This design comes from an exercise in tuning for small area and a short achievable clock period on the open sky130 flow, not from production work.
At most, simulation tests tie the RTL to the original design; equivalence was not proved.
The series may have gaps, and a smaller design here may also do less where the tests do not look.
Function not checked in runs 4 to 9 and 11 to 14: the RTL went through the layout flow alone.

==> flow/design.v <==
module barrel_sll_32bit(in, shamt, out);
	input [31:0] in;
	input [4:0] shamt;
	output [31:0] out;
	wire [31:0] barIn [5:0];
	wire [31:0] shiftResult [4:0];
	assign barIn[5] = in;
	genvar i4;
	generate
		for (i4 = 4; i4 >= 0; i4 = i4 - 1) begin: loop0i4
			barrel_sll myBarrel(.in(barIn[i4+1]), .shamt(2**i4), .out(shiftResult[i4]));
			mux_2to1 myMux(.in0(barIn[i4+1]), .in1(shiftResult[i4]), .select(shamt[i4]), .out(barIn[i4]));
		end
	endgenerate
	assign out = barIn[0];
endmodule
module barrel_sll(in, shamt, out);
	input [31:0] in;
	input [4:0] shamt;
	output [31:0] out;
	assign out = (in << shamt);
endmodule
module barrel_sra_32bit(in, shamt, out);
	input [31:0] in;
	input [4:0] shamt;
	output [31:0] out;
	wire [31:0] barIn [5:0];
	wire [31:0] shiftResult [4:0];
	assign barIn[5] = in;
	genvar i5;
	generate
		for (i5 = 4; i5 >= 0; i5 = i5 - 1) begin: loop0i5
			barrel_sra myBarrel(.in(barIn[i5+1]), .shamt(2**i5), .out(shiftResult[i5]));
			mux_2to1 myMux(.in0(barIn[i5+1]), .in1(shiftResult[i5]), .select(shamt[i5]), .out(barIn[i5]));
		end
	endgenerate
	assign out = barIn[0];
endmodule
module barrel_sra(in, shamt, out);
	input signed [31:0] in;
	input [4:0] shamt;
	output signed [31:0] out;
	assign out = (in >>> shamt);
endmodule
module mux_2to1(in0, in1, select, out);
	input [31:0] in0;
	input [31:0] in1;
	input select;
	output [31:0] out;
	assign out = select ? in1 : in0;
endmodule
module mux_2to1_5bit(in0, in1, select, out);
	input [4:0] in0;
	input [4:0] in1;
	input select;
	output [4:0] out;
	assign out = select ? in1 : in0;
endmodule
module decoder1(inputBin, outputHot);
	input [4:0] inputBin;
	output [31:0] outputHot;
	wire [31:0] outputHot;
	assign outputHot = (1 << inputBin);
endmodule
module decoder8(in, out);
	input[1:0] in;
	output[3:0] out;
	assign out = (1 << in);
endmodule
module my_dff(d, aclr, clk, q);
	input d, aclr, clk;
	output q;
	reg q;
	always @(posedge clk or
			posedge aclr) begin
		if(aclr) begin
			q = 1'b0;
		end 
		else begin
			q = d;
		end
	end
endmodule
module convert(in, out);
	input signed[31:0] in;
	output signed[31:0] out;
	wire signed[31:0] in_negated;
	wire [31:0] one;
	assign in_negated = ~in;
	assign one[31:1] = 0;
	assign one[0] = 1;
	thirtytwo_bit_adder adder(.A(in_negated), .B(one), .C_in(1'b0), .S(out));
endmodule
module multdiv_control(sel, ctrl_shift, ctrl_alu, alu_enable);
	input[2:0] sel;
	output ctrl_shift, ctrl_alu, alu_enable;
	assign ctrl_shift = (sel[2] & ~sel[1] & ~sel[0]) | (~sel[2] & sel[1] & sel[0]);
	assign ctrl_alu = (sel[2] & ~sel[1] & ~sel[0]) | (sel[2] & sel[1] & ~sel[0]) | (sel[2] & ~sel[1] & sel[0]);
	assign alu_enable = ~((~sel[2] & ~sel[1] & ~sel[0]) | (sel[2] & sel[1] & sel[0]));
endmodule
module multdiv_alu(alu_enable, ctrl_alu, inA, inB, out);
	input alu_enable, ctrl_alu;
	input signed [31:0] inA, inB;
	wire signed [31:0] result_add, result_sub, result_mux;
	output signed [31:0] out;
	thirtytwo_bit_adder ba1(.A(inA), .B(inB), .C_in(1'b0), .S(result_add));
	thirtytwo_bit_adder ba2(.A(inA), .B(~inB), .C_in(1'b1), .S(result_sub));
	mux2to1 muxxy(.inA(result_add), .inB(result_sub), .sel(ctrl_alu), .out(result_mux));
	assign out = alu_enable ? result_mux : inA;
endmodule
module mux2to1(inA, inB, sel, out);
	input[31:0] inA, inB;
	input sel;
	output[31:0] out;
	assign out = (sel) ? inB : inA;
endmodule
module one_bit_adder(A, B, C_in, S, P, G);
	input A, B, C_in;
	output S, P, G;
	assign P = (A | B);
	assign G = (A & B);
	assign S = (A ^ B ^ C_in);
endmodule
module four_bit_adder(A, B, C_in, S, PG, GG);
	input signed [3:0] A, B;
	input C_in;
	output signed [3:0] S;
	output PG, GG;
	wire p0, g0, p1, g1, p2, g2, p3, g3, c1, c2, c3;
	one_bit_adder oba1(.A(A[0]), .B(B[0]), .C_in(C_in), .S(S[0]), .P(p0), .G(g0));
	assign c1 = (g0 | (p0 & C_in));
	one_bit_adder oba2(.A(A[1]), .B(B[1]), .C_in(c1), .S(S[1]), .P(p1), .G(g1));
	assign c2 = (g1 | (p1 & c1));
	one_bit_adder oba3(.A(A[2]), .B(B[2]), .C_in(c2), .S(S[2]), .P(p2), .G(g2));
	assign c3 = (g2 | (p2 & c2));
	one_bit_adder oba4(.A(A[3]), .B(B[3]), .C_in(c3), .S(S[3]), .P(p3), .G(g3));
	assign PG = (p0 & p1 & p2 & p3);
	assign GG = (g3 | (g2 & p3) | (g1 & p3 & p2) | (g0 & p3 & p2 & p1));
endmodule
module sixteen_bit_adder(A, B, C_in, S, PG, GG);
	input signed [15:0] A, B;
	input C_in;
	output signed [15:0] S;
	output PG, GG;
	wire p0, g0, p1, g1, p2, g2, p3, g3, c1, c2, c3;
	four_bit_adder fba1(.A(A[3:0]), .B(B[3:0]), .C_in(C_in), .S(S[3:0]), .PG(p0), .GG(g0));
	assign c1 = (g0 | (p0 & C_in));
	four_bit_adder fba2(.A(A[7:4]), .B(B[7:4]), .C_in(c1), .S(S[7:4]), .PG(p1), .GG(g1));
	assign c2 = (g1 | (p1 & c1));
	four_bit_adder fba3(.A(A[11:8]), .B(B[11:8]), .C_in(c2), .S(S[11:8]), .PG(p2), .GG(g2));
	assign c3 = (g2 | (p2 & c2));
	four_bit_adder fba4(.A(A[15:12]), .B(B[15:12]), .C_in(c3), .S(S[15:12]), .PG(p3), .GG(g3));
	assign PG = (p0 & p1 & p2 & p3);
	assign GG = (g3 | (g2 & p3) | (g1 & p3 & p2) | (g0 & p3 & p2 & p1));
endmodule
module thirtytwo_bit_adder(A, B, C_in, S);
	input signed [31:0] A, B;
	input C_in;
	output signed [31:0] S;
	assign S = A + B + {31'd0, C_in};
endmodule
module fault(currVal, stuckAtVal, ctrl, outVal);
	input currVal, stuckAtVal, ctrl;
	output outVal;
	assign outVal = ctrl ? stuckAtVal : currVal;
endmodule
module flip_bit(currVal, ctrl, outVal);
	input currVal, ctrl;
	output outVal;
	assign outVal = ctrl ? ~currVal : currVal;
endmodule
module abl17_adder_32bit(a, b, cin, sum);
	input [31:0] a;
	input [31:0] b;
	input cin;
	output [31:0] sum;
	wire [1:0] cin1;
	wire [1:0] gen1;
	wire [1:0] prop1;
	abl17_adder_16bit adder_16bit_1(.a(a[15:0]), .b(b[15:0]), .cin(cin), .gen(gen1[0]), .prop(prop1[0]), .sum(sum[15:0]));
	abl17_adder_16bit adder_16bit_2(.a(a[31:16]), .b(b[31:16]), .cin(cin1[0]), .gen(gen1[1]), .prop(prop1[1]), .sum(sum[31:16]));
	assign cin1[0] = gen1[0] | (prop1[0] & cin);
	assign cin1[1] = gen1[1] | (gen1[0] & prop1[1]) | (cin & prop1[0] & prop1[1]) ;
endmodule
module abl17_adder_32bit_fault(a, b, cin, ctrl_flip_16, ctrl_flip_4, sum);
	input [31:0] a;
	input [31:0] b;
	input cin;
	input ctrl_flip_16, ctrl_flip_4;
	output [31:0] sum;
	wire [1:0] cin1;
	wire [1:0] gen1;
	wire [1:0] prop1;
	abl17_adder_16bit_fault adder_16bit_1(.a(a[15:0]), .b(b[15:0]), .cin(cin), .ctrl_flip_16(ctrl_flip_16), .ctrl_flip_4(1'b0), .gen(gen1[0]), .prop(prop1[0]), .sum(sum[15:0]));
	abl17_adder_16bit_fault adder_16bit_2(.a(a[31:16]), .b(b[31:16]), .cin(cin1[0]), .ctrl_flip_16(1'b0), .ctrl_flip_4(ctrl_flip_4), .gen(gen1[1]), .prop(prop1[1]), .sum(sum[31:16]));
	assign cin1[0] = gen1[0] | (prop1[0] & cin);
	assign cin1[1] = gen1[1] | (gen1[0] & prop1[1]) | (cin & prop1[0] & prop1[1]) ;
endmodule
module abl17_adder_16bit(a, b, cin, gen, prop, sum);
	input [15:0] a;
	input [15:0] b;
	input cin;
	output gen;
	output prop;
	output [15:0] sum;
	wire [3:0] cin1;
	wire [3:0] gen1;
	wire [3:0] prop1;
	abl17_adder_4bit adder_4bit_1(.a(a[3:0]), .b(b[3:0]), .cin(cin), .gen(gen1[0]), .prop(prop1[0]), .sum(sum[3:0]));
	abl17_adder_4bit adder_4bit_2(.a(a[7:4]), .b(b[7:4]), .cin(cin1[0]), .gen(gen1[1]), .prop(prop1[1]), .sum(sum[7:4]));
	abl17_adder_4bit adder_4bit_3(.a(a[11:8]), .b(b[11:8]), .cin(cin1[1]), .gen(gen1[2]), .prop(prop1[2]), .sum(sum[11:8]));
	abl17_adder_4bit adder_4bit_4(.a(a[15:12]), .b(b[15:12]), .cin(cin1[2]), .gen(gen1[3]), .prop(prop1[3]), .sum(sum[15:12]));
	assign cin1[0] = gen1[0] | (prop1[0] & cin);
	assign cin1[1] = gen1[1] | (gen1[0] & prop1[1]) | (cin & prop1[0] & prop1[1]) ;
	assign cin1[2] = gen1[2] | (gen1[1] & prop1[2]) | (gen1[0] & prop1[1] & prop1[2]) | (cin & prop1[0] & prop1[1] & prop1[2]);
	assign cin1[3] = gen1[3] | (gen1[2] & prop1[3]) | (gen1[1] & prop1[2] & prop1[3]) | (gen1[0] & prop1[1] & prop1[2] & prop1[3]) | (cin & prop1[0] & prop1[1] & prop1[2] & prop1[3]);
	assign gen = gen1[3] | (gen1[2] & prop1[3]) | (gen1[1] & prop1[3] & prop1[2]) | (gen1[0] & prop1[3] & prop1[2] & prop1[1]);
	assign prop = prop1[0] & prop1[1] & prop1[2] & prop1[3];
endmodule
module abl17_adder_16bit_fault(a, b, cin, ctrl_flip_16, ctrl_flip_4, gen, prop, sum);
	input [15:0] a;
	input [15:0] b;
	input cin;
	input ctrl_flip_16, ctrl_flip_4;
	output gen;
	output prop;
	output [15:0] sum;
	wire [3:0] cin1;
	wire temp_cin1bit2;
	wire [3:0] gen1;
	wire [3:0] prop1;
	abl17_adder_4bit_fault adder_4bit_1(.a(a[3:0]), .b(b[3:0]), .cin(cin), .ctrl_flip_4(1'b0), .gen(gen1[0]), .prop(prop1[0]), .sum(sum[3:0]));
	abl17_adder_4bit_fault adder_4bit_2(.a(a[7:4]), .b(b[7:4]), .cin(cin1[0]), .ctrl_flip_4(1'b0), .gen(gen1[1]), .prop(prop1[1]), .sum(sum[7:4]));
	abl17_adder_4bit_fault adder_4bit_3(.a(a[11:8]), .b(b[11:8]), .cin(cin1[1]), .ctrl_flip_4(ctrl_flip_4), .gen(gen1[2]), .prop(prop1[2]), .sum(sum[11:8]));
	abl17_adder_4bit_fault adder_4bit_4(.a(a[15:12]), .b(b[15:12]), .cin(cin1[2]), .ctrl_flip_4(1'b0), .gen(gen1[3]), .prop(prop1[3]), .sum(sum[15:12]));
	assign cin1[0] = gen1[0] | (prop1[0] & cin);
	assign cin1[1] = gen1[1] | (gen1[0] & prop1[1]) | (cin & prop1[0] & prop1[1]) ;
	assign temp_cin1bit2 = gen1[2] | (gen1[1] & prop1[2]) | (gen1[0] & prop1[1] & prop1[2]) | (cin & prop1[0] & prop1[1] & prop1[2]);
	assign cin1[3] = gen1[3] | (gen1[2] & prop1[3]) | (gen1[1] & prop1[2] & prop1[3]) | (gen1[0] & prop1[1] & prop1[2] & prop1[3]) | (cin & prop1[0] & prop1[1] & prop1[2] & prop1[3]);
	flip_bit fault3(.currVal(temp_cin1bit2), .ctrl(ctrl_flip_16), .outVal(cin1[2]));
	assign gen = gen1[3] | (gen1[2] & prop1[3]) | (gen1[1] & prop1[3] & prop1[2]) | (gen1[0] & prop1[3] & prop1[2] & prop1[1]);
	assign prop = prop1[0] & prop1[1] & prop1[2] & prop1[3];
endmodule
module abl17_adder_4bit(a, b, cin, gen, prop, sum);
	input [3:0] a;
	input [3:0] b;
	input cin;
	output gen;
	output prop;
	output [3:0] sum;
	wire [3:0] cin1, gen1, prop1;
	abl17_adder_1bit adder1(.a(a[0]), .b(b[0]), .cin(cin), .gen(gen1[0]), .prop(prop1[0]), .sum(sum[0]));
	abl17_adder_1bit adder2(.a(a[1]), .b(b[1]), .cin(cin1[0]), .gen(gen1[1]), .prop(prop1[1]), .sum(sum[1]));
	abl17_adder_1bit adder3(.a(a[2]), .b(b[2]), .cin(cin1[1]), .gen(gen1[2]), .prop(prop1[2]), .sum(sum[2]));
	abl17_adder_1bit adder4(.a(a[3]), .b(b[3]), .cin(cin1[2]), .gen(gen1[3]), .prop(prop1[3]), .sum(sum[3]));
	assign cin1[0] = gen1[0] | (prop1[0] & cin);
	assign cin1[1] = gen1[1] | (gen1[0] & prop1[1]) | (cin & prop1[0] & prop1[1]) ;
	assign cin1[2] = gen1[2] | (gen1[1] & prop1[2]) | (gen1[0] & prop1[1] & prop1[2]) | (cin & prop1[0] & prop1[1] & prop1[2]);
	assign cin1[3] = gen1[3] | (gen1[2] & prop1[3]) | (gen1[1] & prop1[2] & prop1[3]) | (gen1[0] & prop1[1] & prop1[2] & prop1[3]) | (cin & prop1[0] & prop1[1] & prop1[2] & prop1[3]);
	assign gen = gen1[3] | (gen1[2] & prop1[3]) | (gen1[1] & prop1[3] & prop1[2]) | (gen1[0] & prop1[3] & prop1[2] & prop1[1]);
	assign prop = prop1[0] & prop1[1] & prop1[2] & prop1[3];
endmodule
module abl17_adder_4bit_fault(a, b, cin, ctrl_flip_4, gen, prop, sum);
	input [3:0] a;
	input [3:0] b;
	input cin;
	input ctrl_flip_4;
	output gen;
	output prop;
	output [3:0] sum;
	wire [3:0] cin1, gen1, prop1;
	wire temp_cin1bit1;
	abl17_adder_1bit adder1(.a(a[0]), .b(b[0]), .cin(cin), .gen(gen1[0]), .prop(prop1[0]), .sum(sum[0]));
	abl17_adder_1bit adder2(.a(a[1]), .b(b[1]), .cin(cin1[0]), .gen(gen1[1]), .prop(prop1[1]), .sum(sum[1]));
	abl17_adder_1bit adder3(.a(a[2]), .b(b[2]), .cin(cin1[1]), .gen(gen1[2]), .prop(prop1[2]), .sum(sum[2]));
	abl17_adder_1bit adder4(.a(a[3]), .b(b[3]), .cin(cin1[2]), .gen(gen1[3]), .prop(prop1[3]), .sum(sum[3]));
	assign cin1[0] = gen1[0] | (prop1[0] & cin);
	assign temp_cin1bit1 = gen1[1] | (gen1[0] & prop1[1]) | (cin & prop1[0] & prop1[1]) ;
	assign cin1[2] = gen1[2] | (gen1[1] & prop1[2]) | (gen1[0] & prop1[1] & prop1[2]) | (cin & prop1[0] & prop1[1] & prop1[2]);
	assign cin1[3] = gen1[3] | (gen1[2] & prop1[3]) | (gen1[1] & prop1[2] & prop1[3]) | (gen1[0] & prop1[1] & prop1[2] & prop1[3]) | (cin & prop1[0] & prop1[1] & prop1[2] & prop1[3]);
	flip_bit fault4(.currVal(temp_cin1bit1), .ctrl(ctrl_flip_4), .outVal(cin1[1]));
	assign gen = gen1[3] | (gen1[2] & prop1[3]) | (gen1[1] & prop1[3] & prop1[2]) | (gen1[0] & prop1[3] & prop1[2] & prop1[1]);
	assign prop = prop1[0] & prop1[1] & prop1[2] & prop1[3];
endmodule
module abl17_adder_1bit(a, b, cin, gen, prop, sum);
	input a;
	input b;
	input cin;
	output gen;
	output prop;
	output sum;
	assign gen = a & b;
	assign prop = a | b;
	assign sum = (~a & ~b & cin) | (~a & b & ~cin) | (a & ~b & ~cin) | (a & b & cin);
endmodule
module sra_checker(a, ctrl_shiftamt, sra_result, err);
	input [31:0] a, sra_result;
	input [4:0] ctrl_shiftamt;
	output err;
	wire[31:0] shifted_input;
	wire[31:0] temp;
	assign temp = $signed(a) >>> ctrl_shiftamt;  
	assign err = |(temp^sra_result);
endmodule
module sll_checker(a, ctrl_shiftamt, sll_result, err);
	input [31:0] a, sll_result;
	input [4:0] ctrl_shiftamt;
	output err;
	wire[31:0] shifted_input;
	wire[31:0] temp, mask, mask_shifted, masked_result;
	assign temp = sll_result >>> ctrl_shiftamt;
	assign mask = 32'b11111111111111111111111111111111 >> ctrl_shiftamt;
	assign masked_result = mask & a;
	assign err = |(temp^masked_result);
endmodule
module adder_checker(a, b, cin, sum, error);
	input[31:0] a;
	input[31:0] b;
	input cin;
	input[31:0] sum;
	output error;
	wire cout[31:0];
	wire[31:0] and_gate_inputs;
	one_bit_subchecker one_bit_subchecker_0(.a(a[0]), .b(b[0]), .cin(cin), .s(sum[0]), .cout(cout[0]), .err(and_gate_inputs[0]));
	genvar i;
	generate
	for (i=1; i<32; i=i+1) begin: loop1
		one_bit_subchecker one_bit_subchecker_i(.a(a[i]), .b(b[i]), .cin(cout[i-1]), .s(sum[i]), .cout(cout[i]), .err(and_gate_inputs[i]));
	end
	endgenerate
	assign error = |and_gate_inputs;
endmodule
module one_bit_subchecker(a, b, cin, s, cout, err);
	input a;
	input b;
	input cin;
	input s;
	output cout;
	output err;
	wire xor1, xor2;
	assign xor1 = a^b;
	assign xor2 = xor1^s;
	assign err = xor2^cin;
	assign cout = xor1 ? xor2 : b;
endmodule
module abl17_alu_argus_fault(data_operandA, data_operandB, ctrl_ALUopcode, ctrl_shiftamt, ctrl_adder_flip1, ctrl_adder_flip2, ctrl_shift_flip, data_result, isNotEqual, isLessThan, adder_has_error, sra_has_error, sll_has_error);
   input [31:0] data_operandA, data_operandB;
   input [4:0] ctrl_ALUopcode, ctrl_shiftamt;
	input ctrl_adder_flip1, ctrl_adder_flip2, ctrl_shift_flip;
   output [31:0] data_result;
   output isNotEqual, isLessThan;
	output adder_has_error, sra_has_error, sll_has_error;
	parameter add_opcode = 0;
	parameter subtract_opcode = 1;
	parameter and_opcode = 2;
	parameter or_opcode = 3;
	parameter sll_opcode = 4;
	parameter sra_opcode = 5;
	wire [31:0] negateB;
	assign negateB = ~data_operandB;
	wire subOpcode_cin;
	assign subOpcode_cin =
			ctrl_ALUopcode == subtract_opcode ? 1'b1 :  
			1'b0;  
	wire [31:0] notB_mux_result;
	mux_2to1 notB_mux(.in0(data_operandB), .in1(negateB), .select(subOpcode_cin), .out(notB_mux_result));
	wire[31:0] adder_result;
	abl17_adder_32bit_fault adder1(.a(data_operandA), .b(notB_mux_result), .cin(subOpcode_cin), .ctrl_flip_16(ctrl_adder_flip1), .ctrl_flip_4(ctrl_adder_flip2), .sum(adder_result));
	wire [31:0] and_result;
	assign and_result = data_operandA & data_operandB;
	wire [31:0] or_result;
	assign or_result = data_operandA | data_operandB;
	wire [4:0] flip_shiftamt;  
	flip_bit fault_ho(.currVal(ctrl_shiftamt[0]), .ctrl(ctrl_shift_flip), .outVal(flip_shiftamt[0]));
	assign flip_shiftamt[4:1] = ctrl_shiftamt[4:1];
	wire[31:0] sll_result;
	barrel_sll_32bit barrel_sll(.in(data_operandA), .shamt(flip_shiftamt), .out(sll_result));  
	wire[31:0] sra_result;
	barrel_sra_32bit barrel_sra(.in(data_operandA), .shamt(flip_shiftamt), .out(sra_result));  
	wire [31:0] decoder_output;
	decoder1 myDecoder(.inputBin(ctrl_ALUopcode), .outputHot(decoder_output));
	wire [31:0] tristate_input [5:0];
	assign tristate_input[0] = adder_result;
	assign tristate_input[1] = adder_result;
	assign tristate_input[2] = and_result;
	assign tristate_input[3] = or_result;
	assign tristate_input[4] = sll_result;
	assign tristate_input[5] = sra_result;
	assign data_result = ({32{decoder_output[0]}} & tristate_input[0]) |
	                     ({32{decoder_output[1]}} & tristate_input[1]) |
	                     ({32{decoder_output[2]}} & tristate_input[2]) |
	                     ({32{decoder_output[3]}} & tristate_input[3]) |
	                     ({32{decoder_output[4]}} & tristate_input[4]) |
	                     ({32{decoder_output[5]}} & tristate_input[5]);
	assign isNotEqual = |(adder_result);
	assign isLessThan = (data_operandA[31] & !(data_operandB[31])) | 
								(adder_result[31] & !(data_operandA[31]) & !(data_operandB[31])) |
								(adder_result[31] & data_operandA[31] & data_operandB[31]);  
	wire adder_error, sra_error, sll_error;
	assign adder_has_error = adder_error;
	assign sra_has_error = sra_error;
	assign sll_has_error = sll_error;
	adder_checker my_checker(.a(data_operandA), .b(notB_mux_result), .cin(subOpcode_cin), .sum(adder_result), .error(adder_error));
	sra_checker my_sra_checker(.a(data_operandA), .ctrl_shiftamt(ctrl_shiftamt), .sra_result(sra_result), .err(sra_error));
	sll_checker my_sll_checker(.a(data_operandA), .ctrl_shiftamt(ctrl_shiftamt), .sll_result(sll_result), .err(sll_error));
endmodule
module mult_fault(data_operandA, data_operandB, result, mult_exception, clock, ctrl_flip, datainput_ready, dataoutput_ready);
	input signed [31:0] data_operandA;
   input signed [15:0] data_operandB;
	input clock;
	input ctrl_flip;
	output signed [31:0] result;
	output datainput_ready, dataoutput_ready;
	output mult_exception;
	wire [15:0] exception;	
	wire signed [48:0] initial_data[8:0], temp_wire[7:0];  
	wire signed [31:0] shift_wire[7:0], alu_result_wire[7:0];  
	wire signed [7:0] ctrl_shift, ctrl_alu, alu_enable;  
	assign initial_data[0][48:17] = 1'b0;  
	assign initial_data[0][16:1]  = data_operandB;  
	assign initial_data[0][0] = 1'b0;  
	wire[9:0] dff_array;
	wire nor_wire = ~|dff_array;
	assign datainput_ready = 1'b1;
	my_dff dff5(.d(nor_wire), .aclr(1'b0), .clk(clock), .q(dff_array[0]));
	genvar i, j, k, l;
	generate
	for (i=0; i<8; i=i+1) begin: loop1
		multdiv_control mdc1(.sel(initial_data[i][2:0]), 
									.ctrl_shift(ctrl_shift[i]), 
									.ctrl_alu(ctrl_alu[i]), 
									.alu_enable(alu_enable[i]));
		assign shift_wire[i] = ctrl_shift[i] ? (data_operandA << 1) : data_operandA;
		multdiv_alu alu(.alu_enable(alu_enable[i]), 
						.ctrl_alu(ctrl_alu[i]), 
						.inA(initial_data[i][48:17]), 
						.inB(shift_wire[i]), 
						.out(alu_result_wire[i]));
		for (j=48; j>16; j=j-1) begin: loop2
			assign temp_wire[i][j] = alu_result_wire[i][j-17];
		end
		for (k=16; k>-1; k=k-1) begin: loop3
			assign temp_wire[i][k] = initial_data[i][k];
		end
		assign initial_data[i+1] = temp_wire[i]>>>2;
		my_dff dff6(.d(dff_array[i]), .aclr(1'b0), .clk(clock), .q(dff_array[i+1]));
	end
	my_dff dff7(.d(dff_array[8]), .aclr(1'b0), .clk(clock), .q(dff_array[9]));
	assign dataoutput_ready = 1'b1;
	assign result[31:8] = initial_data[8][32:9];
	assign result[6:0] = initial_data[8][7:1];
	flip_bit fault5(.currVal(initial_data[8][8]), .ctrl(ctrl_flip), .outVal(result[7]));
	wire [15:0] exception_wire;
	for (l=32; l<48; l=l+1) begin: loop4
		assign exception_wire[l-32] = initial_data[8][l] ^ (data_operandA[31] ^ data_operandB[15]);
	end
	assign mult_exception = |exception_wire;
	endgenerate
endmodule
module div_fault(data_operandA, data_operandB, result, clock, ctrl_flip, datainput_ready, dataoutput_ready, outputRemainder);
	input signed [31:0] data_operandA;
	input signed [15:0] data_operandB;
	input clock, ctrl_flip;
	output signed [31:0] result;
	output datainput_ready, dataoutput_ready;
	output [31:0] outputRemainder; assign outputRemainder = remainder[0];
	wire[32:0] dff_array;
	wire nor_wire = ~|dff_array;
	assign datainput_ready = 1'b1;
	my_dff dff0(.d(nor_wire), .aclr(1'b0), .clk(clock), .q(dff_array[32]));
	wire[31:0] denominator;
	assign denominator[15:0] = data_operandB[15:0];
	assign denominator[31:16] = data_operandB >>> 16;
	wire[31:0] converted_denominator;
	convert conv(.in(denominator), .out(converted_denominator));
	wire[31:0] positive_denominator;
	assign positive_denominator = denominator[31] ? converted_denominator : denominator;
	wire[31:0] converted_numerator;
	convert conv2(.in(data_operandA), .out(converted_numerator));
	wire[31:0] positive_numerator;
	assign positive_numerator = data_operandA[31] ? converted_numerator : data_operandA;
	wire[31:0] remainder[32:0];
	wire[31:0] quotient;
	assign remainder[32] = 32'b0;
	wire isNotEqual[31:0];
	wire isLessThan[31:0];
	wire[31:0] alu_result_wire[31:0];
	wire[31:0] temp_wire[31:0];
	wire[31:0] temp_wire2[31:0];
	genvar i;
   generate
	for (i=31; i>=0; i=i-1) begin: loop2
		assign temp_wire2[i] = (remainder[i+1]<<1);
		assign temp_wire[i][31:1] = temp_wire2[i][31:1];
		assign temp_wire[i][0] = positive_numerator[i];
		thirtytwo_bit_adder ba1(.A(temp_wire[i]), 
										.B(~positive_denominator), 
										.C_in(1'b1), 
										.S(alu_result_wire[i]));
		assign isLessThan[i] = ((temp_wire[i][31] & ~positive_denominator[31])|
								(alu_result_wire[i][31] & ~temp_wire[i][31] & ~positive_denominator[31]) |
								(alu_result_wire[i][31] & temp_wire[i][31] & positive_denominator[31]));
		assign remainder[i] = isLessThan[i] ? temp_wire[i] : alu_result_wire[i];
		assign quotient[i] = isLessThan[i] ? 1'b0 : 1'b1;
		my_dff dff(.d(dff_array[i+1]), .aclr(1'b0), .clk(clock), .q(dff_array[i]));
	end
	endgenerate
	wire blah;
	my_dff dff32(.d(dff_array[0]), .aclr(1'b0), .clk(clock), .q(blah));
	assign dataoutput_ready = 1'b1;
	wire quotient_sign;
	wire[31:0] converted_quotient;
	assign quotient_sign = (denominator[31] ^ data_operandA[31]);
	convert conv3(.in(quotient), .out(converted_quotient));
	assign result[31:3] = quotient_sign ? converted_quotient[31:3] : quotient[31:3];
	assign result[1:0] = quotient_sign ? converted_quotient[1:0] : quotient[1:0];
	wire temp;
	assign temp = quotient_sign ? converted_quotient[2] : quotient[2];
	flip_bit fault6(.currVal(temp), .ctrl(ctrl_flip), .outVal(result[2]));
endmodule
module multdiv_fault(data_operandA, data_operandB, ctrl_MULT, ctrl_DIV, clock, ctrl_flip_mult, ctrl_flip_div, data_result, out_remainder, data_exception, data_inputRDY, data_resultRDY);
   input signed [31:0] data_operandA;
   input signed [15:0] data_operandB;
   input ctrl_MULT, ctrl_DIV, clock;
	input ctrl_flip_mult, ctrl_flip_div;
   output signed [31:0] data_result; 
	output [31:0] out_remainder;
   output data_exception, data_inputRDY, data_resultRDY;
	wire [2:0] datainput_readys, dataresult_readys;
	wire signed [31:0] results[2:0];
	wire [1:0] enable;
	wire[31:0]my_tristates[3:0];
	wire my_tristates2[3:0];
	wire my_tristates3[3:0];
	wire [3:0] decoder_result;
	assign data_result = ({32{decoder_result[0]}} & my_tristates[0]) |
	                     ({32{decoder_result[1]}} & my_tristates[1]) |
	                     ({32{decoder_result[2]}} & my_tristates[2]);
	assign data_inputRDY = (decoder_result[0] & my_tristates2[0]) |
	                       (decoder_result[1] & my_tristates2[1]) |
	                       (decoder_result[2] & my_tristates2[2]);
	assign data_resultRDY = (decoder_result[0] & my_tristates3[0]) |
	                        (decoder_result[1] & my_tristates3[1]) |
	                        (decoder_result[2] & my_tristates3[2]);
	assign my_tristates[0] = 32'b0;
	assign my_tristates2[0] = 1'b1;
	assign my_tristates3[0] = 1'b0;
	assign enable[0] = ctrl_MULT;
	assign enable[1] = ctrl_DIV;
	decoder8 mydecoder(enable, decoder_result);
	wire mult_exception;
	mult_fault mult1(data_operandA, data_operandB, my_tristates[1], mult_exception, clock, ctrl_flip_mult, my_tristates2[1], my_tristates3[1]);
	div_fault div1(data_operandA, data_operandB, my_tristates[2], clock, ctrl_flip_div, my_tristates2[2], my_tristates3[2], out_remainder);
	assign data_exception = ((~|data_operandB[15:0] & ctrl_DIV) | (mult_exception & ctrl_MULT));
endmodule
module multdiv_checker(inA, inB, inMultDivResult, ctrl_MULT, ctrl_DIV, inRemainder, outError, enable);
	input signed [31:0] inA;
	input signed [15:0] inB;
	input ctrl_MULT, ctrl_DIV;
	input signed [31:0] inMultDivResult;
	input [31:0] inRemainder;
	output outError;
	output enable;
	function [4:0] red62;
		input [5:0] v;
		reg [5:0] t;
		begin
			t = v - 6'd31;
			if (v >= 6'd62) red62 = v - 6'd62;
			else if (v >= 6'd31) red62 = t[4:0];
			else red62 = v[4:0];
		end
	endfunction
	function [4:0] mod31_32;
		input [31:0] x;
		reg [7:0] s;
		reg [5:0] u;
		begin
			s = {3'd0, x[4:0]} + {3'd0, x[9:5]} + {3'd0, x[14:10]} + {3'd0, x[19:15]} +
			    {3'd0, x[24:20]} + {3'd0, x[29:25]} + {6'd0, x[31:30]};
			u = {1'b0, s[4:0]} + {3'd0, s[7:5]};
			mod31_32 = red62(u);
		end
	endfunction
	function [4:0] mod31_10;
		input [9:0] x;
		reg [5:0] u;
		begin
			u = {1'b0, x[4:0]} + {1'b0, x[9:5]};
			mod31_10 = red62(u);
		end
	endfunction
	assign enable = ctrl_MULT | ctrl_DIV;
	wire [31:0] neg_rem = ~inRemainder + {31'd0, ctrl_DIV};
	wire [31:0] m1_in = ctrl_DIV ? inMultDivResult : inA;
	wire [31:0] m3_in = ctrl_DIV ? inA : inMultDivResult;
	wire [4:0] mod1 = mod31_32(m1_in);
	wire [4:0] mod2 = mod31_32({16'd0, inB});
	wire [4:0] mod3 = mod31_32(m3_in);
	wire [4:0] mod4 = ctrl_DIV ? mod31_32(neg_rem) : 5'd0;
	wire [9:0] prod = mod1 * mod2;
	wire [4:0] c1 = mod31_10(prod);
	wire [4:0] c2 = red62({1'b0, mod3} + {1'b0, mod4});
	assign outError = (c1 != c2);
endmodule
module argus_exec(clk, a, b, alu_op, shamt, mult, div,
                  flip_adder16, flip_adder4, flip_shift, flip_mult, flip_div,
                  alu_result, alu_ne, alu_lt, adder_err, sra_err, sll_err,
                  md_result, md_remainder, md_exception, md_err, md_chk_en);
	input clk;
	input [31:0] a, b;
	input [4:0] alu_op, shamt;
	input mult, div;
	input flip_adder16, flip_adder4, flip_shift, flip_mult, flip_div;
	output reg [31:0] alu_result;
	output reg alu_ne, alu_lt, adder_err, sra_err, sll_err;
	output reg [31:0] md_result, md_remainder;
	output reg md_exception, md_err, md_chk_en;
	reg [31:0] a_q, b_q;
	reg [4:0] op_q, shamt_q;
	reg mult_q, div_q;
	reg f_add16_q, f_add4_q, f_shift_q, f_mult_q, f_div_q;
	always @(posedge clk) begin
		a_q <= a;
		b_q <= b;
		op_q <= alu_op;
		shamt_q <= shamt;
		mult_q <= mult;
		div_q <= div;
		f_add16_q <= flip_adder16;
		f_add4_q <= flip_adder4;
		f_shift_q <= flip_shift;
		f_mult_q <= flip_mult;
		f_div_q <= flip_div;
	end
	wire [31:0] alu_result_X;
	wire a_ne_b_X, a_lt_b_X, adder_has_error_X, sra_has_error_X, sll_has_error_X;
	abl17_alu_argus_fault my_alu(.data_operandA(a_q),
	                             .data_operandB(b_q),
	                             .ctrl_ALUopcode(op_q),
	                             .ctrl_shiftamt(shamt_q),
	                             .ctrl_adder_flip1(f_add16_q),
	                             .ctrl_adder_flip2(f_add4_q),
	                             .ctrl_shift_flip(f_shift_q),
	                             .data_result(alu_result_X),
	                             .isNotEqual(a_ne_b_X),
	                             .isLessThan(a_lt_b_X),
	                             .adder_has_error(adder_has_error_X),
	                             .sra_has_error(sra_has_error_X),
	                             .sll_has_error(sll_has_error_X));
	wire [31:0] multDiv_result_X, multDiv_remainder_X;
	wire multDiv_status_1bit_X, multDiv_inputRDY_X, multDiv_resultRDY_X;
	wire multdiv_output_has_error_X, multdiv_checker_is_enabled_X;
	multdiv_fault multdiv1(.data_operandA(a_q),
	                       .data_operandB(b_q[15:0]),
	                       .ctrl_MULT(mult_q),
	                       .ctrl_DIV(div_q),
	                       .clock(clk),
	                       .ctrl_flip_mult(f_mult_q),
	                       .ctrl_flip_div(f_div_q),
	                       .data_result(multDiv_result_X),
	                       .out_remainder(multDiv_remainder_X),
	                       .data_exception(multDiv_status_1bit_X),
	                       .data_inputRDY(multDiv_inputRDY_X),
	                       .data_resultRDY(multDiv_resultRDY_X));
	multdiv_checker multdiv_argus_checker(.inA(a_q),
	                                      .inB(b_q[15:0]),
	                                      .inMultDivResult(multDiv_result_X),
	                                      .ctrl_MULT(mult_q),
	                                      .ctrl_DIV(div_q),
	                                      .inRemainder(multDiv_remainder_X),
	                                      .outError(multdiv_output_has_error_X),
	                                      .enable(multdiv_checker_is_enabled_X));
	always @(posedge clk) begin
		alu_result <= alu_result_X;
		alu_ne <= a_ne_b_X;
		alu_lt <= a_lt_b_X;
		adder_err <= adder_has_error_X;
		sra_err <= sra_has_error_X;
		sll_err <= sll_has_error_X;
		md_result <= multDiv_result_X;
		md_remainder <= multDiv_remainder_X;
		md_exception <= multDiv_status_1bit_X;
		md_err <= multdiv_output_has_error_X;
		md_chk_en <= multdiv_checker_is_enabled_X;
	end
endmodule
==> flow/run.sh <==
#!/bin/bash
# synth_recipe.tcl (not shown) runs the flow's synth.tcl, then flattens the netlist and writes it again
# the make line also repeats each setting of config.mk as NAME=value (left out here)
make -C /OpenROAD-flow-scripts/flow DESIGN_CONFIG=/design/flow/config.mk WORK_HOME=/design/flow/orfs CLKGATE_MAP_FILE= SYNTH_SCRIPT=/design/flow/synth_recipe.tcl finish
==> flow/config.mk <==
export PLATFORM = sky130hd
export DESIGN_NAME = argus_exec
export DESIGN_NICKNAME = argus_exec
export VERILOG_FILES = /design/flow/design.v
export SDC_FILE = /design/flow/constraint.sdc
export NUM_CORES = 4
export LEC_CHECK = 0
export CAP_MARGIN = 20
export CORE_MARGIN = 2
export CORE_UTILIZATION = 40
export CTS_BUF_LIST = sky130_fd_sc_hd__clkbuf_4 sky130_fd_sc_hd__clkbuf_8 sky130_fd_sc_hd__clkbuf_16
export CTS_CLUSTER_DIAMETER = 60
export CTS_CLUSTER_SIZE = 12
export SLEW_MARGIN = 20
==> flow/constraint.sdc <==
create_clock -name core_clock -period 250.0 [get_ports {clk}]
set_input_delay 50.0000 -clock core_clock [delete_from_list [all_inputs] [get_ports {clk}]]
set_output_delay 50.0000 -clock core_clock [all_outputs]
set_load 0.01 [all_outputs]
==> qor.csv, run 1 <==
stage,metric,value,unit
status,run status,timing/DRC/antenna clean,
yosys,Cell variety after synth,111,
setup_path,Critical Path Stages,713,
final_layout,"number of standard cells in the layout, taps in and fillers out",19900,
min_path,endpoint of the worst hold-timing path,alu_result[27],
setup_path,critical path peak fanout,64,
yosys,most area-consuming cells after synthesis,"ha_1 18%, xnor2_1 6.5%, a21oi_1 6.2%",
final_layout,non-clock buffer share of cell area,0.0347,
final_layout,seq_cells,185,
placed_design,number of placed cells counting well taps,19700,
setup_path,critical path startpoint,b_q[1],
final_layout,final layout net count,18100,
yosys,average instance area after synthesis,6.88,sq um
final_layout,Reg area,0.00377,sq mm
detailed_routing,first-pass detailed-route iteration total,6,
min_path,Min-Delay Path Depth,3,
min_path,type of the most critical hold path,reg -> reg,
placed_design,Final Wtd Congestion,1.03,
setup_path,top cell family by delay on the critical path,compound AO/OA/AOI/OAI gates,
global_route,GR Overflow Total,0,
cts,total CTS buffers,25,
setup_path,endpoint of the most critical register-to-register path,md_err,
placed_design,total placed instance area,0.118,sq mm
sta,unrepaired setup endpoints after global routing,false,
sta,pin slew with the least headroom to its limit,1.34,ns
final_layout,fraction of layout instances using a drive strength above 1,0.0554,
cts,# Post-CTS Setup Buffers,0,
setup_path,cell repeated most along the worst path,a21oi_1,
yosys,top cell type by total area after synthesis,ha_1,
global_route,vias in the first global route,111000,
placed_design,worst-case setup slack after placement,72.24,ns
sta,number of pins with negative max-slew slack in the final report,0,
final_layout,most common library cell in the layout ignoring fill and taps,nor2_1,
final_layout,Area-dominant class,multi-input gates,
setup_path,CP required,250.53,ns
final_layout,proportion of cell area spent on the clock network,0.00647,
setup_path,cell depth of the worst flop-to-flop path,713,
floorplan,Chip Height,527,um
detailed_routing,number of DRC violations after detailed-routing iteration 0,13600,
final_layout,multi-input gate share of the layout cell area,0.856,
yosys,commonest register cell after synthesis,dfxtp_1,
placed_design,HPWL after DPL,397000,um
sta,Worst Clk Skew,0.0678,ns
setup_path,CP max stage cell,nor2_1,
detailed_routing,routed via count divided by cell count,6.18,
final_layout,Multi-In Gates,14500,
floorplan,die width,527,um
setup_path,Worst EP arrival,182.78,ns
detailed_routing,remaining antenna violation count,0,
global_route,largest net degree at the start of global routing,75,
final_layout,ANT cells,100,
setup_path,number of buffer and inverter stages on the critical path,80,
setup_path,RR Startpoint,b_q[1],
final_layout,core utilization of the finished layout,0.435,
final_layout,inverter count,1000,
cts,CTS H-Tree Depth,4,
sta,Max-slew headroom,0.0959,
yosys,asr flop ratio synth,0,
final_layout,final-layout clock buffer total,28,
final_layout,post-synthesis to final-layout area growth,8.50,%
detailed_routing,final routed DRC violation total,0,
yosys,part of the Yosys area used for sequential elements,0.0338,
sta,setup_tns,0,ns
final_layout,layout filler cell count,28900,
global_route,All-Layer GR Usage,0.343,
floorplan,Std-Cell Core Area,0.273,sq mm
cts,clock root buffer master,clkbuf_16,
floorplan,area of the die,0.278,sq mm
yosys,Seq cells post-synth,185,
setup_path,longest individual stage delay on the worst path,1.13,ns
sta,period utilization,0.729,
floorplan,Starting Density,0.401,
final_layout,area of the multi-input gates,0.102,sq mm
floorplan,number of core rows,192,
setup_path,type of the setup path with the least slack,reg -> reg,
final_layout,most frequent cells in the layout,"1,670 x nor2_1, 1,600 x ha_1, 1,427 x nand2_1, 1,366 x a21oi_1, 1,158 x o21ai_0",
final_layout,flip-flop and latch share of the layout cell area,0.0317,
sta,number of hold-slack violations in the final timing report,0,
sta,Max Clk Rate,0.00549,GHz
sta,time the final worst path needs with I/O delays and setup,182.25,ns
final_layout,total non-filler cell area in the finished layout,0.119,sq mm
cts,# resized after CTS,0,
sta,Setup WS post-layout,67.75,ns
cts,clock latency (worst-skew pair),0.64,ns
yosys,combined area of all synthesized cells,0.110,sq mm
setup_path,reg-to-reg setup timing slack,67.75,ns
sta,setup violators final,0,
min_path,Worst Min Path Start,b_q[27],
setup_path,Critical Path Sink,md_err,
yosys,Synth top area share,0.183,
final_layout,Signal buffers,485,
setup_path,Startpoint Class,flop,
cts,number of buffers on the longest clock path,3,
sta,final hold slack,0.653,ns
yosys,Syn Inst Count,15900,
cts,number of sinks handled by clock tree synthesis,185,
cts,CTS tree,done,
yosys,number of warnings printed during yosys synthesis,10,
job,Max Cap Viol,0,
floorplan,number of well taps,3589,
global_route,wire length of the first global-routing pass,729000,um
yosys,number of synthesized flops with an enable pin,0,
cts,clock-pin slew on the worst setup and hold paths,0.13,ns
cts,count of hold buffers inserted by post-cts repair,0,
global_route,initial antenna violation count,53,
setup_path,CP endpoint kind,flop,
==> run 1: synth_stat cells, drive strengths merged (68+ instances only) <==
cell type  count
o211ai       169
clkbuf       630
or2           91
a211oi       213
nor3         377
o21bai       189
and3          96
o31ai        145
fa           184
inv          985
nor2b        181
mux2         194
or3          160
buf          130
nand2       1429
o21a         281
nor2        1674
xnor2        811
nand2b       155
o22ai         80
dfxtp        185
ha          1601
a21o         720
and2         108
o21ai       1181
nor4          93
a21oi       1367
o221ai        68
a31oi        199
mux2i        311
xor2         426
nand3        298
==> run 1: per-layer routing <==
layer	wire, um	track usage	vias to the layer above	part of all wire
met2	205000	0.507	5939	0.41
met3	49400	0.0596	1218	0.099
met1	212000	0.462	57700	0.42
li1	-	-	58000	-
met5	66	0	-	0.00013
met4	34300	0.206	10	0.068
==> run 1: cell families after synthesis <==
family	after synthesis	share of synthesized area
AOI/OAI and AO/OA	5512	0.330
xor gates and xnor gates	1237	0.0990
adders and majority gates	1813	0.219
buffers and inverters	1760	0.0604
DFF	185	0.0338
muxes	534	0.0544
other	2	0.0000685
and+or+nand+nor	4884	0.203
**Run 1: metal 4**

The bar under the picture is 200 um long. Supply wires on this layer in gray. Cells faint in the background.
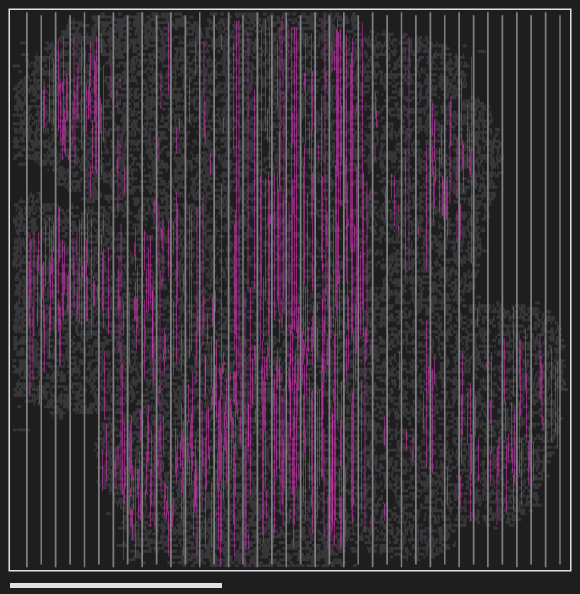
nets with wire on the layer: 379
share of all routed wire: 6.8%
main direction: vertical
wire length on this layer: 34.3 mm
longest straight run: 369 um

**Run 1: the metal 3 layer**

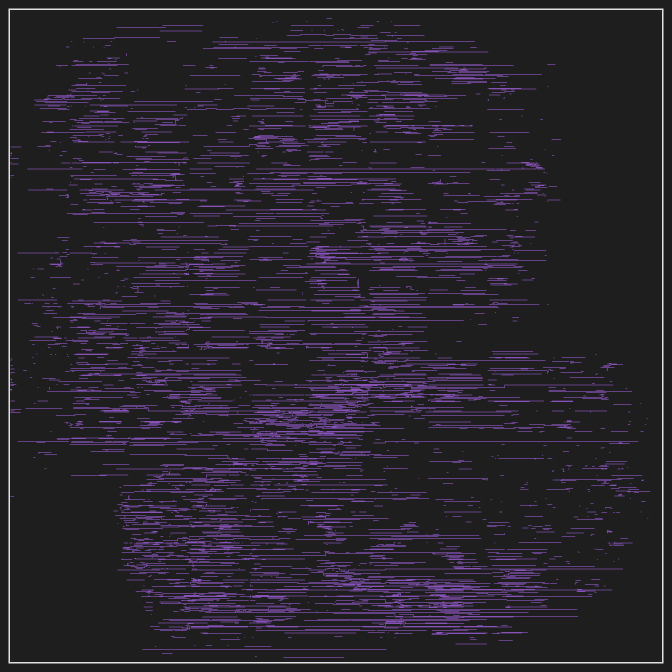
main direction: horizontal
share of all routed wire: 9.9%
final wirelength: 501,000 um
number of vias in the routed layout: 123,000
fraction of met3 tracks used by global routing: 0.0596

**Run 1: the routed nets**

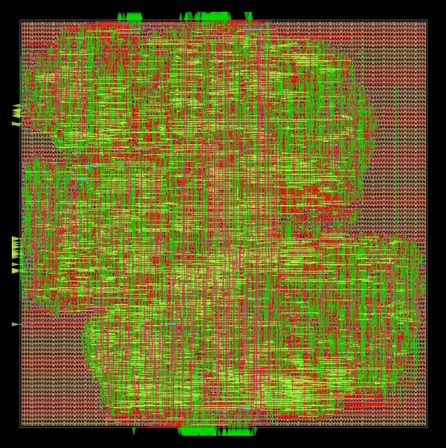
wire length on met3: 49,400 um
wire length the detailed router placed on met1: 212,000 um
met2 wirelength from detailed routing: 205,000 um
top layer in use: met5
routed len/inst: 25.2 um

**Run 1: I/O nets highlighted**

The bar under the picture is 200 um long.
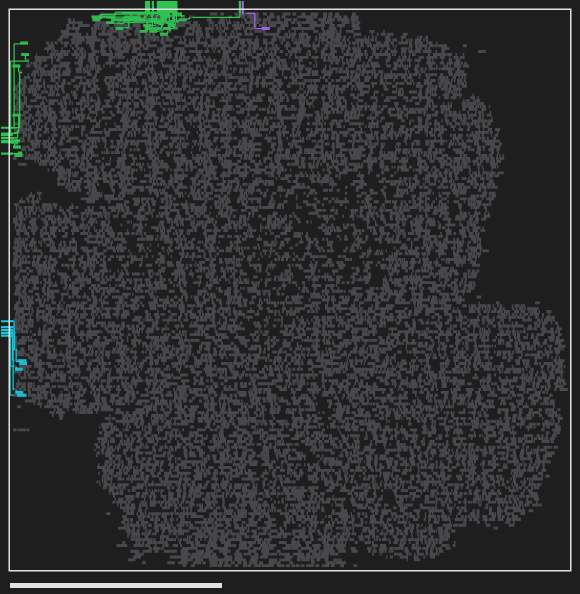
[`md_remainder`] green | direction: output | edge: 25 top, 7 left | end cells: 32 | buffers: 32 | wire: 1,130 um
[`flip_mult`] purple | direction: input | edge: top | end cells: 1 | buffers: 1 | wire: 34.1 um
[`alu_op`] cyan | direction: input | edge: left | end cells: 5 | buffers: 5 | wire: 249 um
I/O Buffers: 185
I/O pin total: 186

**Run 1: finished layout with every layer on**

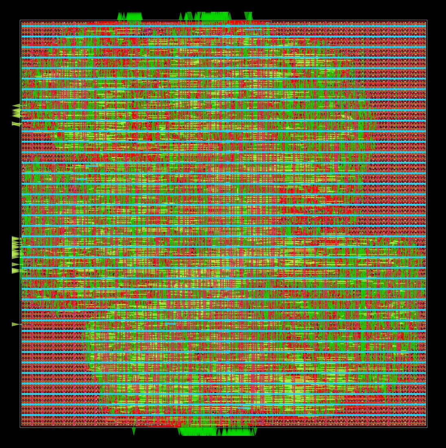

--- run 2 (changed files replaced; the others as in run 1) ---
==> flow/design.v <==
module argus_exec(clk, a, b, alu_op, shamt, mult, div,
                  flip_adder16, flip_adder4, flip_shift, flip_mult, flip_div,
                  alu_result, alu_ne, alu_lt, adder_err, sra_err, sll_err,
                  md_result, md_remainder, md_exception, md_err, md_chk_en);
	input clk;
	input [31:0] a, b;
	input [4:0] alu_op, shamt;
	input mult, div;
	input flip_adder16, flip_adder4, flip_shift, flip_mult, flip_div;
	output reg [31:0] alu_result;
	output reg alu_ne, alu_lt, adder_err, sra_err, sll_err;
	output reg [31:0] md_result, md_remainder;
	output reg md_exception, md_err, md_chk_en;
	reg [31:0] a_q, b_q;
	reg [4:0] op_q, shamt_q;
	reg mult_q, div_q;
	reg f_add16_q, f_add4_q, f_shift_q, f_mult_q, f_div_q;
	always @(posedge clk) begin
		a_q <= a;
		b_q <= b;
		op_q <= alu_op;
		shamt_q <= shamt;
		mult_q <= mult;
		div_q <= div;
		f_add16_q <= flip_adder16;
		f_add4_q <= flip_adder4;
		f_shift_q <= flip_shift;
		f_mult_q <= flip_mult;
		f_div_q <= flip_div;
	end
	wire [31:0] alu_res_x;
	wire alu_ne_x, alu_lt_x, adder_err_x, sra_err_x, sll_err_x;
	alu_unit u_alu(.A(a_q), .B(b_q), .op(op_q), .shamt(shamt_q),
	               .f16(f_add16_q), .f4(f_add4_q), .fsh(f_shift_q),
	               .result(alu_res_x), .ne(alu_ne_x), .lt(alu_lt_x),
	               .adder_err(adder_err_x), .sra_err(sra_err_x), .sll_err(sll_err_x));
	wire [31:0] prod, quo, rem;
	wire ovf, dz;
	booth_mult u_mul(.A(a_q), .B(b_q[15:0]), .flip(f_mult_q), .prod(prod), .ovf(ovf));
	div_unit u_div(.A(a_q), .B(b_q[15:0]), .flip(f_div_q), .quo(quo), .rem(rem), .dz(dz));
	wire [31:0] md_res_x = (mult_q & ~div_q) ? prod : (div_q & ~mult_q) ? quo : 32'd0;
	wire md_exc_x = (div_q & dz) | (mult_q & ovf);
	wire md_err_x;
	residue_check u_chk(.A(a_q), .B(b_q[15:0]), .res(md_res_x), .rem(rem), .div(div_q), .err(md_err_x));
	always @(posedge clk) begin
		alu_result <= alu_res_x;
		alu_ne <= alu_ne_x;
		alu_lt <= alu_lt_x;
		adder_err <= adder_err_x;
		sra_err <= sra_err_x;
		sll_err <= sll_err_x;
		md_result <= md_res_x;
		md_remainder <= rem;
		md_exception <= md_exc_x;
		md_err <= md_err_x;
		md_chk_en <= mult_q | div_q;
	end
endmodule
module alu_unit(A, B, op, shamt, f16, f4, fsh, result, ne, lt, adder_err, sra_err, sll_err);
	input [31:0] A, B;
	input [4:0] op, shamt;
	input f16, f4, fsh;
	output [31:0] result;
	output ne, lt, adder_err, sra_err, sll_err;
	wire sub = (op == 5'd1);
	wire [31:0] Bn = B ^ {32{sub}};
	wire [12:0] lo = {1'b0, A[11:0]} + {1'b0, Bn[11:0]} + {12'd0, sub};
	wire c12 = lo[12];
	wire [3:0] nib = A[15:12] + Bn[15:12] + {3'd0, c12 ^ f16};
	wire g = 1'b0;
	wire [4:0] tnib = {1'b0, A[15:12]} + {1'b0, Bn[15:12]} + {4'd0, c12};
	wire c16 = tnib[4];
	wire [15:0] hi = A[31:16] + Bn[31:16] + {15'd0, c16};
	wire [31:0] S = {hi[15:11], hi[10] ^ f4, hi[9:0], nib, lo[11:0]};
	assign ne = |S;
	assign lt = (A[31] & ~B[31]) | (S[31] & ~A[31] & ~B[31]) | (S[31] & A[31] & B[31]);
	assign adder_err = f16 | f4;
	wire [4:0] sh = {shamt[4:1], shamt[0] ^ fsh};
	wire [31:0] Ar;
	genvar i;
	generate for (i = 0; i < 32; i = i + 1) begin : rv
		assign Ar[i] = A[31 - i];
	end endgenerate
	wire [31:0] X = op[0] ? A : Ar;
	wire fill = op[0] & A[31];
	wire [31:0] Y = $signed({fill, X}) >>> sh;
	wire [31:0] Yr;
	generate for (i = 0; i < 32; i = i + 1) begin : rv2
		assign Yr[i] = Y[31 - i];
	end endgenerate
	assign result = (op == 5'd0 || op == 5'd1) ? S :
	                (op == 5'd2) ? (A & B) :
	                (op == 5'd3) ? (A | B) :
	                (op == 5'd4) ? Yr :
	                (op == 5'd5) ? Y : 32'd0;
	wire [30:0] E = A[30:0] ^ A[31:1];
	wire [31:0] PZ, PE;      
	wire [30:0] SE;          
	assign PZ[0] = A[0];
	assign PE[0] = E[0];
	assign SE[30] = E[30];
	generate for (i = 1; i < 32; i = i + 1) begin : pz
		assign PZ[i] = PZ[i-1] | A[i];
	end endgenerate
	generate for (i = 1; i < 31; i = i + 1) begin : pe
		assign PE[i] = PE[i-1] | E[i];
		assign SE[30-i] = SE[31-i] | E[30-i];
	end endgenerate
	assign PE[31] = PE[30];
	wire [4:0] s0 = {shamt[4:1], 1'b0};
	assign sra_err = fsh & SE[s0];
	wire [4:0] m = 5'd31 - shamt;
	assign sll_err = fsh & (shamt[0] ? PE[m] : PZ[m]);
endmodule
module booth_mult(A, B, flip, prod, ovf);
	input [31:0] A;
	input [15:0] B;
	input flip;
	output [31:0] prod;
	output ovf;
	wire [31:0] acc [0:8];
	wire [1:0] pb [0:7];
	wire [16:0] bb = {B, 1'b0};
	assign acc[0] = 32'd0;
	genvar k;
	generate for (k = 0; k < 8; k = k + 1) begin : st
		wire [2:0] s = bb[2*k+2:2*k];
		wire neg = s[2] & ~(s[1] & s[0]);
		wire one = s[1] ^ s[0];
		wire two = (s == 3'd3) | (s == 3'd4);
		wire [31:0] M = (({32{one}} & A) | ({32{two}} & {A[30:0], 1'b0})) ^ {32{neg}};
		wire [31:0] sum;
		rca #(32) add(.a(acc[k]), .b(M), .ci(neg), .s(sum));
		assign pb[k] = sum[1:0];
		assign acc[k+1] = {sum[31], sum[31], sum[31:2]};
	end endgenerate
	wire [31:0] p = {acc[8][15:0], pb[7], pb[6], pb[5], pb[4], pb[3], pb[2], pb[1], pb[0]};
	assign prod = {p[31:8], p[7] ^ flip, p[6:0]};
	assign ovf = acc[8][30:15] != {16{A[31] ^ B[15]}};
endmodule
module rca(a, b, ci, s);
	parameter W = 32;
	input [W-1:0] a, b;
	input ci;
	output [W-1:0] s;
	wire [W:0] c;
	assign c[0] = ci;
	genvar i;
	generate for (i = 0; i < W; i = i + 1) begin : fa
		assign s[i] = a[i] ^ b[i] ^ c[i];
		assign c[i+1] = (a[i] & b[i]) | (a[i] & c[i]) | (b[i] & c[i]);
	end endgenerate
endmodule
module div_unit(A, B, flip, quo, rem, dz);
	input [31:0] A;
	input [15:0] B;
	input flip;
	output [31:0] quo, rem;
	output dz;
	wire [31:0] N = A[31] ? -A : A;
	wire [15:0] D = B[15] ? -B : B;
	assign dz = (B == 16'd0);
	wire [15:0] r [0:32];
	wire [31:0] q;
	assign r[32] = 16'd0;
	genvar i;
	generate for (i = 31; i >= 0; i = i - 1) begin : st
		localparam W = (32 - i) < 16 ? (32 - i) : 16;
		wire [W-1:0] t = {r[i+1][W-2 >= 0 ? W-2 : 0:0], N[i]};
		wire [W:0] d = {1'b0, t} - {1'b0, D[W-1:0]};
		wire hi_nz;
		if (W < 16) begin : nz
			assign hi_nz = |D[15:W];
		end else begin : z
			assign hi_nz = 1'b0;
		end
		wire lt = hi_nz | d[W];
		assign q[i] = ~lt;
		wire [W-1:0] rn = lt ? t : d[W-1:0];
		assign r[i] = {{(16-W){1'b0}}, rn} & 16'h7fff;
	end endgenerate
	wire [31:0] qq = dz ? {31'h7fffffff, ~N[31]} : q;
	wire [31:0] qs = (A[31] ^ B[15]) ? -qq : qq;
	assign quo = {qs[31:3], qs[2] ^ flip, qs[1:0]};
	assign rem = dz ? N : {17'd0, r[0][14:0]};
endmodule
module residue_check(A, B, res, rem, div, err);
	input [31:0] A;
	input [15:0] B;
	input [31:0] res, rem;
	input div;
	output err;
	function [9:0] csa;
		input [4:0] x, y, z;
		reg [4:0] c;
		begin
			c = (x & y) | (x & z) | (y & z);
			csa = {c[3:0], c[4], x ^ y ^ z};
		end
	endfunction
	function [4:0] eadd;
		input [4:0] x, y;
		reg [5:0] t;
		begin
			t = {1'b0, x} + {1'b0, y};
			eadd = t[4:0] + {4'd0, t[5]};
		end
	endfunction
	function [4:0] r32;
		input [31:0] x;
		reg [9:0] u, v, w, z;
		begin
			u = csa(x[4:0], x[9:5], x[14:10]);
			v = csa(x[19:15], x[24:20], x[29:25]);
			w = csa(u[4:0], u[9:5], v[4:0]);
			z = csa(w[4:0], w[9:5], v[9:5]);
			u = csa(z[4:0], z[9:5], {3'd0, x[31:30]});
			r32 = eadd(u[4:0], u[9:5]);
		end
	endfunction
	function [4:0] rot;
		input [4:0] x;
		input integer k;
		reg [9:0] t;
		begin
			t = {x, x} << k;
			rot = t[9:5];
		end
	endfunction
	wire [4:0] rA = r32(A);
	wire [4:0] rB = r32({16'd0, B});
	wire [4:0] rR = r32(res);
	wire [4:0] rM = r32(rem);
	wire nz = |rem;
	wire [4:0] r1 = div ? rR : rA;
	wire [4:0] r3 = div ? rA : rR;
	wire [4:0] p0 = rB[0] ? r1 : 5'd0;
	wire [4:0] p1 = rB[1] ? rot(r1, 1) : 5'd0;
	wire [4:0] p2 = rB[2] ? rot(r1, 2) : 5'd0;
	wire [4:0] p3 = rB[3] ? rot(r1, 3) : 5'd0;
	wire [4:0] p4 = rB[4] ? rot(r1, 4) : 5'd0;
	wire [4:0] n3 = ~r3;
	wire [4:0] n4a = div ? rM : 5'd0;
	wire [4:0] n4b = (div & nz) ? 5'd27 : 5'd0;
	wire [9:0] l1 = csa(p0, p1, p2);
	wire [9:0] l2 = csa(p3, p4, n3);
	wire [9:0] l3 = csa(l1[4:0], l1[9:5], l2[4:0]);
	wire [9:0] l4 = csa(l2[9:5], n4a, n4b);
	wire [9:0] l5 = csa(l3[4:0], l3[9:5], l4[4:0]);
	wire [9:0] l6 = csa(l5[4:0], l5[9:5], l4[9:5]);
	wire [4:0] x = l6[4:0], y = l6[9:5];
	assign err = ~(((x ^ y) == 5'd31) | ((x | y) == 5'd0) | ((x & y) == 5'd31));
endmodule
**Run 2: finished layout with every layer on**

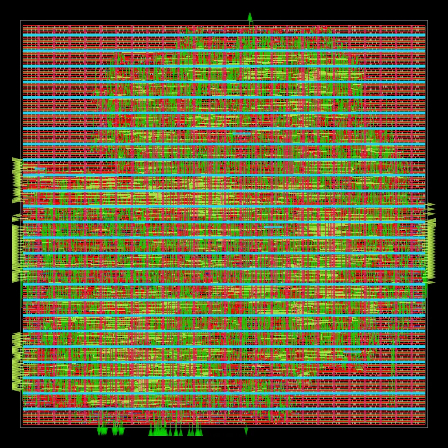
die width: 356 um
number of standard cells in the layout, taps in and fillers out: 7,900
total non-filler cell area in the finished layout: 0.0540 sq mm

**Run 2: selected gate families**

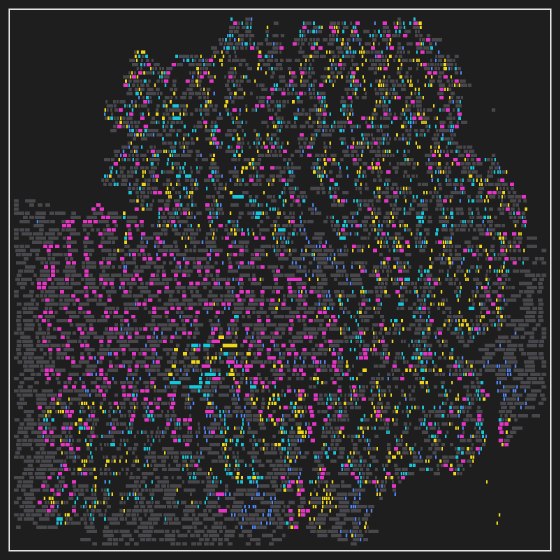
[NAND gates] yellow | cells: 767 | most used: nand2_1 | where: all over the die
[NOR gates] cyan | cells: 711 | most used: nor2_1
[XOR/XNOR gates] magenta | cells: 639 | most used: xnor2_1
[inverters] blue | cells: 421 | most used: inv_1 | where: all over the die
most common library cell in the layout ignoring fill and taps: ha_1
multi-input gate share of the layout cell area: 0.797

**Run 2: the routed nets**

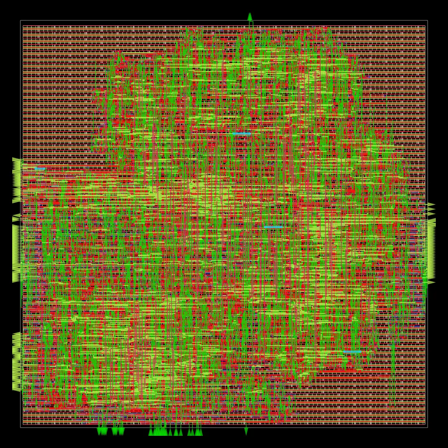
wire length on met3: 20,900 um
All-Layer GR Usage: 0.317

**Run 2: metal 4**

The bar under the picture is 100 um long. Supply wires on this layer in gray. Cells faint in the background.
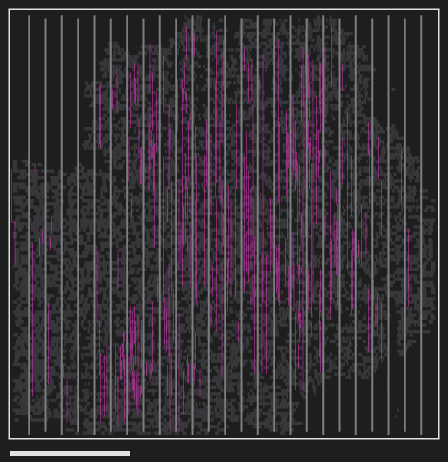
nets with wire on the layer: 169
wire length on this layer: 10,900 um
longest straight run: 207 um
number of vias in the routed layout: 49,800
final wirelength: 206,000 um

==> qor.csv, run 2 <==
stage,metric,value,unit
yosys,top cell type by total area after synthesis,ha_1,
final_layout,proportion of cell area spent on the clock network,0.0116,
final_layout,core utilization of the finished layout,0.442,
final_layout,layout filler cell count,12300,
floorplan,number of well taps,1625,
sta,setup violators final,0,
yosys,commonest cells in the synthesized netlist,"563 x ha_1, 530 x nand2_1, 523 x xnor2_1",
cts,clock-pin slew on the worst setup and hold paths,0.09,ns
global_route,GR Overflow Total,0,
placed_design,total placed instance area,0.0534,sq mm
yosys,Cell variety after synth,121,
setup_path,cell depth of the worst flop-to-flop path,295,
setup_path,CP required,250.45,ns
min_path,endpoint of the worst hold-timing path,adder_err,
detailed_routing,remaining antenna violation count,0,
yosys,Synth top area share,0.143,
yosys,average instance area after synthesis,7.94,sq um
cts,number of sinks handled by clock tree synthesis,185,
floorplan,I/O pin total,186,
final_layout,Area-dominant class,multi-input gates,
sta,final hold slack,0.541,ns
placed_design,worst-case setup slack after placement,162.97,ns
setup_path,critical path peak fanout,31,
yosys,number of warnings printed during yosys synthesis,4,
setup_path,Critical Path Stages,295,
detailed_routing,final routed DRC violation total,0,
sta,Max Clk Rate,0.0112,GHz
yosys,combined area of all synthesized cells,0.0494,sq mm
status,run status,timing/DRC/antenna clean,
placed_design,Final Wtd Congestion,1.02,
setup_path,Worst EP arrival,90.05,ns
cts,count of hold buffers inserted by post-cts repair,0,
sta,period utilization,0.358,
sta,unrepaired setup endpoints after global routing,false,
final_layout,Reg area,0.00372,sq mm
yosys,Syn Inst Count,6222,
setup_path,top cell family by delay on the critical path,compound AO/OA/AOI/OAI gates,
cts,number of buffers on the longest clock path,2,
yosys,most area-consuming cells after synthesis,"ha_1 14%, fa_1 14%, xnor2_1 9.3%",
final_layout,most frequent cells in the layout,"561 x ha_1, 529 x nand2_1, 514 x xnor2_1, 446 x nor2_1, 417 x inv_1",
min_path,Min-Delay Path Depth,1,
global_route,wire length of the first global-routing pass,304000,um
final_layout,ANT cells,3,
yosys,Simple-Gate Fraction of Synth Area,0.161,
sta,Worst Clk Skew,0.0380,ns
floorplan,area of the die,0.126,sq mm
cts,# Post-CTS Setup Buffers,0,
cts,clock latency (worst-skew pair),0.54,ns
yosys,asr flop ratio synth,0,
final_layout,final-layout clock buffer total,18,
yosys,Seq cells post-synth,185,
global_route,initial antenna violation count,13,
yosys,post-synthesis share of cell area spent on xor and xnor gates,0.113,
sta,setup_tns,0,ns
setup_path,endpoint of the most critical register-to-register path,md_err,
setup_path,RR Startpoint,b_q[11],
floorplan,number of core rows,128,
cts,CTS H-Tree Depth,4,
detailed_routing,routed len/inst,26.0,um
cts,total CTS buffers,17,
floorplan,Starting Density,0.404,
setup_path,critical path startpoint,b_q[11],
final_layout,post-synthesis to final-layout area growth,9.32,%
yosys,most common cell in the netlist,ha_1,
final_layout,inverter count,421,
detailed_routing,routed via count divided by cell count,6.30,
placed_design,number of placed cells counting well taps,7865,
sta,pin slew with the least headroom to its limit,1.21,ns
final_layout,Signal buffers,334,
placed_design,I/O Buffers,185,
run 2: cell count changes after synthesis, moves of 288 or more:
cell,previous run,this run
a21o_1,720,125
a21oi_1,1367,391
clkbuf_1,630,237
ha_1,1601,563
inv_1,979,417
nand2_1,1429,530
nor2_1,1674,447
o21ai_0,1160,369
xnor2_1,811,523
xor2_1,425,115
run 2: cells by family (layout without fill, tap and decap cells):
| logic type | count (synthesis) | in the layout |
|---|---|---|
| AO/OA/AOI/OAI | 1898 | 1898 |
| AND/OR/NAND/NOR | 1656 | 1656 |
| flip-flops | 185 | 185 |
| multiplexers | 180 | 180 |
| XOR/XNOR | 639 | 639 |
| other | 0 | 3 |
| adder cells (fa/ha/maj) | 927 | 927 |
| buffers and inverters | 737 | 787 |
run 2: worst reg2reg max path, delay by kind of cell (launching register included):
kind            cells  cell delay [ns]
flops               1             1.01
compound gates    134            39.25
buf+inv            25             4.46
xor+xnor            3             0.61
simple gates       82            25.40
fa+ha+maj          45            16.50
mux                 6             2.35
run 2: routing by layer:
| metal | global-route usage | wire [um] |
|---|---|---|
| met1 | 0.427 | 86000 |
| met2 | 0.484 | 87900 |
| met3 | 0.0642 | 20900 |
| met4 | 0.145 | 10900 |
| met5 | 0 | 48 |
**Run 2: I/O nets highlighted**

The bar under the picture is 100 um long.
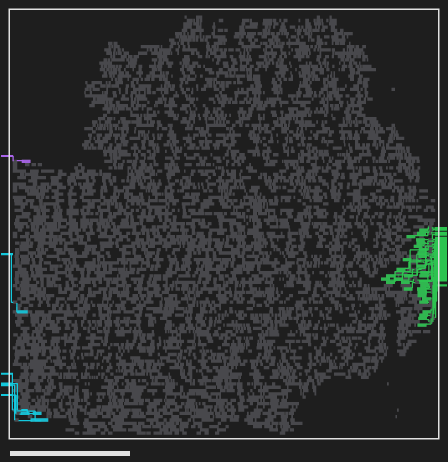

==> run 3: a larger rewrite; changed files in full <==
==> flow/design.v <==
module alu_unit(A, B, op, shamt, f16, f4, fsh, result, ne, lt, adder_err, sra_err, sll_err);
	input [31:0] A, B;
	input [4:0] op, shamt;
	input f16, f4, fsh;
	output [31:0] result;
	output ne, lt, adder_err, sra_err, sll_err;
	wire sub = (op == 5'd1);
	wire [31:0] Bn = B ^ {32{sub}};
	wire [32:0] c;
	wire [16:12] cf;
	wire [31:0] T;
	assign c[0] = sub;
	genvar j;
	generate for (j = 0; j < 32; j = j + 1) begin : add
		assign T[j] = A[j] ^ Bn[j] ^ c[j];
		assign c[j+1] = (A[j] & Bn[j]) | (A[j] & c[j]) | (Bn[j] & c[j]);
	end endgenerate
	assign cf[12] = c[12] ^ f16;
	generate for (j = 12; j < 16; j = j + 1) begin : fadd
		assign cf[j+1] = (A[j] & Bn[j]) | (A[j] & cf[j]) | (Bn[j] & cf[j]);
	end endgenerate
	wire [3:0] nib = A[15:12] ^ Bn[15:12] ^ cf[15:12];
	wire [31:0] S = {T[31:27], T[26] ^ f4, T[25:16], nib, T[11:0]};
	assign ne = |S;
	assign lt = (A[31] & ~B[31]) | (S[31] & ~A[31] & ~B[31]) | (S[31] & A[31] & B[31]);
	assign adder_err = f16 | f4;
	wire [4:0] sh = {shamt[4:1], shamt[0] ^ fsh};
	wire [31:0] Ar;
	genvar i;
	generate for (i = 0; i < 32; i = i + 1) begin : rv
		assign Ar[i] = A[31 - i];
	end endgenerate
	wire [31:0] X = op[0] ? A : Ar;
	wire fill = op[0] & A[31];
	wire [31:0] Y = $signed({fill, X}) >>> sh;
	wire [31:0] Yr;
	generate for (i = 0; i < 32; i = i + 1) begin : rv2
		assign Yr[i] = Y[31 - i];
	end endgenerate
	assign result = (op == 5'd0 || op == 5'd1) ? S :
	                (op == 5'd2) ? (A & B) :
	                (op == 5'd3) ? (A | B) :
	                (op == 5'd4) ? Yr :
	                (op == 5'd5) ? Y : 32'd0;
	wire [30:0] E = A[30:0] ^ A[31:1];
	wire [31:0] PZ, PE;      
	wire [30:0] SE;          
	assign PZ[0] = A[0];
	assign PE[0] = E[0];
	assign SE[30] = E[30];
	generate for (i = 1; i < 32; i = i + 1) begin : pz
		assign PZ[i] = PZ[i-1] | A[i];
	end endgenerate
	generate for (i = 1; i < 31; i = i + 1) begin : pe
		assign PE[i] = PE[i-1] | E[i];
		assign SE[30-i] = SE[31-i] | E[30-i];
	end endgenerate
	assign PE[31] = PE[30];
	wire [4:0] s0 = {shamt[4:1], 1'b0};
	assign sra_err = fsh & SE[s0];
	wire [4:0] m = 5'd31 - shamt;
	assign sll_err = fsh & (shamt[0] ? PE[m] : PZ[m]);
endmodule
module booth_mult(A, B, flip, prod, ovf);
	input [31:0] A;
	input [15:0] B;
	input flip;
	output [31:0] prod;
	output ovf;
	wire [31:0] acc [0:8];
	wire [1:0] pb [0:7];
	wire [16:0] bb = {B, 1'b0};
	assign acc[0] = 32'd0;
	genvar k;
	generate for (k = 0; k < 8; k = k + 1) begin : st
		wire [2:0] s = bb[2*k+2:2*k];
		wire neg = s[2] & ~(s[1] & s[0]);
		wire one = s[1] ^ s[0];
		wire two = (s == 3'd3) | (s == 3'd4);
		wire [31:0] M = (({32{one}} & A) | ({32{two}} & {A[30:0], 1'b0})) ^ {32{neg}};
		wire [31:0] sum;
		rca #(32) add(.a(acc[k]), .b(M), .ci(neg), .s(sum));
		assign pb[k] = sum[1:0];
		assign acc[k+1] = {sum[31], sum[31], sum[31:2]};
	end endgenerate
	wire [31:0] p = {acc[8][15:0], pb[7], pb[6], pb[5], pb[4], pb[3], pb[2], pb[1], pb[0]};
	assign prod = {p[31:8], p[7] ^ flip, p[6:0]};
	assign ovf = acc[8][30:15] != {16{A[31] ^ B[15]}};
endmodule
module rca(a, b, ci, s);
	parameter W = 32;
	input [W-1:0] a, b;
	input ci;
	output [W-1:0] s;
	wire [W:0] c;
	assign c[0] = ci;
	genvar i;
	generate for (i = 0; i < W; i = i + 1) begin : fa
		assign s[i] = a[i] ^ b[i] ^ c[i];
		assign c[i+1] = (a[i] & b[i]) | (a[i] & c[i]) | (b[i] & c[i]);
	end endgenerate
endmodule
module div_stage(rin, n, D, rout, q);
	parameter I = 31;
	localparam W = (32 - I) < 16 ? (32 - I) : 16;
	input [14:0] rin;
	input n;
	input [15:0] D;
	output [14:0] rout;
	output q;
	wire [W-1:0] t;
	generate if (W > 1) begin : wide
		assign t = {rin[W-2:0], n};
	end else begin : one
		assign t = n;
	end endgenerate
	wire [W:0] d = {1'b0, t} - {1'b0, D[W-1:0]};
	wire hi_nz;
	generate if (W < 16) begin : nz
		assign hi_nz = |D[15:W];
	end else begin : z
		assign hi_nz = 1'b0;
	end endgenerate
	wire lt = hi_nz | d[W];
	assign q = ~lt;
	wire [W-1:0] rn = lt ? t : d[W-1:0];
	generate if (W < 16) begin : pad
		assign rout = {{(15-W){1'b0}}, rn};
	end else begin : trunc
		assign rout = rn[14:0];
	end endgenerate
endmodule
module residue_check(rA, rB, s, sl, k1, k2, m0, m1, m2, nz, div, err);
	input [4:0] rA, rB, s, sl, k1, k2, m0, m1, m2;
	input nz, div;
	output err;
	function [9:0] csa;
		input [4:0] x, y, z;
		reg [4:0] c;
		begin
			c = (x & y) | (x & z) | (y & z);
			csa = {c[3:0], c[4], x ^ y ^ z};
		end
	endfunction
	function [4:0] rot;
		input [4:0] x;
		input integer k;
		reg [9:0] t;
		begin
			t = {x, x} << k;
			rot = t[9:5];
		end
	endfunction
	function [4:0] eadd;
		input [4:0] x, y;
		reg [5:0] t;
		begin
			t = {1'b0, x} + {1'b0, y};
			eadd = t[4:0] + {4'd0, t[5]};
		end
	endfunction
	wire [9:0] k0 = csa(s, sl, k1);
	wire [9:0] kk = csa(k0[4:0], k0[9:5], k2);
	wire [4:0] rR = eadd(kk[4:0], kk[9:5]);
	wire [4:0] r1 = div ? rR : rA;
	wire [4:0] r3 = div ? rA : rR;
	wire [4:0] p0 = rB[0] ? r1 : 5'd0;
	wire [4:0] p1 = rB[1] ? rot(r1, 1) : 5'd0;
	wire [4:0] p2 = rB[2] ? rot(r1, 2) : 5'd0;
	wire [4:0] p3 = rB[3] ? rot(r1, 3) : 5'd0;
	wire [4:0] p4 = rB[4] ? rot(r1, 4) : 5'd0;
	wire [4:0] n3 = ~r3;
	wire [9:0] mm = csa(m0, m1, m2);
	wire [4:0] n4a = div ? mm[4:0] : 5'd0;
	wire [4:0] n4c = div ? mm[9:5] : 5'd0;
	wire [4:0] n4b = (div & nz) ? 5'd27 : 5'd0;
	wire [9:0] l1 = csa(p0, p1, p2);
	wire [9:0] l2 = csa(p3, p4, n3);
	wire [9:0] l4 = csa(n4a, n4c, n4b);
	wire [9:0] l3 = csa(l1[4:0], l1[9:5], l2[4:0]);
	wire [9:0] l7 = csa(l2[9:5], l4[4:0], l4[9:5]);
	wire [9:0] l5 = csa(l3[4:0], l3[9:5], l7[4:0]);
	wire [9:0] l6 = csa(l5[4:0], l5[9:5], l7[9:5]);
	wire [4:0] x = l6[4:0], y = l6[9:5];
	assign err = ~(((x ^ y) == 5'd31) | ((x | y) == 5'd0) | ((x & y) == 5'd31));
endmodule
module res31(x, r);
	input [31:0] x;
	output [4:0] r;
	function [9:0] csa;
		input [4:0] a, b, c;
		reg [4:0] m;
		begin
			m = (a & b) | (a & c) | (b & c);
			csa = {m[3:0], m[4], a ^ b ^ c};
		end
	endfunction
	wire [9:0] u = csa(x[4:0], x[9:5], x[14:10]);
	wire [9:0] v = csa(x[19:15], x[24:20], x[29:25]);
	wire [9:0] w = csa(u[4:0], u[9:5], v[4:0]);
	wire [9:0] z = csa(w[4:0], w[9:5], v[9:5]);
	wire [9:0] y = csa(z[4:0], z[9:5], {3'd0, x[31:30]});
	wire [5:0] t = {1'b0, y[4:0]} + {1'b0, y[9:5]};
	assign r = t[4:0] + {4'd0, t[5]};
endmodule
module argus_exec(clk, a, b, alu_op, shamt, mult, div,
                  flip_adder16, flip_adder4, flip_shift, flip_mult, flip_div,
                  alu_result, alu_ne, alu_lt, adder_err, sra_err, sll_err,
                  md_result, md_remainder, md_exception, md_err, md_chk_en);
	input clk;
	input [31:0] a, b;
	input [4:0] alu_op, shamt;
	input mult, div;
	input flip_adder16, flip_adder4, flip_shift, flip_mult, flip_div;
	output reg [31:0] alu_result;
	output reg alu_ne, alu_lt, adder_err, sra_err, sll_err;
	output [31:0] md_result;
	output reg [31:0] md_remainder;
	output reg md_exception, md_chk_en;
	output md_err;
	parameter J = 5;     
	wire [31:0] n0 = a[31] ? -a : a;
	wire [15:0] d0 = b[15] ? -b[15:0] : b[15:0];
	wire [14:0] r0 [32-J:32];
	assign r0[32] = 15'd0;
	wire [31:32-J] q0;
	genvar i;
	generate for (i = 31; i >= 32 - J; i = i - 1) begin : s1
		div_stage #(.I(i)) st(.rin(r0[i+1]), .n(n0[i]), .D(d0), .rout(r0[i]), .q(q0[i]));
	end endgenerate
	reg [31:0] a_q, b_q;
	reg [4:0] op_q, shamt_q;
	reg mult_q, div_q;
	reg f_add16_q, f_add4_q, f_shift_q, f_mult_q, f_div_q;
	reg [J-1:0] dr_q;         
	reg [31:32-J] dq_q;       
	reg [31-J:0] dn_q;        
	reg [15:0] dd_q;          
	reg dz_q, dsg_q;          
	always @(posedge clk) begin
		a_q <= a;
		b_q <= b;
		op_q <= alu_op;
		shamt_q <= shamt;
		mult_q <= mult;
		div_q <= div;
		f_add16_q <= flip_adder16;
		f_add4_q <= flip_adder4;
		f_shift_q <= flip_shift;
		f_mult_q <= flip_mult;
		f_div_q <= flip_div;
		dr_q <= r0[32-J][J-1:0];
		dq_q <= q0;
		dn_q <= n0[31-J:0];
		dd_q <= d0;
		dz_q <= (b[15:0] == 16'd0);
		dsg_q <= a[31] ^ b[15];
	end
	wire [31:0] alu_res_x;
	wire alu_ne_x, alu_lt_x, adder_err_x, sra_err_x, sll_err_x;
	alu_unit u_alu(.A(a_q), .B(b_q), .op(op_q), .shamt(shamt_q),
	               .f16(f_add16_q), .f4(f_add4_q), .fsh(f_shift_q),
	               .result(alu_res_x), .ne(alu_ne_x), .lt(alu_lt_x),
	               .adder_err(adder_err_x), .sra_err(sra_err_x), .sll_err(sll_err_x));
	wire [31:0] prod;
	wire ovf;
	booth_mult u_mul(.A(a_q), .B(b_q[15:0]), .flip(f_mult_q), .prod(prod), .ovf(ovf));
	wire [14:0] r1 [0:32-J];
	assign r1[32-J] = {{(15-J){1'b0}}, dr_q};
	wire [31-J:0] q1;
	generate for (i = 31 - J; i >= 0; i = i - 1) begin : s2
		div_stage #(.I(i)) st(.rin(r1[i+1]), .n(dn_q[i]), .D(dd_q), .rout(r1[i]), .q(q1[i]));
	end endgenerate
	wire [31:0] nmag = {dr_q, dn_q};
	wire [31:0] qq = dz_q ? {31'h7fffffff, ~nmag[31]} : {dq_q, q1};
	wire [31:0] rem_x = dz_q ? nmag : {17'd0, r1[0]};
	wire monly = mult_q & ~div_q;
	wire donly = div_q & ~mult_q;
	wire [4:0] ra_x, rb_x, rpr_x, rqh_x, rn_x;
	res31 u_ra(.x(a_q), .r(ra_x));
	res31 u_rb(.x({16'd0, b_q[15:0]}), .r(rb_x));
	res31 u_rp(.x({prod[31:5], 5'd0}), .r(rpr_x));
	res31 u_rq(.x({dq_q, q1[31-J:5], 5'd0}), .r(rqh_x));
	res31 u_rn(.x(nmag), .r(rn_x));
	reg [31:0] pre_q;         
	reg zero_q, neg_q, fdb_q, div2_q;
	reg [4:0] ra_q, rb_q;     
	reg [4:0] rp_q, rn_q;     
	reg pz_q, dz2_q;          
	always @(posedge clk) begin
		alu_result <= alu_res_x;
		alu_ne <= alu_ne_x;
		alu_lt <= alu_lt_x;
		adder_err <= adder_err_x;
		sra_err <= sra_err_x;
		sll_err <= sll_err_x;
		pre_q <= monly ? prod : qq;
		zero_q <= ~(monly | donly);
		neg_q <= donly & dsg_q;
		fdb_q <= donly & f_div_q;
		div2_q <= div_q;
		md_remainder <= rem_x;
		md_exception <= (div_q & dz_q) | (mult_q & ovf);
		md_chk_en <= mult_q | div_q;
		ra_q <= ra_x;
		rb_q <= rb_x;
		rp_q <= monly ? rpr_x : (dz_q ? 5'd3 : rqh_x);
		pz_q <= ~dz_q & ~(|{dq_q, q1});
		rn_q <= rn_x;
		dz2_q <= dz_q;
	end
	wire [31:0] negpre = -pre_q;
	assign md_result = zero_q ? 32'd0 : ((neg_q ? negpre : pre_q) ^ {29'd0, fdb_q, 2'd0});
	wire b2 = neg_q ? (pre_q[2] ^ (pre_q[1] | pre_q[0])) : pre_q[2];
	wire [4:0] k4 = (neg_q & ~pz_q) ? 5'd4 : 5'd0;
	wire [4:0] kf = fdb_q ? (b2 ? 5'd27 : 5'd4) : 5'd0;
	wire [4:0] sp = zero_q ? 5'd0 : (neg_q ? ~rp_q : rp_q);
	wire [4:0] sl = zero_q ? 5'd0 : (neg_q ? ~pre_q[4:0] : pre_q[4:0]);
	wire [4:0] m0 = dz2_q ? rn_q : md_remainder[4:0];
	wire [4:0] m1 = dz2_q ? 5'd0 : md_remainder[9:5];
	wire [4:0] m2 = dz2_q ? 5'd0 : md_remainder[14:10];
	residue_check u_chk(.rA(ra_q), .rB(rb_q), .s(sp), .sl(sl), .k1(k4), .k2(kf),
	                    .m0(m0), .m1(m1), .m2(m2), .nz(|md_remainder), .div(div2_q), .err(md_err));
endmodule
**Run 3: I/O nets highlighted**

The bar under the picture is 100 um long.
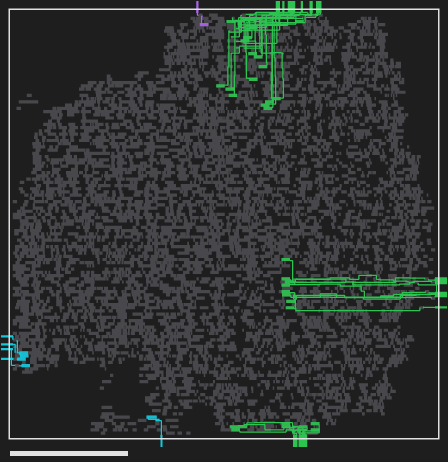
[`flip_mult`] purple | direction: input | edge: top | end cells: 1 | buffers: 1 | wire: 12.8 um
[`alu_op`] cyan | direction: input | edge: 4 left, 1 bottom | end cells: 5 | buffers: 5 | wire: 90.5 um
[`md_remainder`] green | direction: output | edge: 16 top, 8 bottom, 8 right | end cells: 32 | buffers: 32 | wire: 3,060 um

**Run 3: metal 4**

The bar under the picture is 100 um long. Supply wires on this layer in gray. Cells faint in the background.
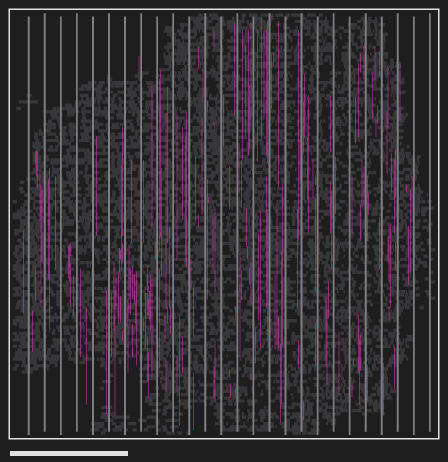
share of all routed wire: 4.9%
longest straight run: 177 um
wire length on this layer: 10,000 um

**Run 3: selected gate families**

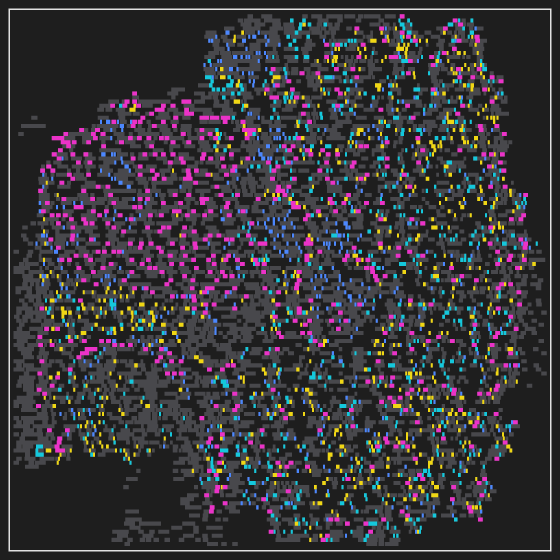
[NAND gates] yellow | cells: 668 | most used: nand2_1 | where: all over the die
[NOR gates] cyan | cells: 677 | most used: nor2_1
[inverters] blue | cells: 525 | most used: inv_1 | where: all over the die
[XOR/XNOR gates] magenta | cells: 643 | most used: xnor2_1 | where: all over the die

**Run 3: finished layout with every layer on**

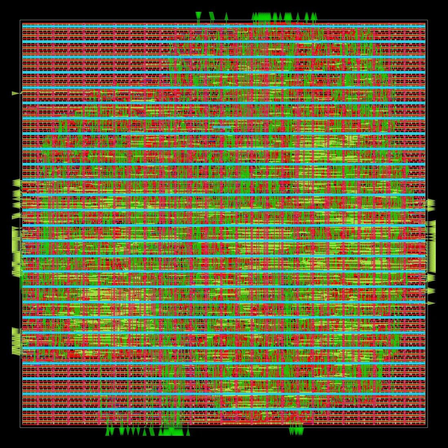
die width: 362 um
number of core rows: 131
final wirelength: 205,000 um
core utilization of the finished layout: 0.440

==> qor.csv, run 3 <==
stage,metric,value,unit
setup_path,type of the setup path with the least slack,reg -> reg,
cts,clock root buffer master,clkbuf_16,
cts,clock-pin slew on the worst setup and hold paths,0.06,ns
final_layout,fraction of layout instances using a drive strength above 1,0.0562,
sta,setup violators final,0,
setup_path,longest individual stage delay on the worst path,0.92,ns
final_layout,Reg area,0.00528,sq mm
final_layout,layout filler cell count,12500,
setup_path,Critical Path Stages,237,
placed_design,I/O Buffers,185,
detailed_routing,final routed DRC violation total,0,
yosys,commonest register cell after synthesis,dfxtp_1,
setup_path,CP required,250.44,ns
sta,period utilization,0.289,
sta,setup_tns,0,ns
final_layout,"number of standard cells in the layout, taps in and fillers out",7960,
global_route,largest net degree at the start of global routing,98,
floorplan,I/O pin total,186,
final_layout,area of the multi-input gates,0.0429,sq mm
cts,# resized after CTS,0,
sta,number of hold-slack violations in the final timing report,0,
yosys,Syn Inst Count,6280,
sta,Worst Clk Skew,0.0420,ns
yosys,number of synthesized flops with an enable pin,0,
yosys,Synth Area in Adders,0.295,
setup_path,critical path peak fanout,32,
detailed_routing,remaining antenna violation count,0,
placed_design,Final Wtd Congestion,1.01,
placed_design,HPWL after DPL,158000,um
final_layout,final layout net count,7303,
final_layout,total non-filler cell area in the finished layout,0.0560,sq mm
global_route,GR Overflow Total,0,
sta,time the final worst path needs with I/O delays and setup,72.35,ns
job,Max Cap Viol,0,
global_route,vias in the first global route,46800,
yosys,main combinational cell family by area after synthesis,adder cells,
min_path,Min-Delay Path Depth,1,
sta,pin slew with the least headroom to its limit,1.18,ns
setup_path,cell depth of the worst flop-to-flop path,237,
yosys,proportion of synthesized area in mux cells,0.0502,
setup_path,Worst EP arrival,72.79,ns
sta,Setup WS post-layout,177.66,ns
setup_path,Startpoint Class,flop,
final_layout,largest registers,"alu_result x32, md_remainder x32, pre_q x32",
yosys,Seq cells post-synth,263,
sta,Max Clk Rate,0.0138,GHz
setup_path,CP endpoint kind,flop,
cts,clock latency (worst-skew pair),0.60,ns
final_layout,most frequent cells in the layout,"541 x ha_1, 511 x inv_1, 464 x xnor2_1, 442 x nand2_1",
yosys,Cell variety after synth,91,
placed_design,number of placed cells counting well taps,7894,
detailed_routing,routed via count divided by cell count,6.11,
yosys,commonest cells in the synthesized netlist,"543 x ha_1, 517 x inv_1, 465 x xnor2_1",
detailed_routing,number of DRC violations after detailed-routing iteration 0,5568,
yosys,post-synthesis share of cell area spent on xor and xnor gates,0.110,
detailed_routing,first-pass detailed-route iteration total,7,
yosys,average instance area after synthesis,8.16,sq um
yosys,most common cell in the netlist,ha_1,
setup_path,cell repeated most along the worst path,ha_1,
floorplan,area of the die,0.131,sq mm
sta,unrepaired setup endpoints after global routing,false,
sta,number of pins with negative max-slew slack in the final report,0,
yosys,Simple-Gate Fraction of Synth Area,0.144,
final_layout,post-synthesis to final-layout area growth,9.32,%
sta,Max-slew headroom,0.208,
yosys,asr flop ratio synth,0,
cts,number of sinks handled by clock tree synthesis,263,
cts,CTS tree,done,
floorplan,Std-Cell Core Area,0.127,sq mm
detailed_routing,routed len/inst,25.8,um
setup_path,CP max stage cell,o31ai_1,
setup_path,top cell family by delay on the critical path,compound AO/OA/AOI/OAI gates,
global_route,All-Layer GR Usage,0.304,
yosys,number of warnings printed during yosys synthesis,4,
placed_design,total placed instance area,0.0547,sq mm
yosys,Synth top area share,0.158,
sta,final hold slack,0.437,ns
cts,# Post-CTS Setup Buffers,0,
yosys,area fraction in compound gates after synthesis,0.236,
placed_design,worst-case setup slack after placement,179.74,ns
min_path,type of the most critical hold path,reg -> reg,
yosys,part of the Yosys area used for sequential elements,0.103,
cts,total CTS buffers,39,
cts,CTS H-Tree Depth,2,
status,run status,timing/DRC/antenna clean,
detailed_routing,number of vias in the routed layout,48600,
setup_path,number of buffer and inverter stages on the critical path,36,
global_route,wire length of the first global-routing pass,303000,um
yosys,combined area of all synthesized cells,0.0513,sq mm
yosys,most area-consuming cells after synthesis,"fa_1 16%, ha_1 13%, dfxtp_1 10%",
floorplan,Starting Density,0.402,
cts,count of hold buffers inserted by post-cts repair,0,
cts,number of buffers on the longest clock path,3,
yosys,top cell type by total area after synthesis,fa_1,
global_route,initial antenna violation count,4,
final_layout,most common library cell in the layout ignoring fill and taps,ha_1,
run 3: path summary, 6_finish.rpt:
path | startpoint | end | slack [ns]
min | dsg_q | neg_q | 0.44
min reg2reg | dsg_q | neg_q | 0.44
max reg2reg | dd_q[0] | md_remainder[6] | 177.66
max | dd_q[0] | md_remainder[6] | 177.66
run 3: cell families after synthesis:
logic type	Yosys count
adder cells (fa/ha/maj)	968
AND/OR/NAND/NOR	1538
AO/OA/AOI/OAI	1815
buffers and inverters	848
XOR/XNOR	643
flip-flops	263
multiplexers	205
run 3: final cells by class:
type	count	share of cell area
Sequential cell	263	0.0943
Tap cell	1662	0.0371
Timing Repair Buffer	275	0.0451
Inverter	525	0.0352
Antenna cell	2	0.0000893
Clock buffer	44	0.0185
Clock inverter	20	0.00447
Multi-Input combinational cell	5169	0.765
run 3: layer usage:
metal / global-route usage / up-vias / share of wire
li1: - / 22300 / -
met1: 0.411 / 23600 / 0.42
met3: 0.0468 / 413 / 0.088
met4: 0.127 / 2 / 0.049
met2: 0.482 / 2309 / 0.44
met5: 0 / - / 0.000063
**Run 3: sequential cells colored by netlist name**

Other sequential cells in the stronger gray, the rest of the logic in the fainter gray.
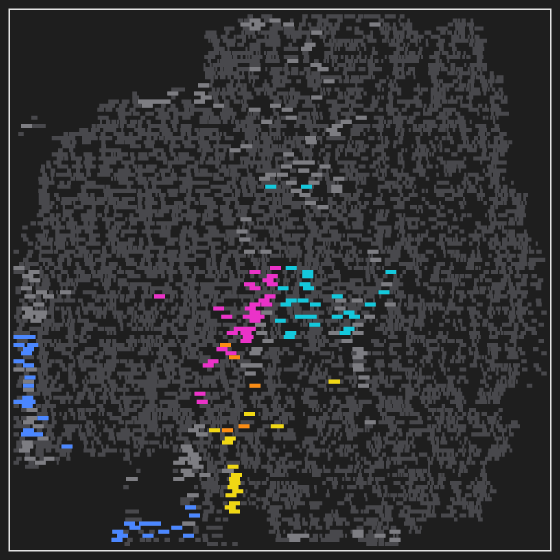

==> run 4: a larger rewrite; changed files in full <==
==> flow/design.v <==
module alu_unit(A, B, op, shamt, f16, f4, fsh, result, ne, lt, adder_err, sra_err, sll_err);
	input [31:0] A, B;
	input [4:0] op, shamt;
	input f16, f4, fsh;
	output [31:0] result;
	output ne, lt, adder_err, sra_err, sll_err;
	wire sub = (op == 5'd1);
	wire [31:0] Bn = B ^ {32{sub}};
	wire [32:0] c;
	wire [16:12] cf;
	wire [31:0] T;
	assign c[0] = sub;
	genvar j;
	generate for (j = 0; j < 32; j = j + 1) begin : add
		assign T[j] = A[j] ^ Bn[j] ^ c[j];
		assign c[j+1] = (A[j] & Bn[j]) | (A[j] & c[j]) | (Bn[j] & c[j]);
	end endgenerate
	assign cf[12] = c[12] ^ f16;
	generate for (j = 12; j < 16; j = j + 1) begin : fadd
		assign cf[j+1] = (A[j] & Bn[j]) | (A[j] & cf[j]) | (Bn[j] & cf[j]);
	end endgenerate
	wire [3:0] nib = A[15:12] ^ Bn[15:12] ^ cf[15:12];
	wire [31:0] S = {T[31:27], T[26] ^ f4, T[25:16], nib, T[11:0]};
	assign ne = |S;
	assign lt = (A[31] & ~B[31]) | (S[31] & ~A[31] & ~B[31]) | (S[31] & A[31] & B[31]);
	assign adder_err = f16 | f4;
	wire [4:0] sh = {shamt[4:1], shamt[0] ^ fsh};
	wire [31:0] Ar;
	genvar i;
	generate for (i = 0; i < 32; i = i + 1) begin : rv
		assign Ar[i] = A[31 - i];
	end endgenerate
	wire [31:0] X = op[0] ? A : Ar;
	wire fill = op[0] & A[31];
	wire [31:0] Y = $signed({fill, X}) >>> sh;
	wire [31:0] Yr;
	generate for (i = 0; i < 32; i = i + 1) begin : rv2
		assign Yr[i] = Y[31 - i];
	end endgenerate
	assign result = (op == 5'd0 || op == 5'd1) ? S :
	                (op == 5'd2) ? (A & B) :
	                (op == 5'd3) ? (A | B) :
	                (op == 5'd4) ? Yr :
	                (op == 5'd5) ? Y : 32'd0;
	wire [30:0] E = A[30:0] ^ A[31:1];
	wire [31:0] PZ, PE;      
	wire [30:0] SE;          
	assign PZ[0] = A[0];
	assign PE[0] = E[0];
	assign SE[30] = E[30];
	generate for (i = 1; i < 32; i = i + 1) begin : pz
		assign PZ[i] = PZ[i-1] | A[i];
	end endgenerate
	generate for (i = 1; i < 31; i = i + 1) begin : pe
		assign PE[i] = PE[i-1] | E[i];
		assign SE[30-i] = SE[31-i] | E[30-i];
	end endgenerate
	assign PE[31] = PE[30];
	wire [4:0] s0 = {shamt[4:1], 1'b0};
	assign sra_err = fsh & SE[s0];
	wire [4:0] m = 5'd31 - shamt;
	assign sll_err = fsh & (shamt[0] ? PE[m] : PZ[m]);
endmodule
module booth_mult(A, B, flip, prod, ovf);
	input [31:0] A;
	input [15:0] B;
	input flip;
	output [31:0] prod;
	output ovf;
	wire [31:0] acc [0:8];
	wire [1:0] pb [0:7];
	wire [16:0] bb = {B, 1'b0};
	assign acc[0] = 32'd0;
	genvar k;
	generate for (k = 0; k < 8; k = k + 1) begin : st
		wire [2:0] s = bb[2*k+2:2*k];
		wire neg = s[2] & ~(s[1] & s[0]);
		wire one = s[1] ^ s[0];
		wire two = (s == 3'd3) | (s == 3'd4);
		wire [31:0] M = (({32{one}} & A) | ({32{two}} & {A[30:0], 1'b0})) ^ {32{neg}};
		wire [31:0] sum;
		rca #(32) add(.a(acc[k]), .b(M), .ci(neg), .s(sum));
		assign pb[k] = sum[1:0];
		assign acc[k+1] = {sum[31], sum[31], sum[31:2]};
	end endgenerate
	wire [31:0] p = {acc[8][15:0], pb[7], pb[6], pb[5], pb[4], pb[3], pb[2], pb[1], pb[0]};
	assign prod = {p[31:8], p[7] ^ flip, p[6:0]};
	assign ovf = acc[8][30:15] != {16{A[31] ^ B[15]}};
endmodule
module rca(a, b, ci, s);
	parameter W = 32;
	input [W-1:0] a, b;
	input ci;
	output [W-1:0] s;
	wire [W:0] c;
	assign c[0] = ci;
	genvar i;
	generate for (i = 0; i < W; i = i + 1) begin : fa
		assign s[i] = a[i] ^ b[i] ^ c[i];
		assign c[i+1] = (a[i] & b[i]) | (a[i] & c[i]) | (b[i] & c[i]);
	end endgenerate
endmodule
module div_stage(rin, n, D, rout, q);
	parameter I = 31;
	localparam W = (32 - I) < 16 ? (32 - I) : 16;
	input [14:0] rin;
	input n;
	input [15:0] D;
	output [14:0] rout;
	output q;
	wire [W-1:0] t;
	generate if (W > 1) begin : wide
		assign t = {rin[W-2:0], n};
	end else begin : one
		assign t = n;
	end endgenerate
	wire [W:0] d = {1'b0, t} - {1'b0, D[W-1:0]};
	wire hi_nz;
	generate if (W < 16) begin : nz
		assign hi_nz = |D[15:W];
	end else begin : z
		assign hi_nz = 1'b0;
	end endgenerate
	wire lt = hi_nz | d[W];
	assign q = ~lt;
	wire [W-1:0] rn = lt ? t : d[W-1:0];
	generate if (W < 16) begin : pad
		assign rout = {{(15-W){1'b0}}, rn};
	end else begin : trunc
		assign rout = rn[14:0];
	end endgenerate
endmodule
module csa31(x, y, z, s, c);
	input [4:0] x, y, z;
	output [4:0] s, c;
	wire [4:0] m = (x & y) | (x & z) | (y & z);
	assign s = x ^ y ^ z;
	assign c = {m[3:0], m[4]};
endmodule
module mul31(x, y, p);
	input [4:0] x, y;
	output [4:0] p;
	wire [4:0] p0 = y[0] ? x : 5'd0;
	wire [4:0] p1 = y[1] ? {x[3:0], x[4]} : 5'd0;
	wire [4:0] p2 = y[2] ? {x[2:0], x[4:3]} : 5'd0;
	wire [4:0] p3 = y[3] ? {x[1:0], x[4:2]} : 5'd0;
	wire [4:0] p4 = y[4] ? {x[0], x[4:1]} : 5'd0;
	wire [4:0] s1, c1, s2, c2, s3, c3;
	csa31 a1(p0, p1, p2, s1, c1);
	csa31 a2(s1, c1, p3, s2, c2);
	csa31 a3(s2, c2, p4, s3, c3);
	wire [5:0] t = {1'b0, s3} + {1'b0, c3};
	assign p = t[4:0] + {4'd0, t[5]};
endmodule
module residue_pre(rA, rB, rP, monly, donly, div, neg, c, m);
	input [4:0] rA, rB, rP;
	input monly, donly, div, neg;
	output [4:0] c, m;
	wire [4:0] ab, pb;
	mul31 u_ab(rA, rB, ab);
	mul31 u_pb(rP, rB, pb);
	wire [4:0] t1 = donly ? (neg ? ~pb : pb) : (div ? 5'd0 : ab);
	wire [4:0] t2 = monly ? ~rP : (div ? ~rA : 5'd0);
	wire [5:0] t = {1'b0, t1} + {1'b0, t2};
	assign c = t[4:0] + {4'd0, t[5]};
	assign m = monly ? 5'd30 : donly ? (neg ? ~rB : rB) : 5'd0;
endmodule
module residue_post(c, m, pl, rB, k4, kf, kneg, rem, rn, dz, div, err);
	input [4:0] c, m, pl, rB, rn;
	input k4, kf, kneg, dz, div;
	input [31:0] rem;
	output err;
	wire [4:0] q0 = pl[0] ? m : 5'd0;
	wire [4:0] q1 = pl[1] ? {m[3:0], m[4]} : 5'd0;
	wire [4:0] q2 = pl[2] ? {m[2:0], m[4:3]} : 5'd0;
	wire [4:0] q3 = pl[3] ? {m[1:0], m[4:2]} : 5'd0;
	wire [4:0] q4 = pl[4] ? {m[0], m[4:1]} : 5'd0;
	wire [4:0] b4 = {rB[2:0], rB[4:3]};
	wire [4:0] e1 = k4 ? b4 : 5'd0;
	wire [4:0] e2 = kf ? (kneg ? ~b4 : b4) : 5'd0;
	wire [4:0] m0 = ~div ? 5'd0 : dz ? rn : rem[4:0];
	wire [4:0] m1 = (~div | dz) ? 5'd0 : rem[9:5];
	wire [4:0] m2 = (~div | dz) ? 5'd0 : rem[14:10];
	wire [4:0] n4 = (div & (|rem)) ? 5'd27 : 5'd0;
	wire [4:0] s1, c1, s2, c2, s3, c3, s4, c4, s5, c5, s6, c6, s7, c7, s8, c8, s9, c9, s10, c10;
	csa31 a1(q0, q1, q2, s1, c1);
	csa31 a2(q3, q4, c, s2, c2);
	csa31 a3(e1, e2, m0, s3, c3);
	csa31 a4(m1, m2, n4, s4, c4);
	csa31 a5(s1, c1, s2, s5, c5);
	csa31 a6(c2, s3, c3, s6, c6);
	csa31 a7(s4, c4, s5, s7, c7);
	csa31 a8(c5, s6, c6, s8, c8);
	csa31 a9(s7, c7, s8, s9, c9);
	csa31 a10(s9, c9, c8, s10, c10);
	assign err = ~(((s10 ^ c10) == 5'd31) | ((s10 | c10) == 5'd0) | ((s10 & c10) == 5'd31));
endmodule
module res31(x, r);
	input [31:0] x;
	output [4:0] r;
	function [9:0] csa;
		input [4:0] a, b, c;
		reg [4:0] m;
		begin
			m = (a & b) | (a & c) | (b & c);
			csa = {m[3:0], m[4], a ^ b ^ c};
		end
	endfunction
	wire [9:0] u = csa(x[4:0], x[9:5], x[14:10]);
	wire [9:0] v = csa(x[19:15], x[24:20], x[29:25]);
	wire [9:0] w = csa(u[4:0], u[9:5], v[4:0]);
	wire [9:0] z = csa(w[4:0], w[9:5], v[9:5]);
	wire [9:0] y = csa(z[4:0], z[9:5], {3'd0, x[31:30]});
	wire [5:0] t = {1'b0, y[4:0]} + {1'b0, y[9:5]};
	assign r = t[4:0] + {4'd0, t[5]};
endmodule
module argus_exec(clk, a, b, alu_op, shamt, mult, div,
                  flip_adder16, flip_adder4, flip_shift, flip_mult, flip_div,
                  alu_result, alu_ne, alu_lt, adder_err, sra_err, sll_err,
                  md_result, md_remainder, md_exception, md_err, md_chk_en);
	input clk;
	input [31:0] a, b;
	input [4:0] alu_op, shamt;
	input mult, div;
	input flip_adder16, flip_adder4, flip_shift, flip_mult, flip_div;
	output reg [31:0] alu_result;
	output reg alu_ne, alu_lt, adder_err, sra_err, sll_err;
	output [31:0] md_result;
	output reg [31:0] md_remainder;
	output reg md_exception, md_chk_en;
	output md_err;
	parameter J = 7;     
	wire [31:0] n0 = a[31] ? -a : a;
	wire [15:0] d0 = b[15] ? -b[15:0] : b[15:0];
	wire [14:0] r0 [32-J:32];
	assign r0[32] = 15'd0;
	wire [31:32-J] q0;
	genvar i;
	generate for (i = 31; i >= 32 - J; i = i - 1) begin : s1
		div_stage #(.I(i)) st(.rin(r0[i+1]), .n(n0[i]), .D(d0), .rout(r0[i]), .q(q0[i]));
	end endgenerate
	reg [31:0] a_q, b_q;
	reg [4:0] op_q, shamt_q;
	reg mult_q, div_q;
	reg f_add16_q, f_add4_q, f_shift_q, f_mult_q, f_div_q;
	reg [J-1:0] dr_q;         
	reg [31:32-J] dq_q;       
	reg [31-J:0] dn_q;        
	reg [15:0] dd_q;          
	reg dz_q, dsg_q;          
	always @(posedge clk) begin
		a_q <= a;
		b_q <= b;
		op_q <= alu_op;
		shamt_q <= shamt;
		mult_q <= mult;
		div_q <= div;
		f_add16_q <= flip_adder16;
		f_add4_q <= flip_adder4;
		f_shift_q <= flip_shift;
		f_mult_q <= flip_mult;
		f_div_q <= flip_div;
		dr_q <= r0[32-J][J-1:0];
		dq_q <= q0;
		dn_q <= n0[31-J:0];
		dd_q <= d0;
		dz_q <= (b[15:0] == 16'd0);
		dsg_q <= a[31] ^ b[15];
	end
	wire [31:0] alu_res_x;
	wire alu_ne_x, alu_lt_x, adder_err_x, sra_err_x, sll_err_x;
	alu_unit u_alu(.A(a_q), .B(b_q), .op(op_q), .shamt(shamt_q),
	               .f16(f_add16_q), .f4(f_add4_q), .fsh(f_shift_q),
	               .result(alu_res_x), .ne(alu_ne_x), .lt(alu_lt_x),
	               .adder_err(adder_err_x), .sra_err(sra_err_x), .sll_err(sll_err_x));
	wire [31:0] prod;
	wire ovf;
	booth_mult u_mul(.A(a_q), .B(b_q[15:0]), .flip(f_mult_q), .prod(prod), .ovf(ovf));
	wire [14:0] r1 [0:32-J];
	assign r1[32-J] = {{(15-J){1'b0}}, dr_q};
	wire [31-J:0] q1;
	generate for (i = 31 - J; i >= 0; i = i - 1) begin : s2
		div_stage #(.I(i)) st(.rin(r1[i+1]), .n(dn_q[i]), .D(dd_q), .rout(r1[i]), .q(q1[i]));
	end endgenerate
	wire [31:0] nmag = {dr_q, dn_q};
	wire [31:0] qq = dz_q ? {31'h7fffffff, ~nmag[31]} : {dq_q, q1};
	wire [31:0] rem_x = dz_q ? nmag : {17'd0, r1[0]};
	wire monly = mult_q & ~div_q;
	wire donly = div_q & ~mult_q;
	wire [4:0] ra_x, rb_x, rpr_x, rqh_x, rn_x;
	res31 u_ra(.x(a_q), .r(ra_x));
	res31 u_rb(.x({16'd0, b_q[15:0]}), .r(rb_x));
	res31 u_rp(.x({prod[31:5], 5'd0}), .r(rpr_x));
	res31 u_rq(.x({dq_q, q1[31-J:5], 5'd0}), .r(rqh_x));
	res31 u_rn(.x(nmag), .r(rn_x));
	wire neg_x = donly & dsg_q;
	wire [4:0] rp_x = monly ? rpr_x : (dz_q ? 5'd3 : rqh_x);
	wire [4:0] c_x, m_x;
	residue_pre u_rpre(.rA(ra_x), .rB(rb_x), .rP(rp_x), .monly(monly), .donly(donly),
	                   .div(div_q), .neg(neg_x), .c(c_x), .m(m_x));
	reg [31:0] pre_q;         
	reg zero_q, neg_q, fdb_q, div2_q, pz_q, dz2_q;
	reg [4:0] rb_q, rn_q, c_q, m_q;
	always @(posedge clk) begin
		alu_result <= alu_res_x;
		alu_ne <= alu_ne_x;
		alu_lt <= alu_lt_x;
		adder_err <= adder_err_x;
		sra_err <= sra_err_x;
		sll_err <= sll_err_x;
		pre_q <= monly ? prod : qq;
		zero_q <= ~(monly | donly);
		neg_q <= neg_x;
		fdb_q <= donly & f_div_q;
		div2_q <= div_q;
		md_remainder <= rem_x;
		md_exception <= (div_q & dz_q) | (mult_q & ovf);
		md_chk_en <= mult_q | div_q;
		rb_q <= rb_x;
		rn_q <= rn_x;
		c_q <= c_x;
		m_q <= m_x;
		pz_q <= ~dz_q & ~(|{dq_q, q1});
		dz2_q <= dz_q;
	end
	wire [31:0] negpre = -pre_q;
	assign md_result = zero_q ? 32'd0 : ((neg_q ? negpre : pre_q) ^ {29'd0, fdb_q, 2'd0});
	wire b2 = neg_q ? (pre_q[2] ^ (pre_q[1] | pre_q[0])) : pre_q[2];
	residue_post u_rpost(.c(c_q), .m(m_q), .pl(pre_q[4:0]), .rB(rb_q),
	                     .k4(neg_q & ~pz_q), .kf(fdb_q), .kneg(b2),
	                     .rem(md_remainder), .rn(rn_q), .dz(dz2_q), .div(div2_q), .err(md_err));
endmodule
==> flow/config.mk <==
export PLATFORM = sky130hd
export DESIGN_NAME = argus_exec
export DESIGN_NICKNAME = argus_exec
export VERILOG_FILES = /design/flow/design.v
export SDC_FILE = /design/flow/constraint.sdc
export NUM_CORES = 4
export LEC_CHECK = 0
export ABC_AREA = 1
export CAP_MARGIN = 50
export CORE_MARGIN = 2
export CORE_UTILIZATION = 40
export CTS_BUF_LIST = sky130_fd_sc_hd__clkbuf_4 sky130_fd_sc_hd__clkbuf_8 sky130_fd_sc_hd__clkbuf_16
export CTS_CLUSTER_DIAMETER = 60
export CTS_CLUSTER_SIZE = 12
export SLEW_MARGIN = 70
**Run 4: sequential cells colored by netlist name**

Other sequential cells in the stronger gray, the rest of the logic in the fainter gray.
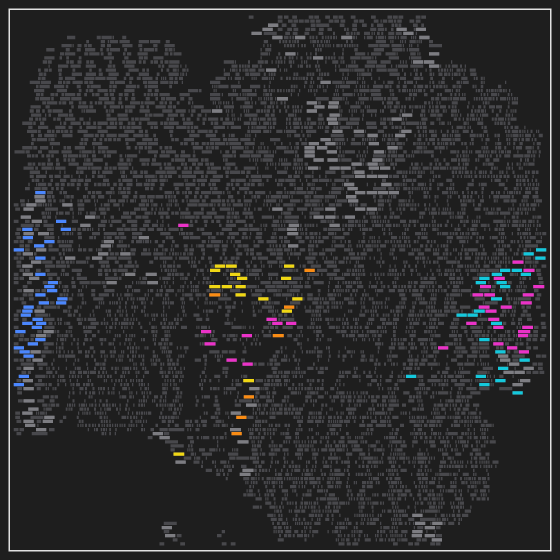
[`dq_q`] orange | flops: 7 | where: center
[`dd_q`] yellow | flops: 16 | where: center
[`alu_result`] blue | flops: 32 | where: middle left
[`a_q`] magenta | flops: 31
[`dn_q`] cyan | flops: 25 | where: middle right
not colored: 154

**Run 4: the routed nets**

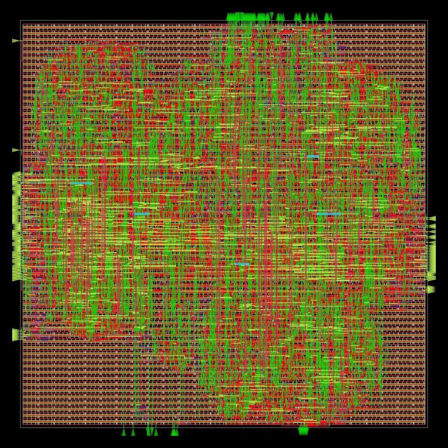
number of vias in the routed layout: 49,300
All-Layer GR Usage: 0.289
wire length on met3: 13,700 um
met2 wirelength from detailed routing: 83,300 um
wire length the detailed router placed on met1: 81,500 um

**Run 4: metal 4**

The bar under the picture is 100 um long. Supply wires on this layer in gray. Cells faint in the background.
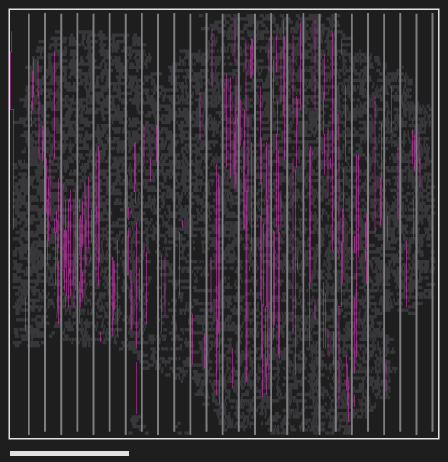
wire length on this layer: 10,500 um
nets with wire on the layer: 147
longest straight run: 193 um
final wirelength: 189,000 um

**Run 4: selected gate families**

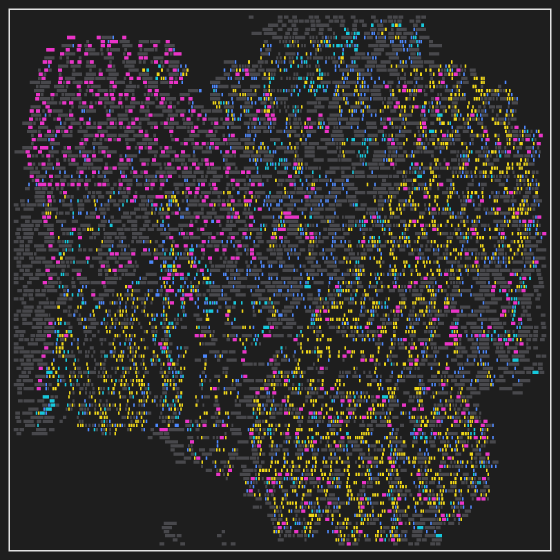
[NAND gates] yellow | cells: 1,843 | most used: nand2_1 | where: all over the die
[inverters] blue | cells: 1,145 | most used: inv_1 | where: all over the die
[XOR/XNOR gates] magenta | cells: 586 | most used: xor2_1 | where: all over the die
[NOR gates] cyan | cells: 448 | most used: nor2_1 | where: all over the die
most common library cell in the layout ignoring fill and taps: nand2_1
number of standard cells in the layout, taps in and fillers out: 8,959

==> qor.csv, run 4 <==
stage,metric,value,unit
cts,CTS H-Tree Depth,2,
global_route,wire length of the first global-routing pass,290000,um
final_layout,post-synthesis to final-layout area growth,11.9,%
setup_path,Critical Path Sink,dr_q[6],
cts,count of hold buffers inserted by post-cts repair,0,
min_path,Worst Min Path Start,f_div_q,
final_layout,core utilization of the finished layout,0.451,
yosys,asr flop ratio synth,0,
setup_path,CP required,250.51,ns
yosys,Simple-Gate Fraction of Synth Area,0.210,
global_route,largest net degree at the start of global routing,67,
placed_design,Final Wtd Congestion,1.03,
yosys,post-synthesis share of cell area spent on xor and xnor gates,0.102,
floorplan,area of the die,0.129,sq mm
setup_path,Worst EP arrival,62.10,ns
yosys,Seq cells post-synth,265,
cts,CTS tree,done,
detailed_routing,remaining antenna violation count,0,
setup_path,Critical Path Stages,69,
floorplan,I/O pin total,186,
floorplan,Std-Cell Core Area,0.126,sq mm
setup_path,critical path peak fanout,14,
yosys,proportion of synthesized area in mux cells,0.00257,
yosys,top cell type by total area after synthesis,fa_1,
setup_path,CP endpoint kind,flop,
sta,Worst Clk Skew,0.0318,ns
cts,clock latency (worst-skew pair),0.64,ns
global_route,GR Overflow Total,0,
yosys,number of synthesized flops with an enable pin,0,
setup_path,RR Startpoint,dd_q[15],
yosys,average instance area after synthesis,7.05,sq um
detailed_routing,final routed DRC violation total,0,
cts,# resized after CTS,0,
cts,number of buffers on the longest clock path,3,
yosys,commonest cells in the synthesized netlist,"1,344 x nand2_1, 1,108 x inv_1, 551 x ha_1",
placed_design,total placed instance area,0.0550,sq mm
min_path,type of the most critical hold path,reg -> reg,
detailed_routing,routed len/inst,21.1,um
setup_path,Startpoint Class,input pin,
yosys,Cell variety after synth,57,
yosys,main combinational cell family by area after synthesis,adder cells,
floorplan,die width,360,um
yosys,most common cell in the netlist,nand2_1,
placed_design,worst-case setup slack after placement,187.60,ns
job,Max Cap Viol,0,
detailed_routing,routed via count divided by cell count,5.50,
placed_design,I/O Buffers,185,
cts,total CTS buffers,43,
setup_path,longest individual stage delay on the worst path,0.47,ns
setup_path,reg-to-reg setup timing slack,194.17,ns
final_layout,total non-filler cell area in the finished layout,0.0566,sq mm
floorplan,Chip Height,360,um
yosys,area fraction in compound gates after synthesis,0.165,
sta,Max-slew headroom,0.674,
yosys,number of warnings printed during yosys synthesis,3,
yosys,part of the Yosys area used for sequential elements,0.105,
setup_path,top cell family by delay on the critical path,simple AND/OR/NAND/NOR gates,
setup_path,critical path startpoint,a[2],
setup_path,CP max stage cell,clkdlybuf4s50_1,
global_route,initial antenna violation count,11,
sta,Max Clk Rate,0.0162,GHz
yosys,Synth top area share,0.174,
final_layout,fraction of layout instances using a drive strength above 1,0.0674,
detailed_routing,number of DRC violations after detailed-routing iteration 0,4281,
cts,number of sinks handled by clock tree synthesis,265,
setup_path,number of buffer and inverter stages on the critical path,10,
setup_path,cell depth of the worst flop-to-flop path,336,
cts,clock-pin slew on the worst setup and hold paths,0.06,ns
sta,setup violators final,0,
floorplan,number of core rows,130,
placed_design,number of placed cells counting well taps,8878,
cts,clock root buffer master,clkbuf_16,
sta,number of pins with negative max-slew slack in the final report,0,
status,run status,timing/DRC/antenna clean,
cts,# Post-CTS Setup Buffers,0,
min_path,endpoint of the worst hold-timing path,fdb_q,
setup_path,endpoint of the most critical register-to-register path,md_remainder[8],
yosys,combined area of all synthesized cells,0.0506,sq mm
sta,Setup WS post-layout,188.41,ns
sta,period utilization,0.246,
final_layout,final layout net count,8348,
global_route,vias in the first global route,48400,
sta,time the final worst path needs with I/O delays and setup,61.59,ns
yosys,most area-consuming cells after synthesis,"fa_1 17%, ha_1 14%, dfxtp_1 10%",
setup_path,type of the setup path with the least slack,in -> reg,
yosys,Synth Area in Adders,0.311,
final_layout,most frequent cells in the layout,"1,331 x nand2_1, 1,086 x inv_1, 547 x ha_1, 468 x xor2_1, 439 x nand3_1",
placed_design,HPWL after DPL,153000,um
final_layout,largest registers,"alu_result x32, md_remainder x32, pre_q x32",
sta,pin slew with the least headroom to its limit,0.484,ns
[run 4: changes by cell type after synthesis, sizes merged, moves of 82 or more]
cell	change
nand3	+334
nor2b	-112
a22oi	-211
a21o	-104
o21a	-82
nand2	+904
xnor2	-359
xor2	+304
inv	+601
o22ai	+264
mux2i	-96
[run 4: layer usage]
layer,up-vias,track usage,routed length (um)
met5,-,0,66
met4,10,0.142,10500
met3,391,0.0434,13700
met2,1724,0.462,83300
met1,23500,0.380,81500
li1,23700,-,-
[run 4: cell type report]
type                       count  area, sq um
clock buffer                  47         1110
antenna                        4         10.0
clock inverter                29          333
timing repair buffer         312         2890
inverter                    1145         4360
sequential                   265         5350
tap                         1650         2060
fill                       12800        69000
multi-input combinational   5507        40500
[run 4: tightest hold or removal path, stage by stage (launching register included)]
cell,delay [ns]
dfxtp_1,0.30
nand2_1,0.06
inv_1,0.03
**Run 4: finished layout with every layer on**

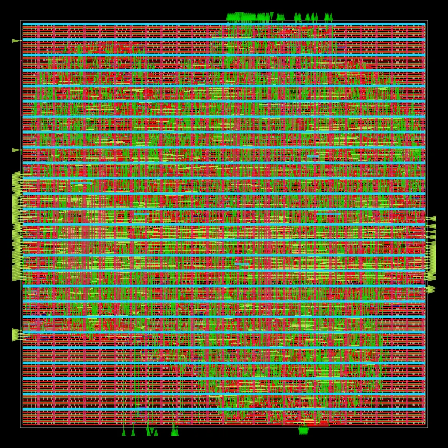

==> run 4 -> run 5 <==
--- a/flow/design.v
+++ b/flow/design.v
@@ -185,10 +185,10 @@
 	wire [4:0] s1, c1, s2, c2, s3, c3, s4, c4, s5, c5, s6, c6, s7, c7, s8, c8, s9, c9, s10, c10;
 	csa31 a1(q0, q1, q2, s1, c1);
 	csa31 a2(q3, q4, c, s2, c2);
-	csa31 a3(e1, e2, m0, s3, c3);
-	csa31 a4(m1, m2, n4, s4, c4);
-	csa31 a5(s1, c1, s2, s5, c5);
-	csa31 a6(c2, s3, c3, s6, c6);
+	csa31 a3(m0, m1, m2, s3, c3);
+	csa31 a4(s1, c1, s2, s4, c4);
+	csa31 a5(c2, s3, c3, s5, c5);
+	csa31 a6(e1, e2, n4, s6, c6);
 	csa31 a7(s4, c4, s5, s7, c7);
 	csa31 a8(c5, s6, c6, s8, c8);
 	csa31 a9(s7, c7, s8, s9, c9);
--- a/flow/config.mk
+++ b/flow/config.mk
@@ -6,10 +6,10 @@
 export NUM_CORES = 4
 export LEC_CHECK = 0
 export ABC_AREA = 1
-export CAP_MARGIN = 50
+export CAP_MARGIN = 70
 export CORE_MARGIN = 2
 export CORE_UTILIZATION = 40
 export CTS_BUF_LIST = sky130_fd_sc_hd__clkbuf_4 sky130_fd_sc_hd__clkbuf_8 sky130_fd_sc_hd__clkbuf_16
 export CTS_CLUSTER_DIAMETER = 60
 export CTS_CLUSTER_SIZE = 12
-export SLEW_MARGIN = 70
+export SLEW_MARGIN = 85
**Run 5: finished layout with every layer on**

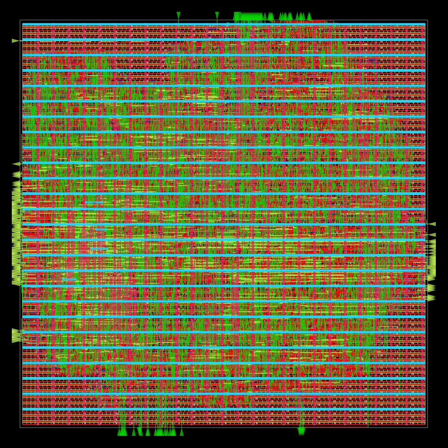
core utilization of the finished layout: 0.563
die width: 360 um
number of standard cells in the layout, taps in and fillers out: 9,349

**Run 5: sequential cells colored by netlist name**

Other sequential cells in the stronger gray, the rest of the logic in the fainter gray.
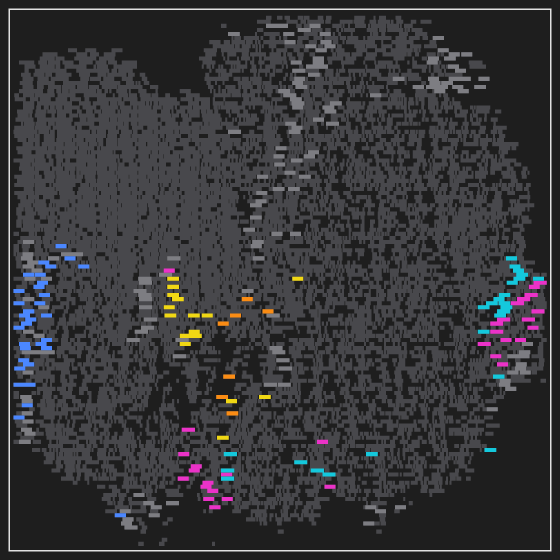
[`dn_q`] cyan | flops: 25
[`dq_q`] orange | flops: 7 | where: center
[`a_q`] magenta | flops: 31
[`alu_result`] blue | flops: 32 | where: middle left
[`dd_q`] yellow | flops: 16
not colored: 154

==> qor.csv, run 5 <==
stage,metric,value,unit
yosys,average instance area after synthesis,7.06,sq um
setup_path,CP endpoint kind,flop,
sta,pin slew with the least headroom to its limit,0.251,ns
setup_path,CP required,250.50,ns
final_layout,fraction of layout instances using a drive strength above 1,0.256,
floorplan,I/O pin total,186,
cts,total CTS buffers,42,
floorplan,Starting Density,0.403,
final_layout,layout filler cell count,11000,
yosys,most common cell in the netlist,nand2_1,
final_layout,largest registers,"alu_result x32, md_remainder x32, pre_q x32",
yosys,top cell type by total area after synthesis,fa_1,
cts,CTS tree,done,
placed_design,worst-case setup slack after placement,188.59,ns
placed_design,total placed instance area,0.0666,sq mm
cts,number of buffers on the longest clock path,3,
cts,count of hold buffers inserted by post-cts repair,0,
yosys,proportion of synthesized area in mux cells,0.00178,
floorplan,number of core rows,130,
setup_path,Startpoint Class,input pin,
sta,number of pins with negative max-slew slack in the final report,0,
sta,unrepaired setup endpoints after global routing,false,
global_route,largest net degree at the start of global routing,30,
cts,# Post-CTS Setup Buffers,0,
final_layout,post-synthesis to final-layout area growth,39.5,%
cts,CTS H-Tree Depth,2,
placed_design,number of placed cells counting well taps,9240,
yosys,Simple-Gate Fraction of Synth Area,0.208,
global_route,initial antenna violation count,11,
yosys,number of synthesized flops with an enable pin,0,
yosys,asr flop ratio synth,0,
setup_path,longest individual stage delay on the worst path,0.54,ns
global_route,GR Overflow Total,0,
yosys,Synth top area share,0.174,
placed_design,Final Wtd Congestion,0.947,
final_layout,final layout net count,8735,
detailed_routing,number of DRC violations after detailed-routing iteration 0,3660,
cts,# resized after CTS,0,
yosys,Cell variety after synth,61,
cts,clock latency (worst-skew pair),0.63,ns
yosys,part of the Yosys area used for sequential elements,0.105,
sta,setup violators final,0,
setup_path,type of the setup path with the least slack,in -> reg,
sta,Max-slew headroom,0.832,
detailed_routing,final routed DRC violation total,0,
yosys,combined area of all synthesized cells,0.0507,sq mm
cts,number of sinks handled by clock tree synthesis,265,
yosys,Synth Area in Adders,0.310,
yosys,main combinational cell family by area after synthesis,adder cells,
detailed_routing,remaining antenna violation count,0,
yosys,most area-consuming cells after synthesis,"fa_1 17%, ha_1 14%, dfxtp_1 10%",
final_layout,area of the multi-input gates,0.0491,sq mm
status,run status,timing/DRC/antenna clean,
final_layout,total non-filler cell area in the finished layout,0.0708,sq mm
setup_path,cell repeated most along the worst path,nand2_1,
final_layout,most frequent cells in the layout,"1,314 x nand2_1, 950 x inv_1, 523 x ha_1, 425 x fa_1, 424 x nand3_1",
yosys,commonest cells in the synthesized netlist,"1,365 x nand2_1, 992 x inv_1, 551 x ha_1",
global_route,wire length of the first global-routing pass,300000,um
sta,Max Clk Rate,0.0163,GHz
final_layout,Reg area,0.00554,sq mm
sta,Setup WS post-layout,188.76,ns
floorplan,area of the die,0.130,sq mm
floorplan,Std-Cell Core Area,0.126,sq mm
sta,final hold slack,0.424,ns
setup_path,critical path peak fanout,14,
yosys,Syn Inst Count,7187,
setup_path,CP max stage cell,clkdlybuf4s50_1,
placed_design,I/O Buffers,185,
sta,number of hold-slack violations in the final timing report,0,
detailed_routing,routed via count divided by cell count,5.52,
sta,time the final worst path needs with I/O delays and setup,61.24,ns
detailed_routing,first-pass detailed-route iteration total,5,
yosys,commonest register cell after synthesis,dfxtp_1,
setup_path,Worst EP arrival,61.74,ns
global_route,vias in the first global route,52000,
sta,setup_tns,0,ns
yosys,post-synthesis share of cell area spent on xor and xnor gates,0.104,
sta,Worst Clk Skew,0.0236,ns
placed_design,HPWL after DPL,162000,um
cts,clock root buffer master,clkbuf_16,
yosys,Seq cells post-synth,265,
yosys,number of warnings printed during yosys synthesis,3,
job,Max Cap Viol,0,
sta,period utilization,0.245,
cts,clock-pin slew on the worst setup and hold paths,0.06,ns
final_layout,most common library cell in the layout ignoring fill and taps,nand2_1,
min_path,type of the most critical hold path,reg -> reg,
yosys,area fraction in compound gates after synthesis,0.168,
**Run 5: the routed nets**

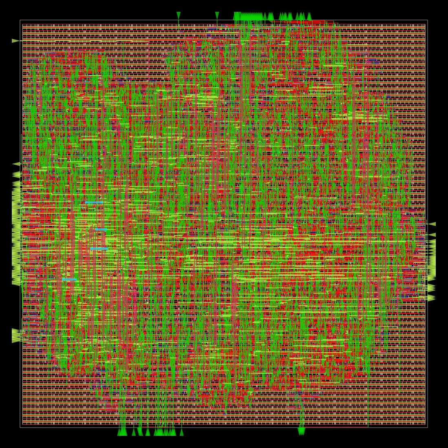
All-Layer GR Usage: 0.295
routed len/inst: 21.0 um
met2 wirelength from detailed routing: 90,700 um
number of vias in the routed layout: 51,600
final wirelength: 197,000 um

**Run 5: selected gate families**

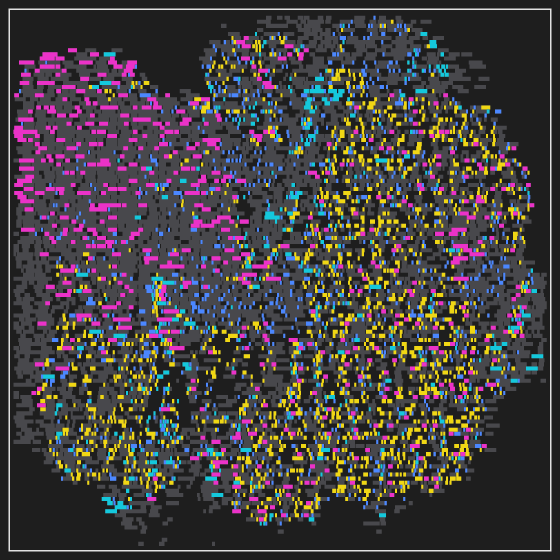
[NAND gates] yellow | cells: 1,861 | most used: nand2_1 | where: all over the die
[NOR gates] cyan | cells: 427 | most used: nor2_1
[XOR/XNOR gates] magenta | cells: 597 | most used: xor2_1 | where: all over the die
[inverters] blue | cells: 1,132 | most used: inv_1 | where: all over the die
multi-input gate share of the layout cell area: 0.694

run 5: layout make-up:
class	instances	share of cell area
Multi-Input combinational cell	5522	0.694
Timing Repair Buffer	698	0.112
Sequential cell	265	0.0783
Inverter	1132	0.0665
Tap cell	1650	0.0292
Clock buffer	52	0.0167
Clock inverter	24	0.00375
Antenna cell	6	0.000212
run 5: metal layers:
layer  wire length (um)  up-vias  global-route usage
met4              11900        8               0.144
met3              13600      544              0.0502
li1                   -    24600                   -
met1              80300    24800               0.372
met5                 46        -                   0
met2              90700     1720               0.489
run 5: final timing paths:
kind	start	to	slack [ns]	cells past startpoint
min reg2reg	f_div_q	fdb_q	0.42	2
max reg2reg	dd_q[1]	md_remainder[1]	193.13	357
min	f_div_q	fdb_q	0.42	2
max	a[2]	dr_q[6]	188.76	70
run 5: worst max-delay path: cells and delay by family:
kind	cells	cell delay [ns]
buffers and inverters	15	3.67
and+or+nand+nor	31	3.56
adders and majority gates	7	2.28
AOI/OAI and AO/OA	17	2.20
**Run 5: metal 4**

The bar under the picture is 100 um long. Supply wires on this layer in gray. Cells faint in the background.
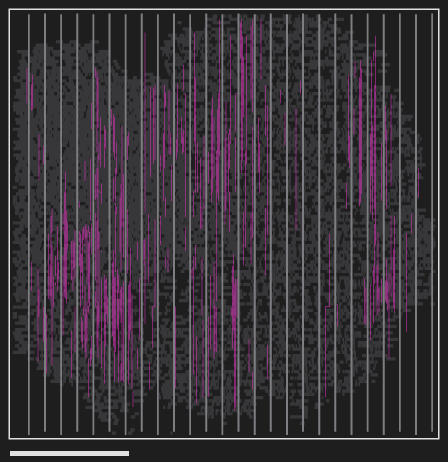

==> run 5 -> run 6 <==
--- a/flow/design.v
+++ b/flow/design.v
@@ -229,7 +229,7 @@
 	output reg [31:0] md_remainder;
 	output reg md_exception, md_chk_en;
 	output md_err;
-	parameter J = 7;     
+	parameter J = 6;     
 	wire [31:0] n0 = a[31] ? -a : a;
 	wire [15:0] d0 = b[15] ? -b[15:0] : b[15:0];
 	wire [14:0] r0 [32-J:32];
--- a/flow/config.mk
+++ b/flow/config.mk
@@ -6,10 +6,10 @@
 export NUM_CORES = 4
 export LEC_CHECK = 0
 export ABC_AREA = 1
-export CAP_MARGIN = 70
+export CAP_MARGIN = 50
 export CORE_MARGIN = 2
 export CORE_UTILIZATION = 40
 export CTS_BUF_LIST = sky130_fd_sc_hd__clkbuf_4 sky130_fd_sc_hd__clkbuf_8 sky130_fd_sc_hd__clkbuf_16
 export CTS_CLUSTER_DIAMETER = 60
 export CTS_CLUSTER_SIZE = 12
-export SLEW_MARGIN = 85
+export SLEW_MARGIN = 70
**Run 6: metal 4**

The bar under the picture is 100 um long. Supply wires on this layer in gray. Cells faint in the background.
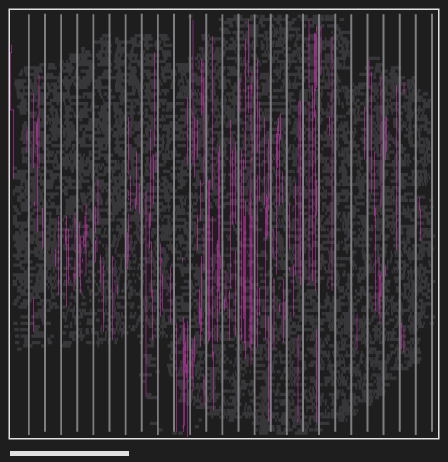
main direction: vertical
share of all routed wire: 5.1%
nets with wire on the layer: 133
wire length on this layer: 9,480 um
number of vias in the routed layout: 49,100
final wirelength: 187,000 um

**Run 6: the routed nets**

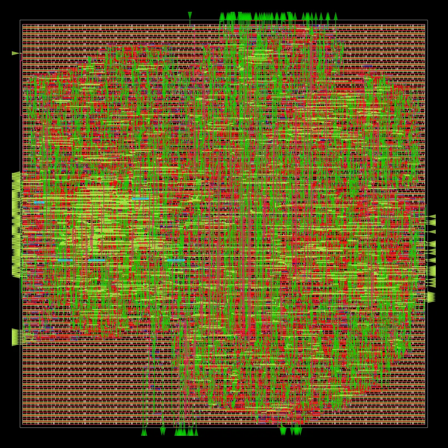
met2 wirelength from detailed routing: 82,900 um
wire length on met3: 13,900 um
routed len/inst: 20.9 um
wire length the detailed router placed on met1: 80,800 um

**Run 6: sequential cells colored by netlist name**

Other sequential cells in the stronger gray, the rest of the logic in the fainter gray.
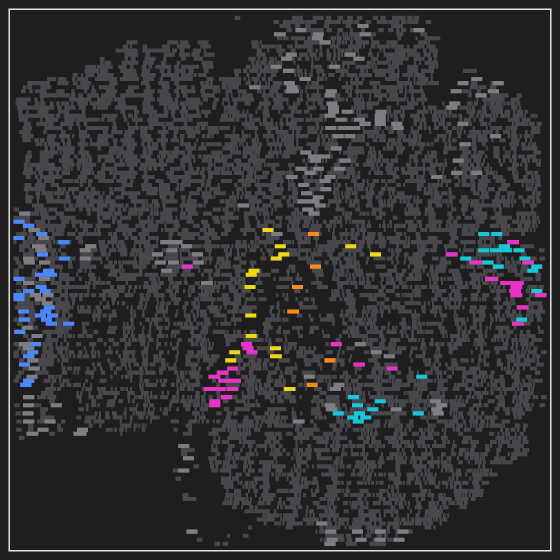
[`alu_result`] blue | flops: 32 | where: middle left
[`dn_q`] cyan | flops: 26 | where: middle right
[`a_q`] magenta | flops: 31
[`dd_q`] yellow | flops: 16 | where: center
[`dq_q`] orange | flops: 6 | where: center
not colored: 153

**Run 6: finished layout with every layer on**

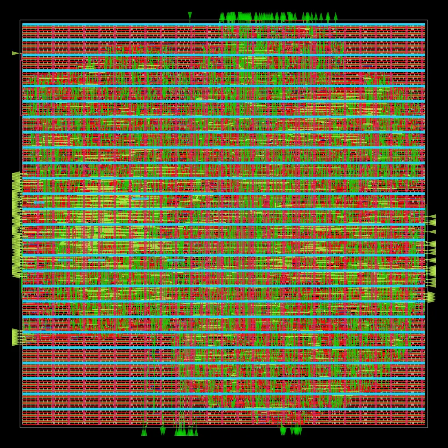
total non-filler cell area in the finished layout: 0.0567 sq mm
core utilization of the finished layout: 0.451
number of standard cells in the layout, taps in and fillers out: 8,937
number of core rows: 130
Chip Height: 360 um

==> qor.csv, run 6 <==
stage,metric,value,unit
final_layout,final layout net count,8326,
cts,number of buffers on the longest clock path,3,
setup_path,CP endpoint kind,flop,
setup_path,Startpoint Class,input pin,
sta,number of pins with negative max-slew slack in the final report,0,
sta,unrepaired setup endpoints after global routing,false,
setup_path,CP required,250.49,ns
cts,CTS tree,done,
final_layout,flip-flop and latch share of the layout cell area,0.0940,
detailed_routing,number of DRC violations after detailed-routing iteration 0,4322,
final_layout,Reg area,0.00533,sq mm
setup_path,CP max stage cell,clkdlybuf4s50_1,
yosys,Synth top area share,0.174,
final_layout,area of the multi-input gates,0.0407,sq mm
yosys,Seq cells post-synth,264,
sta,final hold slack,0.417,ns
final_layout,final-layout clock buffer total,51,
yosys,Synth Area in Adders,0.310,
setup_path,critical path peak fanout,12,
sta,period utilization,0.237,
setup_path,type of the setup path with the least slack,in -> reg,
global_route,wire length of the first global-routing pass,288000,um
cts,clock latency (worst-skew pair),0.65,ns
placed_design,number of placed cells counting well taps,8856,
floorplan,Starting Density,0.404,
yosys,Cell variety after synth,63,
cts,total CTS buffers,44,
yosys,top cell type by total area after synthesis,fa_1,
cts,# Post-CTS Setup Buffers,0,
floorplan,I/O pin total,186,
status,run status,timing/DRC/antenna clean,
final_layout,Signal buffers,294,
final_layout,post-synthesis to final-layout area growth,11.8,%
detailed_routing,first-pass detailed-route iteration total,6,
final_layout,largest registers,"alu_result x32, md_remainder x32, pre_q x32",
global_route,initial antenna violation count,13,
cts,count of hold buffers inserted by post-cts repair,0,
global_route,All-Layer GR Usage,0.286,
yosys,part of the Yosys area used for sequential elements,0.104,
floorplan,die width,360,um
final_layout,inverter count,1129,
detailed_routing,routed via count divided by cell count,5.49,
final_layout,proportion of cell area spent on the clock network,0.0276,
placed_design,I/O Buffers,185,
floorplan,Std-Cell Core Area,0.126,sq mm
detailed_routing,final routed DRC violation total,0,
final_layout,most common library cell in the layout ignoring fill and taps,nand2_1,
placed_design,Final Wtd Congestion,1.01,
sta,Max Clk Rate,0.0169,GHz
yosys,post-synthesis share of cell area spent on xor and xnor gates,0.104,
cts,number of sinks handled by clock tree synthesis,264,
yosys,commonest cells in the synthesized netlist,"1,345 x nand2_1, 1,091 x inv_1, 551 x ha_1",
yosys,proportion of synthesized area in mux cells,0.00316,
sta,pin slew with the least headroom to its limit,0.489,ns
final_layout,Area-dominant class,multi-input gates,
yosys,number of warnings printed during yosys synthesis,3,
placed_design,HPWL after DPL,150000,um
cts,# resized after CTS,0,
placed_design,worst-case setup slack after placement,190.25,ns
global_route,largest net degree at the start of global routing,69,
detailed_routing,remaining antenna violation count,0,
floorplan,area of the die,0.130,sq mm
yosys,number of synthesized flops with an enable pin,0,
yosys,main combinational cell family by area after synthesis,adder cells,
floorplan,number of well taps,1650,
yosys,average instance area after synthesis,7.07,sq um
sta,Worst Clk Skew,0.0304,ns
run 6: changes by cell type after synthesis, moves of 13 or more:
cell      before   now
clkbuf_1     218   205
nor2_1       324   366
o21ai_0      217   383
nand2_1     1365  1345
o21ai_1      268    57
o21bai_1      53    67
or2_1         17     4
a21oi_1      408   422
inv_2        105    16
or2_2         74   102
inv_1        992  1091
o21a_1        35     7
nand3_1      436   410
o21ai_2        4    18
run 6: worst max-delay path: cells and delay by family:
kind | cells | cell delay [ns]
and+or+nand+nor | 21 | 3.67
buffers and inverters | 7 | 1.07
adders and majority gates | 7 | 2.28
AOI/OAI and AO/OA | 15 | 2.52
xor gates and xnor gates | 1 | 0.20
run 6: per-layer routing:
metal | GRT usage | wire length, um | up-vias
li1 | - | - | 23700
met5 | 0 | 57 | -
met2 | 0.459 | 82900 | 1811
met4 | 0.122 | 9480 | 10
met1 | 0.385 | 80800 | 23200
met3 | 0.0397 | 13900 | 359
run 6: worst paths after layout:
check	startpoint	to	slack, ns	depth (start not counted)
worst max register to register	dd_q[14]	pz_q	195.83	346
worst max-delay path	a[1]	dr_q[3]	190.74	51
worst min-delay path	f_div_q	fdb_q	0.42	2
worst min register to register	f_div_q	fdb_q	0.42	2
**Run 6: I/O nets highlighted**

The bar under the picture is 100 um long.
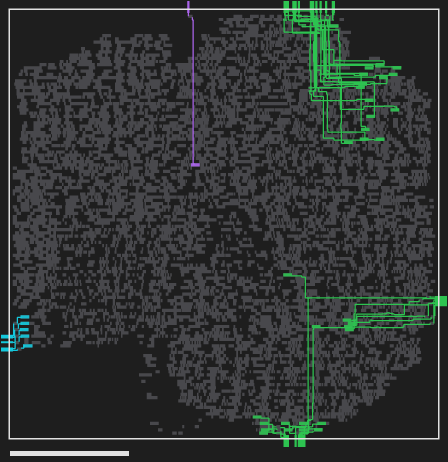

==> run 6 -> run 7 <==
--- a/flow/config.mk
+++ b/flow/config.mk
@@ -6,10 +6,10 @@
 export NUM_CORES = 4
 export LEC_CHECK = 0
 export ABC_AREA = 1
-export CAP_MARGIN = 50
+export CAP_MARGIN = 20
 export CORE_MARGIN = 2
 export CORE_UTILIZATION = 40
 export CTS_BUF_LIST = sky130_fd_sc_hd__clkbuf_4 sky130_fd_sc_hd__clkbuf_8 sky130_fd_sc_hd__clkbuf_16
 export CTS_CLUSTER_DIAMETER = 60
 export CTS_CLUSTER_SIZE = 12
-export SLEW_MARGIN = 70
+export SLEW_MARGIN = 60
**Run 7: I/O nets highlighted**

The bar under the picture is 100 um long.
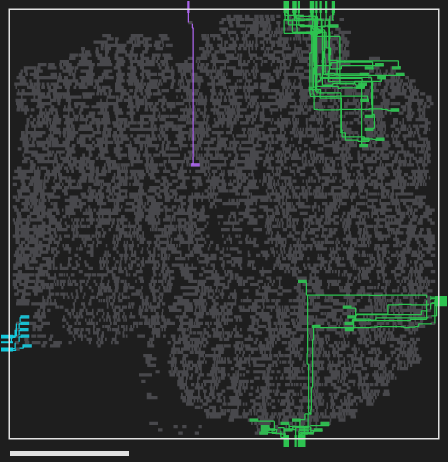
[`md_remainder`] green | direction: output | edge: 16 top, 10 bottom, 6 right | end cells: 32 | buffers: 32 | wire: 3,350 um
[`flip_mult`] purple | direction: input | edge: top | end cells: 1 | buffers: 1 | wire: 130 um
[`alu_op`] cyan | direction: input | edge: left | end cells: 5 | buffers: 5 | wire: 79.7 um

**Run 7: selected gate families**

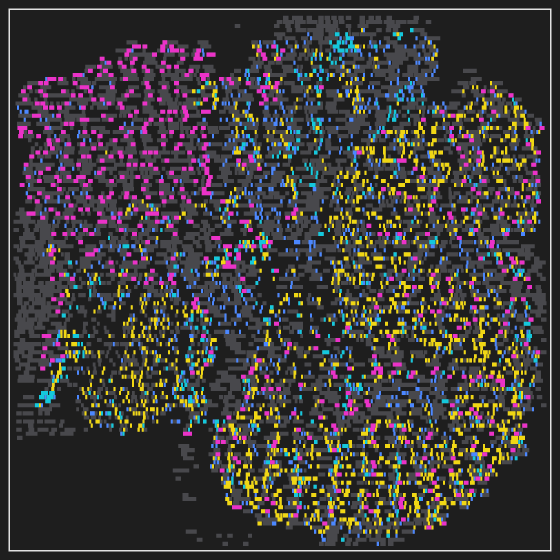
[NAND gates] yellow | cells: 1,808 | most used: nand2_1 | where: all over the die
[XOR/XNOR gates] magenta | cells: 600 | most used: xor2_1 | where: all over the die
[NOR gates] cyan | cells: 489 | most used: nor2_1 | where: all over the die
[inverters] blue | cells: 1,129 | most used: inv_1 | where: all over the die
number of standard cells in the layout, taps in and fillers out: 8,935
multi-input gate share of the layout cell area: 0.719

==> qor.csv, run 7 <==
stage,metric,value,unit
setup_path,Critical Path Stages,50,
final_layout,Signal buffers,289,
cts,CTS tree,done,
yosys,top cell type by total area after synthesis,fa_1,
sta,Max Clk Rate,0.0168,GHz
placed_design,Final Wtd Congestion,1.01,
detailed_routing,wire length on met3,13300,um
cts,# resized after CTS,0,
detailed_routing,met2 wirelength from detailed routing,82800,um
final_layout,largest registers,"alu_result x32, md_remainder x32, pre_q x32",
final_layout,flip-flop and latch share of the layout cell area,0.0945,
setup_path,reg-to-reg setup timing slack,194.28,ns
yosys,combined area of all synthesized cells,0.0508,sq mm
global_route,GR Overflow Total,0,
final_layout,area of the multi-input gates,0.0404,sq mm
final_layout,inverter count,1129,
detailed_routing,final routed DRC violation total,0,
sta,Max-slew headroom,0.543,
setup_path,type of the setup path with the least slack,in -> reg,
setup_path,Worst EP arrival,60.06,ns
final_layout,ANT cells,7,
final_layout,Reg area,0.00532,sq mm
yosys,commonest cells in the synthesized netlist,"1,345 x nand2_1, 1,091 x inv_1, 551 x ha_1",
global_route,largest net degree at the start of global routing,69,
yosys,commonest register cell after synthesis,dfxtp_1,
yosys,asr flop ratio synth,0,
setup_path,number of buffer and inverter stages on the critical path,7,
yosys,Seq cells post-synth,264,
final_layout,non-clock buffer share of cell area,0.0471,
sta,setup violators final,0,
final_layout,post-synthesis to final-layout area growth,10.8,%
floorplan,Starting Density,0.404,
detailed_routing,wire length the detailed router placed on met1,81600,um
yosys,Synth top area share,0.174,
global_route,global-route met2 utilization,0.457,
status,run status,timing/DRC/antenna clean,
cts,count of hold buffers inserted by post-cts repair,0,
cts,clock latency (worst-skew pair),0.62,ns
final_layout,Area-dominant class,multi-input gates,
global_route,All-Layer GR Usage,0.286,
detailed_routing,remaining antenna violation count,0,
sta,Setup WS post-layout,190.40,ns
detailed_routing,routed len/inst,21.0,um
sta,time the final worst path needs with I/O delays and setup,59.60,ns
floorplan,number of well taps,1650,
floorplan,number of core rows,130,
floorplan,Std-Cell Core Area,0.126,sq mm
global_route,wire length of the first global-routing pass,288000,um
yosys,most common cell in the netlist,nand2_1,
yosys,number of warnings printed during yosys synthesis,3,
min_path,endpoint of the worst hold-timing path,fdb_q,
cts,number of sinks handled by clock tree synthesis,264,
yosys,number of synthesized flops with an enable pin,0,
cts,total CTS buffers,44,
final_layout,proportion of cell area spent on the clock network,0.0267,
setup_path,CP endpoint kind,flop,
cts,clock-pin slew on the worst setup and hold paths,0.06,ns
global_route,vias in the first global route,48400,
setup_path,cell repeated most along the worst path,nand2_1,
sta,Worst Clk Skew,0.0275,ns
global_route,initial antenna violation count,12,
final_layout,Multi-In Gates,5519,
sta,period utilization,0.238,
sta,unrepaired setup endpoints after global routing,false,
placed_design,I/O Buffers,185,
final_layout,core utilization of the finished layout,0.447,
detailed_routing,number of vias in the routed layout,49100,
final_layout,most common library cell in the layout ignoring fill and taps,nand2_1,
min_path,type of the most critical hold path,reg -> reg,
final_layout,fraction of layout instances using a drive strength above 1,0.0609,
final_layout,layout filler cell count,12900,
yosys,Syn Inst Count,7179,
placed_design,total placed instance area,0.0547,sq mm
placed_design,worst-case setup slack after placement,190.02,ns
yosys,part of the Yosys area used for sequential elements,0.104,
floorplan,I/O pin total,186,
detailed_routing,first-pass detailed-route iteration total,9,
final_layout,final-layout clock buffer total,47,
detailed_routing,routed via count divided by cell count,5.49,
global_route,busiest layer in global routing,met2,
min_path,Worst Min Path Start,f_div_q,
final_layout,final layout net count,8321,
detailed_routing,final wirelength,187000,um
sta,setup_tns,0,ns
setup_path,Startpoint Class,input pin,
setup_path,CP max stage cell,clkdlybuf4s50_1,
sta,number of pins with negative max-slew slack in the final report,0,
sta,number of hold-slack violations in the final timing report,0,
final_layout,seq_cells,264,
cts,number of buffers on the longest clock path,3,
yosys,average instance area after synthesis,7.07,sq um
setup_path,RR Startpoint,dd_q[14],
sta,pin slew with the least headroom to its limit,0.685,ns
setup_path,CP required,250.46,ns
job,Max Cap Viol,0,
setup_path,top cell family by delay on the critical path,simple AND/OR/NAND/NOR gates,
**Run 7: metal 4**

The bar under the picture is 100 um long. Supply wires on this layer in gray. Cells faint in the background.
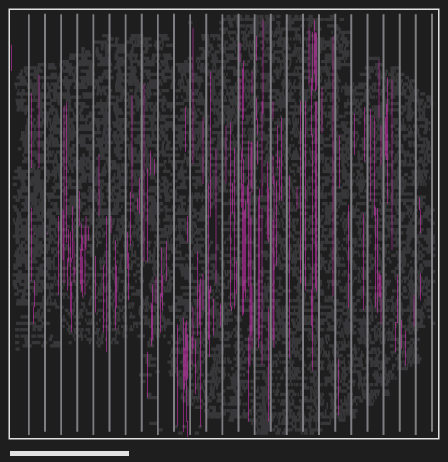
wire length on this layer: 9,650 um
nets with wire on the layer: 125
main direction: vertical
share of all routed wire: 5.1%
longest straight run: 219 um

**Run 7: finished layout with every layer on**

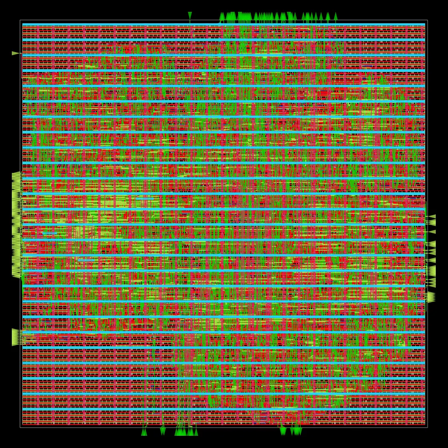
area of the die: 0.130 sq mm
die width: 360 um

## run 7: cell counts after synthesis
Identical to the previous run, type by type.
## run 7: per-stage QoR
stage | hold slack [ns] | std cells
6_report | 0.421 | 8935
5_1_grt | 0.454 | 8933
4_1_cts | 0.422 | 8927
3_5_place_dp | 0.406 | 8850
3_3_place_gp | 0.404 | 8841
2_1_floorplan | 0.363 | 7179
## run 7: worst max path at each step
| stage | from | endpoint | slack, ns |
|---|---|---|---|
| 6_report | a[1] | dr_q[3] | 190.40 |
| 5_1_grt | dd_q[15] | md_remainder[2] | 188.73 |
| 4_1_cts | a[1] | dr_q[3] | 190.60 |
| 3_5_place_dp | a[1] | dr_q[1] | 190.02 |
| 3_3_place_gp | a[4] | dr_q[1] | 189.18 |
| 2_1_floorplan | a[0] | dr_q[3] | 192.43 |
## run 7: cells by family (layout without fill, tap and decap cells)
family          after synthesis  count (layout)  share of synthesized area
fa+ha+maj                   992             992                      0.310
flops                       264             264                      0.104
compound gates             1445            1445                      0.166
other cells                   0               7                          0
xor+xnor                    600             600                      0.104
simple gates               2466            2466                      0.209
mux                          16              16                    0.00316
buf+inv                    1396            1495                      0.104
**Run 7: sequential cells colored by netlist name**

Other sequential cells in the stronger gray, the rest of the logic in the fainter gray.
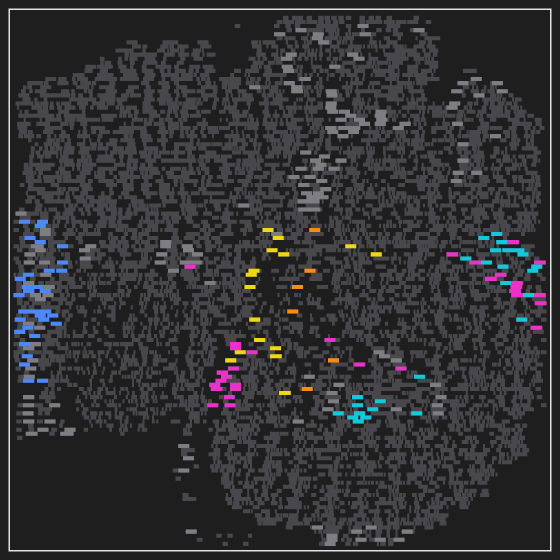

==> run 7 -> run 8 <==
--- a/flow/design.v
+++ b/flow/design.v
@@ -229,9 +229,11 @@
 	output reg [31:0] md_remainder;
 	output reg md_exception, md_chk_en;
 	output md_err;
-	parameter J = 6;     
-	wire [31:0] n0 = a[31] ? -a : a;
-	wire [15:0] d0 = b[15] ? -b[15:0] : b[15:0];
+	parameter J = 5;     
+	wire [31:0] n0;
+	wire [15:0] d0;
+	abs_val #(32) u_an(.x(a), .y(n0));
+	abs_val #(16) u_ad(.x(b[15:0]), .y(d0));
 	wire [14:0] r0 [32-J:32];
 	assign r0[32] = 15'd0;
 	wire [31:32-J] q0;
@@ -330,3 +332,22 @@
 	                     .k4(neg_q & ~pz_q), .kf(fdb_q), .kneg(b2),
 	                     .rem(md_remainder), .rn(rn_q), .dz(dz2_q), .div(div2_q), .err(md_err));
 endmodule
+module abs_val(x, y);
+	parameter W = 32;
+	localparam L = (W > 16) ? 5 : (W > 8) ? 4 : (W > 4) ? 3 : 2;
+	input [W-1:0] x;
+	output [W-1:0] y;
+	wire [W-1:0] o [0:L];
+	assign o[0] = x;
+	genvar l, j;
+	generate for (l = 0; l < L; l = l + 1) begin : lv
+		for (j = 0; j < W; j = j + 1) begin : b
+			if (((j >> l) & 1) == 1) begin : m
+				assign o[l+1][j] = o[l][j] | o[l][((j >> l) << l) - 1];
+			end else begin : c
+				assign o[l+1][j] = o[l][j];
+			end
+		end
+	end endgenerate
+	assign y = x ^ ({W{x[W-1]}} & {o[L][W-2:0], 1'b0});
+endmodule
--- a/flow/config.mk
+++ b/flow/config.mk
@@ -6,10 +6,10 @@
 export NUM_CORES = 4
 export LEC_CHECK = 0
 export ABC_AREA = 1
-export CAP_MARGIN = 20
+export CAP_MARGIN = 50
 export CORE_MARGIN = 2
 export CORE_UTILIZATION = 40
 export CTS_BUF_LIST = sky130_fd_sc_hd__clkbuf_4 sky130_fd_sc_hd__clkbuf_8 sky130_fd_sc_hd__clkbuf_16
 export CTS_CLUSTER_DIAMETER = 60
 export CTS_CLUSTER_SIZE = 12
-export SLEW_MARGIN = 60
+export SLEW_MARGIN = 70
**Run 8: sequential cells colored by netlist name**

Other sequential cells in the stronger gray, the rest of the logic in the fainter gray.
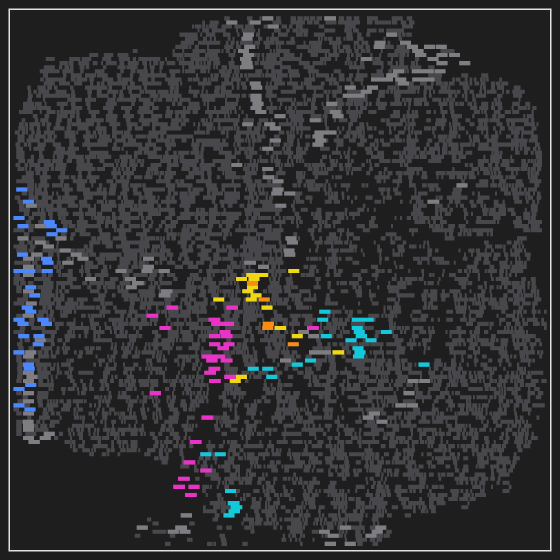
[`a_q`] magenta | flops: 31
[`dq_q`] orange | flops: 5 | where: center
[`dn_q`] cyan | flops: 27
[`alu_result`] blue | flops: 32 | where: middle left
[`dd_q`] yellow | flops: 16 | where: center
not colored: 152
core utilization of the finished layout: 0.450
flip-flop and latch share of the layout cell area: 0.0938

**Run 8: the routed nets**

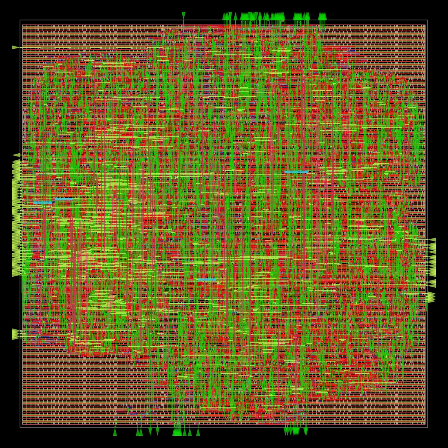
wire length on met3: 12,300 um
routed len/inst: 22.1 um
met2 wirelength from detailed routing: 89,300 um
All-Layer GR Usage: 0.300
wire length the detailed router placed on met1: 86,000 um

**Run 8: metal 4**

The bar under the picture is 100 um long. Supply wires on this layer in gray. Cells faint in the background.
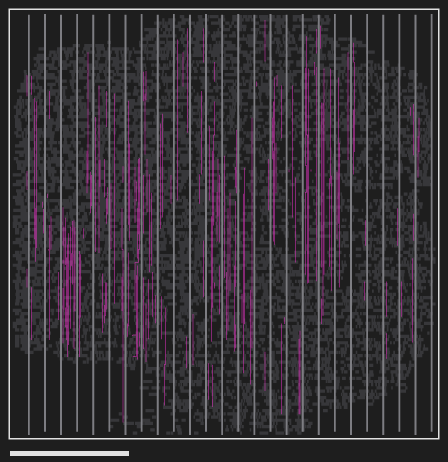
main direction: vertical
wire length on this layer: 10,000 um
share of all routed wire: 5.1%
longest straight run: 194 um
nets with wire on the layer: 135

**Run 8: selected gate families**

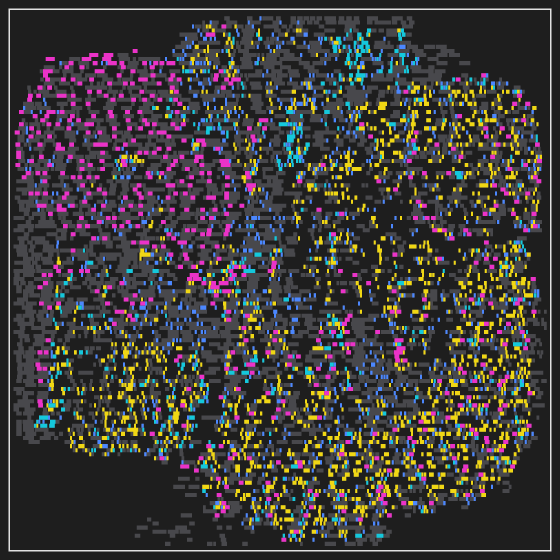
[NOR gates] cyan | cells: 509 | most used: nor2_1 | where: all over the die
[NAND gates] yellow | cells: 1,892 | most used: nand2_1 | where: all over the die
[XOR/XNOR gates] magenta | cells: 590 | most used: xor2_1 | where: all over the die
[inverters] blue | cells: 1,105 | most used: inv_1 | where: all over the die
multi-input gate share of the layout cell area: 0.724
number of standard cells in the layout, taps in and fillers out: 8,947

==> qor.csv, run 8 <==
stage,metric,value,unit
setup_path,CP max stage cell,clkdlybuf4s50_1,
global_route,GR Overflow Total,0,
yosys,most area-consuming cells after synthesis,"fa_1 17%, ha_1 14%, dfxtp_1 10%",
setup_path,Startpoint Class,input pin,
cts,CTS tree,done,
cts,clock latency (worst-skew pair),0.63,ns
status,run status,timing/DRC/antenna clean,
final_layout,final layout net count,8343,
setup_path,RR Startpoint,dn_q[26],
final_layout,layout filler cell count,13000,
cts,number of buffers on the longest clock path,3,
yosys,Seq cells post-synth,263,
sta,setup violators final,0,
placed_design,HPWL after DPL,160000,um
detailed_routing,top layer in use,met5,
cts,total CTS buffers,39,
setup_path,cell repeated most along the worst path,nand2_1,
sta,Worst Clk Skew,0.0408,ns
sta,number of pins with negative max-slew slack in the final report,0,
floorplan,die width,361,um
setup_path,type of the setup path with the least slack,in -> reg,
final_layout,fraction of layout instances using a drive strength above 1,0.0762,
sta,Max-slew headroom,0.683,
yosys,combined area of all synthesized cells,0.0508,sq mm
yosys,commonest cells in the synthesized netlist,"1,384 x nand2_1, 1,055 x inv_1, 549 x ha_1",
yosys,post-synthesis share of cell area spent on xor and xnor gates,0.103,
setup_path,cell depth of the worst flop-to-flop path,364,
yosys,most common cell in the netlist,nand2_1,
detailed_routing,final routed DRC violation total,0,
setup_path,CP required,250.56,ns
sta,Setup WS post-layout,192.30,ns
cts,# Post-CTS Setup Buffers,0,
global_route,wire length of the first global-routing pass,299000,um
setup_path,Critical Path Sink,dr_q[1],
yosys,area fraction in compound gates after synthesis,0.160,
job,Max Cap Viol,0,
cts,number of sinks handled by clock tree synthesis,263,
global_route,initial antenna violation count,11,
final_layout,most common library cell in the layout ignoring fill and taps,nand2_1,
yosys,Cell variety after synth,70,
floorplan,Chip Height,361,um
placed_design,number of placed cells counting well taps,8876,
final_layout,most frequent cells in the layout,"1,365 x nand2_1, 1,032 x inv_1, 546 x ha_1, 473 x xor2_1",
setup_path,endpoint of the most critical register-to-register path,md_remainder[8],
setup_path,reg-to-reg setup timing slack,193.26,ns
final_layout,largest registers,"alu_result x32, md_remainder x32, pre_q x32",
final_layout,area of the multi-input gates,0.0410,sq mm
detailed_routing,remaining antenna violation count,0,
setup_path,critical path startpoint,a[0],
detailed_routing,routed via count divided by cell count,5.52,
yosys,number of synthesized flops with an enable pin,0,
cts,clock root buffer master,clkbuf_16,
cts,CTS H-Tree Depth,2,
yosys,part of the Yosys area used for sequential elements,0.104,
min_path,endpoint of the worst hold-timing path,fdb_q,
min_path,Min-Delay Path Depth,2,
sta,final hold slack,0.416,ns
sta,Max Clk Rate,0.0173,GHz
yosys,Syn Inst Count,7194,
yosys,Simple-Gate Fraction of Synth Area,0.220,
global_route,largest net degree at the start of global routing,67,
setup_path,critical path peak fanout,8,
sta,setup_tns,0,ns
yosys,asr flop ratio synth,0,
final_layout,total non-filler cell area in the finished layout,0.0566,sq mm
sta,number of hold-slack violations in the final timing report,0,
detailed_routing,first-pass detailed-route iteration total,6,
yosys,commonest register cell after synthesis,dfxtp_1,
final_layout,Reg area,0.00531,sq mm
global_route,vias in the first global route,48500,
yosys,proportion of synthesized area in mux cells,0.00295,
floorplan,area of the die,0.130,sq mm
placed_design,Final Wtd Congestion,1.01,
floorplan,I/O pin total,186,
detailed_routing,final wirelength,198000,um
cts,count of hold buffers inserted by post-cts repair,0,
floorplan,number of core rows,130,
setup_path,top cell family by delay on the critical path,simple AND/OR/NAND/NOR gates,
yosys,number of warnings printed during yosys synthesis,5,
yosys,main combinational cell family by area after synthesis,adder cells,
floorplan,Starting Density,0.404,
detailed_routing,number of DRC violations after detailed-routing iteration 0,4260,
yosys,top cell type by total area after synthesis,fa_1,
final_layout,post-synthesis to final-layout area growth,11.4,%
setup_path,CP endpoint kind,flop,
sta,time the final worst path needs with I/O delays and setup,57.71,ns
floorplan,Std-Cell Core Area,0.126,sq mm
setup_path,longest individual stage delay on the worst path,0.61,ns
placed_design,I/O Buffers,185,
cts,# resized after CTS,0,
setup_path,Critical Path Stages,46,
sta,pin slew with the least headroom to its limit,0.474,ns
sta,unrepaired setup endpoints after global routing,false,
min_path,Worst Min Path Start,f_div_q,
yosys,average instance area after synthesis,7.07,sq um
setup_path,number of buffer and inverter stages on the critical path,3,
min_path,type of the most critical hold path,reg -> reg,
placed_design,total placed instance area,0.0552,sq mm
setup_path,Worst EP arrival,58.27,ns
detailed_routing,number of vias in the routed layout,49400,
placed_design,worst-case setup slack after placement,191.75,ns
cts,clock-pin slew on the worst setup and hold paths,0.06,ns
sta,period utilization,0.231,
yosys,Synth top area share,0.174,
yosys,Synth Area in Adders,0.309,
run 8: worst reg2reg max path: cells and delay by family, from the launching register on:
family	cells	cell delay (ns)
AO/OA/AOI/OAI	123	20.28
buffers and inverters	56	7.50
flip-flops	1	0.37
XOR/XNOR	9	1.42
AND/OR/NAND/NOR	148	17.77
adder cells (fa/ha/maj)	28	9.25
run 8: area by class of cell:
class / count / area share
multi-input cells: 5560 / 0.724
flip-flops and latches: 263 / 0.0938
inverters: 1105 / 0.0738
repair buffers: 302 / 0.0494
well taps: 1650 / 0.0365
clock buffers: 43 / 0.0178
clock inverters: 22 / 0.00451
diodes: 2 / 0.0000884
run 8: kinds of logic after synthesis:
logic type                 after synthesis
adders and majority gates              990
muxes                                   15
DFF                                    263
xor gates and xnor gates               590
AOI/OAI and AO/OA                     1388
buffers and inverters                 1371
and+or+nand+nor                       2577
run 8: routing by layer:
metal / global-route usage / up-vias
li1: - / 23700
met1: 0.398 / 23600
met2: 0.489 / 1733
met3: 0.0372 / 370
met4: 0.133 / 8
met5: 0 / -
**Run 8: I/O nets highlighted**

The bar under the picture is 100 um long.
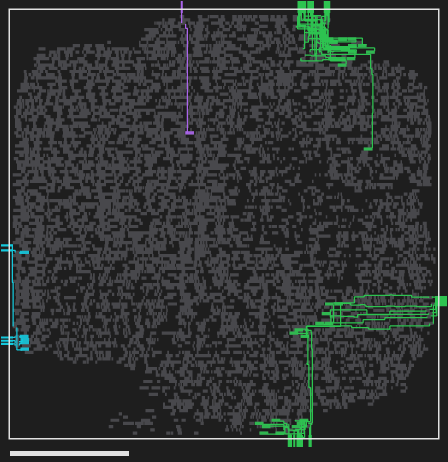

==> run 8 -> run 9 <==
--- a/flow/design.v
+++ b/flow/design.v
@@ -114,16 +114,42 @@
 	end else begin : one
 		assign t = n;
 	end endgenerate
-	wire [W:0] d = {1'b0, t} - {1'b0, D[W-1:0]};
+	wire [W-1:0] Dw = D[W-1:0];
+	wire [W-1:0] g0 = ~t & Dw;
+	wire [W-1:0] p0 = ~(t ^ Dw);
+	localparam L = (W > 8) ? 4 : (W > 4) ? 3 : (W > 2) ? 2 : (W > 1) ? 1 : 0;
+	wire [W-1:0] G [0:L];
+	wire [W-1:0] P [0:L];
+	assign G[0] = g0;
+	assign P[0] = p0;
+	genvar l, j;
+	generate for (l = 0; l < L; l = l + 1) begin : lv
+		for (j = 0; j < W; j = j + 1) begin : b
+			if (((j >> l) & 1) == 1) begin : m
+				assign G[l+1][j] = G[l][j] | (P[l][j] & G[l][((j >> l) << l) - 1]);
+				assign P[l+1][j] = P[l][j] & P[l][((j >> l) << l) - 1];
+			end else begin : c
+				assign G[l+1][j] = G[l][j];
+				assign P[l+1][j] = P[l][j];
+			end
+		end
+	end endgenerate
+	wire [W-1:0] bin;    
+	generate if (W > 1) begin : bw
+		assign bin = {G[L][W-2:0], 1'b0};
+	end else begin : b1
+		assign bin = 1'b0;
+	end endgenerate
 	wire hi_nz;
 	generate if (W < 16) begin : nz
 		assign hi_nz = |D[15:W];
 	end else begin : z
 		assign hi_nz = 1'b0;
 	end endgenerate
-	wire lt = hi_nz | d[W];
+	wire lt = hi_nz | G[L][W-1];
 	assign q = ~lt;
-	wire [W-1:0] rn = lt ? t : d[W-1:0];
+	wire [W-1:0] d = ~p0 ^ bin;
+	wire [W-1:0] rn = lt ? t : d;
 	generate if (W < 16) begin : pad
 		assign rout = {{(15-W){1'b0}}, rn};
 	end else begin : trunc
**Run 9: I/O nets highlighted**

The bar under the picture is 100 um long.
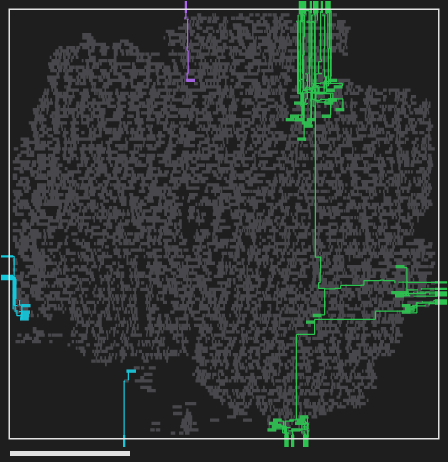
[`alu_op`] cyan | direction: input | edge: 4 left, 1 bottom | end cells: 5 | buffers: 5 | wire: 215 um
[`flip_mult`] purple | direction: input | edge: top | end cells: 1 | buffers: 1 | wire: 62.6 um
[`md_remainder`] green | direction: output | edge: 15 top, 9 bottom, 8 right | end cells: 32 | buffers: 32 | wire: 2,400 um

**Run 9: selected gate families**

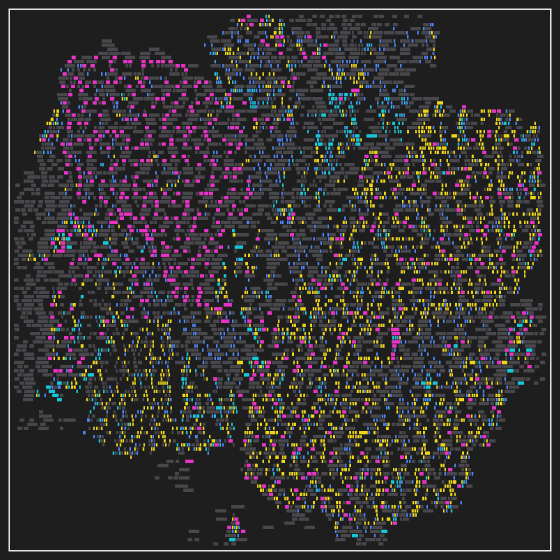
[NOR gates] cyan | cells: 418 | most used: nor2_1 | where: all over the die
[NAND gates] yellow | cells: 1,805 | most used: nand2_1 | where: all over the die
[inverters] blue | cells: 1,036 | most used: inv_1 | where: all over the die
[XOR/XNOR gates] magenta | cells: 567 | most used: xor2_1 | where: all over the die

**Run 9: finished layout with every layer on**

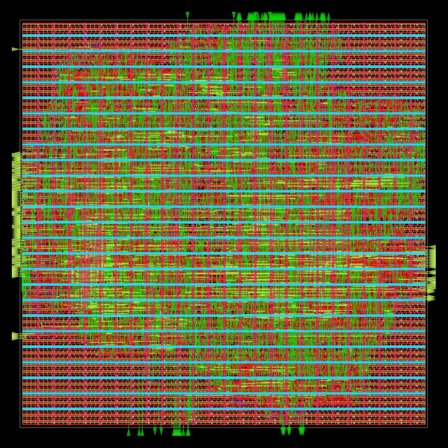
total non-filler cell area in the finished layout: 0.0555 sq mm
die width: 356 um
Chip Height: 356 um

**Run 9: metal 4**

The bar under the picture is 100 um long. Supply wires on this layer in gray. Cells faint in the background.
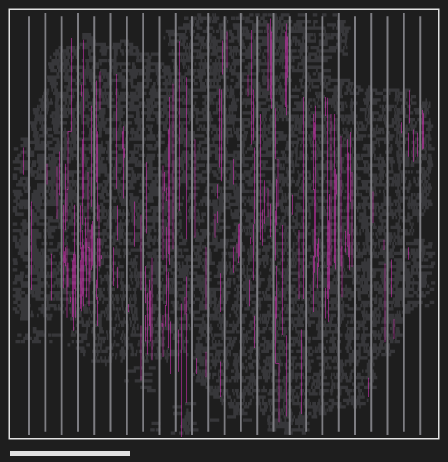
main direction: vertical
longest straight run: 168 um
wire length on this layer: 8,240 um

==> qor.csv, run 9 <==
stage,metric,value,unit
status,run status,timing/DRC/antenna clean,
detailed_routing,number of vias in the routed layout,46500,
setup_path,CP required,250.50,ns
placed_design,total placed instance area,0.0541,sq mm
floorplan,area of the die,0.127,sq mm
global_route,All-Layer GR Usage,0.278,
cts,clock-pin slew on the worst setup and hold paths,0.06,ns
sta,period utilization,0.230,
cts,CTS H-Tree Depth,2,
sta,Max Clk Rate,0.0174,GHz
yosys,Synth top area share,0.210,
final_layout,most common library cell in the layout ignoring fill and taps,nand2_1,
sta,pin slew with the least headroom to its limit,0.493,ns
detailed_routing,routed via count divided by cell count,5.47,
setup_path,top cell family by delay on the critical path,simple AND/OR/NAND/NOR gates,
setup_path,Worst EP arrival,58.11,ns
final_layout,most frequent cells in the layout,"1,269 x nand2_1, 978 x inv_1, 522 x fa_1, 513 x ha_1, 435 x nand3_1",
setup_path,Startpoint Class,input pin,
global_route,largest net degree at the start of global routing,68,
sta,setup_tns,0,ns
final_layout,layout filler cell count,12400,
yosys,average instance area after synthesis,7.39,sq um
final_layout,largest registers,"alu_result x32, md_remainder x32, pre_q x32",
sta,number of pins with negative max-slew slack in the final report,0,
sta,number of hold-slack violations in the final timing report,0,
setup_path,cell repeated most along the worst path,nand2_1,
floorplan,Std-Cell Core Area,0.123,sq mm
setup_path,number of buffer and inverter stages on the critical path,8,
cts,clock root buffer master,clkbuf_16,
detailed_routing,met2 wirelength from detailed routing,79100,um
global_route,vias in the first global route,45500,
yosys,number of warnings printed during yosys synthesis,37,
global_route,wire length of the first global-routing pass,271000,um
yosys,post-synthesis share of cell area spent on xor and xnor gates,0.101,
yosys,Seq cells post-synth,263,
yosys,most common cell in the netlist,nand2_1,
yosys,commonest cells in the synthesized netlist,"1,284 x nand2_1, 998 x inv_1, 522 x fa_1",
sta,final hold slack,0.434,ns
sta,unrepaired setup endpoints after global routing,false,
placed_design,I/O Buffers,185,
yosys,Cell variety after synth,69,
detailed_routing,final wirelength,177000,um
sta,Worst Clk Skew,0.0399,ns
yosys,Simple-Gate Fraction of Synth Area,0.211,
yosys,top cell type by total area after synthesis,fa_1,
cts,total CTS buffers,41,
placed_design,worst-case setup slack after placement,191.68,ns
detailed_routing,routed len/inst,20.9,um
floorplan,Starting Density,0.402,
floorplan,I/O pin total,186,
yosys,proportion of synthesized area in mux cells,0.00363,
yosys,main combinational cell family by area after synthesis,adder cells,
cts,number of buffers on the longest clock path,3,
setup_path,type of the setup path with the least slack,in -> reg,
final_layout,core utilization of the finished layout,0.449,
cts,clock latency (worst-skew pair),0.63,ns
yosys,commonest register cell after synthesis,dfxtp_1,
setup_path,CP max stage cell,clkdlybuf4s50_1,
global_route,GR Overflow Total,0,
setup_path,CP endpoint kind,flop,
final_layout,post-synthesis to final-layout area growth,11.7,%
final_layout,fraction of layout instances using a drive strength above 1,0.0801,
final_layout,final layout net count,7935,
setup_path,critical path peak fanout,8,
placed_design,number of placed cells counting well taps,8410,
sta,Max-slew headroom,0.672,
setup_path,longest individual stage delay on the worst path,0.46,ns
min_path,type of the most critical hold path,reg -> reg,
detailed_routing,number of DRC violations after detailed-routing iteration 0,4026,
cts,CTS tree,done,
yosys,most area-consuming cells after synthesis,"fa_1 21%, ha_1 13%, dfxtp_1 11%",
detailed_routing,final routed DRC violation total,0,
job,Max Cap Viol,0,
global_route,initial antenna violation count,12,
cts,# resized after CTS,0,
detailed_routing,top layer in use,met4,
floorplan,number of core rows,129,
## run 9: area by class of cell
class,instances,area [sq um],area share
antenna,6,15.0,0.000271
clock buffer,45,1060,0.0190
clock inverter,26,275,0.00496
inverter,1036,3910,0.0704
multi-input combinational,5156,39900,0.719
sequential,263,5350,0.0964
tap,1637,2050,0.0369
timing repair buffer,318,2940,0.0530
## run 9: final timing paths
check               start              end  slack [ns]  depth (start not counted)
setup / recovery     a[1]          dr_q[4]      192.39                         50
hold / removal    f_div_q            fdb_q        0.43                          2
setup reg to reg  dd_q[0]  md_remainder[2]      198.46                        311
hold reg to reg   f_div_q            fdb_q        0.43                          2
## run 9: per-layer routing
layer  global-route usage  vias to the layer above
met5                    0                        -
li1                     -                    22100
met2                0.445                     1742
met1                0.372                    22300
met4                0.119                        0
met3               0.0440                      362
**Run 9: sequential cells colored by netlist name**

Other sequential cells in the stronger gray, the rest of the logic in the fainter gray.
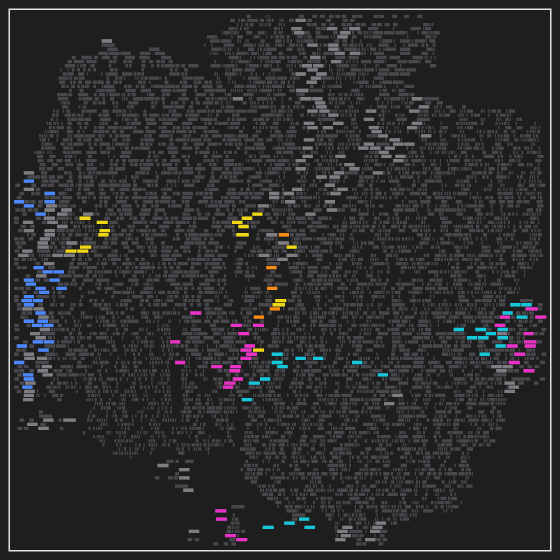

==> run 9 -> run 10 <==
--- a/flow/design.v
+++ b/flow/design.v
@@ -315,14 +315,14 @@
 	wire [31:0] rem_x = dz_q ? nmag : {17'd0, r1[0]};
 	wire monly = mult_q & ~div_q;
 	wire donly = div_q & ~mult_q;
-	wire [4:0] ra_x, rb_x, rpr_x, rqh_x, rn_x;
+	wire [4:0] ra_x, rb_x, rp_x;
+	wire [31:0] pre_x = monly ? prod : qq;
 	res31 u_ra(.x(a_q), .r(ra_x));
 	res31 u_rb(.x({16'd0, b_q[15:0]}), .r(rb_x));
-	res31 u_rp(.x({prod[31:5], 5'd0}), .r(rpr_x));
-	res31 u_rq(.x({dq_q, q1[31-J:5], 5'd0}), .r(rqh_x));
-	res31 u_rn(.x(nmag), .r(rn_x));
+	res31 u_rp(.x({pre_x[31:5], 5'd0}), .r(rp_x));
+	wire [5:0] rna = {1'b0, ~ra_x} + 6'd4;
+	wire [4:0] rn_x = a_q[31] ? (rna[4:0] + {4'd0, rna[5]}) : ra_x;
 	wire neg_x = donly & dsg_q;
-	wire [4:0] rp_x = monly ? rpr_x : (dz_q ? 5'd3 : rqh_x);
 	wire [4:0] c_x, m_x;
 	residue_pre u_rpre(.rA(ra_x), .rB(rb_x), .rP(rp_x), .monly(monly), .donly(donly),
 	                   .div(div_q), .neg(neg_x), .c(c_x), .m(m_x));
@@ -336,7 +336,7 @@
 		adder_err <= adder_err_x;
 		sra_err <= sra_err_x;
 		sll_err <= sll_err_x;
-		pre_q <= monly ? prod : qq;
+		pre_q <= pre_x;
 		zero_q <= ~(monly | donly);
 		neg_q <= neg_x;
 		fdb_q <= donly & f_div_q;
**Run 10: sequential cells colored by netlist name**

Other sequential cells in the stronger gray, the rest of the logic in the fainter gray.
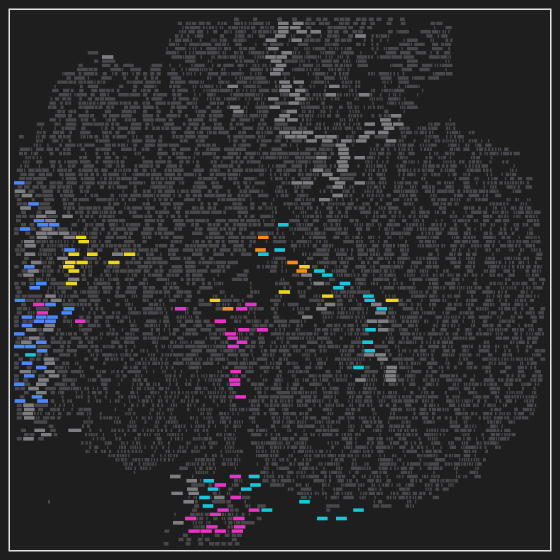
[`a_q`] magenta | flops: 31
[`dn_q`] cyan | flops: 27
[`dq_q`] orange | flops: 5 | where: center
[`alu_result`] blue | flops: 32 | where: middle left
[`dd_q`] yellow | flops: 16
core utilization of the finished layout: 0.452
flip-flop and latch share of the layout cell area: 0.0994

**Run 10: finished layout with every layer on**

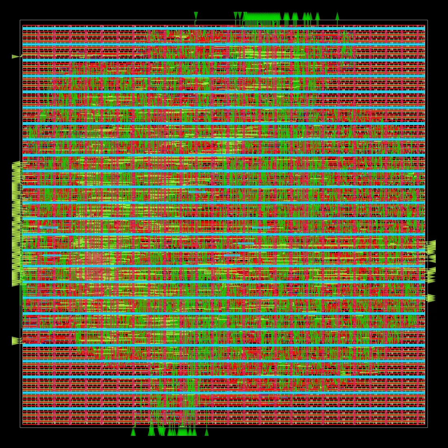
die width: 350 um
total non-filler cell area in the finished layout: 0.0535 sq mm
number of core rows: 126
number of standard cells in the layout, taps in and fillers out: 8,274

**Run 10: selected gate families**

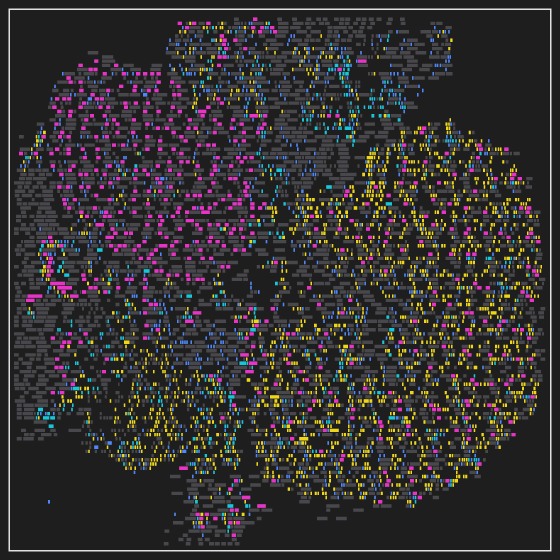
[NAND gates] yellow | cells: 1,793 | most used: nand2_1
[XOR/XNOR gates] magenta | cells: 563 | most used: xor2_1
[NOR gates] cyan | cells: 417 | most used: nor2_1 | where: all over the die
[inverters] blue | cells: 942 | most used: inv_1 | where: all over the die

**Run 10: metal 4**

The bar under the picture is 100 um long. Supply wires on this layer in gray. Cells faint in the background.
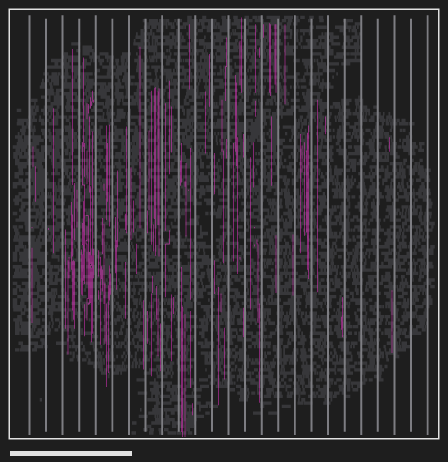
share of all routed wire: 4.6%
wire length on this layer: 7,760 um
nets with wire on the layer: 116
longest straight run: 165 um
main direction: vertical
final wirelength: 168,000 um
number of vias in the routed layout: 44,700

==> qor.csv, run 10 <==
stage,metric,value,unit
status,run status,timing/DRC/antenna clean,
final_layout,multi-input gate share of the layout cell area,0.720,
yosys,main combinational cell family by area after synthesis,adder cells,
setup_path,cell repeated most along the worst path,nand2_1,
sta,period utilization,0.234,
global_route,global-route met2 utilization,0.449,
global_route,vias in the first global route,43900,
final_layout,largest registers,"alu_result x32, md_remainder x32, pre_q x32",
placed_design,worst-case setup slack after placement,190.83,ns
yosys,top cell type by total area after synthesis,fa_1,
yosys,post-synthesis share of cell area spent on xor and xnor gates,0.103,
sta,final hold slack,0.432,ns
cts,CTS H-Tree Depth,2,
yosys,Simple-Gate Fraction of Synth Area,0.219,
placed_design,HPWL after DPL,136000,um
final_layout,Reg area,0.00532,sq mm
sta,pin slew with the least headroom to its limit,0.501,ns
sta,Setup WS post-layout,191.54,ns
final_layout,area of the multi-input gates,0.0386,sq mm
yosys,commonest cells in the synthesized netlist,"1,271 x nand2_1, 906 x inv_1, 495 x ha_1",
setup_path,CP endpoint kind,flop,
global_route,GR Overflow Total,0,
sta,number of pins with negative max-slew slack in the final report,0,
cts,total CTS buffers,36,
yosys,most area-consuming cells after synthesis,"fa_1 20%, ha_1 13%, dfxtp_1 11%",
cts,clock-pin slew on the worst setup and hold paths,0.06,ns
detailed_routing,routed via count divided by cell count,5.40,
sta,Worst Clk Skew,0.0376,ns
global_route,initial antenna violation count,15,
placed_design,number of placed cells counting well taps,8205,
floorplan,area of the die,0.123,sq mm
yosys,number of synthesized flops with an enable pin,0,
final_layout,final layout net count,7705,
placed_design,total placed instance area,0.0522,sq mm
cts,clock root buffer master,clkbuf_16,
cts,CTS tree,done,
sta,Max-slew headroom,0.665,
cts,count of hold buffers inserted by post-cts repair,0,
final_layout,final-layout clock buffer total,39,
yosys,Cell variety after synth,62,
sta,number of hold-slack violations in the final timing report,0,
sta,setup_tns,0,ns
final_layout,Multi-In Gates,5087,
yosys,average instance area after synthesis,7.30,sq um
setup_path,Worst EP arrival,58.92,ns
sta,setup violators final,0,
final_layout,Area-dominant class,multi-input gates,
final_layout,seq_cells,263,
yosys,number of warnings printed during yosys synthesis,37,
yosys,commonest register cell after synthesis,dfxtp_1,
final_layout,fraction of layout instances using a drive strength above 1,0.0716,
cts,number of buffers on the longest clock path,3,
final_layout,post-synthesis to final-layout area growth,11.8,%
global_route,largest net degree at the start of global routing,68,
yosys,most common cell in the netlist,nand2_1,
placed_design,I/O Buffers,185,
global_route,All-Layer GR Usage,0.273,
sta,Max Clk Rate,0.0171,GHz
setup_path,type of the setup path with the least slack,in -> reg,
final_layout,Signal buffers,317,
min_path,type of the most critical hold path,reg -> reg,
yosys,part of the Yosys area used for sequential elements,0.110,
final_layout,proportion of cell area spent on the clock network,0.0216,
floorplan,number of well taps,1600,
final_layout,layout filler cell count,12000,
global_route,met1 GRT Util,0.359,
setup_path,CP max stage cell,clkdlybuf4s50_1,
global_route,fraction of met3 tracks used by global routing,0.0421,
global_route,busiest layer in global routing,met2,
setup_path,Startpoint Class,input pin,
setup_path,CP required,250.46,ns
yosys,asr flop ratio synth,0,
yosys,area fraction in compound gates after synthesis,0.138,
detailed_routing,remaining antenna violation count,0,
global_route,wire length of the first global-routing pass,259000,um
final_layout,ANT cells,8,
cts,number of sinks handled by clock tree synthesis,263,
detailed_routing,number of DRC violations after detailed-routing iteration 0,3500,
detailed_routing,routed len/inst,20.3,um
yosys,Synth top area share,0.201,
cts,# resized after CTS,0,
floorplan,Starting Density,0.405,
floorplan,Std-Cell Core Area,0.118,sq mm
sta,time the final worst path needs with I/O delays and setup,58.46,ns
yosys,proportion of synthesized area in mux cells,0.00376,
yosys,combined area of all synthesized cells,0.0479,sq mm
job,Max Cap Viol,0,
cts,clock latency (worst-skew pair),0.60,ns
final_layout,inverter count,942,
detailed_routing,final routed DRC violation total,0,
final_layout,non-clock buffer share of cell area,0.0540,
placed_design,Final Wtd Congestion,0.963,
cts,# Post-CTS Setup Buffers,0,
setup_path,critical path peak fanout,8,
sta,unrepaired setup endpoints after global routing,false,
yosys,Seq cells post-synth,263,
floorplan,I/O pin total,186,
yosys,Syn Inst Count,6560,
final_layout,most frequent cells in the layout,"1,258 x nand2_1, 895 x inv_1, 491 x ha_1, 481 x fa_1, 448 x nand3_1",
yosys,Synth Area in Adders,0.330,
setup_path,longest individual stage delay on the worst path,0.50,ns
detailed_routing,first-pass detailed-route iteration total,6,
final_layout,most common library cell in the layout ignoring fill and taps,nand2_1,
-- run 10: changes by cell type after synthesis, sizes merged, moves of 15 or more --
cell   previous run  this run
fa              522       481
ha              515       495
inv            1010       914
nand2          1296      1274
nand3           440       455
or2             101       119
xnor2           128       113
-- run 10: worst max-delay path: cells and delay by family --
kind                       cells  cell delay [ns]
AOI/OAI and AO/OA              5             0.74
and+or+nand+nor               31             4.53
buffers and inverters          4             0.89
muxes                          1             0.36
adders and majority gates      7             2.37
-- run 10: final timing paths --
kind | start | to | slack [ns] | cells past startpoint
worst max-delay path | a[1] | dr_q[4] | 191.54 | 48
worst max register to register | dd_q[1] | md_remainder[11] | 197.95 | 310
worst min register to register | f_div_q | fdb_q | 0.43 | 2
worst min-delay path | f_div_q | fdb_q | 0.43 | 2
-- run 10: per-layer routing --
layer	vias to the layer above	routed length (um)	part of all wire
li1	21600	-	-
met2	1367	76100	0.45
met1	21400	72700	0.43
met4	12	7760	0.046
met5	-	78	0.00046
met3	327	11500	0.068
**Run 10: the routed nets**

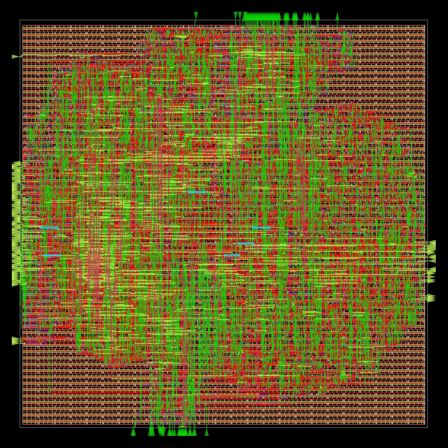

==> run 10 -> run 11 <==
--- a/flow/design.v
+++ b/flow/design.v
@@ -255,7 +255,8 @@
 	output reg [31:0] md_remainder;
 	output reg md_exception, md_chk_en;
 	output md_err;
-	parameter J = 5;     
+	parameter J = 4;     
+	parameter R = 2;     
 	wire [31:0] n0;
 	wire [15:0] d0;
 	abs_val #(32) u_an(.x(a), .y(n0));
@@ -273,7 +274,7 @@
 	reg f_add16_q, f_add4_q, f_shift_q, f_mult_q, f_div_q;
 	reg [J-1:0] dr_q;         
 	reg [31:32-J] dq_q;       
-	reg [31-J:0] dn_q;        
+	reg [31-J:32-J-R] dn_q;   
 	reg [15:0] dd_q;          
 	reg dz_q, dsg_q;          
 	always @(posedge clk) begin
@@ -290,7 +291,7 @@
 		f_div_q <= flip_div;
 		dr_q <= r0[32-J][J-1:0];
 		dq_q <= q0;
-		dn_q <= n0[31-J:0];
+		dn_q <= n0[31-J:32-J-R];
 		dd_q <= d0;
 		dz_q <= (b[15:0] == 16'd0);
 		dsg_q <= a[31] ^ b[15];
@@ -307,10 +308,13 @@
 	wire [14:0] r1 [0:32-J];
 	assign r1[32-J] = {{(15-J){1'b0}}, dr_q};
 	wire [31-J:0] q1;
+	wire [31:0] n1;
+	abs_val #(32) u_an1(.x(a_q), .y(n1));
+	wire [31-J:0] dn = {dn_q, n1[31-J-R:0]};
 	generate for (i = 31 - J; i >= 0; i = i - 1) begin : s2
-		div_stage #(.I(i)) st(.rin(r1[i+1]), .n(dn_q[i]), .D(dd_q), .rout(r1[i]), .q(q1[i]));
+		div_stage #(.I(i)) st(.rin(r1[i+1]), .n(dn[i]), .D(dd_q), .rout(r1[i]), .q(q1[i]));
 	end endgenerate
-	wire [31:0] nmag = {dr_q, dn_q};
+	wire [31:0] nmag = {dr_q, dn};
 	wire [31:0] qq = dz_q ? {31'h7fffffff, ~nmag[31]} : {dq_q, q1};
 	wire [31:0] rem_x = dz_q ? nmag : {17'd0, r1[0]};
 	wire monly = mult_q & ~div_q;
**Run 11: the routed nets**

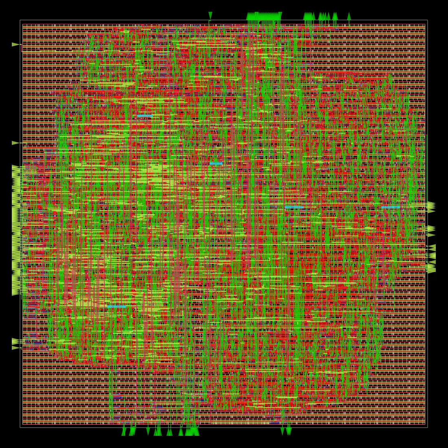
final wirelength: 177,000 um
All-Layer GR Usage: 0.290
routed len/inst: 21.7 um
wire length on met3: 13,800 um
met2 wirelength from detailed routing: 77,400 um

**Run 11: sequential cells colored by netlist name**

Other sequential cells in the stronger gray, the rest of the logic in the fainter gray.
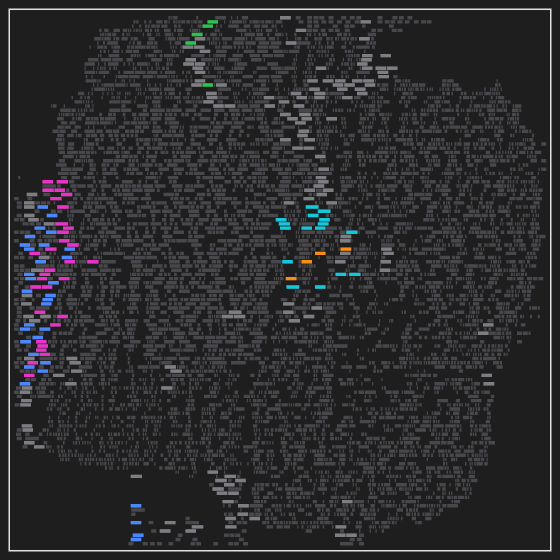
[`c_q`] green | flops: 5
[`dd_q`] cyan | flops: 16 | where: center
[`dq_q`] orange | flops: 4 | where: center
[`alu_result`] blue | flops: 32
[`b_q`] magenta | flops: 31 | where: middle left
not colored: 149

**Run 11: selected gate families**

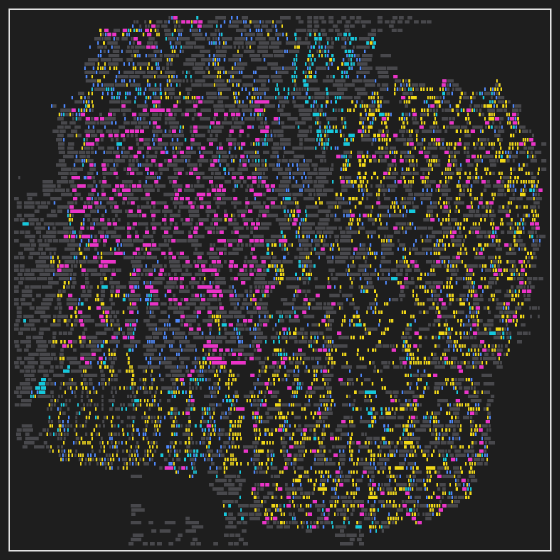
[inverters] blue | cells: 907 | most used: inv_1 | where: all over the die
[XOR/XNOR gates] magenta | cells: 549 | most used: xor2_1
[NAND gates] yellow | cells: 1,860 | most used: nand2_1 | where: all over the die
[NOR gates] cyan | cells: 423 | most used: nor2_1
multi-input gate share of the layout cell area: 0.735
number of standard cells in the layout, taps in and fillers out: 8,175

**Run 11: I/O nets highlighted**

The bar under the picture is 100 um long.
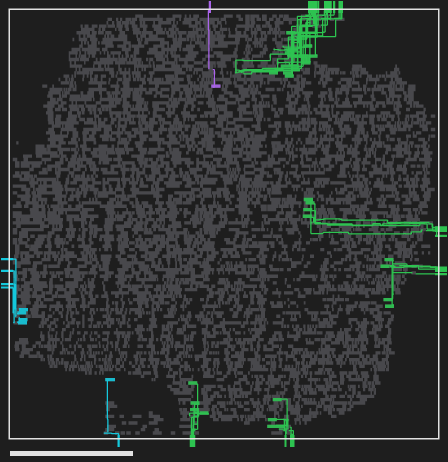
[`md_remainder`] green | direction: output | edge: 16 top, 8 bottom, 8 right | end cells: 32 | buffers: 32 | wire: 2,360 um
[`alu_op`] cyan | direction: input | edge: 4 left, 1 bottom | end cells: 5 | buffers: 5 | wire: 211 um
[`flip_mult`] purple | direction: input | edge: top | end cells: 1 | buffers: 1 | wire: 66.9 um

==> qor.csv, run 11 <==
stage,metric,value,unit
setup_path,CP endpoint kind,flop,
floorplan,I/O pin total,186,
yosys,Cell variety after synth,61,
placed_design,I/O Buffers,185,
cts,clock-pin slew on the worst setup and hold paths,0.07,ns
yosys,most common cell in the netlist,nand2_1,
final_layout,most frequent cells in the layout,"1,252 x nand2_1, 857 x inv_1, 502 x ha_1, 499 x nand3_1, 481 x fa_1",
setup_path,Startpoint Class,input pin,
setup_path,type of the setup path with the least slack,in -> reg,
placed_design,number of placed cells counting well taps,8113,
cts,CTS H-Tree Depth,2,
min_path,type of the most critical hold path,reg -> reg,
cts,number of sinks handled by clock tree synthesis,237,
sta,unrepaired setup endpoints after global routing,false,
yosys,commonest register cell after synthesis,dfxtp_1,
final_layout,area of the multi-input gates,0.0393,sq mm
sta,Setup WS post-layout,193.63,ns
sta,setup violators final,0,
setup_path,reg-to-reg setup timing slack,197.82,ns
cts,CTS tree,done,
floorplan,area of the die,0.122,sq mm
cts,count of hold buffers inserted by post-cts repair,0,
detailed_routing,routed via count divided by cell count,5.55,
global_route,largest net degree at the start of global routing,67,
yosys,combined area of all synthesized cells,0.0476,sq mm
min_path,Worst Min Path Start,f_div_q,
setup_path,RR Startpoint,dd_q[3],
sta,Max Clk Rate,0.0177,GHz
floorplan,Starting Density,0.403,
min_path,endpoint of the worst hold-timing path,fdb_q,
placed_design,Final Wtd Congestion,0.990,
sta,period utilization,0.225,
placed_design,total placed instance area,0.0521,sq mm
global_route,global-route met2 utilization,0.457,
sta,Max-slew headroom,0.681,
global_route,busiest layer in global routing,met2,
yosys,Seq cells post-synth,237,
final_layout,Reg area,0.00481,sq mm
yosys,number of warnings printed during yosys synthesis,37,
cts,# Post-CTS Setup Buffers,0,
cts,clock root buffer master,clkbuf_16,
setup_path,Worst EP arrival,56.91,ns
global_route,wire length of the first global-routing pass,269000,um
yosys,most area-consuming cells after synthesis,"fa_1 20%, ha_1 13%, nand2_1 10%",
global_route,initial antenna violation count,7,
sta,pin slew with the least headroom to its limit,0.476,ns
setup_path,critical path peak fanout,5,
floorplan,die width,349,um
sta,number of pins with negative max-slew slack in the final report,0,
placed_design,HPWL after DPL,141000,um
final_layout,fraction of layout instances using a drive strength above 1,0.0762,
cts,number of buffers on the longest clock path,3,
global_route,GR Overflow Total,0,
setup_path,cell depth of the worst flop-to-flop path,293,
placed_design,worst-case setup slack after placement,193.06,ns
setup_path,top cell family by delay on the critical path,simple AND/OR/NAND/NOR gates,
min_path,Min-Delay Path Depth,2,
global_route,fraction of met3 tracks used by global routing,0.0530,
final_layout,layout filler cell count,11800,
yosys,asr flop ratio synth,0,
detailed_routing,top layer in use,met5,
global_route,met1 GRT Util,0.384,
yosys,Synth top area share,0.202,
final_layout,most common library cell in the layout ignoring fill and taps,nand2_1,
detailed_routing,number of DRC violations after detailed-routing iteration 0,3923,
setup_path,Critical Path Sink,dr_q[2],
setup_path,longest individual stage delay on the worst path,0.63,ns
detailed_routing,remaining antenna violation count,0,
yosys,Syn Inst Count,6547,
yosys,part of the Yosys area used for sequential elements,0.0996,
final_layout,total non-filler cell area in the finished layout,0.0534,sq mm
global_route,vias in the first global route,44100,
setup_path,number of buffer and inverter stages on the critical path,6,
detailed_routing,final routed DRC violation total,0,
detailed_routing,first-pass detailed-route iteration total,6,
sta,number of hold-slack violations in the final timing report,0,
setup_path,CP max stage cell,clkdlybuf4s50_1,
setup_path,endpoint of the most critical register-to-register path,md_remainder[2],
job,Max Cap Viol,0,
yosys,number of synthesized flops with an enable pin,0,
setup_path,critical path startpoint,a[10],
floorplan,Chip Height,349,um
cts,total CTS buffers,35,
floorplan,number of core rows,126,
yosys,commonest cells in the synthesized netlist,"1,274 x nand2_1, 863 x inv_1, 505 x ha_1, 505 x nand3_1, 481 x fa_1",
floorplan,Std-Cell Core Area,0.118,sq mm
setup_path,CP required,250.54,ns
sta,Worst Clk Skew,0.0347,ns
sta,setup_tns,0,ns
final_layout,final layout net count,7684,
sta,time the final worst path needs with I/O delays and setup,56.37,ns
status,run status,timing/DRC/antenna clean,
final_layout,post-synthesis to final-layout area growth,12.2,%
yosys,top cell type by total area after synthesis,fa_1,
sta,final hold slack,0.425,ns
final_layout,core utilization of the finished layout,0.452,
detailed_routing,wire length the detailed router placed on met1,76400,um
detailed_routing,number of vias in the routed layout,45400,
setup_path,cell repeated most along the worst path,nand2_1,
cts,clock latency (worst-skew pair),0.61,ns
cts,# resized after CTS,0,
setup_path,Critical Path Stages,33,
yosys,average instance area after synthesis,7.27,sq um
run 11: cell types whose count changed after synthesis, sizes merged, moves of 11 or more:
cell	previous run	this run
nor3	55	83
a31oi	36	25
nand3	455	506
dfxtp	263	237
a21oi	296	277
clkbuf	209	222
o21ai	332	298
or2	119	105
o21a	9	36
inv	914	878
xnor2	113	102
nor2	323	292
run 11: final cells by class:
| cell class | count | area share |
|---|---|---|
| multi-input combinational | 5125 | 0.735 |
| sequential | 237 | 0.0900 |
| inverter | 907 | 0.0644 |
| timing repair buffer | 310 | 0.0530 |
| tap | 1536 | 0.0360 |
| clock buffer | 41 | 0.0180 |
| clock inverter | 17 | 0.00300 |
| antenna | 2 | 0.0000937 |
run 11: cells by family (layout without fill, tap and decap cells):
family          Yosys count  in the layout  synth area share
other cells               0              2                 0
mux                      18             18           0.00378
compound gates         1095           1095             0.137
fa+ha+maj               986            986             0.335
flops                   237            237            0.0996
buf+inv                1185           1275            0.0939
xor+xnor                549            549             0.102
simple gates           2477           2477             0.229
**Run 11: finished layout with every layer on**

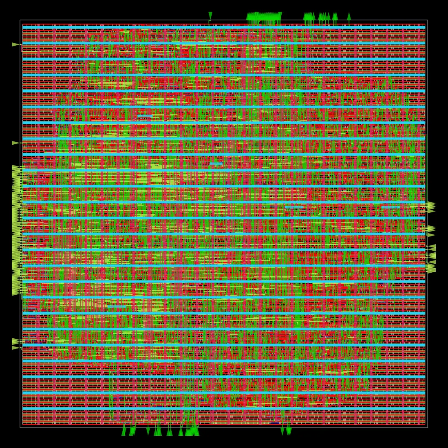

==> run 11 -> run 12 <==
--- a/flow/design.v
+++ b/flow/design.v
@@ -187,7 +187,10 @@
 	mul31 u_pb(rP, rB, pb);
 	wire [4:0] t1 = donly ? (neg ? ~pb : pb) : (div ? 5'd0 : ab);
 	wire [4:0] t2 = monly ? ~rP : (div ? ~rA : 5'd0);
-	wire [5:0] t = {1'b0, t1} + {1'b0, t2};
+	wire [4:0] t3 = div ? 5'd27 : 5'd0;
+	wire [4:0] u1, u2;
+	csa31 a1(t1, t2, t3, u1, u2);
+	wire [5:0] t = {1'b0, u1} + {1'b0, u2};
 	assign c = t[4:0] + {4'd0, t[5]};
 	assign m = monly ? 5'd30 : donly ? (neg ? ~rB : rB) : 5'd0;
 endmodule
@@ -202,24 +205,27 @@
 	wire [4:0] q3 = pl[3] ? {m[1:0], m[4:2]} : 5'd0;
 	wire [4:0] q4 = pl[4] ? {m[0], m[4:1]} : 5'd0;
 	wire [4:0] b4 = {rB[2:0], rB[4:3]};
-	wire [4:0] e1 = k4 ? b4 : 5'd0;
-	wire [4:0] e2 = kf ? (kneg ? ~b4 : b4) : 5'd0;
+	wire [4:0] b8 = {rB[1:0], rB[4:2]};
+	wire two = k4 & kf & ~kneg;
+	wire one = (k4 & ~kf) | (~k4 & kf & ~kneg);
+	wire mone = ~k4 & kf & kneg;
+	wire [4:0] e = two ? b8 : one ? b4 : mone ? ~b4 : 5'd0;
 	wire [4:0] m0 = ~div ? 5'd0 : dz ? rn : rem[4:0];
 	wire [4:0] m1 = (~div | dz) ? 5'd0 : rem[9:5];
 	wire [4:0] m2 = (~div | dz) ? 5'd0 : rem[14:10];
-	wire [4:0] n4 = (div & (|rem)) ? 5'd27 : 5'd0;
-	wire [4:0] s1, c1, s2, c2, s3, c3, s4, c4, s5, c5, s6, c6, s7, c7, s8, c8, s9, c9, s10, c10;
+	wire [4:0] s1, c1, s2, c2, s3, c3, s4, c4, s5, c5, s6, c6, s7, c7, s8, c8, s9, c9;
 	csa31 a1(q0, q1, q2, s1, c1);
 	csa31 a2(q3, q4, c, s2, c2);
 	csa31 a3(m0, m1, m2, s3, c3);
 	csa31 a4(s1, c1, s2, s4, c4);
 	csa31 a5(c2, s3, c3, s5, c5);
-	csa31 a6(e1, e2, n4, s6, c6);
-	csa31 a7(s4, c4, s5, s7, c7);
-	csa31 a8(c5, s6, c6, s8, c8);
-	csa31 a9(s7, c7, s8, s9, c9);
-	csa31 a10(s9, c9, c8, s10, c10);
-	assign err = ~(((s10 ^ c10) == 5'd31) | ((s10 | c10) == 5'd0) | ((s10 & c10) == 5'd31));
+	csa31 a6(s4, c4, s5, s6, c6);
+	csa31 a7(c5, e, s6, s7, c7);
+	csa31 a8(s7, c7, c6, s8, c8);
+	csa31 a9(s8, c8, 5'd4, s9, c9);
+	wire z0 = ((s8 ^ c8) == 5'd31) | ((s8 | c8) == 5'd0) | ((s8 & c8) == 5'd31);
+	wire z4 = ((s9 ^ c9) == 5'd31) | ((s9 | c9) == 5'd0) | ((s9 & c9) == 5'd31);
+	assign err = ~((div & ~(|rem)) ? z4 : z0);
 endmodule
 module res31(x, r);
 	input [31:0] x;
==> flow/flow/run.sh (new file) <==
#!/bin/bash
set -euo pipefail
export BUFFER_PORTS_ARGS="-buffer_cell sky130_fd_sc_hd__buf_2"
bash standard.sh finish > standard_flow.log 2>&1
==> flow/standard.sh (new file) <==
#!/bin/bash
# synth_recipe.tcl (not shown) runs the flow's synth.tcl, then flattens the netlist and writes it again
# the make line also repeats each setting of config.mk as NAME=value (left out here)
make -C /OpenROAD-flow-scripts/flow DESIGN_CONFIG=/design/flow/config.mk WORK_HOME=/design/flow/orfs CLKGATE_MAP_FILE= SYNTH_SCRIPT=/design/flow/synth_recipe.tcl "${@:-finish}"
removed: flow/run.sh
**Run 12: finished layout with every layer on**

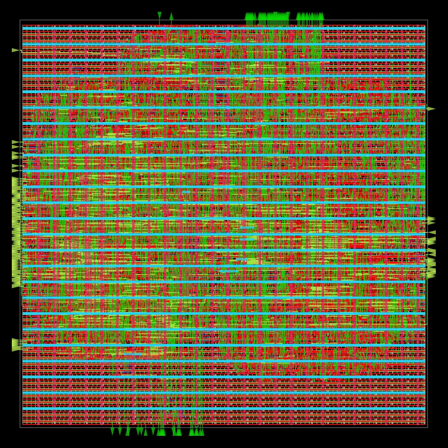
area of the die: 0.122 sq mm
die width: 350 um
Chip Height: 350 um

**Run 12: metal 4**

The bar under the picture is 100 um long. Supply wires on this layer in gray. Cells faint in the background.
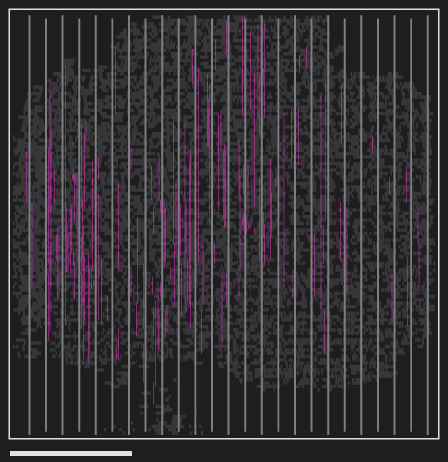
share of all routed wire: 4.0%
longest straight run: 175 um
main direction: vertical
number of vias in the routed layout: 44,900
final wirelength: 169,000 um

==> qor.csv, run 12 <==
stage,metric,value,unit
cts,CTS H-Tree Depth,2,
global_route,All-Layer GR Usage,0.276,
yosys,number of synthesized flops with an enable pin,0,
final_layout,final-layout clock buffer total,45,
setup_path,critical path startpoint,a[6],
sta,number of pins with negative max-slew slack in the final report,0,
floorplan,number of core rows,126,
yosys,average instance area after synthesis,7.30,sq um
setup_path,Critical Path Stages,37,
sta,unrepaired setup endpoints after global routing,false,
sta,Worst Clk Skew,0.0261,ns
final_layout,ANT cells,3,
final_layout,most frequent cells in the layout,"1,258 x nand2_1, 850 x inv_1, 513 x ha_1, 482 x nand3_1, 476 x fa_1",
global_route,GR Overflow Total,0,
final_layout,multi-input gate share of the layout cell area,0.743,
final_layout,inverter count,917,
setup_path,RR Startpoint,dn_q[27],
floorplan,I/O pin total,186,
final_layout,Multi-In Gates,5123,
sta,setup violators final,0,
sta,Max Clk Rate,0.0177,GHz
placed_design,I/O Buffers,185,
sta,setup_tns,0,ns
final_layout,most common library cell in the layout ignoring fill and taps,nand2_1,
sta,time the final worst path needs with I/O delays and setup,56.37,ns
setup_path,endpoint of the most critical register-to-register path,md_remainder[4],
final_layout,area of the multi-input gates,0.0394,sq mm
setup_path,critical path peak fanout,5,
yosys,top cell type by total area after synthesis,fa_1,
yosys,Seq cells post-synth,237,
cts,number of buffers on the longest clock path,3,
floorplan,Starting Density,0.404,
setup_path,top cell family by delay on the critical path,simple AND/OR/NAND/NOR gates,
floorplan,number of well taps,1600,
detailed_routing,number of DRC violations after detailed-routing iteration 0,4270,
yosys,asr flop ratio synth,0,
yosys,part of the Yosys area used for sequential elements,0.0991,
final_layout,layout filler cell count,12000,
setup_path,reg-to-reg setup timing slack,198.73,ns
cts,clock latency (worst-skew pair),0.62,ns
final_layout,fraction of layout instances using a drive strength above 1,0.112,
detailed_routing,routed via count divided by cell count,5.44,
yosys,number of warnings printed during yosys synthesis,37,
yosys,commonest cells in the synthesized netlist,"1,278 x nand2_1, 863 x inv_1, 517 x ha_1",
detailed_routing,first-pass detailed-route iteration total,7,
sta,Max-slew headroom,0.677,
min_path,Worst Min Path Start,f_div_q,
cts,clock-pin slew on the worst setup and hold paths,0.05,ns
final_layout,"number of standard cells in the layout, taps in and fillers out",8247,
yosys,most area-consuming cells after synthesis,"fa_1 20%, ha_1 14%, nand2_1 10%",
min_path,endpoint of the worst hold-timing path,fdb_q,
floorplan,Std-Cell Core Area,0.118,sq mm
setup_path,CP endpoint kind,flop,
global_route,largest net degree at the start of global routing,68,
cts,total CTS buffers,39,
detailed_routing,remaining antenna violation count,0,
setup_path,longest individual stage delay on the worst path,0.42,ns
cts,count of hold buffers inserted by post-cts repair,0,
setup_path,Critical Path Sink,dr_q[2],
setup_path,CP required,250.55,ns
yosys,commonest register cell after synthesis,dfxtp_1,
placed_design,Final Wtd Congestion,0.979,
yosys,Synth top area share,0.199,
setup_path,number of buffer and inverter stages on the critical path,11,
cts,CTS tree,done,
setup_path,CP max stage cell,mux2_2,
sta,number of hold-slack violations in the final timing report,0,
setup_path,cell depth of the worst flop-to-flop path,302,
yosys,most common cell in the netlist,nand2_1,
placed_design,number of placed cells counting well taps,8172,
cts,# resized after CTS,0,
setup_path,Worst EP arrival,56.92,ns
final_layout,Area-dominant class,multi-input gates,
final_layout,seq_cells,237,
yosys,combined area of all synthesized cells,0.0479,sq mm
sta,pin slew with the least headroom to its limit,0.484,ns
yosys,Syn Inst Count,6555,
global_route,initial antenna violation count,10,
final_layout,non-clock buffer share of cell area,0.0362,
detailed_routing,routed len/inst,20.5,um
min_path,Min-Delay Path Depth,2,
final_layout,post-synthesis to final-layout area growth,10.8,%
detailed_routing,final routed DRC violation total,0,
global_route,wire length of the first global-routing pass,259000,um
final_layout,Signal buffers,299,
status,run status,timing/DRC/antenna clean,
cts,clock root buffer master,clkbuf_16,
cts,number of sinks handled by clock tree synthesis,237,
job,Max Cap Viol,0,
yosys,Cell variety after synth,67,
final_layout,proportion of cell area spent on the clock network,0.0259,
setup_path,cell repeated most along the worst path,inv_1,
sta,period utilization,0.225,
cts,# Post-CTS Setup Buffers,0,
setup_path,Startpoint Class,input pin,
global_route,vias in the first global route,43400,
placed_design,HPWL after DPL,134000,um
setup_path,type of the setup path with the least slack,in -> reg,
final_layout,final layout net count,7692,
min_path,type of the most critical hold path,reg -> reg,
**Run 12: sequential cells colored by netlist name**

Other sequential cells in the stronger gray, the rest of the logic in the fainter gray.
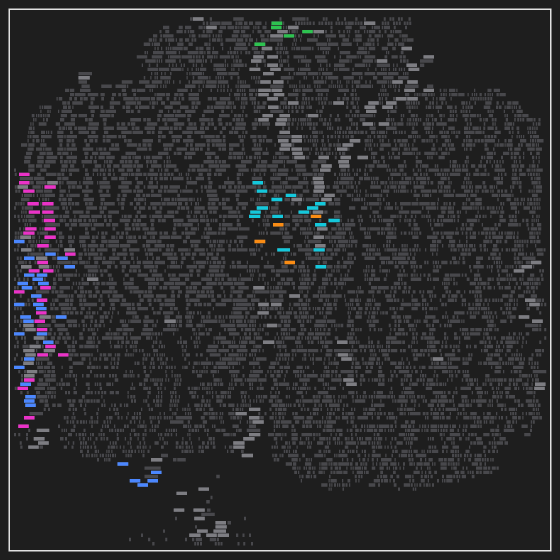
[`c_q`] green | flops: 5 | where: top center
[`dd_q`] cyan | flops: 16
[`alu_result`] blue | flops: 32
[`dq_q`] orange | flops: 4 | where: center
[`b_q`] magenta | flops: 31 | where: middle left
Reg area: 0.00482 sq mm
flip-flop and latch share of the layout cell area: 0.0909
core utilization of the finished layout: 0.448

**Run 12: selected gate families**

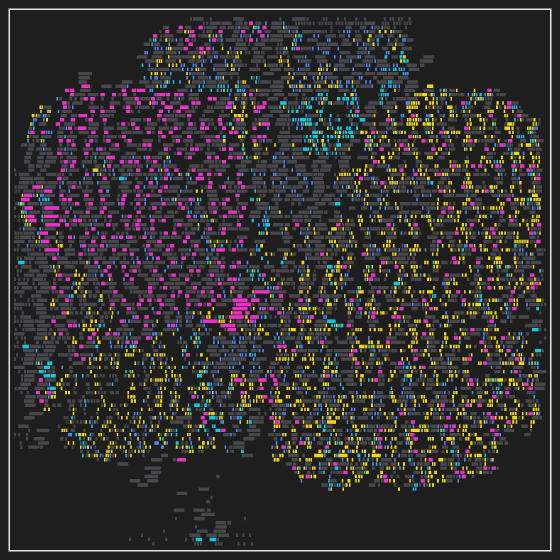
[NOR gates] cyan | cells: 410 | most used: nor2_1 | where: all over the die
[NAND gates] yellow | cells: 1,859 | most used: nand2_1
[inverters] blue | cells: 917 | most used: inv_1 | where: all over the die
[XOR/XNOR gates] magenta | cells: 556 | most used: xor2_1

-- run 12: cell types whose count changed in the layout (fill, tap and decap cells not counted), moves of 10 or more --
cell / change
nand2_2: +18
a21oi_1: -13
xor2_1: -14
nand4_1: -11
inv_2: +15
nand3_1: -17
o21ai_1: +10
and2_1: -12
dfxtp_2: +10
buf_2: +181
ha_1: +11
xnor2_1: +12
buf_4: -20
clkdlybuf4s50_1: -177
-- run 12: metrics by stage --
stage                     hold slack [ns]  cell area [sq um]  setup WS, ns   util
final                               0.415              53000        193.63  0.448
after detailed placement            0.404              51500        193.09  0.435
after global routing                0.474              53000        193.13  0.448
after global placement              0.401              50500        189.18  0.427
after floorplan                     0.329              47900        194.40      -
after CTS                           0.417              52900        193.73  0.447
-- run 12: kinds of logic after synthesis --
group | share of synthesized area
xor gates and xnor gates | 0.103
muxes | 0.00400
DFF | 0.0991
AOI/OAI and AO/OA | 0.139
buffers and inverters | 0.0950
adders and majority gates | 0.334
and+or+nand+nor | 0.226
-- run 12: routing by layer --
metal | track usage | wire length (um)
met1 | 0.381 | 74500
met2 | 0.432 | 73600
met3 | 0.0485 | 14200
met4 | 0.0980 | 6840
met5 | 0 | 60
**Run 12: the routed nets**

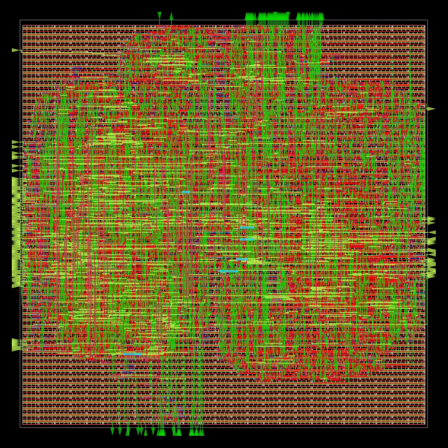

==> run 12 -> run 13 <==
--- a/flow/design.v
+++ b/flow/design.v
@@ -261,7 +261,7 @@
 	output reg [31:0] md_remainder;
 	output reg md_exception, md_chk_en;
 	output md_err;
-	parameter J = 4;     
+	parameter J = 3;     
 	parameter R = 2;     
 	wire [31:0] n0;
 	wire [15:0] d0;
**Run 13: the routed nets**

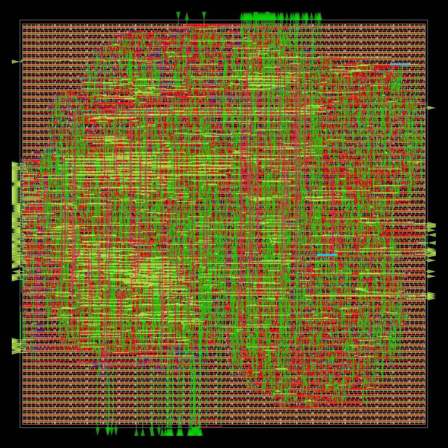
met2 wirelength from detailed routing: 77,000 um
All-Layer GR Usage: 0.280
final wirelength: 171,000 um

**Run 13: sequential cells colored by netlist name**

Other sequential cells in the stronger gray, the rest of the logic in the fainter gray.
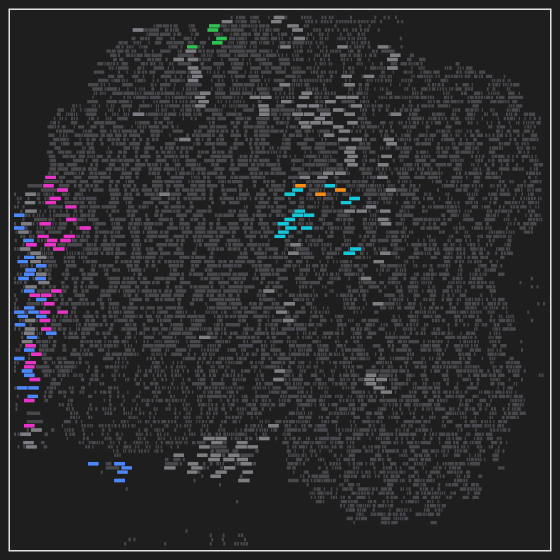
[`dq_q`] orange | flops: 3
[`c_q`] green | flops: 5
[`alu_result`] blue | flops: 32
[`dd_q`] cyan | flops: 16 | where: center
[`b_q`] magenta | flops: 31 | where: middle left
Reg area: 0.00476 sq mm
flip-flop and latch share of the layout cell area: 0.0904
core utilization of the finished layout: 0.446

==> qor.csv, run 13 <==
stage,metric,value,unit
status,run status,timing/DRC/antenna clean,
detailed_routing,first-pass detailed-route iteration total,6,
setup_path,number of buffer and inverter stages on the critical path,5,
detailed_routing,number of vias in the routed layout,45000,
sta,setup violators final,0,
min_path,Min-Delay Path Depth,2,
yosys,Syn Inst Count,6522,
floorplan,I/O pin total,186,
job,Max Cap Viol,0,
cts,# Post-CTS Setup Buffers,0,
detailed_routing,final routed DRC violation total,0,
setup_path,CP endpoint kind,output port,
placed_design,total placed instance area,0.0512,sq mm
global_route,largest net degree at the start of global routing,69,
detailed_routing,routed via count divided by cell count,5.52,
setup_path,longest individual stage delay on the worst path,0.52,ns
setup_path,reg-to-reg setup timing slack,198.20,ns
global_route,initial antenna violation count,6,
global_route,met1 GRT Util,0.366,
yosys,commonest register cell after synthesis,dfxtp_1,
yosys,asr flop ratio synth,0,
cts,number of sinks handled by clock tree synthesis,235,
global_route,global-route met2 utilization,0.454,
setup_path,Critical Path Stages,18,
setup_path,critical path peak fanout,10,
yosys,part of the Yosys area used for sequential elements,0.0989,
detailed_routing,wire length on met3,13700,um
setup_path,CP required,200.00,ns
detailed_routing,number of DRC violations after detailed-routing iteration 0,4045,
cts,# resized after CTS,0,
cts,count of hold buffers inserted by post-cts repair,0,
final_layout,inverter count,921,
floorplan,Starting Density,0.403,
final_layout,ANT cells,1,
final_layout,final-layout clock buffer total,38,
yosys,Synth top area share,0.200,
min_path,type of the most critical hold path,reg -> reg,
sta,Max Clk Rate,0.0180,GHz
floorplan,die width,349,um
floorplan,number of well taps,1536,
sta,Worst Clk Skew,0.0337,ns
cts,clock latency (worst-skew pair),0.58,ns
final_layout,fraction of layout instances using a drive strength above 1,0.104,
cts,total CTS buffers,34,
detailed_routing,wire length the detailed router placed on met1,72400,um
sta,pin slew with the least headroom to its limit,0.481,ns
final_layout,Area-dominant class,multi-input gates,
cts,CTS H-Tree Depth,2,
sta,period utilization,0.222,
setup_path,critical path startpoint,dz2_q,
yosys,number of synthesized flops with an enable pin,0,
sta,final hold slack,0.445,ns
final_layout,most frequent cells in the layout,"1,214 x nand2_1, 871 x inv_1, 517 x ha_1, 489 x nand3_1, 476 x fa_1",
final_layout,final layout net count,7661,
placed_design,worst-case setup slack after placement,195.05,ns
final_layout,layout filler cell count,12000,
detailed_routing,top layer in use,met5,
placed_design,HPWL after DPL,137000,um
yosys,commonest cells in the synthesized netlist,"1,232 x nand2_1, 883 x inv_1, 518 x ha_1",
global_route,wire length of the first global-routing pass,262000,um
**Run 13: selected gate families**

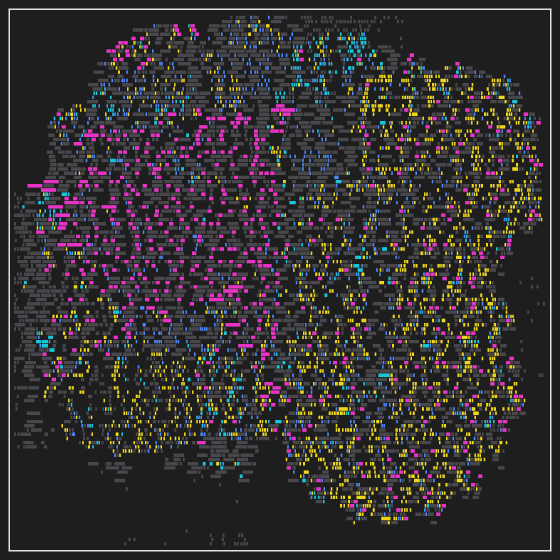
[inverters] blue | cells: 921 | most used: inv_1 | where: all over the die
[NOR gates] cyan | cells: 379 | most used: nor2_1 | where: all over the die
[NAND gates] yellow | cells: 1,799 | most used: nand2_1 | where: all over the die
[XOR/XNOR gates] magenta | cells: 563 | most used: xor2_1
number of standard cells in the layout, taps in and fillers out: 8,143
multi-input gate share of the layout cell area: 0.747

**Run 13: finished layout with every layer on**

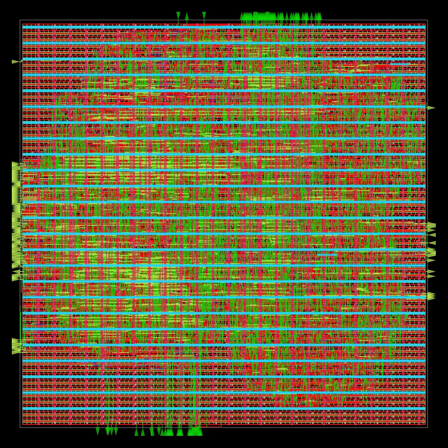
Chip Height: 349 um
total non-filler cell area in the finished layout: 0.0527 sq mm
area of the die: 0.122 sq mm

==> run 13: cell types whose count changed after synthesis, moves of 13 or more <==
cell	change
o21ai_0	+52
nand2_1	-46
a21oi_1	+31
o21ai_1	-23
nor3_1	-22
inv_1	+20
clkbuf_1	+19
nand2_2	-19
inv_2	-13
or2_2	+13
==> run 13: cell families (layout without fill, tap and decap cells) <==
logic type / Yosys count / in the layout / share of synthesized area
XOR/XNOR: 563 / 563 / 0.105
buffers and inverters: 1201 / 1285 / 0.0953
AND/OR/NAND/NOR: 2374 / 2374 / 0.220
multiplexers: 21 / 21 / 0.00442
flip-flops: 235 / 235 / 0.0989
other: 0 / 1 / 0
AO/OA/AOI/OAI: 1134 / 1134 / 0.141
adder cells (fa/ha/maj): 994 / 994 / 0.337
==> run 13: worst register-to-register path, delay by kind of cell, from the launching register on <==
family / cells / cell delay, ns
xor gates and xnor gates: 3 / 0.37
adders and majority gates: 30 / 10.25
buffers and inverters: 42 / 7.06
and+or+nand+nor: 171 / 22.83
AOI/OAI and AO/OA: 52 / 10.46
DFF: 1 / 0.37
muxes: 1 / 0.40
**Run 13: I/O nets highlighted**

The bar under the picture is 100 um long.
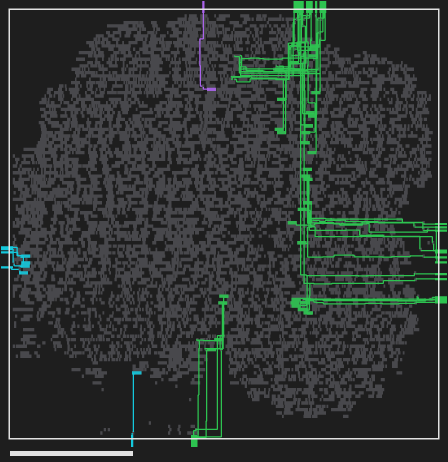

==> run 13 -> run 14 <==
--- a/flow/config.mk
+++ b/flow/config.mk
@@ -8,8 +8,9 @@
 export ABC_AREA = 1
 export CAP_MARGIN = 50
 export CORE_MARGIN = 2
-export CORE_UTILIZATION = 40
+export CORE_UTILIZATION = 50
 export CTS_BUF_LIST = sky130_fd_sc_hd__clkbuf_4 sky130_fd_sc_hd__clkbuf_8 sky130_fd_sc_hd__clkbuf_16
 export CTS_CLUSTER_DIAMETER = 60
 export CTS_CLUSTER_SIZE = 12
+export PLACE_DENSITY = 0.72
 export SLEW_MARGIN = 70
**Run 14: I/O nets highlighted**

The bar under the picture is 100 um long.
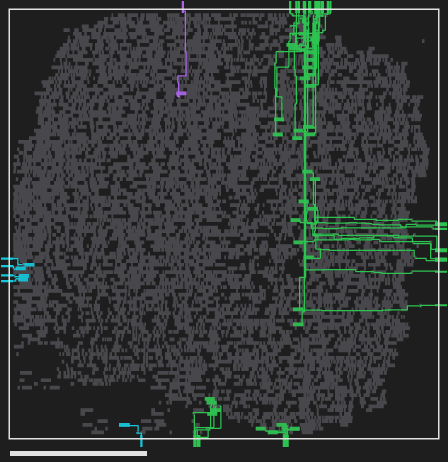
[`md_remainder`] green | direction: output | edge: 15 top, 9 right, 8 bottom | end cells: 32 | buffers: 32 | wire: 2,840 um
[`flip_mult`] purple | direction: input | edge: top | end cells: 1 | buffers: 1 | wire: 77.3 um
[`alu_op`] cyan | direction: input | edge: 4 left, 1 bottom | end cells: 5 | buffers: 5 | wire: 60.0 um

**Run 14: the routed nets**

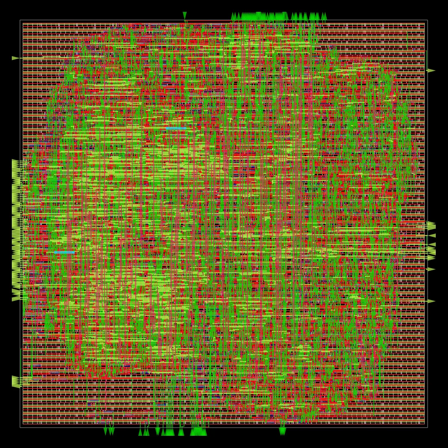
All-Layer GR Usage: 0.337
final wirelength: 167,000 um
met2 wirelength from detailed routing: 73,600 um
number of vias in the routed layout: 45,900
wire length the detailed router placed on met1: 66,500 um

**Run 14: sequential cells colored by netlist name**

Other sequential cells in the stronger gray, the rest of the logic in the fainter gray.
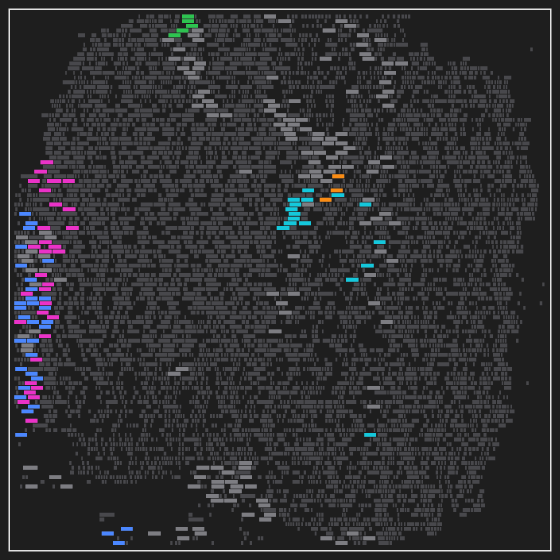
[`b_q`] magenta | flops: 31 | where: middle left
[`dq_q`] orange | flops: 3
[`dd_q`] cyan | flops: 16
[`alu_result`] blue | flops: 32
[`c_q`] green | flops: 5
not colored: 148

**Run 14: metal 4**

The bar under the picture is 100 um long. Supply wires on this layer in gray. Cells faint in the background.
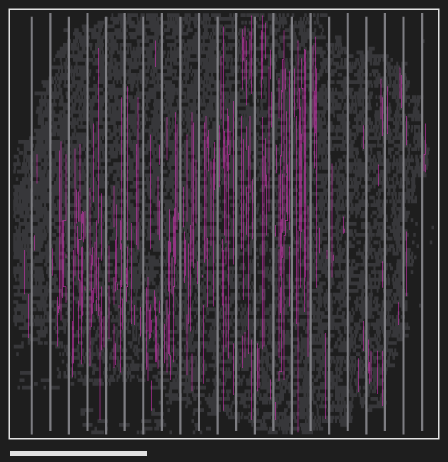
share of all routed wire: 6.7%
main direction: vertical

==> qor.csv, run 14 <==
stage,metric,value,unit
cts,CTS H-Tree Depth,1,
detailed_routing,remaining antenna violation count,0,
yosys,commonest cells in the synthesized netlist,"1,232 x nand2_1, 883 x inv_1, 518 x ha_1",
cts,CTS tree,done,
placed_design,HPWL after DPL,133000,um
global_route,largest net degree at the start of global routing,68,
yosys,main combinational cell family by area after synthesis,adder cells,
yosys,Simple-Gate Fraction of Synth Area,0.220,
sta,time the final worst path needs with I/O delays and setup,55.92,ns
setup_path,top cell family by delay on the critical path,adder cells,
cts,total CTS buffers,29,
sta,final hold slack,0.435,ns
yosys,top cell type by total area after synthesis,fa_1,
placed_design,total placed instance area,0.0507,sq mm
placed_design,I/O Buffers,185,
setup_path,longest individual stage delay on the worst path,0.53,ns
setup_path,cell depth of the worst flop-to-flop path,294,
setup_path,Worst EP arrival,5.92,ns
cts,# Post-CTS Setup Buffers,0,
final_layout,total non-filler cell area in the finished layout,0.0519,sq mm
yosys,part of the Yosys area used for sequential elements,0.0989,
setup_path,CP required,200.00,ns
global_route,initial antenna violation count,9,
setup_path,Startpoint Class,flop,
final_layout,"number of standard cells in the layout, taps in and fillers out",7858,
yosys,number of warnings printed during yosys synthesis,37,
cts,clock latency (worst-skew pair),0.62,ns
setup_path,critical path peak fanout,10,
yosys,combined area of all synthesized cells,0.0476,sq mm
yosys,number of synthesized flops with an enable pin,0,
final_layout,most frequent cells in the layout,"1,213 x nand2_1, 873 x inv_1, 518 x ha_1, 489 x nand3_1, 476 x fa_1",
final_layout,core utilization of the finished layout,0.549,
setup_path,RR Startpoint,dd_q[15],
min_path,type of the most critical hold path,reg -> reg,
setup_path,CP max stage cell,fa_1,
cts,# resized after CTS,0,
yosys,proportion of synthesized area in mux cells,0.00442,
yosys,most area-consuming cells after synthesis,"fa_1 20%, ha_1 14%, dfxtp_1 9.9%",
detailed_routing,routed len/inst,21.2,um
detailed_routing,top layer in use,met5,
global_route,fraction of met3 tracks used by global routing,0.0579,
detailed_routing,wire length on met3,15500,um
global_route,wire length of the first global-routing pass,258000,um
global_route,met1 GRT Util,0.434,
cts,number of buffers on the longest clock path,3,
final_layout,final layout net count,7653,
setup_path,Critical Path Sink,md_err,
yosys,commonest register cell after synthesis,dfxtp_1,
sta,setup violators final,0,
global_route,global-route met2 utilization,0.537,
floorplan,die width,312,um
setup_path,endpoint of the most critical register-to-register path,md_remainder[7],
final_layout,fraction of layout instances using a drive strength above 1,0.103,
sta,setup_tns,0,ns
cts,count of hold buffers inserted by post-cts repair,0,
final_layout,post-synthesis to final-layout area growth,9.10,%
floorplan,I/O pin total,186,
placed_design,worst-case setup slack after placement,194.79,ns
status,run status,timing/DRC/antenna clean,
sta,Worst Clk Skew,0.0260,ns
yosys,Synth top area share,0.200,
setup_path,reg-to-reg setup timing slack,197.87,ns
sta,number of hold-slack violations in the final timing report,0,
setup_path,CP endpoint kind,output port,
job,Max Cap Viol,0,
sta,pin slew with the least headroom to its limit,0.481,ns
setup_path,critical path startpoint,dz2_q,
floorplan,Std-Cell Core Area,0.0946,sq mm
global_route,vias in the first global route,44900,
setup_path,critical-path cell list,"inv_1, nand2_1, nor2_1, fa_1, fa_1, inv_1, fa_1, fa_1, inv_1, fa_1, ha_1, ha_1, nand3_1, o221ai_1, mux2i_2, buf_2",
detailed_routing,number of DRC violations after detailed-routing iteration 0,4325,
placed_design,Final Wtd Congestion,1.02,
setup_path,type of the setup path with the least slack,reg -> out,
yosys,Syn Inst Count,6522,
sta,unrepaired setup endpoints after global routing,false,
global_route,GR Overflow Total,0,
setup_path,Critical Path Stages,16,
floorplan,Starting Density,0.503,
floorplan,number of core rows,113,
final_layout,most common library cell in the layout ignoring fill and taps,nand2_1,
floorplan,area of the die,0.0976,sq mm
global_route,busiest layer in global routing,met2,
cts,number of sinks handled by clock tree synthesis,235,
yosys,average instance area after synthesis,7.29,sq um
yosys,Seq cells post-synth,235,
yosys,area fraction in compound gates after synthesis,0.141,
yosys,post-synthesis share of cell area spent on xor and xnor gates,0.105,
placed_design,number of placed cells counting well taps,7806,
sta,number of pins with negative max-slew slack in the final report,0,
yosys,Cell variety after synth,63,
yosys,Synth Area in Adders,0.337,
sta,period utilization,0.224,
sta,Setup WS post-layout,194.08,ns
yosys,most common cell in the netlist,nand2_1,
cts,clock root buffer master,clkbuf_16,
setup_path,number of buffer and inverter stages on the critical path,4,
detailed_routing,final routed DRC violation total,0,
yosys,asr flop ratio synth,0,
sta,Max Clk Rate,0.0179,GHz
detailed_routing,routed via count divided by cell count,5.85,
setup_path,cell repeated most along the worst path,fa_1,
detailed_routing,first-pass detailed-route iteration total,6,
floorplan,Chip Height,312,um
sta,Max-slew headroom,0.677,
cts,clock-pin slew on the worst setup and hold paths,0.06,ns
==> run 14: cell counts after synthesis <==
No cell type changed its count.
==> run 14: worst register-to-register path: cells and delay by family (launching register included) <==
family	cells	cell delay [ns]
adder cells (fa/ha/maj)	30	9.66
AO/OA/AOI/OAI	62	12.40
buffers and inverters	39	7.08
XOR/XNOR	3	0.38
flip-flops	1	0.30
AND/OR/NAND/NOR	160	22.20
==> run 14: area by class of cell <==
type | instances | area (sq um)
fillers | 8955 | 42700
flip-flops and latches | 235 | 4770
diodes | 2 | 5.00
clock inverters | 11 | 93.8
multi-input cells | 5086 | 39300
clock buffers | 34 | 776
inverters | 921 | 3480
repair buffers | 304 | 1920
well taps | 1265 | 1580
==> run 14: worst min path at each step <==
stage | depth (start not counted) | to | from | slack (ns)
global route | 2 | fdb_q | f_div_q | 0.45
floorplan | 2 | fdb_q | f_div_q | 0.39
finish | 2 | fdb_q | f_div_q | 0.44
global placement | 2 | fdb_q | f_div_q | 0.42
CTS | 2 | fdb_q | f_div_q | 0.45
detailed placement | 2 | fdb_q | f_div_q | 0.41
**Run 14: finished layout with every layer on**

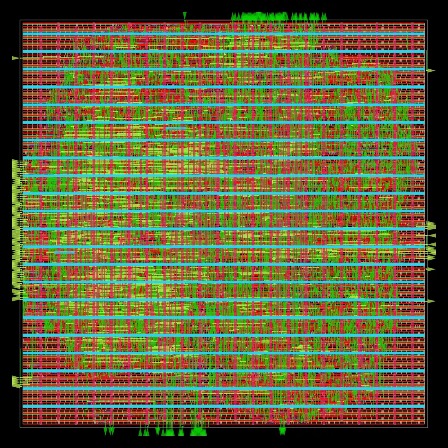

==> run 14 -> run 15 <==
--- a/flow/design.v
+++ b/flow/design.v
@@ -32,16 +32,23 @@
 	end endgenerate
 	wire [31:0] X = op[0] ? A : Ar;
 	wire fill = op[0] & A[31];
-	wire [31:0] Y = $signed({fill, X}) >>> sh;
+	wire [31:0] Y0 = sh[0] ? {fill, X[31:1]} : X;
+	wire [31:0] Y1 = sh[1] ? {{2{fill}}, Y0[31:2]} : Y0;
+	wire [31:0] Y2 = sh[2] ? {{4{fill}}, Y1[31:4]} : Y1;
+	wire [31:0] Y3 = sh[3] ? {{8{fill}}, Y2[31:8]} : Y2;
+	wire [31:0] Y = sh[4] ? {{16{fill}}, Y3[31:16]} : Y3;
 	wire [31:0] Yr;
 	generate for (i = 0; i < 32; i = i + 1) begin : rv2
 		assign Yr[i] = Y[31 - i];
 	end endgenerate
-	assign result = (op == 5'd0 || op == 5'd1) ? S :
-	                (op == 5'd2) ? (A & B) :
-	                (op == 5'd3) ? (A | B) :
-	                (op == 5'd4) ? Yr :
-	                (op == 5'd5) ? Y : 32'd0;
+	wire hi0 = (op[4:3] == 2'b00);
+	wire s_add = hi0 & (op[2:1] == 2'b00);
+	wire s_and = hi0 & (op[2:0] == 3'd2);
+	wire s_or = hi0 & (op[2:0] == 3'd3);
+	wire s_sll = hi0 & (op[2:0] == 3'd4);
+	wire s_sra = hi0 & (op[2:0] == 3'd5);
+	assign result = ({32{s_add}} & S) | ({32{s_and}} & (A & B)) | ({32{s_or}} & (A | B)) |
+	                ({32{s_sll}} & Yr) | ({32{s_sra}} & Y);
 	wire [30:0] E = A[30:0] ^ A[31:1];
 	wire [31:0] PZ, PE;      
 	wire [30:0] SE;          
@@ -194,38 +201,44 @@
 	assign c = t[4:0] + {4'd0, t[5]};
 	assign m = monly ? 5'd30 : donly ? (neg ? ~rB : rB) : 5'd0;
 endmodule
-module residue_post(c, m, pl, rB, k4, kf, kneg, rem, rn, dz, div, err);
-	input [4:0] c, m, pl, rB, rn;
-	input k4, kf, kneg, dz, div;
-	input [31:0] rem;
-	output err;
-	wire [4:0] q0 = pl[0] ? m : 5'd0;
+module residue_mid(c, m, pl, r, rn, dz, div, cs, cc, ms, mc);
+	input [4:0] c, m, rn;
+	input [4:1] pl;
+	input [14:0] r;
+	input dz, div;
+	output [4:0] cs, cc, ms, mc;
 	wire [4:0] q1 = pl[1] ? {m[3:0], m[4]} : 5'd0;
 	wire [4:0] q2 = pl[2] ? {m[2:0], m[4:3]} : 5'd0;
 	wire [4:0] q3 = pl[3] ? {m[1:0], m[4:2]} : 5'd0;
 	wire [4:0] q4 = pl[4] ? {m[0], m[4:1]} : 5'd0;
+	wire [4:0] s1, c1, s2, c2;
+	csa31 a1(q1, q2, q3, s1, c1);
+	csa31 a2(q4, c, s1, s2, c2);
+	csa31 a3(s2, c2, c1, cs, cc);
+	wire [4:0] t1, t2;
+	csa31 a4(r[4:0], r[9:5], r[14:10], t1, t2);
+	assign ms = ~div ? 5'd0 : dz ? rn : t1;
+	assign mc = (~div | dz) ? 5'd0 : t2;
+endmodule
+module residue_post(cs, cc, ms, mc, m, p0, rB, k4, kf, kneg, remz, err);
+	input [4:0] cs, cc, ms, mc, m, rB;
+	input p0, k4, kf, kneg, remz;
+	output err;
+	wire [4:0] q0 = p0 ? m : 5'd0;
 	wire [4:0] b4 = {rB[2:0], rB[4:3]};
 	wire [4:0] b8 = {rB[1:0], rB[4:2]};
-	wire two = k4 & kf & ~kneg;
-	wire one = (k4 & ~kf) | (~k4 & kf & ~kneg);
-	wire mone = ~k4 & kf & kneg;
-	wire [4:0] e = two ? b8 : one ? b4 : mone ? ~b4 : 5'd0;
-	wire [4:0] m0 = ~div ? 5'd0 : dz ? rn : rem[4:0];
-	wire [4:0] m1 = (~div | dz) ? 5'd0 : rem[9:5];
-	wire [4:0] m2 = (~div | dz) ? 5'd0 : rem[14:10];
-	wire [4:0] s1, c1, s2, c2, s3, c3, s4, c4, s5, c5, s6, c6, s7, c7, s8, c8, s9, c9;
-	csa31 a1(q0, q1, q2, s1, c1);
-	csa31 a2(q3, q4, c, s2, c2);
-	csa31 a3(m0, m1, m2, s3, c3);
-	csa31 a4(s1, c1, s2, s4, c4);
-	csa31 a5(c2, s3, c3, s5, c5);
-	csa31 a6(s4, c4, s5, s6, c6);
-	csa31 a7(c5, e, s6, s7, c7);
-	csa31 a8(s7, c7, c6, s8, c8);
-	csa31 a9(s8, c8, 5'd4, s9, c9);
-	wire z0 = ((s8 ^ c8) == 5'd31) | ((s8 | c8) == 5'd0) | ((s8 & c8) == 5'd31);
-	wire z4 = ((s9 ^ c9) == 5'd31) | ((s9 | c9) == 5'd0) | ((s9 & c9) == 5'd31);
-	assign err = ~((div & ~(|rem)) ? z4 : z0);
+	wire [4:0] e0 = kf ? (k4 ? b8 : b4) : (k4 ? b4 : 5'd0);    
+	wire [4:0] e1 = kf ? (k4 ? 5'd0 : ~b4) : (k4 ? b4 : 5'd0);  
+	wire [4:0] e = kneg ? e1 : e0;
+	wire [4:0] s1, c1, s2, c2, s3, c3, s4, c4, s5, c5;
+	csa31 a1(cs, cc, ms, s1, c1);
+	csa31 a2(mc, q0, s1, s2, c2);
+	csa31 a3(c1, s2, c2, s3, c3);
+	csa31 a4(s3, c3, e, s4, c4);
+	csa31 a5(s4, c4, 5'd4, s5, c5);
+	wire z0 = ((s4 ^ c4) == 5'd31) | ((s4 | c4) == 5'd0) | ((s4 & c4) == 5'd31);
+	wire z4 = ((s5 ^ c5) == 5'd31) | ((s5 | c5) == 5'd0) | ((s5 & c5) == 5'd31);
+	assign err = ~(remz ? z4 : z0);
 endmodule
 module res31(x, r);
 	input [31:0] x;
@@ -333,12 +346,14 @@
 	wire [5:0] rna = {1'b0, ~ra_x} + 6'd4;
 	wire [4:0] rn_x = a_q[31] ? (rna[4:0] + {4'd0, rna[5]}) : ra_x;
 	wire neg_x = donly & dsg_q;
-	wire [4:0] c_x, m_x;
+	wire [4:0] c_x, m_x, cs_x, cc_x, ms_x, mc_x;
 	residue_pre u_rpre(.rA(ra_x), .rB(rb_x), .rP(rp_x), .monly(monly), .donly(donly),
 	                   .div(div_q), .neg(neg_x), .c(c_x), .m(m_x));
+	residue_mid u_rmid(.c(c_x), .m(m_x), .pl(pre_x[4:1]), .r(r1[0]), .rn(rn_x),
+	                   .dz(dz_q), .div(div_q), .cs(cs_x), .cc(cc_x), .ms(ms_x), .mc(mc_x));
 	reg [31:0] pre_q;         
-	reg zero_q, neg_q, fdb_q, div2_q, pz_q, dz2_q;
-	reg [4:0] rb_q, rn_q, c_q, m_q;
+	reg zero_q, neg_q, fdb_q, div2_q, pz_q;
+	reg [4:0] rb_q, m_q, cs_q, cc_q, ms_q, mc_q;
 	always @(posedge clk) begin
 		alu_result <= alu_res_x;
 		alu_ne <= alu_ne_x;
@@ -355,18 +370,19 @@
 		md_exception <= (div_q & dz_q) | (mult_q & ovf);
 		md_chk_en <= mult_q | div_q;
 		rb_q <= rb_x;
-		rn_q <= rn_x;
-		c_q <= c_x;
 		m_q <= m_x;
+		cs_q <= cs_x;
+		cc_q <= cc_x;
+		ms_q <= ms_x;
+		mc_q <= mc_x;
 		pz_q <= ~dz_q & ~(|{dq_q, q1});
-		dz2_q <= dz_q;
 	end
 	wire [31:0] negpre = -pre_q;
 	assign md_result = zero_q ? 32'd0 : ((neg_q ? negpre : pre_q) ^ {29'd0, fdb_q, 2'd0});
 	wire b2 = neg_q ? (pre_q[2] ^ (pre_q[1] | pre_q[0])) : pre_q[2];
-	residue_post u_rpost(.c(c_q), .m(m_q), .pl(pre_q[4:0]), .rB(rb_q),
-	                     .k4(neg_q & ~pz_q), .kf(fdb_q), .kneg(b2),
-	                     .rem(md_remainder), .rn(rn_q), .dz(dz2_q), .div(div2_q), .err(md_err));
+	residue_post u_rpost(.cs(cs_q), .cc(cc_q), .ms(ms_q), .mc(mc_q), .m(m_q), .p0(pre_q[0]),
+	                     .rB(rb_q), .k4(neg_q & ~pz_q), .kf(fdb_q), .kneg(b2),
+	                     .remz(div2_q & ~(|md_remainder)), .err(md_err));
 endmodule
 module abs_val(x, y);
 	parameter W = 32;
--- a/flow/config.mk
+++ b/flow/config.mk
@@ -8,9 +8,8 @@
 export ABC_AREA = 1
 export CAP_MARGIN = 50
 export CORE_MARGIN = 2
-export CORE_UTILIZATION = 50
+export CORE_UTILIZATION = 40
 export CTS_BUF_LIST = sky130_fd_sc_hd__clkbuf_4 sky130_fd_sc_hd__clkbuf_8 sky130_fd_sc_hd__clkbuf_16
 export CTS_CLUSTER_DIAMETER = 60
 export CTS_CLUSTER_SIZE = 12
-export PLACE_DENSITY = 0.72
 export SLEW_MARGIN = 70
**Run 15: finished layout with every layer on**

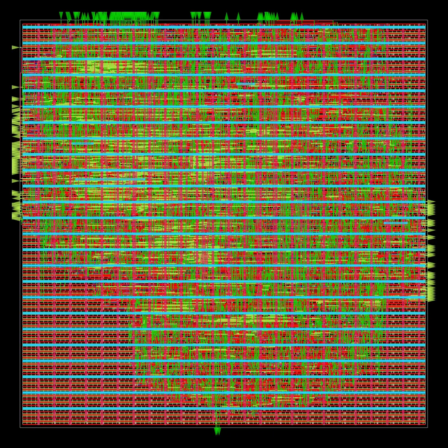
final wirelength: 174,000 um
number of standard cells in the layout, taps in and fillers out: 8,148

**Run 15: I/O nets highlighted**

The bar under the picture is 100 um long.
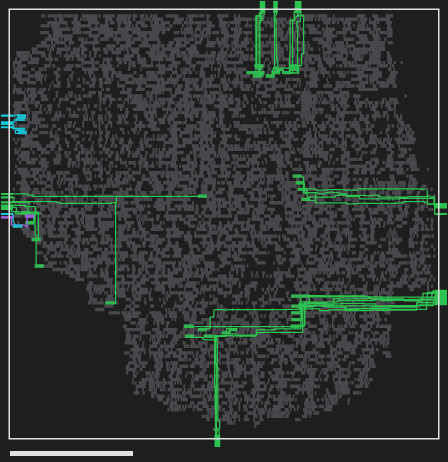
[`md_remainder`] green | direction: output | edge: 13 right, 10 top, 6 left, 3 bottom | end cells: 32 | buffers: 32 | wire: 3,480 um
[`flip_mult`] purple | direction: input | edge: left | end cells: 1 | buffers: 1 | wire: 29.2 um
[`alu_op`] cyan | direction: input | edge: left | end cells: 5 | buffers: 5 | wire: 47.4 um

==> qor.csv, run 15 <==
stage,metric,value,unit
status,run status,timing/DRC/antenna clean,
min_path,Min-Delay Path Depth,2,
setup_path,cell depth of the worst flop-to-flop path,307,
setup_path,cell repeated most along the worst path,nand2_1,
yosys,Cell variety after synth,59,
setup_path,endpoint of the most critical register-to-register path,ms_q[1],
cts,clock latency (worst-skew pair),0.60,ns
cts,CTS tree,done,
cts,clock-pin slew on the worst setup and hold paths,0.06,ns
final_layout,most common library cell in the layout ignoring fill and taps,nand2_1,
yosys,main combinational cell family by area after synthesis,adder cells,
cts,number of sinks handled by clock tree synthesis,244,
setup_path,CP endpoint kind,flop,
detailed_routing,top layer in use,met5,
cts,count of hold buffers inserted by post-cts repair,0,
cts,CTS H-Tree Depth,2,
global_route,global-route met2 utilization,0.438,
cts,number of buffers on the longest clock path,3,
global_route,initial antenna violation count,10,
final_layout,final layout net count,7668,
setup_path,Startpoint Class,flop,
global_route,met1 GRT Util,0.387,
setup_path,Critical Path Sink,ms_q[1],
setup_path,number of buffer and inverter stages on the critical path,43,
placed_design,number of placed cells counting well taps,8087,
global_route,busiest layer in global routing,met2,
min_path,endpoint of the worst hold-timing path,fdb_q,
setup_path,Critical Path Stages,307,
floorplan,number of core rows,126,
floorplan,area of the die,0.122,sq mm
setup_path,critical path startpoint,dd_q[15],
sta,unrepaired setup endpoints after global routing,false,
yosys,commonest register cell after synthesis,dfxtp_1,
setup_path,top cell family by delay on the critical path,simple AND/OR/NAND/NOR gates,
yosys,Simple-Gate Fraction of Synth Area,0.224,
placed_design,total placed instance area,0.0512,sq mm
detailed_routing,first-pass detailed-route iteration total,8,
detailed_routing,routed len/inst,21.4,um
setup_path,CP max stage cell,fa_1,
placed_design,Final Wtd Congestion,0.974,
yosys,Syn Inst Count,6509,
sta,final hold slack,0.413,ns
sta,Setup WS post-layout,195.21,ns
sta,time the final worst path needs with I/O delays and setup,54.79,ns
yosys,average instance area after synthesis,7.31,sq um
yosys,asr flop ratio synth,0,
placed_design,I/O Buffers,185,
cts,# Post-CTS Setup Buffers,0,
detailed_routing,met2 wirelength from detailed routing,75200,um
floorplan,Std-Cell Core Area,0.118,sq mm
yosys,commonest cells in the synthesized netlist,"1,274 x nand2_1, 835 x inv_1, 519 x ha_1",
floorplan,I/O pin total,186,
floorplan,Chip Height,349,um
final_layout,post-synthesis to final-layout area growth,10.4,%
setup_path,RR Startpoint,dd_q[15],
sta,setup violators final,0,
cts,# resized after CTS,0,
final_layout,total non-filler cell area in the finished layout,0.0525,sq mm
final_layout,fraction of layout instances using a drive strength above 1,0.105,
setup_path,Worst EP arrival,55.24,ns
sta,Max Clk Rate,0.0183,GHz
yosys,proportion of synthesized area in mux cells,0.00505,
detailed_routing,final routed DRC violation total,0,
min_path,type of the most critical hold path,reg -> reg,
yosys,most common cell in the netlist,nand2_1,
yosys,number of synthesized flops with an enable pin,0,
global_route,vias in the first global route,43400,
sta,period utilization,0.219,
detailed_routing,wire length on met3,14500,um
sta,Max-slew headroom,0.674,
yosys,post-synthesis share of cell area spent on xor and xnor gates,0.104,
yosys,number of warnings printed during yosys synthesis,37,
setup_path,CP required,250.45,ns
cts,total CTS buffers,36,
floorplan,die width,349,um
sta,number of pins with negative max-slew slack in the final report,0,
job,Max Cap Viol,0,
yosys,Synth top area share,0.200,
detailed_routing,number of DRC violations after detailed-routing iteration 0,4176,
detailed_routing,routed via count divided by cell count,5.56,
yosys,Synth Area in Adders,0.337,
yosys,top cell type by total area after synthesis,fa_1,
yosys,part of the Yosys area used for sequential elements,0.103,
placed_design,worst-case setup slack after placement,194.13,ns
global_route,GR Overflow Total,0,
floorplan,Starting Density,0.403,
cts,clock root buffer master,clkbuf_16,
setup_path,reg-to-reg setup timing slack,195.21,ns
detailed_routing,remaining antenna violation count,0,
setup_path,longest individual stage delay on the worst path,0.46,ns
sta,setup_tns,0,ns
detailed_routing,number of vias in the routed layout,45300,
placed_design,HPWL after DPL,141000,um
yosys,area fraction in compound gates after synthesis,0.137,
final_layout,core utilization of the finished layout,0.445,
sta,Worst Clk Skew,0.0276,ns
sta,pin slew with the least headroom to its limit,0.483,ns
global_route,fraction of met3 tracks used by global routing,0.0560,
setup_path,type of the setup path with the least slack,reg -> reg,
yosys,Seq cells post-synth,244,
sta,number of hold-slack violations in the final timing report,0,
yosys,combined area of all synthesized cells,0.0476,sq mm
global_route,largest net degree at the start of global routing,69,
min_path,Worst Min Path Start,f_div_q,
setup_path,critical path peak fanout,24,
yosys,most area-consuming cells after synthesis,"fa_1 20%, ha_1 14%, dfxtp_1 10%",
global_route,wire length of the first global-routing pass,264000,um
final_layout,most frequent cells in the layout,"1,253 x nand2_1, 816 x inv_1, 516 x ha_1, 476 x fa_1, 462 x nand3_1",
**Run 15: the routed nets**

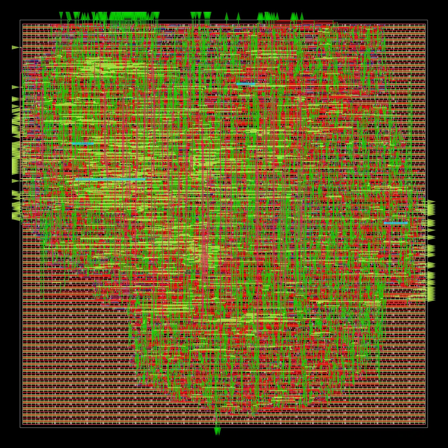
wire length the detailed router placed on met1: 76,500 um
All-Layer GR Usage: 0.283

**Run 15: selected gate families**

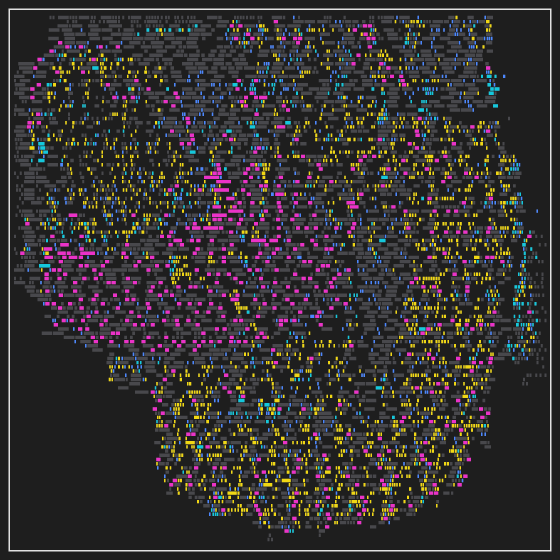
[NOR gates] cyan | cells: 385 | most used: nor2_1 | where: all over the die
[XOR/XNOR gates] magenta | cells: 561 | most used: xor2_1 | where: all over the die
[inverters] blue | cells: 870 | most used: inv_1 | where: all over the die
[NAND gates] yellow | cells: 1,825 | most used: nand2_1 | where: all over the die

==> run 15: cell count changes in the layout (fill, tap and decap cells not counted), sizes merged, moves of 9 or more <==
cell,delta
buf,+25
nand3,-26
inv,-48
nand2,+42
o21ai,-15
a221oi,-25
a21oi,+12
nor4,-13
o21a,-25
a22oi,-14
a32oi,+17
dfxtp,+9
nor3,+12
and2,+21
==> run 15: tightest hold or removal path: stages (launching register included) <==
cell and delay (ns):
dfxtp_1 0.30, nand2_1 0.05, inv_1 0.04
==> run 15: cell families after synthesis <==
| kind of cell | after synthesis |
|---|---|
| buf+inv | 1151 |
| xor+xnor | 561 |
| simple gates | 2423 |
| mux | 24 |
| fa+ha+maj | 995 |
| compound gates | 1111 |
| flops | 244 |
==> run 15: final cells by class <==
| cell class | count | area, sq um |
|---|---|---|
| diodes | 2 | 5.00 |
| clock buffers | 37 | 908 |
| clock inverters | 20 | 219 |
| fillers | 12000 | 65600 |
| inverters | 870 | 3310 |
| multi-input cells | 5114 | 39100 |
| flip-flops and latches | 244 | 4920 |
| well taps | 1536 | 1920 |
| repair buffers | 325 | 2100 |
**Run 15: metal 4**

The bar under the picture is 100 um long. Supply wires on this layer in gray. Cells faint in the background.
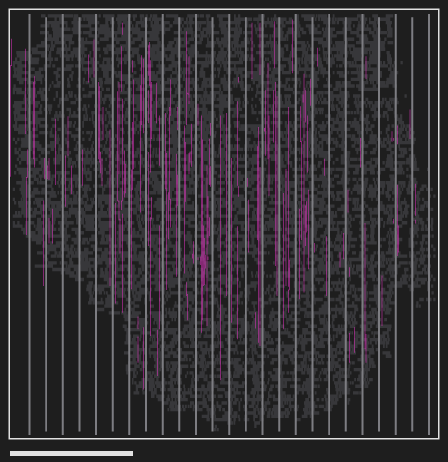

==> run 15 -> run 16 <==
--- a/flow/config.mk
+++ b/flow/config.mk
@@ -8,8 +8,9 @@
 export ABC_AREA = 1
 export CAP_MARGIN = 50
 export CORE_MARGIN = 2
-export CORE_UTILIZATION = 40
+export CORE_UTILIZATION = 50
 export CTS_BUF_LIST = sky130_fd_sc_hd__clkbuf_4 sky130_fd_sc_hd__clkbuf_8 sky130_fd_sc_hd__clkbuf_16
 export CTS_CLUSTER_DIAMETER = 60
 export CTS_CLUSTER_SIZE = 12
+export PLACE_DENSITY = 0.72
 export SLEW_MARGIN = 70
**Run 16: metal 4**

The bar under the picture is 100 um long. Supply wires on this layer in gray. Cells faint in the background.
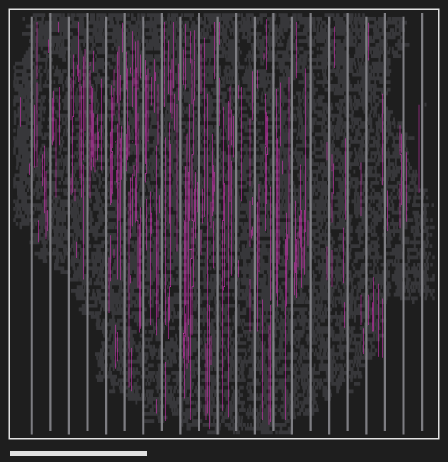
longest straight run: 233 um
wire length on this layer: 10,900 um
final wirelength: 164,000 um
number of vias in the routed layout: 46,200

**Run 16: finished layout with every layer on**

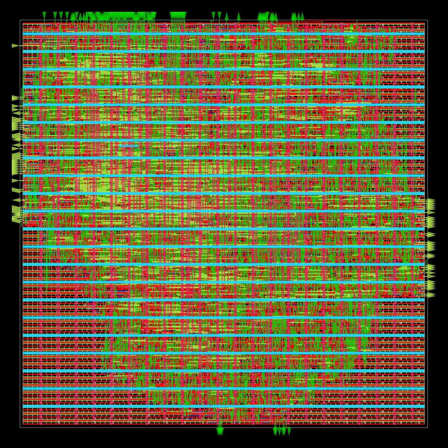
core utilization of the finished layout: 0.550
die width: 312 um
number of standard cells in the layout, taps in and fillers out: 7,865
area of the die: 0.0976 sq mm
number of core rows: 113

**Run 16: I/O nets highlighted**

The bar under the picture is 100 um long.
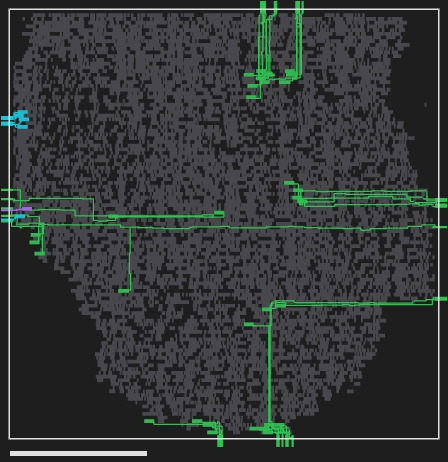
[`alu_op`] cyan | direction: input | edge: left | end cells: 5 | buffers: 5 | wire: 37.0 um
[`flip_mult`] purple | direction: input | edge: left | end cells: 1 | buffers: 1 | wire: 10.0 um
[`md_remainder`] green | direction: output | edge: 10 top, 10 bottom, 7 right, 5 left | end cells: 32 | buffers: 32 | wire: 2,620 um

**Run 16: the routed nets**

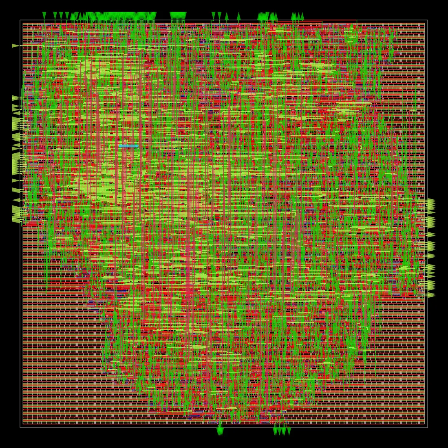
wire length on met3: 16,900 um
routed len/inst: 20.8 um
met2 wirelength from detailed routing: 69,600 um
wire length the detailed router placed on met1: 66,100 um

==> qor.csv, run 16 <==
stage,metric,value,unit
min_path,Min-Delay Path Depth,2,
setup_path,critical path peak fanout,7,
cts,clock latency (worst-skew pair),0.62,ns
setup_path,Worst EP arrival,4.45,ns
status,run status,timing/DRC/antenna clean,
yosys,main combinational cell family by area after synthesis,adder cells,
final_layout,post-synthesis to final-layout area growth,9.30,%
yosys,Seq cells post-synth,244,
job,Max Cap Viol,0,
setup_path,CP endpoint kind,output port,
final_layout,most frequent cells in the layout,"1,253 x nand2_1, 813 x inv_1, 517 x ha_1, 476 x fa_1, 463 x nand3_1",
final_layout,area of the multi-input gates,0.0391,sq mm
detailed_routing,top layer in use,met5,
yosys,area fraction in compound gates after synthesis,0.137,
cts,clock-pin slew on the worst setup and hold paths,0.06,ns
placed_design,Final Wtd Congestion,1.02,
setup_path,cell depth of the worst flop-to-flop path,302,
final_layout,fraction of layout instances using a drive strength above 1,0.103,
cts,number of buffers on the longest clock path,3,
yosys,average instance area after synthesis,7.31,sq um
cts,number of sinks handled by clock tree synthesis,244,
setup_path,Startpoint Class,flop,
detailed_routing,first-pass detailed-route iteration total,7,
cts,CTS H-Tree Depth,2,
yosys,post-synthesis share of cell area spent on xor and xnor gates,0.104,
yosys,proportion of synthesized area in mux cells,0.00505,
detailed_routing,remaining antenna violation count,0,
final_layout,final layout net count,7652,
yosys,Cell variety after synth,59,
setup_path,endpoint of the most critical register-to-register path,ms_q[1],
yosys,Simple-Gate Fraction of Synth Area,0.224,
yosys,combined area of all synthesized cells,0.0476,sq mm
global_route,GR Overflow Total,0,
setup_path,CP required,200.00,ns
sta,final hold slack,0.454,ns
sta,Max-slew headroom,0.666,
global_route,All-Layer GR Usage,0.330,
global_route,wire length of the first global-routing pass,253000,um
yosys,asr flop ratio synth,0,
cts,total CTS buffers,36,
yosys,commonest cells in the synthesized netlist,"1,274 x nand2_1, 835 x inv_1, 519 x ha_1",
global_route,global-route met2 utilization,0.505,
setup_path,reg-to-reg setup timing slack,195.99,ns
global_route,initial antenna violation count,6,
yosys,part of the Yosys area used for sequential elements,0.103,
detailed_routing,routed via count divided by cell count,5.87,
cts,count of hold buffers inserted by post-cts repair,0,
sta,period utilization,0.218,
global_route,fraction of met3 tracks used by global routing,0.0707,
yosys,number of warnings printed during yosys synthesis,37,
yosys,top cell type by total area after synthesis,fa_1,
## run 16: cell counts after synthesis
Identical to the previous run, type by type.
## run 16: worst max-delay path by stage
stage | to | from | depth (start not counted) | slack, ns
after floorplan | dr_q[2] | b[1] | 29 | 196.45
after global placement | ms_q[1] | dd_q[2] | 314 | 190.47
after detailed placement | ms_q[1] | dd_q[2] | 308 | 194.69
after CTS | ms_q[1] | dd_q[2] | 306 | 194.52
after global routing | ms_q[1] | dd_q[2] | 312 | 190.59
final | md_err | pre_q[0] | 19 | 195.55
## run 16: critical path, cell delays in order, from the launching register on
cell,delay (ns)
dfxtp_1,0.56
inv_1,0.16
ha_1,0.21
inv_1,0.08
nand2_1,0.06
xor2_1,0.28
inv_1,0.17
nor2_1,0.27
inv_1,0.09
o21ai_0,0.16
a31oi_1,0.10
fa_1,0.49
ha_1,0.33
inv_1,0.06
ha_1,0.19
nand3_1,0.08
nand3b_1,0.11
o221ai_1,0.13
mux2i_1,0.16
buf_2,0.16
## run 16: cell type report
class,count,share of cell area
antenna,2,0.0000962
clock buffer,44,0.0188
clock inverter,17,0.00332
inverter,870,0.0637
multi-input combinational,5114,0.752
sequential,244,0.0948
tap,1265,0.0304
timing repair buffer,309,0.0373

## Gallery

The routed nets.
Plate I
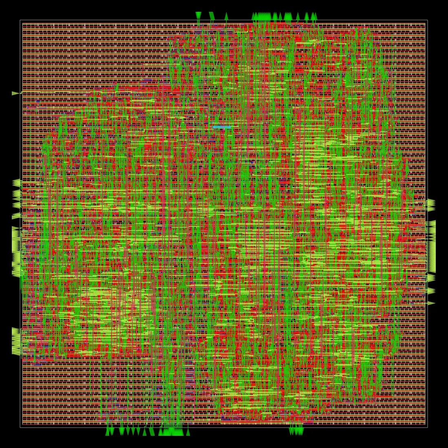
Plate II
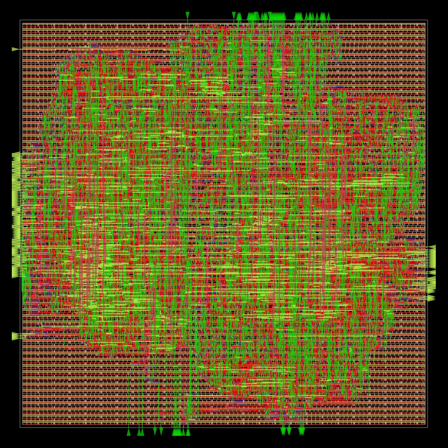
Plate III
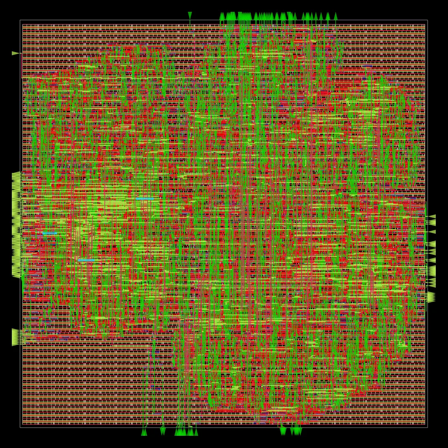
Run 9 is Plate II.
Run 3 is Plate I.
Run 7 is Plate III.
Of these, most wire per cell: Plate I

-- port drivers added, routing unchanged --
How much do the figures lean on ideal ports? The routed layouts below were timed once more, with nothing changed but the port constraints. Step 1 assumes that a clkbuf_16 drives the clock port and a buf_2 every other input. Step 2 adds t to the input delays and takes it off the output delays; t is the mean of the earliest and latest rising clock arrival at the registers after step 1. Input paths then give back, and output paths get back, about the clock's delay inside the block. a / b / c = ideal ports / drivers / drivers and shift; a / b = the first two.
run | t (ns) | setup WS [ns] | worst register clock-pin slew, ns
run 1 | 0.693 | 67.754 / 67.754 / 67.754 | 0.13 / 0.13
run 2 | 0.590 | 160.407 / 160.407 / 160.407 | 0.11 / 0.11
run 3 | 0.642 | 177.655 / 177.655 / 177.655 | 0.07 / 0.07
run 4 | 0.700 | 188.414 / 188.469 / 187.769 | 0.06 / 0.06
run 5 | 0.691 | 188.763 / 188.809 / 188.118 | 0.07 / 0.07
run 6 | 0.708 | 190.742 / 190.787 / 190.080 | 0.06 / 0.06
run 7 | 0.683 | 190.399 / 190.445 / 189.762 | 0.06 / 0.06
run 8 | 0.681 | 192.295 / 192.340 / 191.659 | 0.06 / 0.06
run 9 | 0.686 | 192.391 / 192.445 / 191.759 | 0.06 / 0.06
run 10 | 0.647 | 191.543 / 191.590 / 190.943 | 0.06 / 0.06
run 11 | 0.667 | 193.634 / 193.688 / 193.021 | 0.07 / 0.07
run 12 | 0.686 | 193.630 / 193.685 / 192.999 | 0.06 / 0.06
run 13 | 0.629 | 194.452 / 194.388 / 195.017 | 0.06 / 0.06
run 14 | 0.678 | 194.081 / 194.014 / 194.692 | 0.06 / 0.06
run 15 | 0.653 | 195.212 / 195.212 / 195.212 | 0.06 / 0.06
run 16 | 0.669 | 195.553 / 195.481 / 195.288 | 0.06 / 0.06
After both steps setup and hold are still met in every run listed. The setup slack of run 6, which loses most, moves by +0.045 ns with the drivers and by -0.662 ns with both steps.
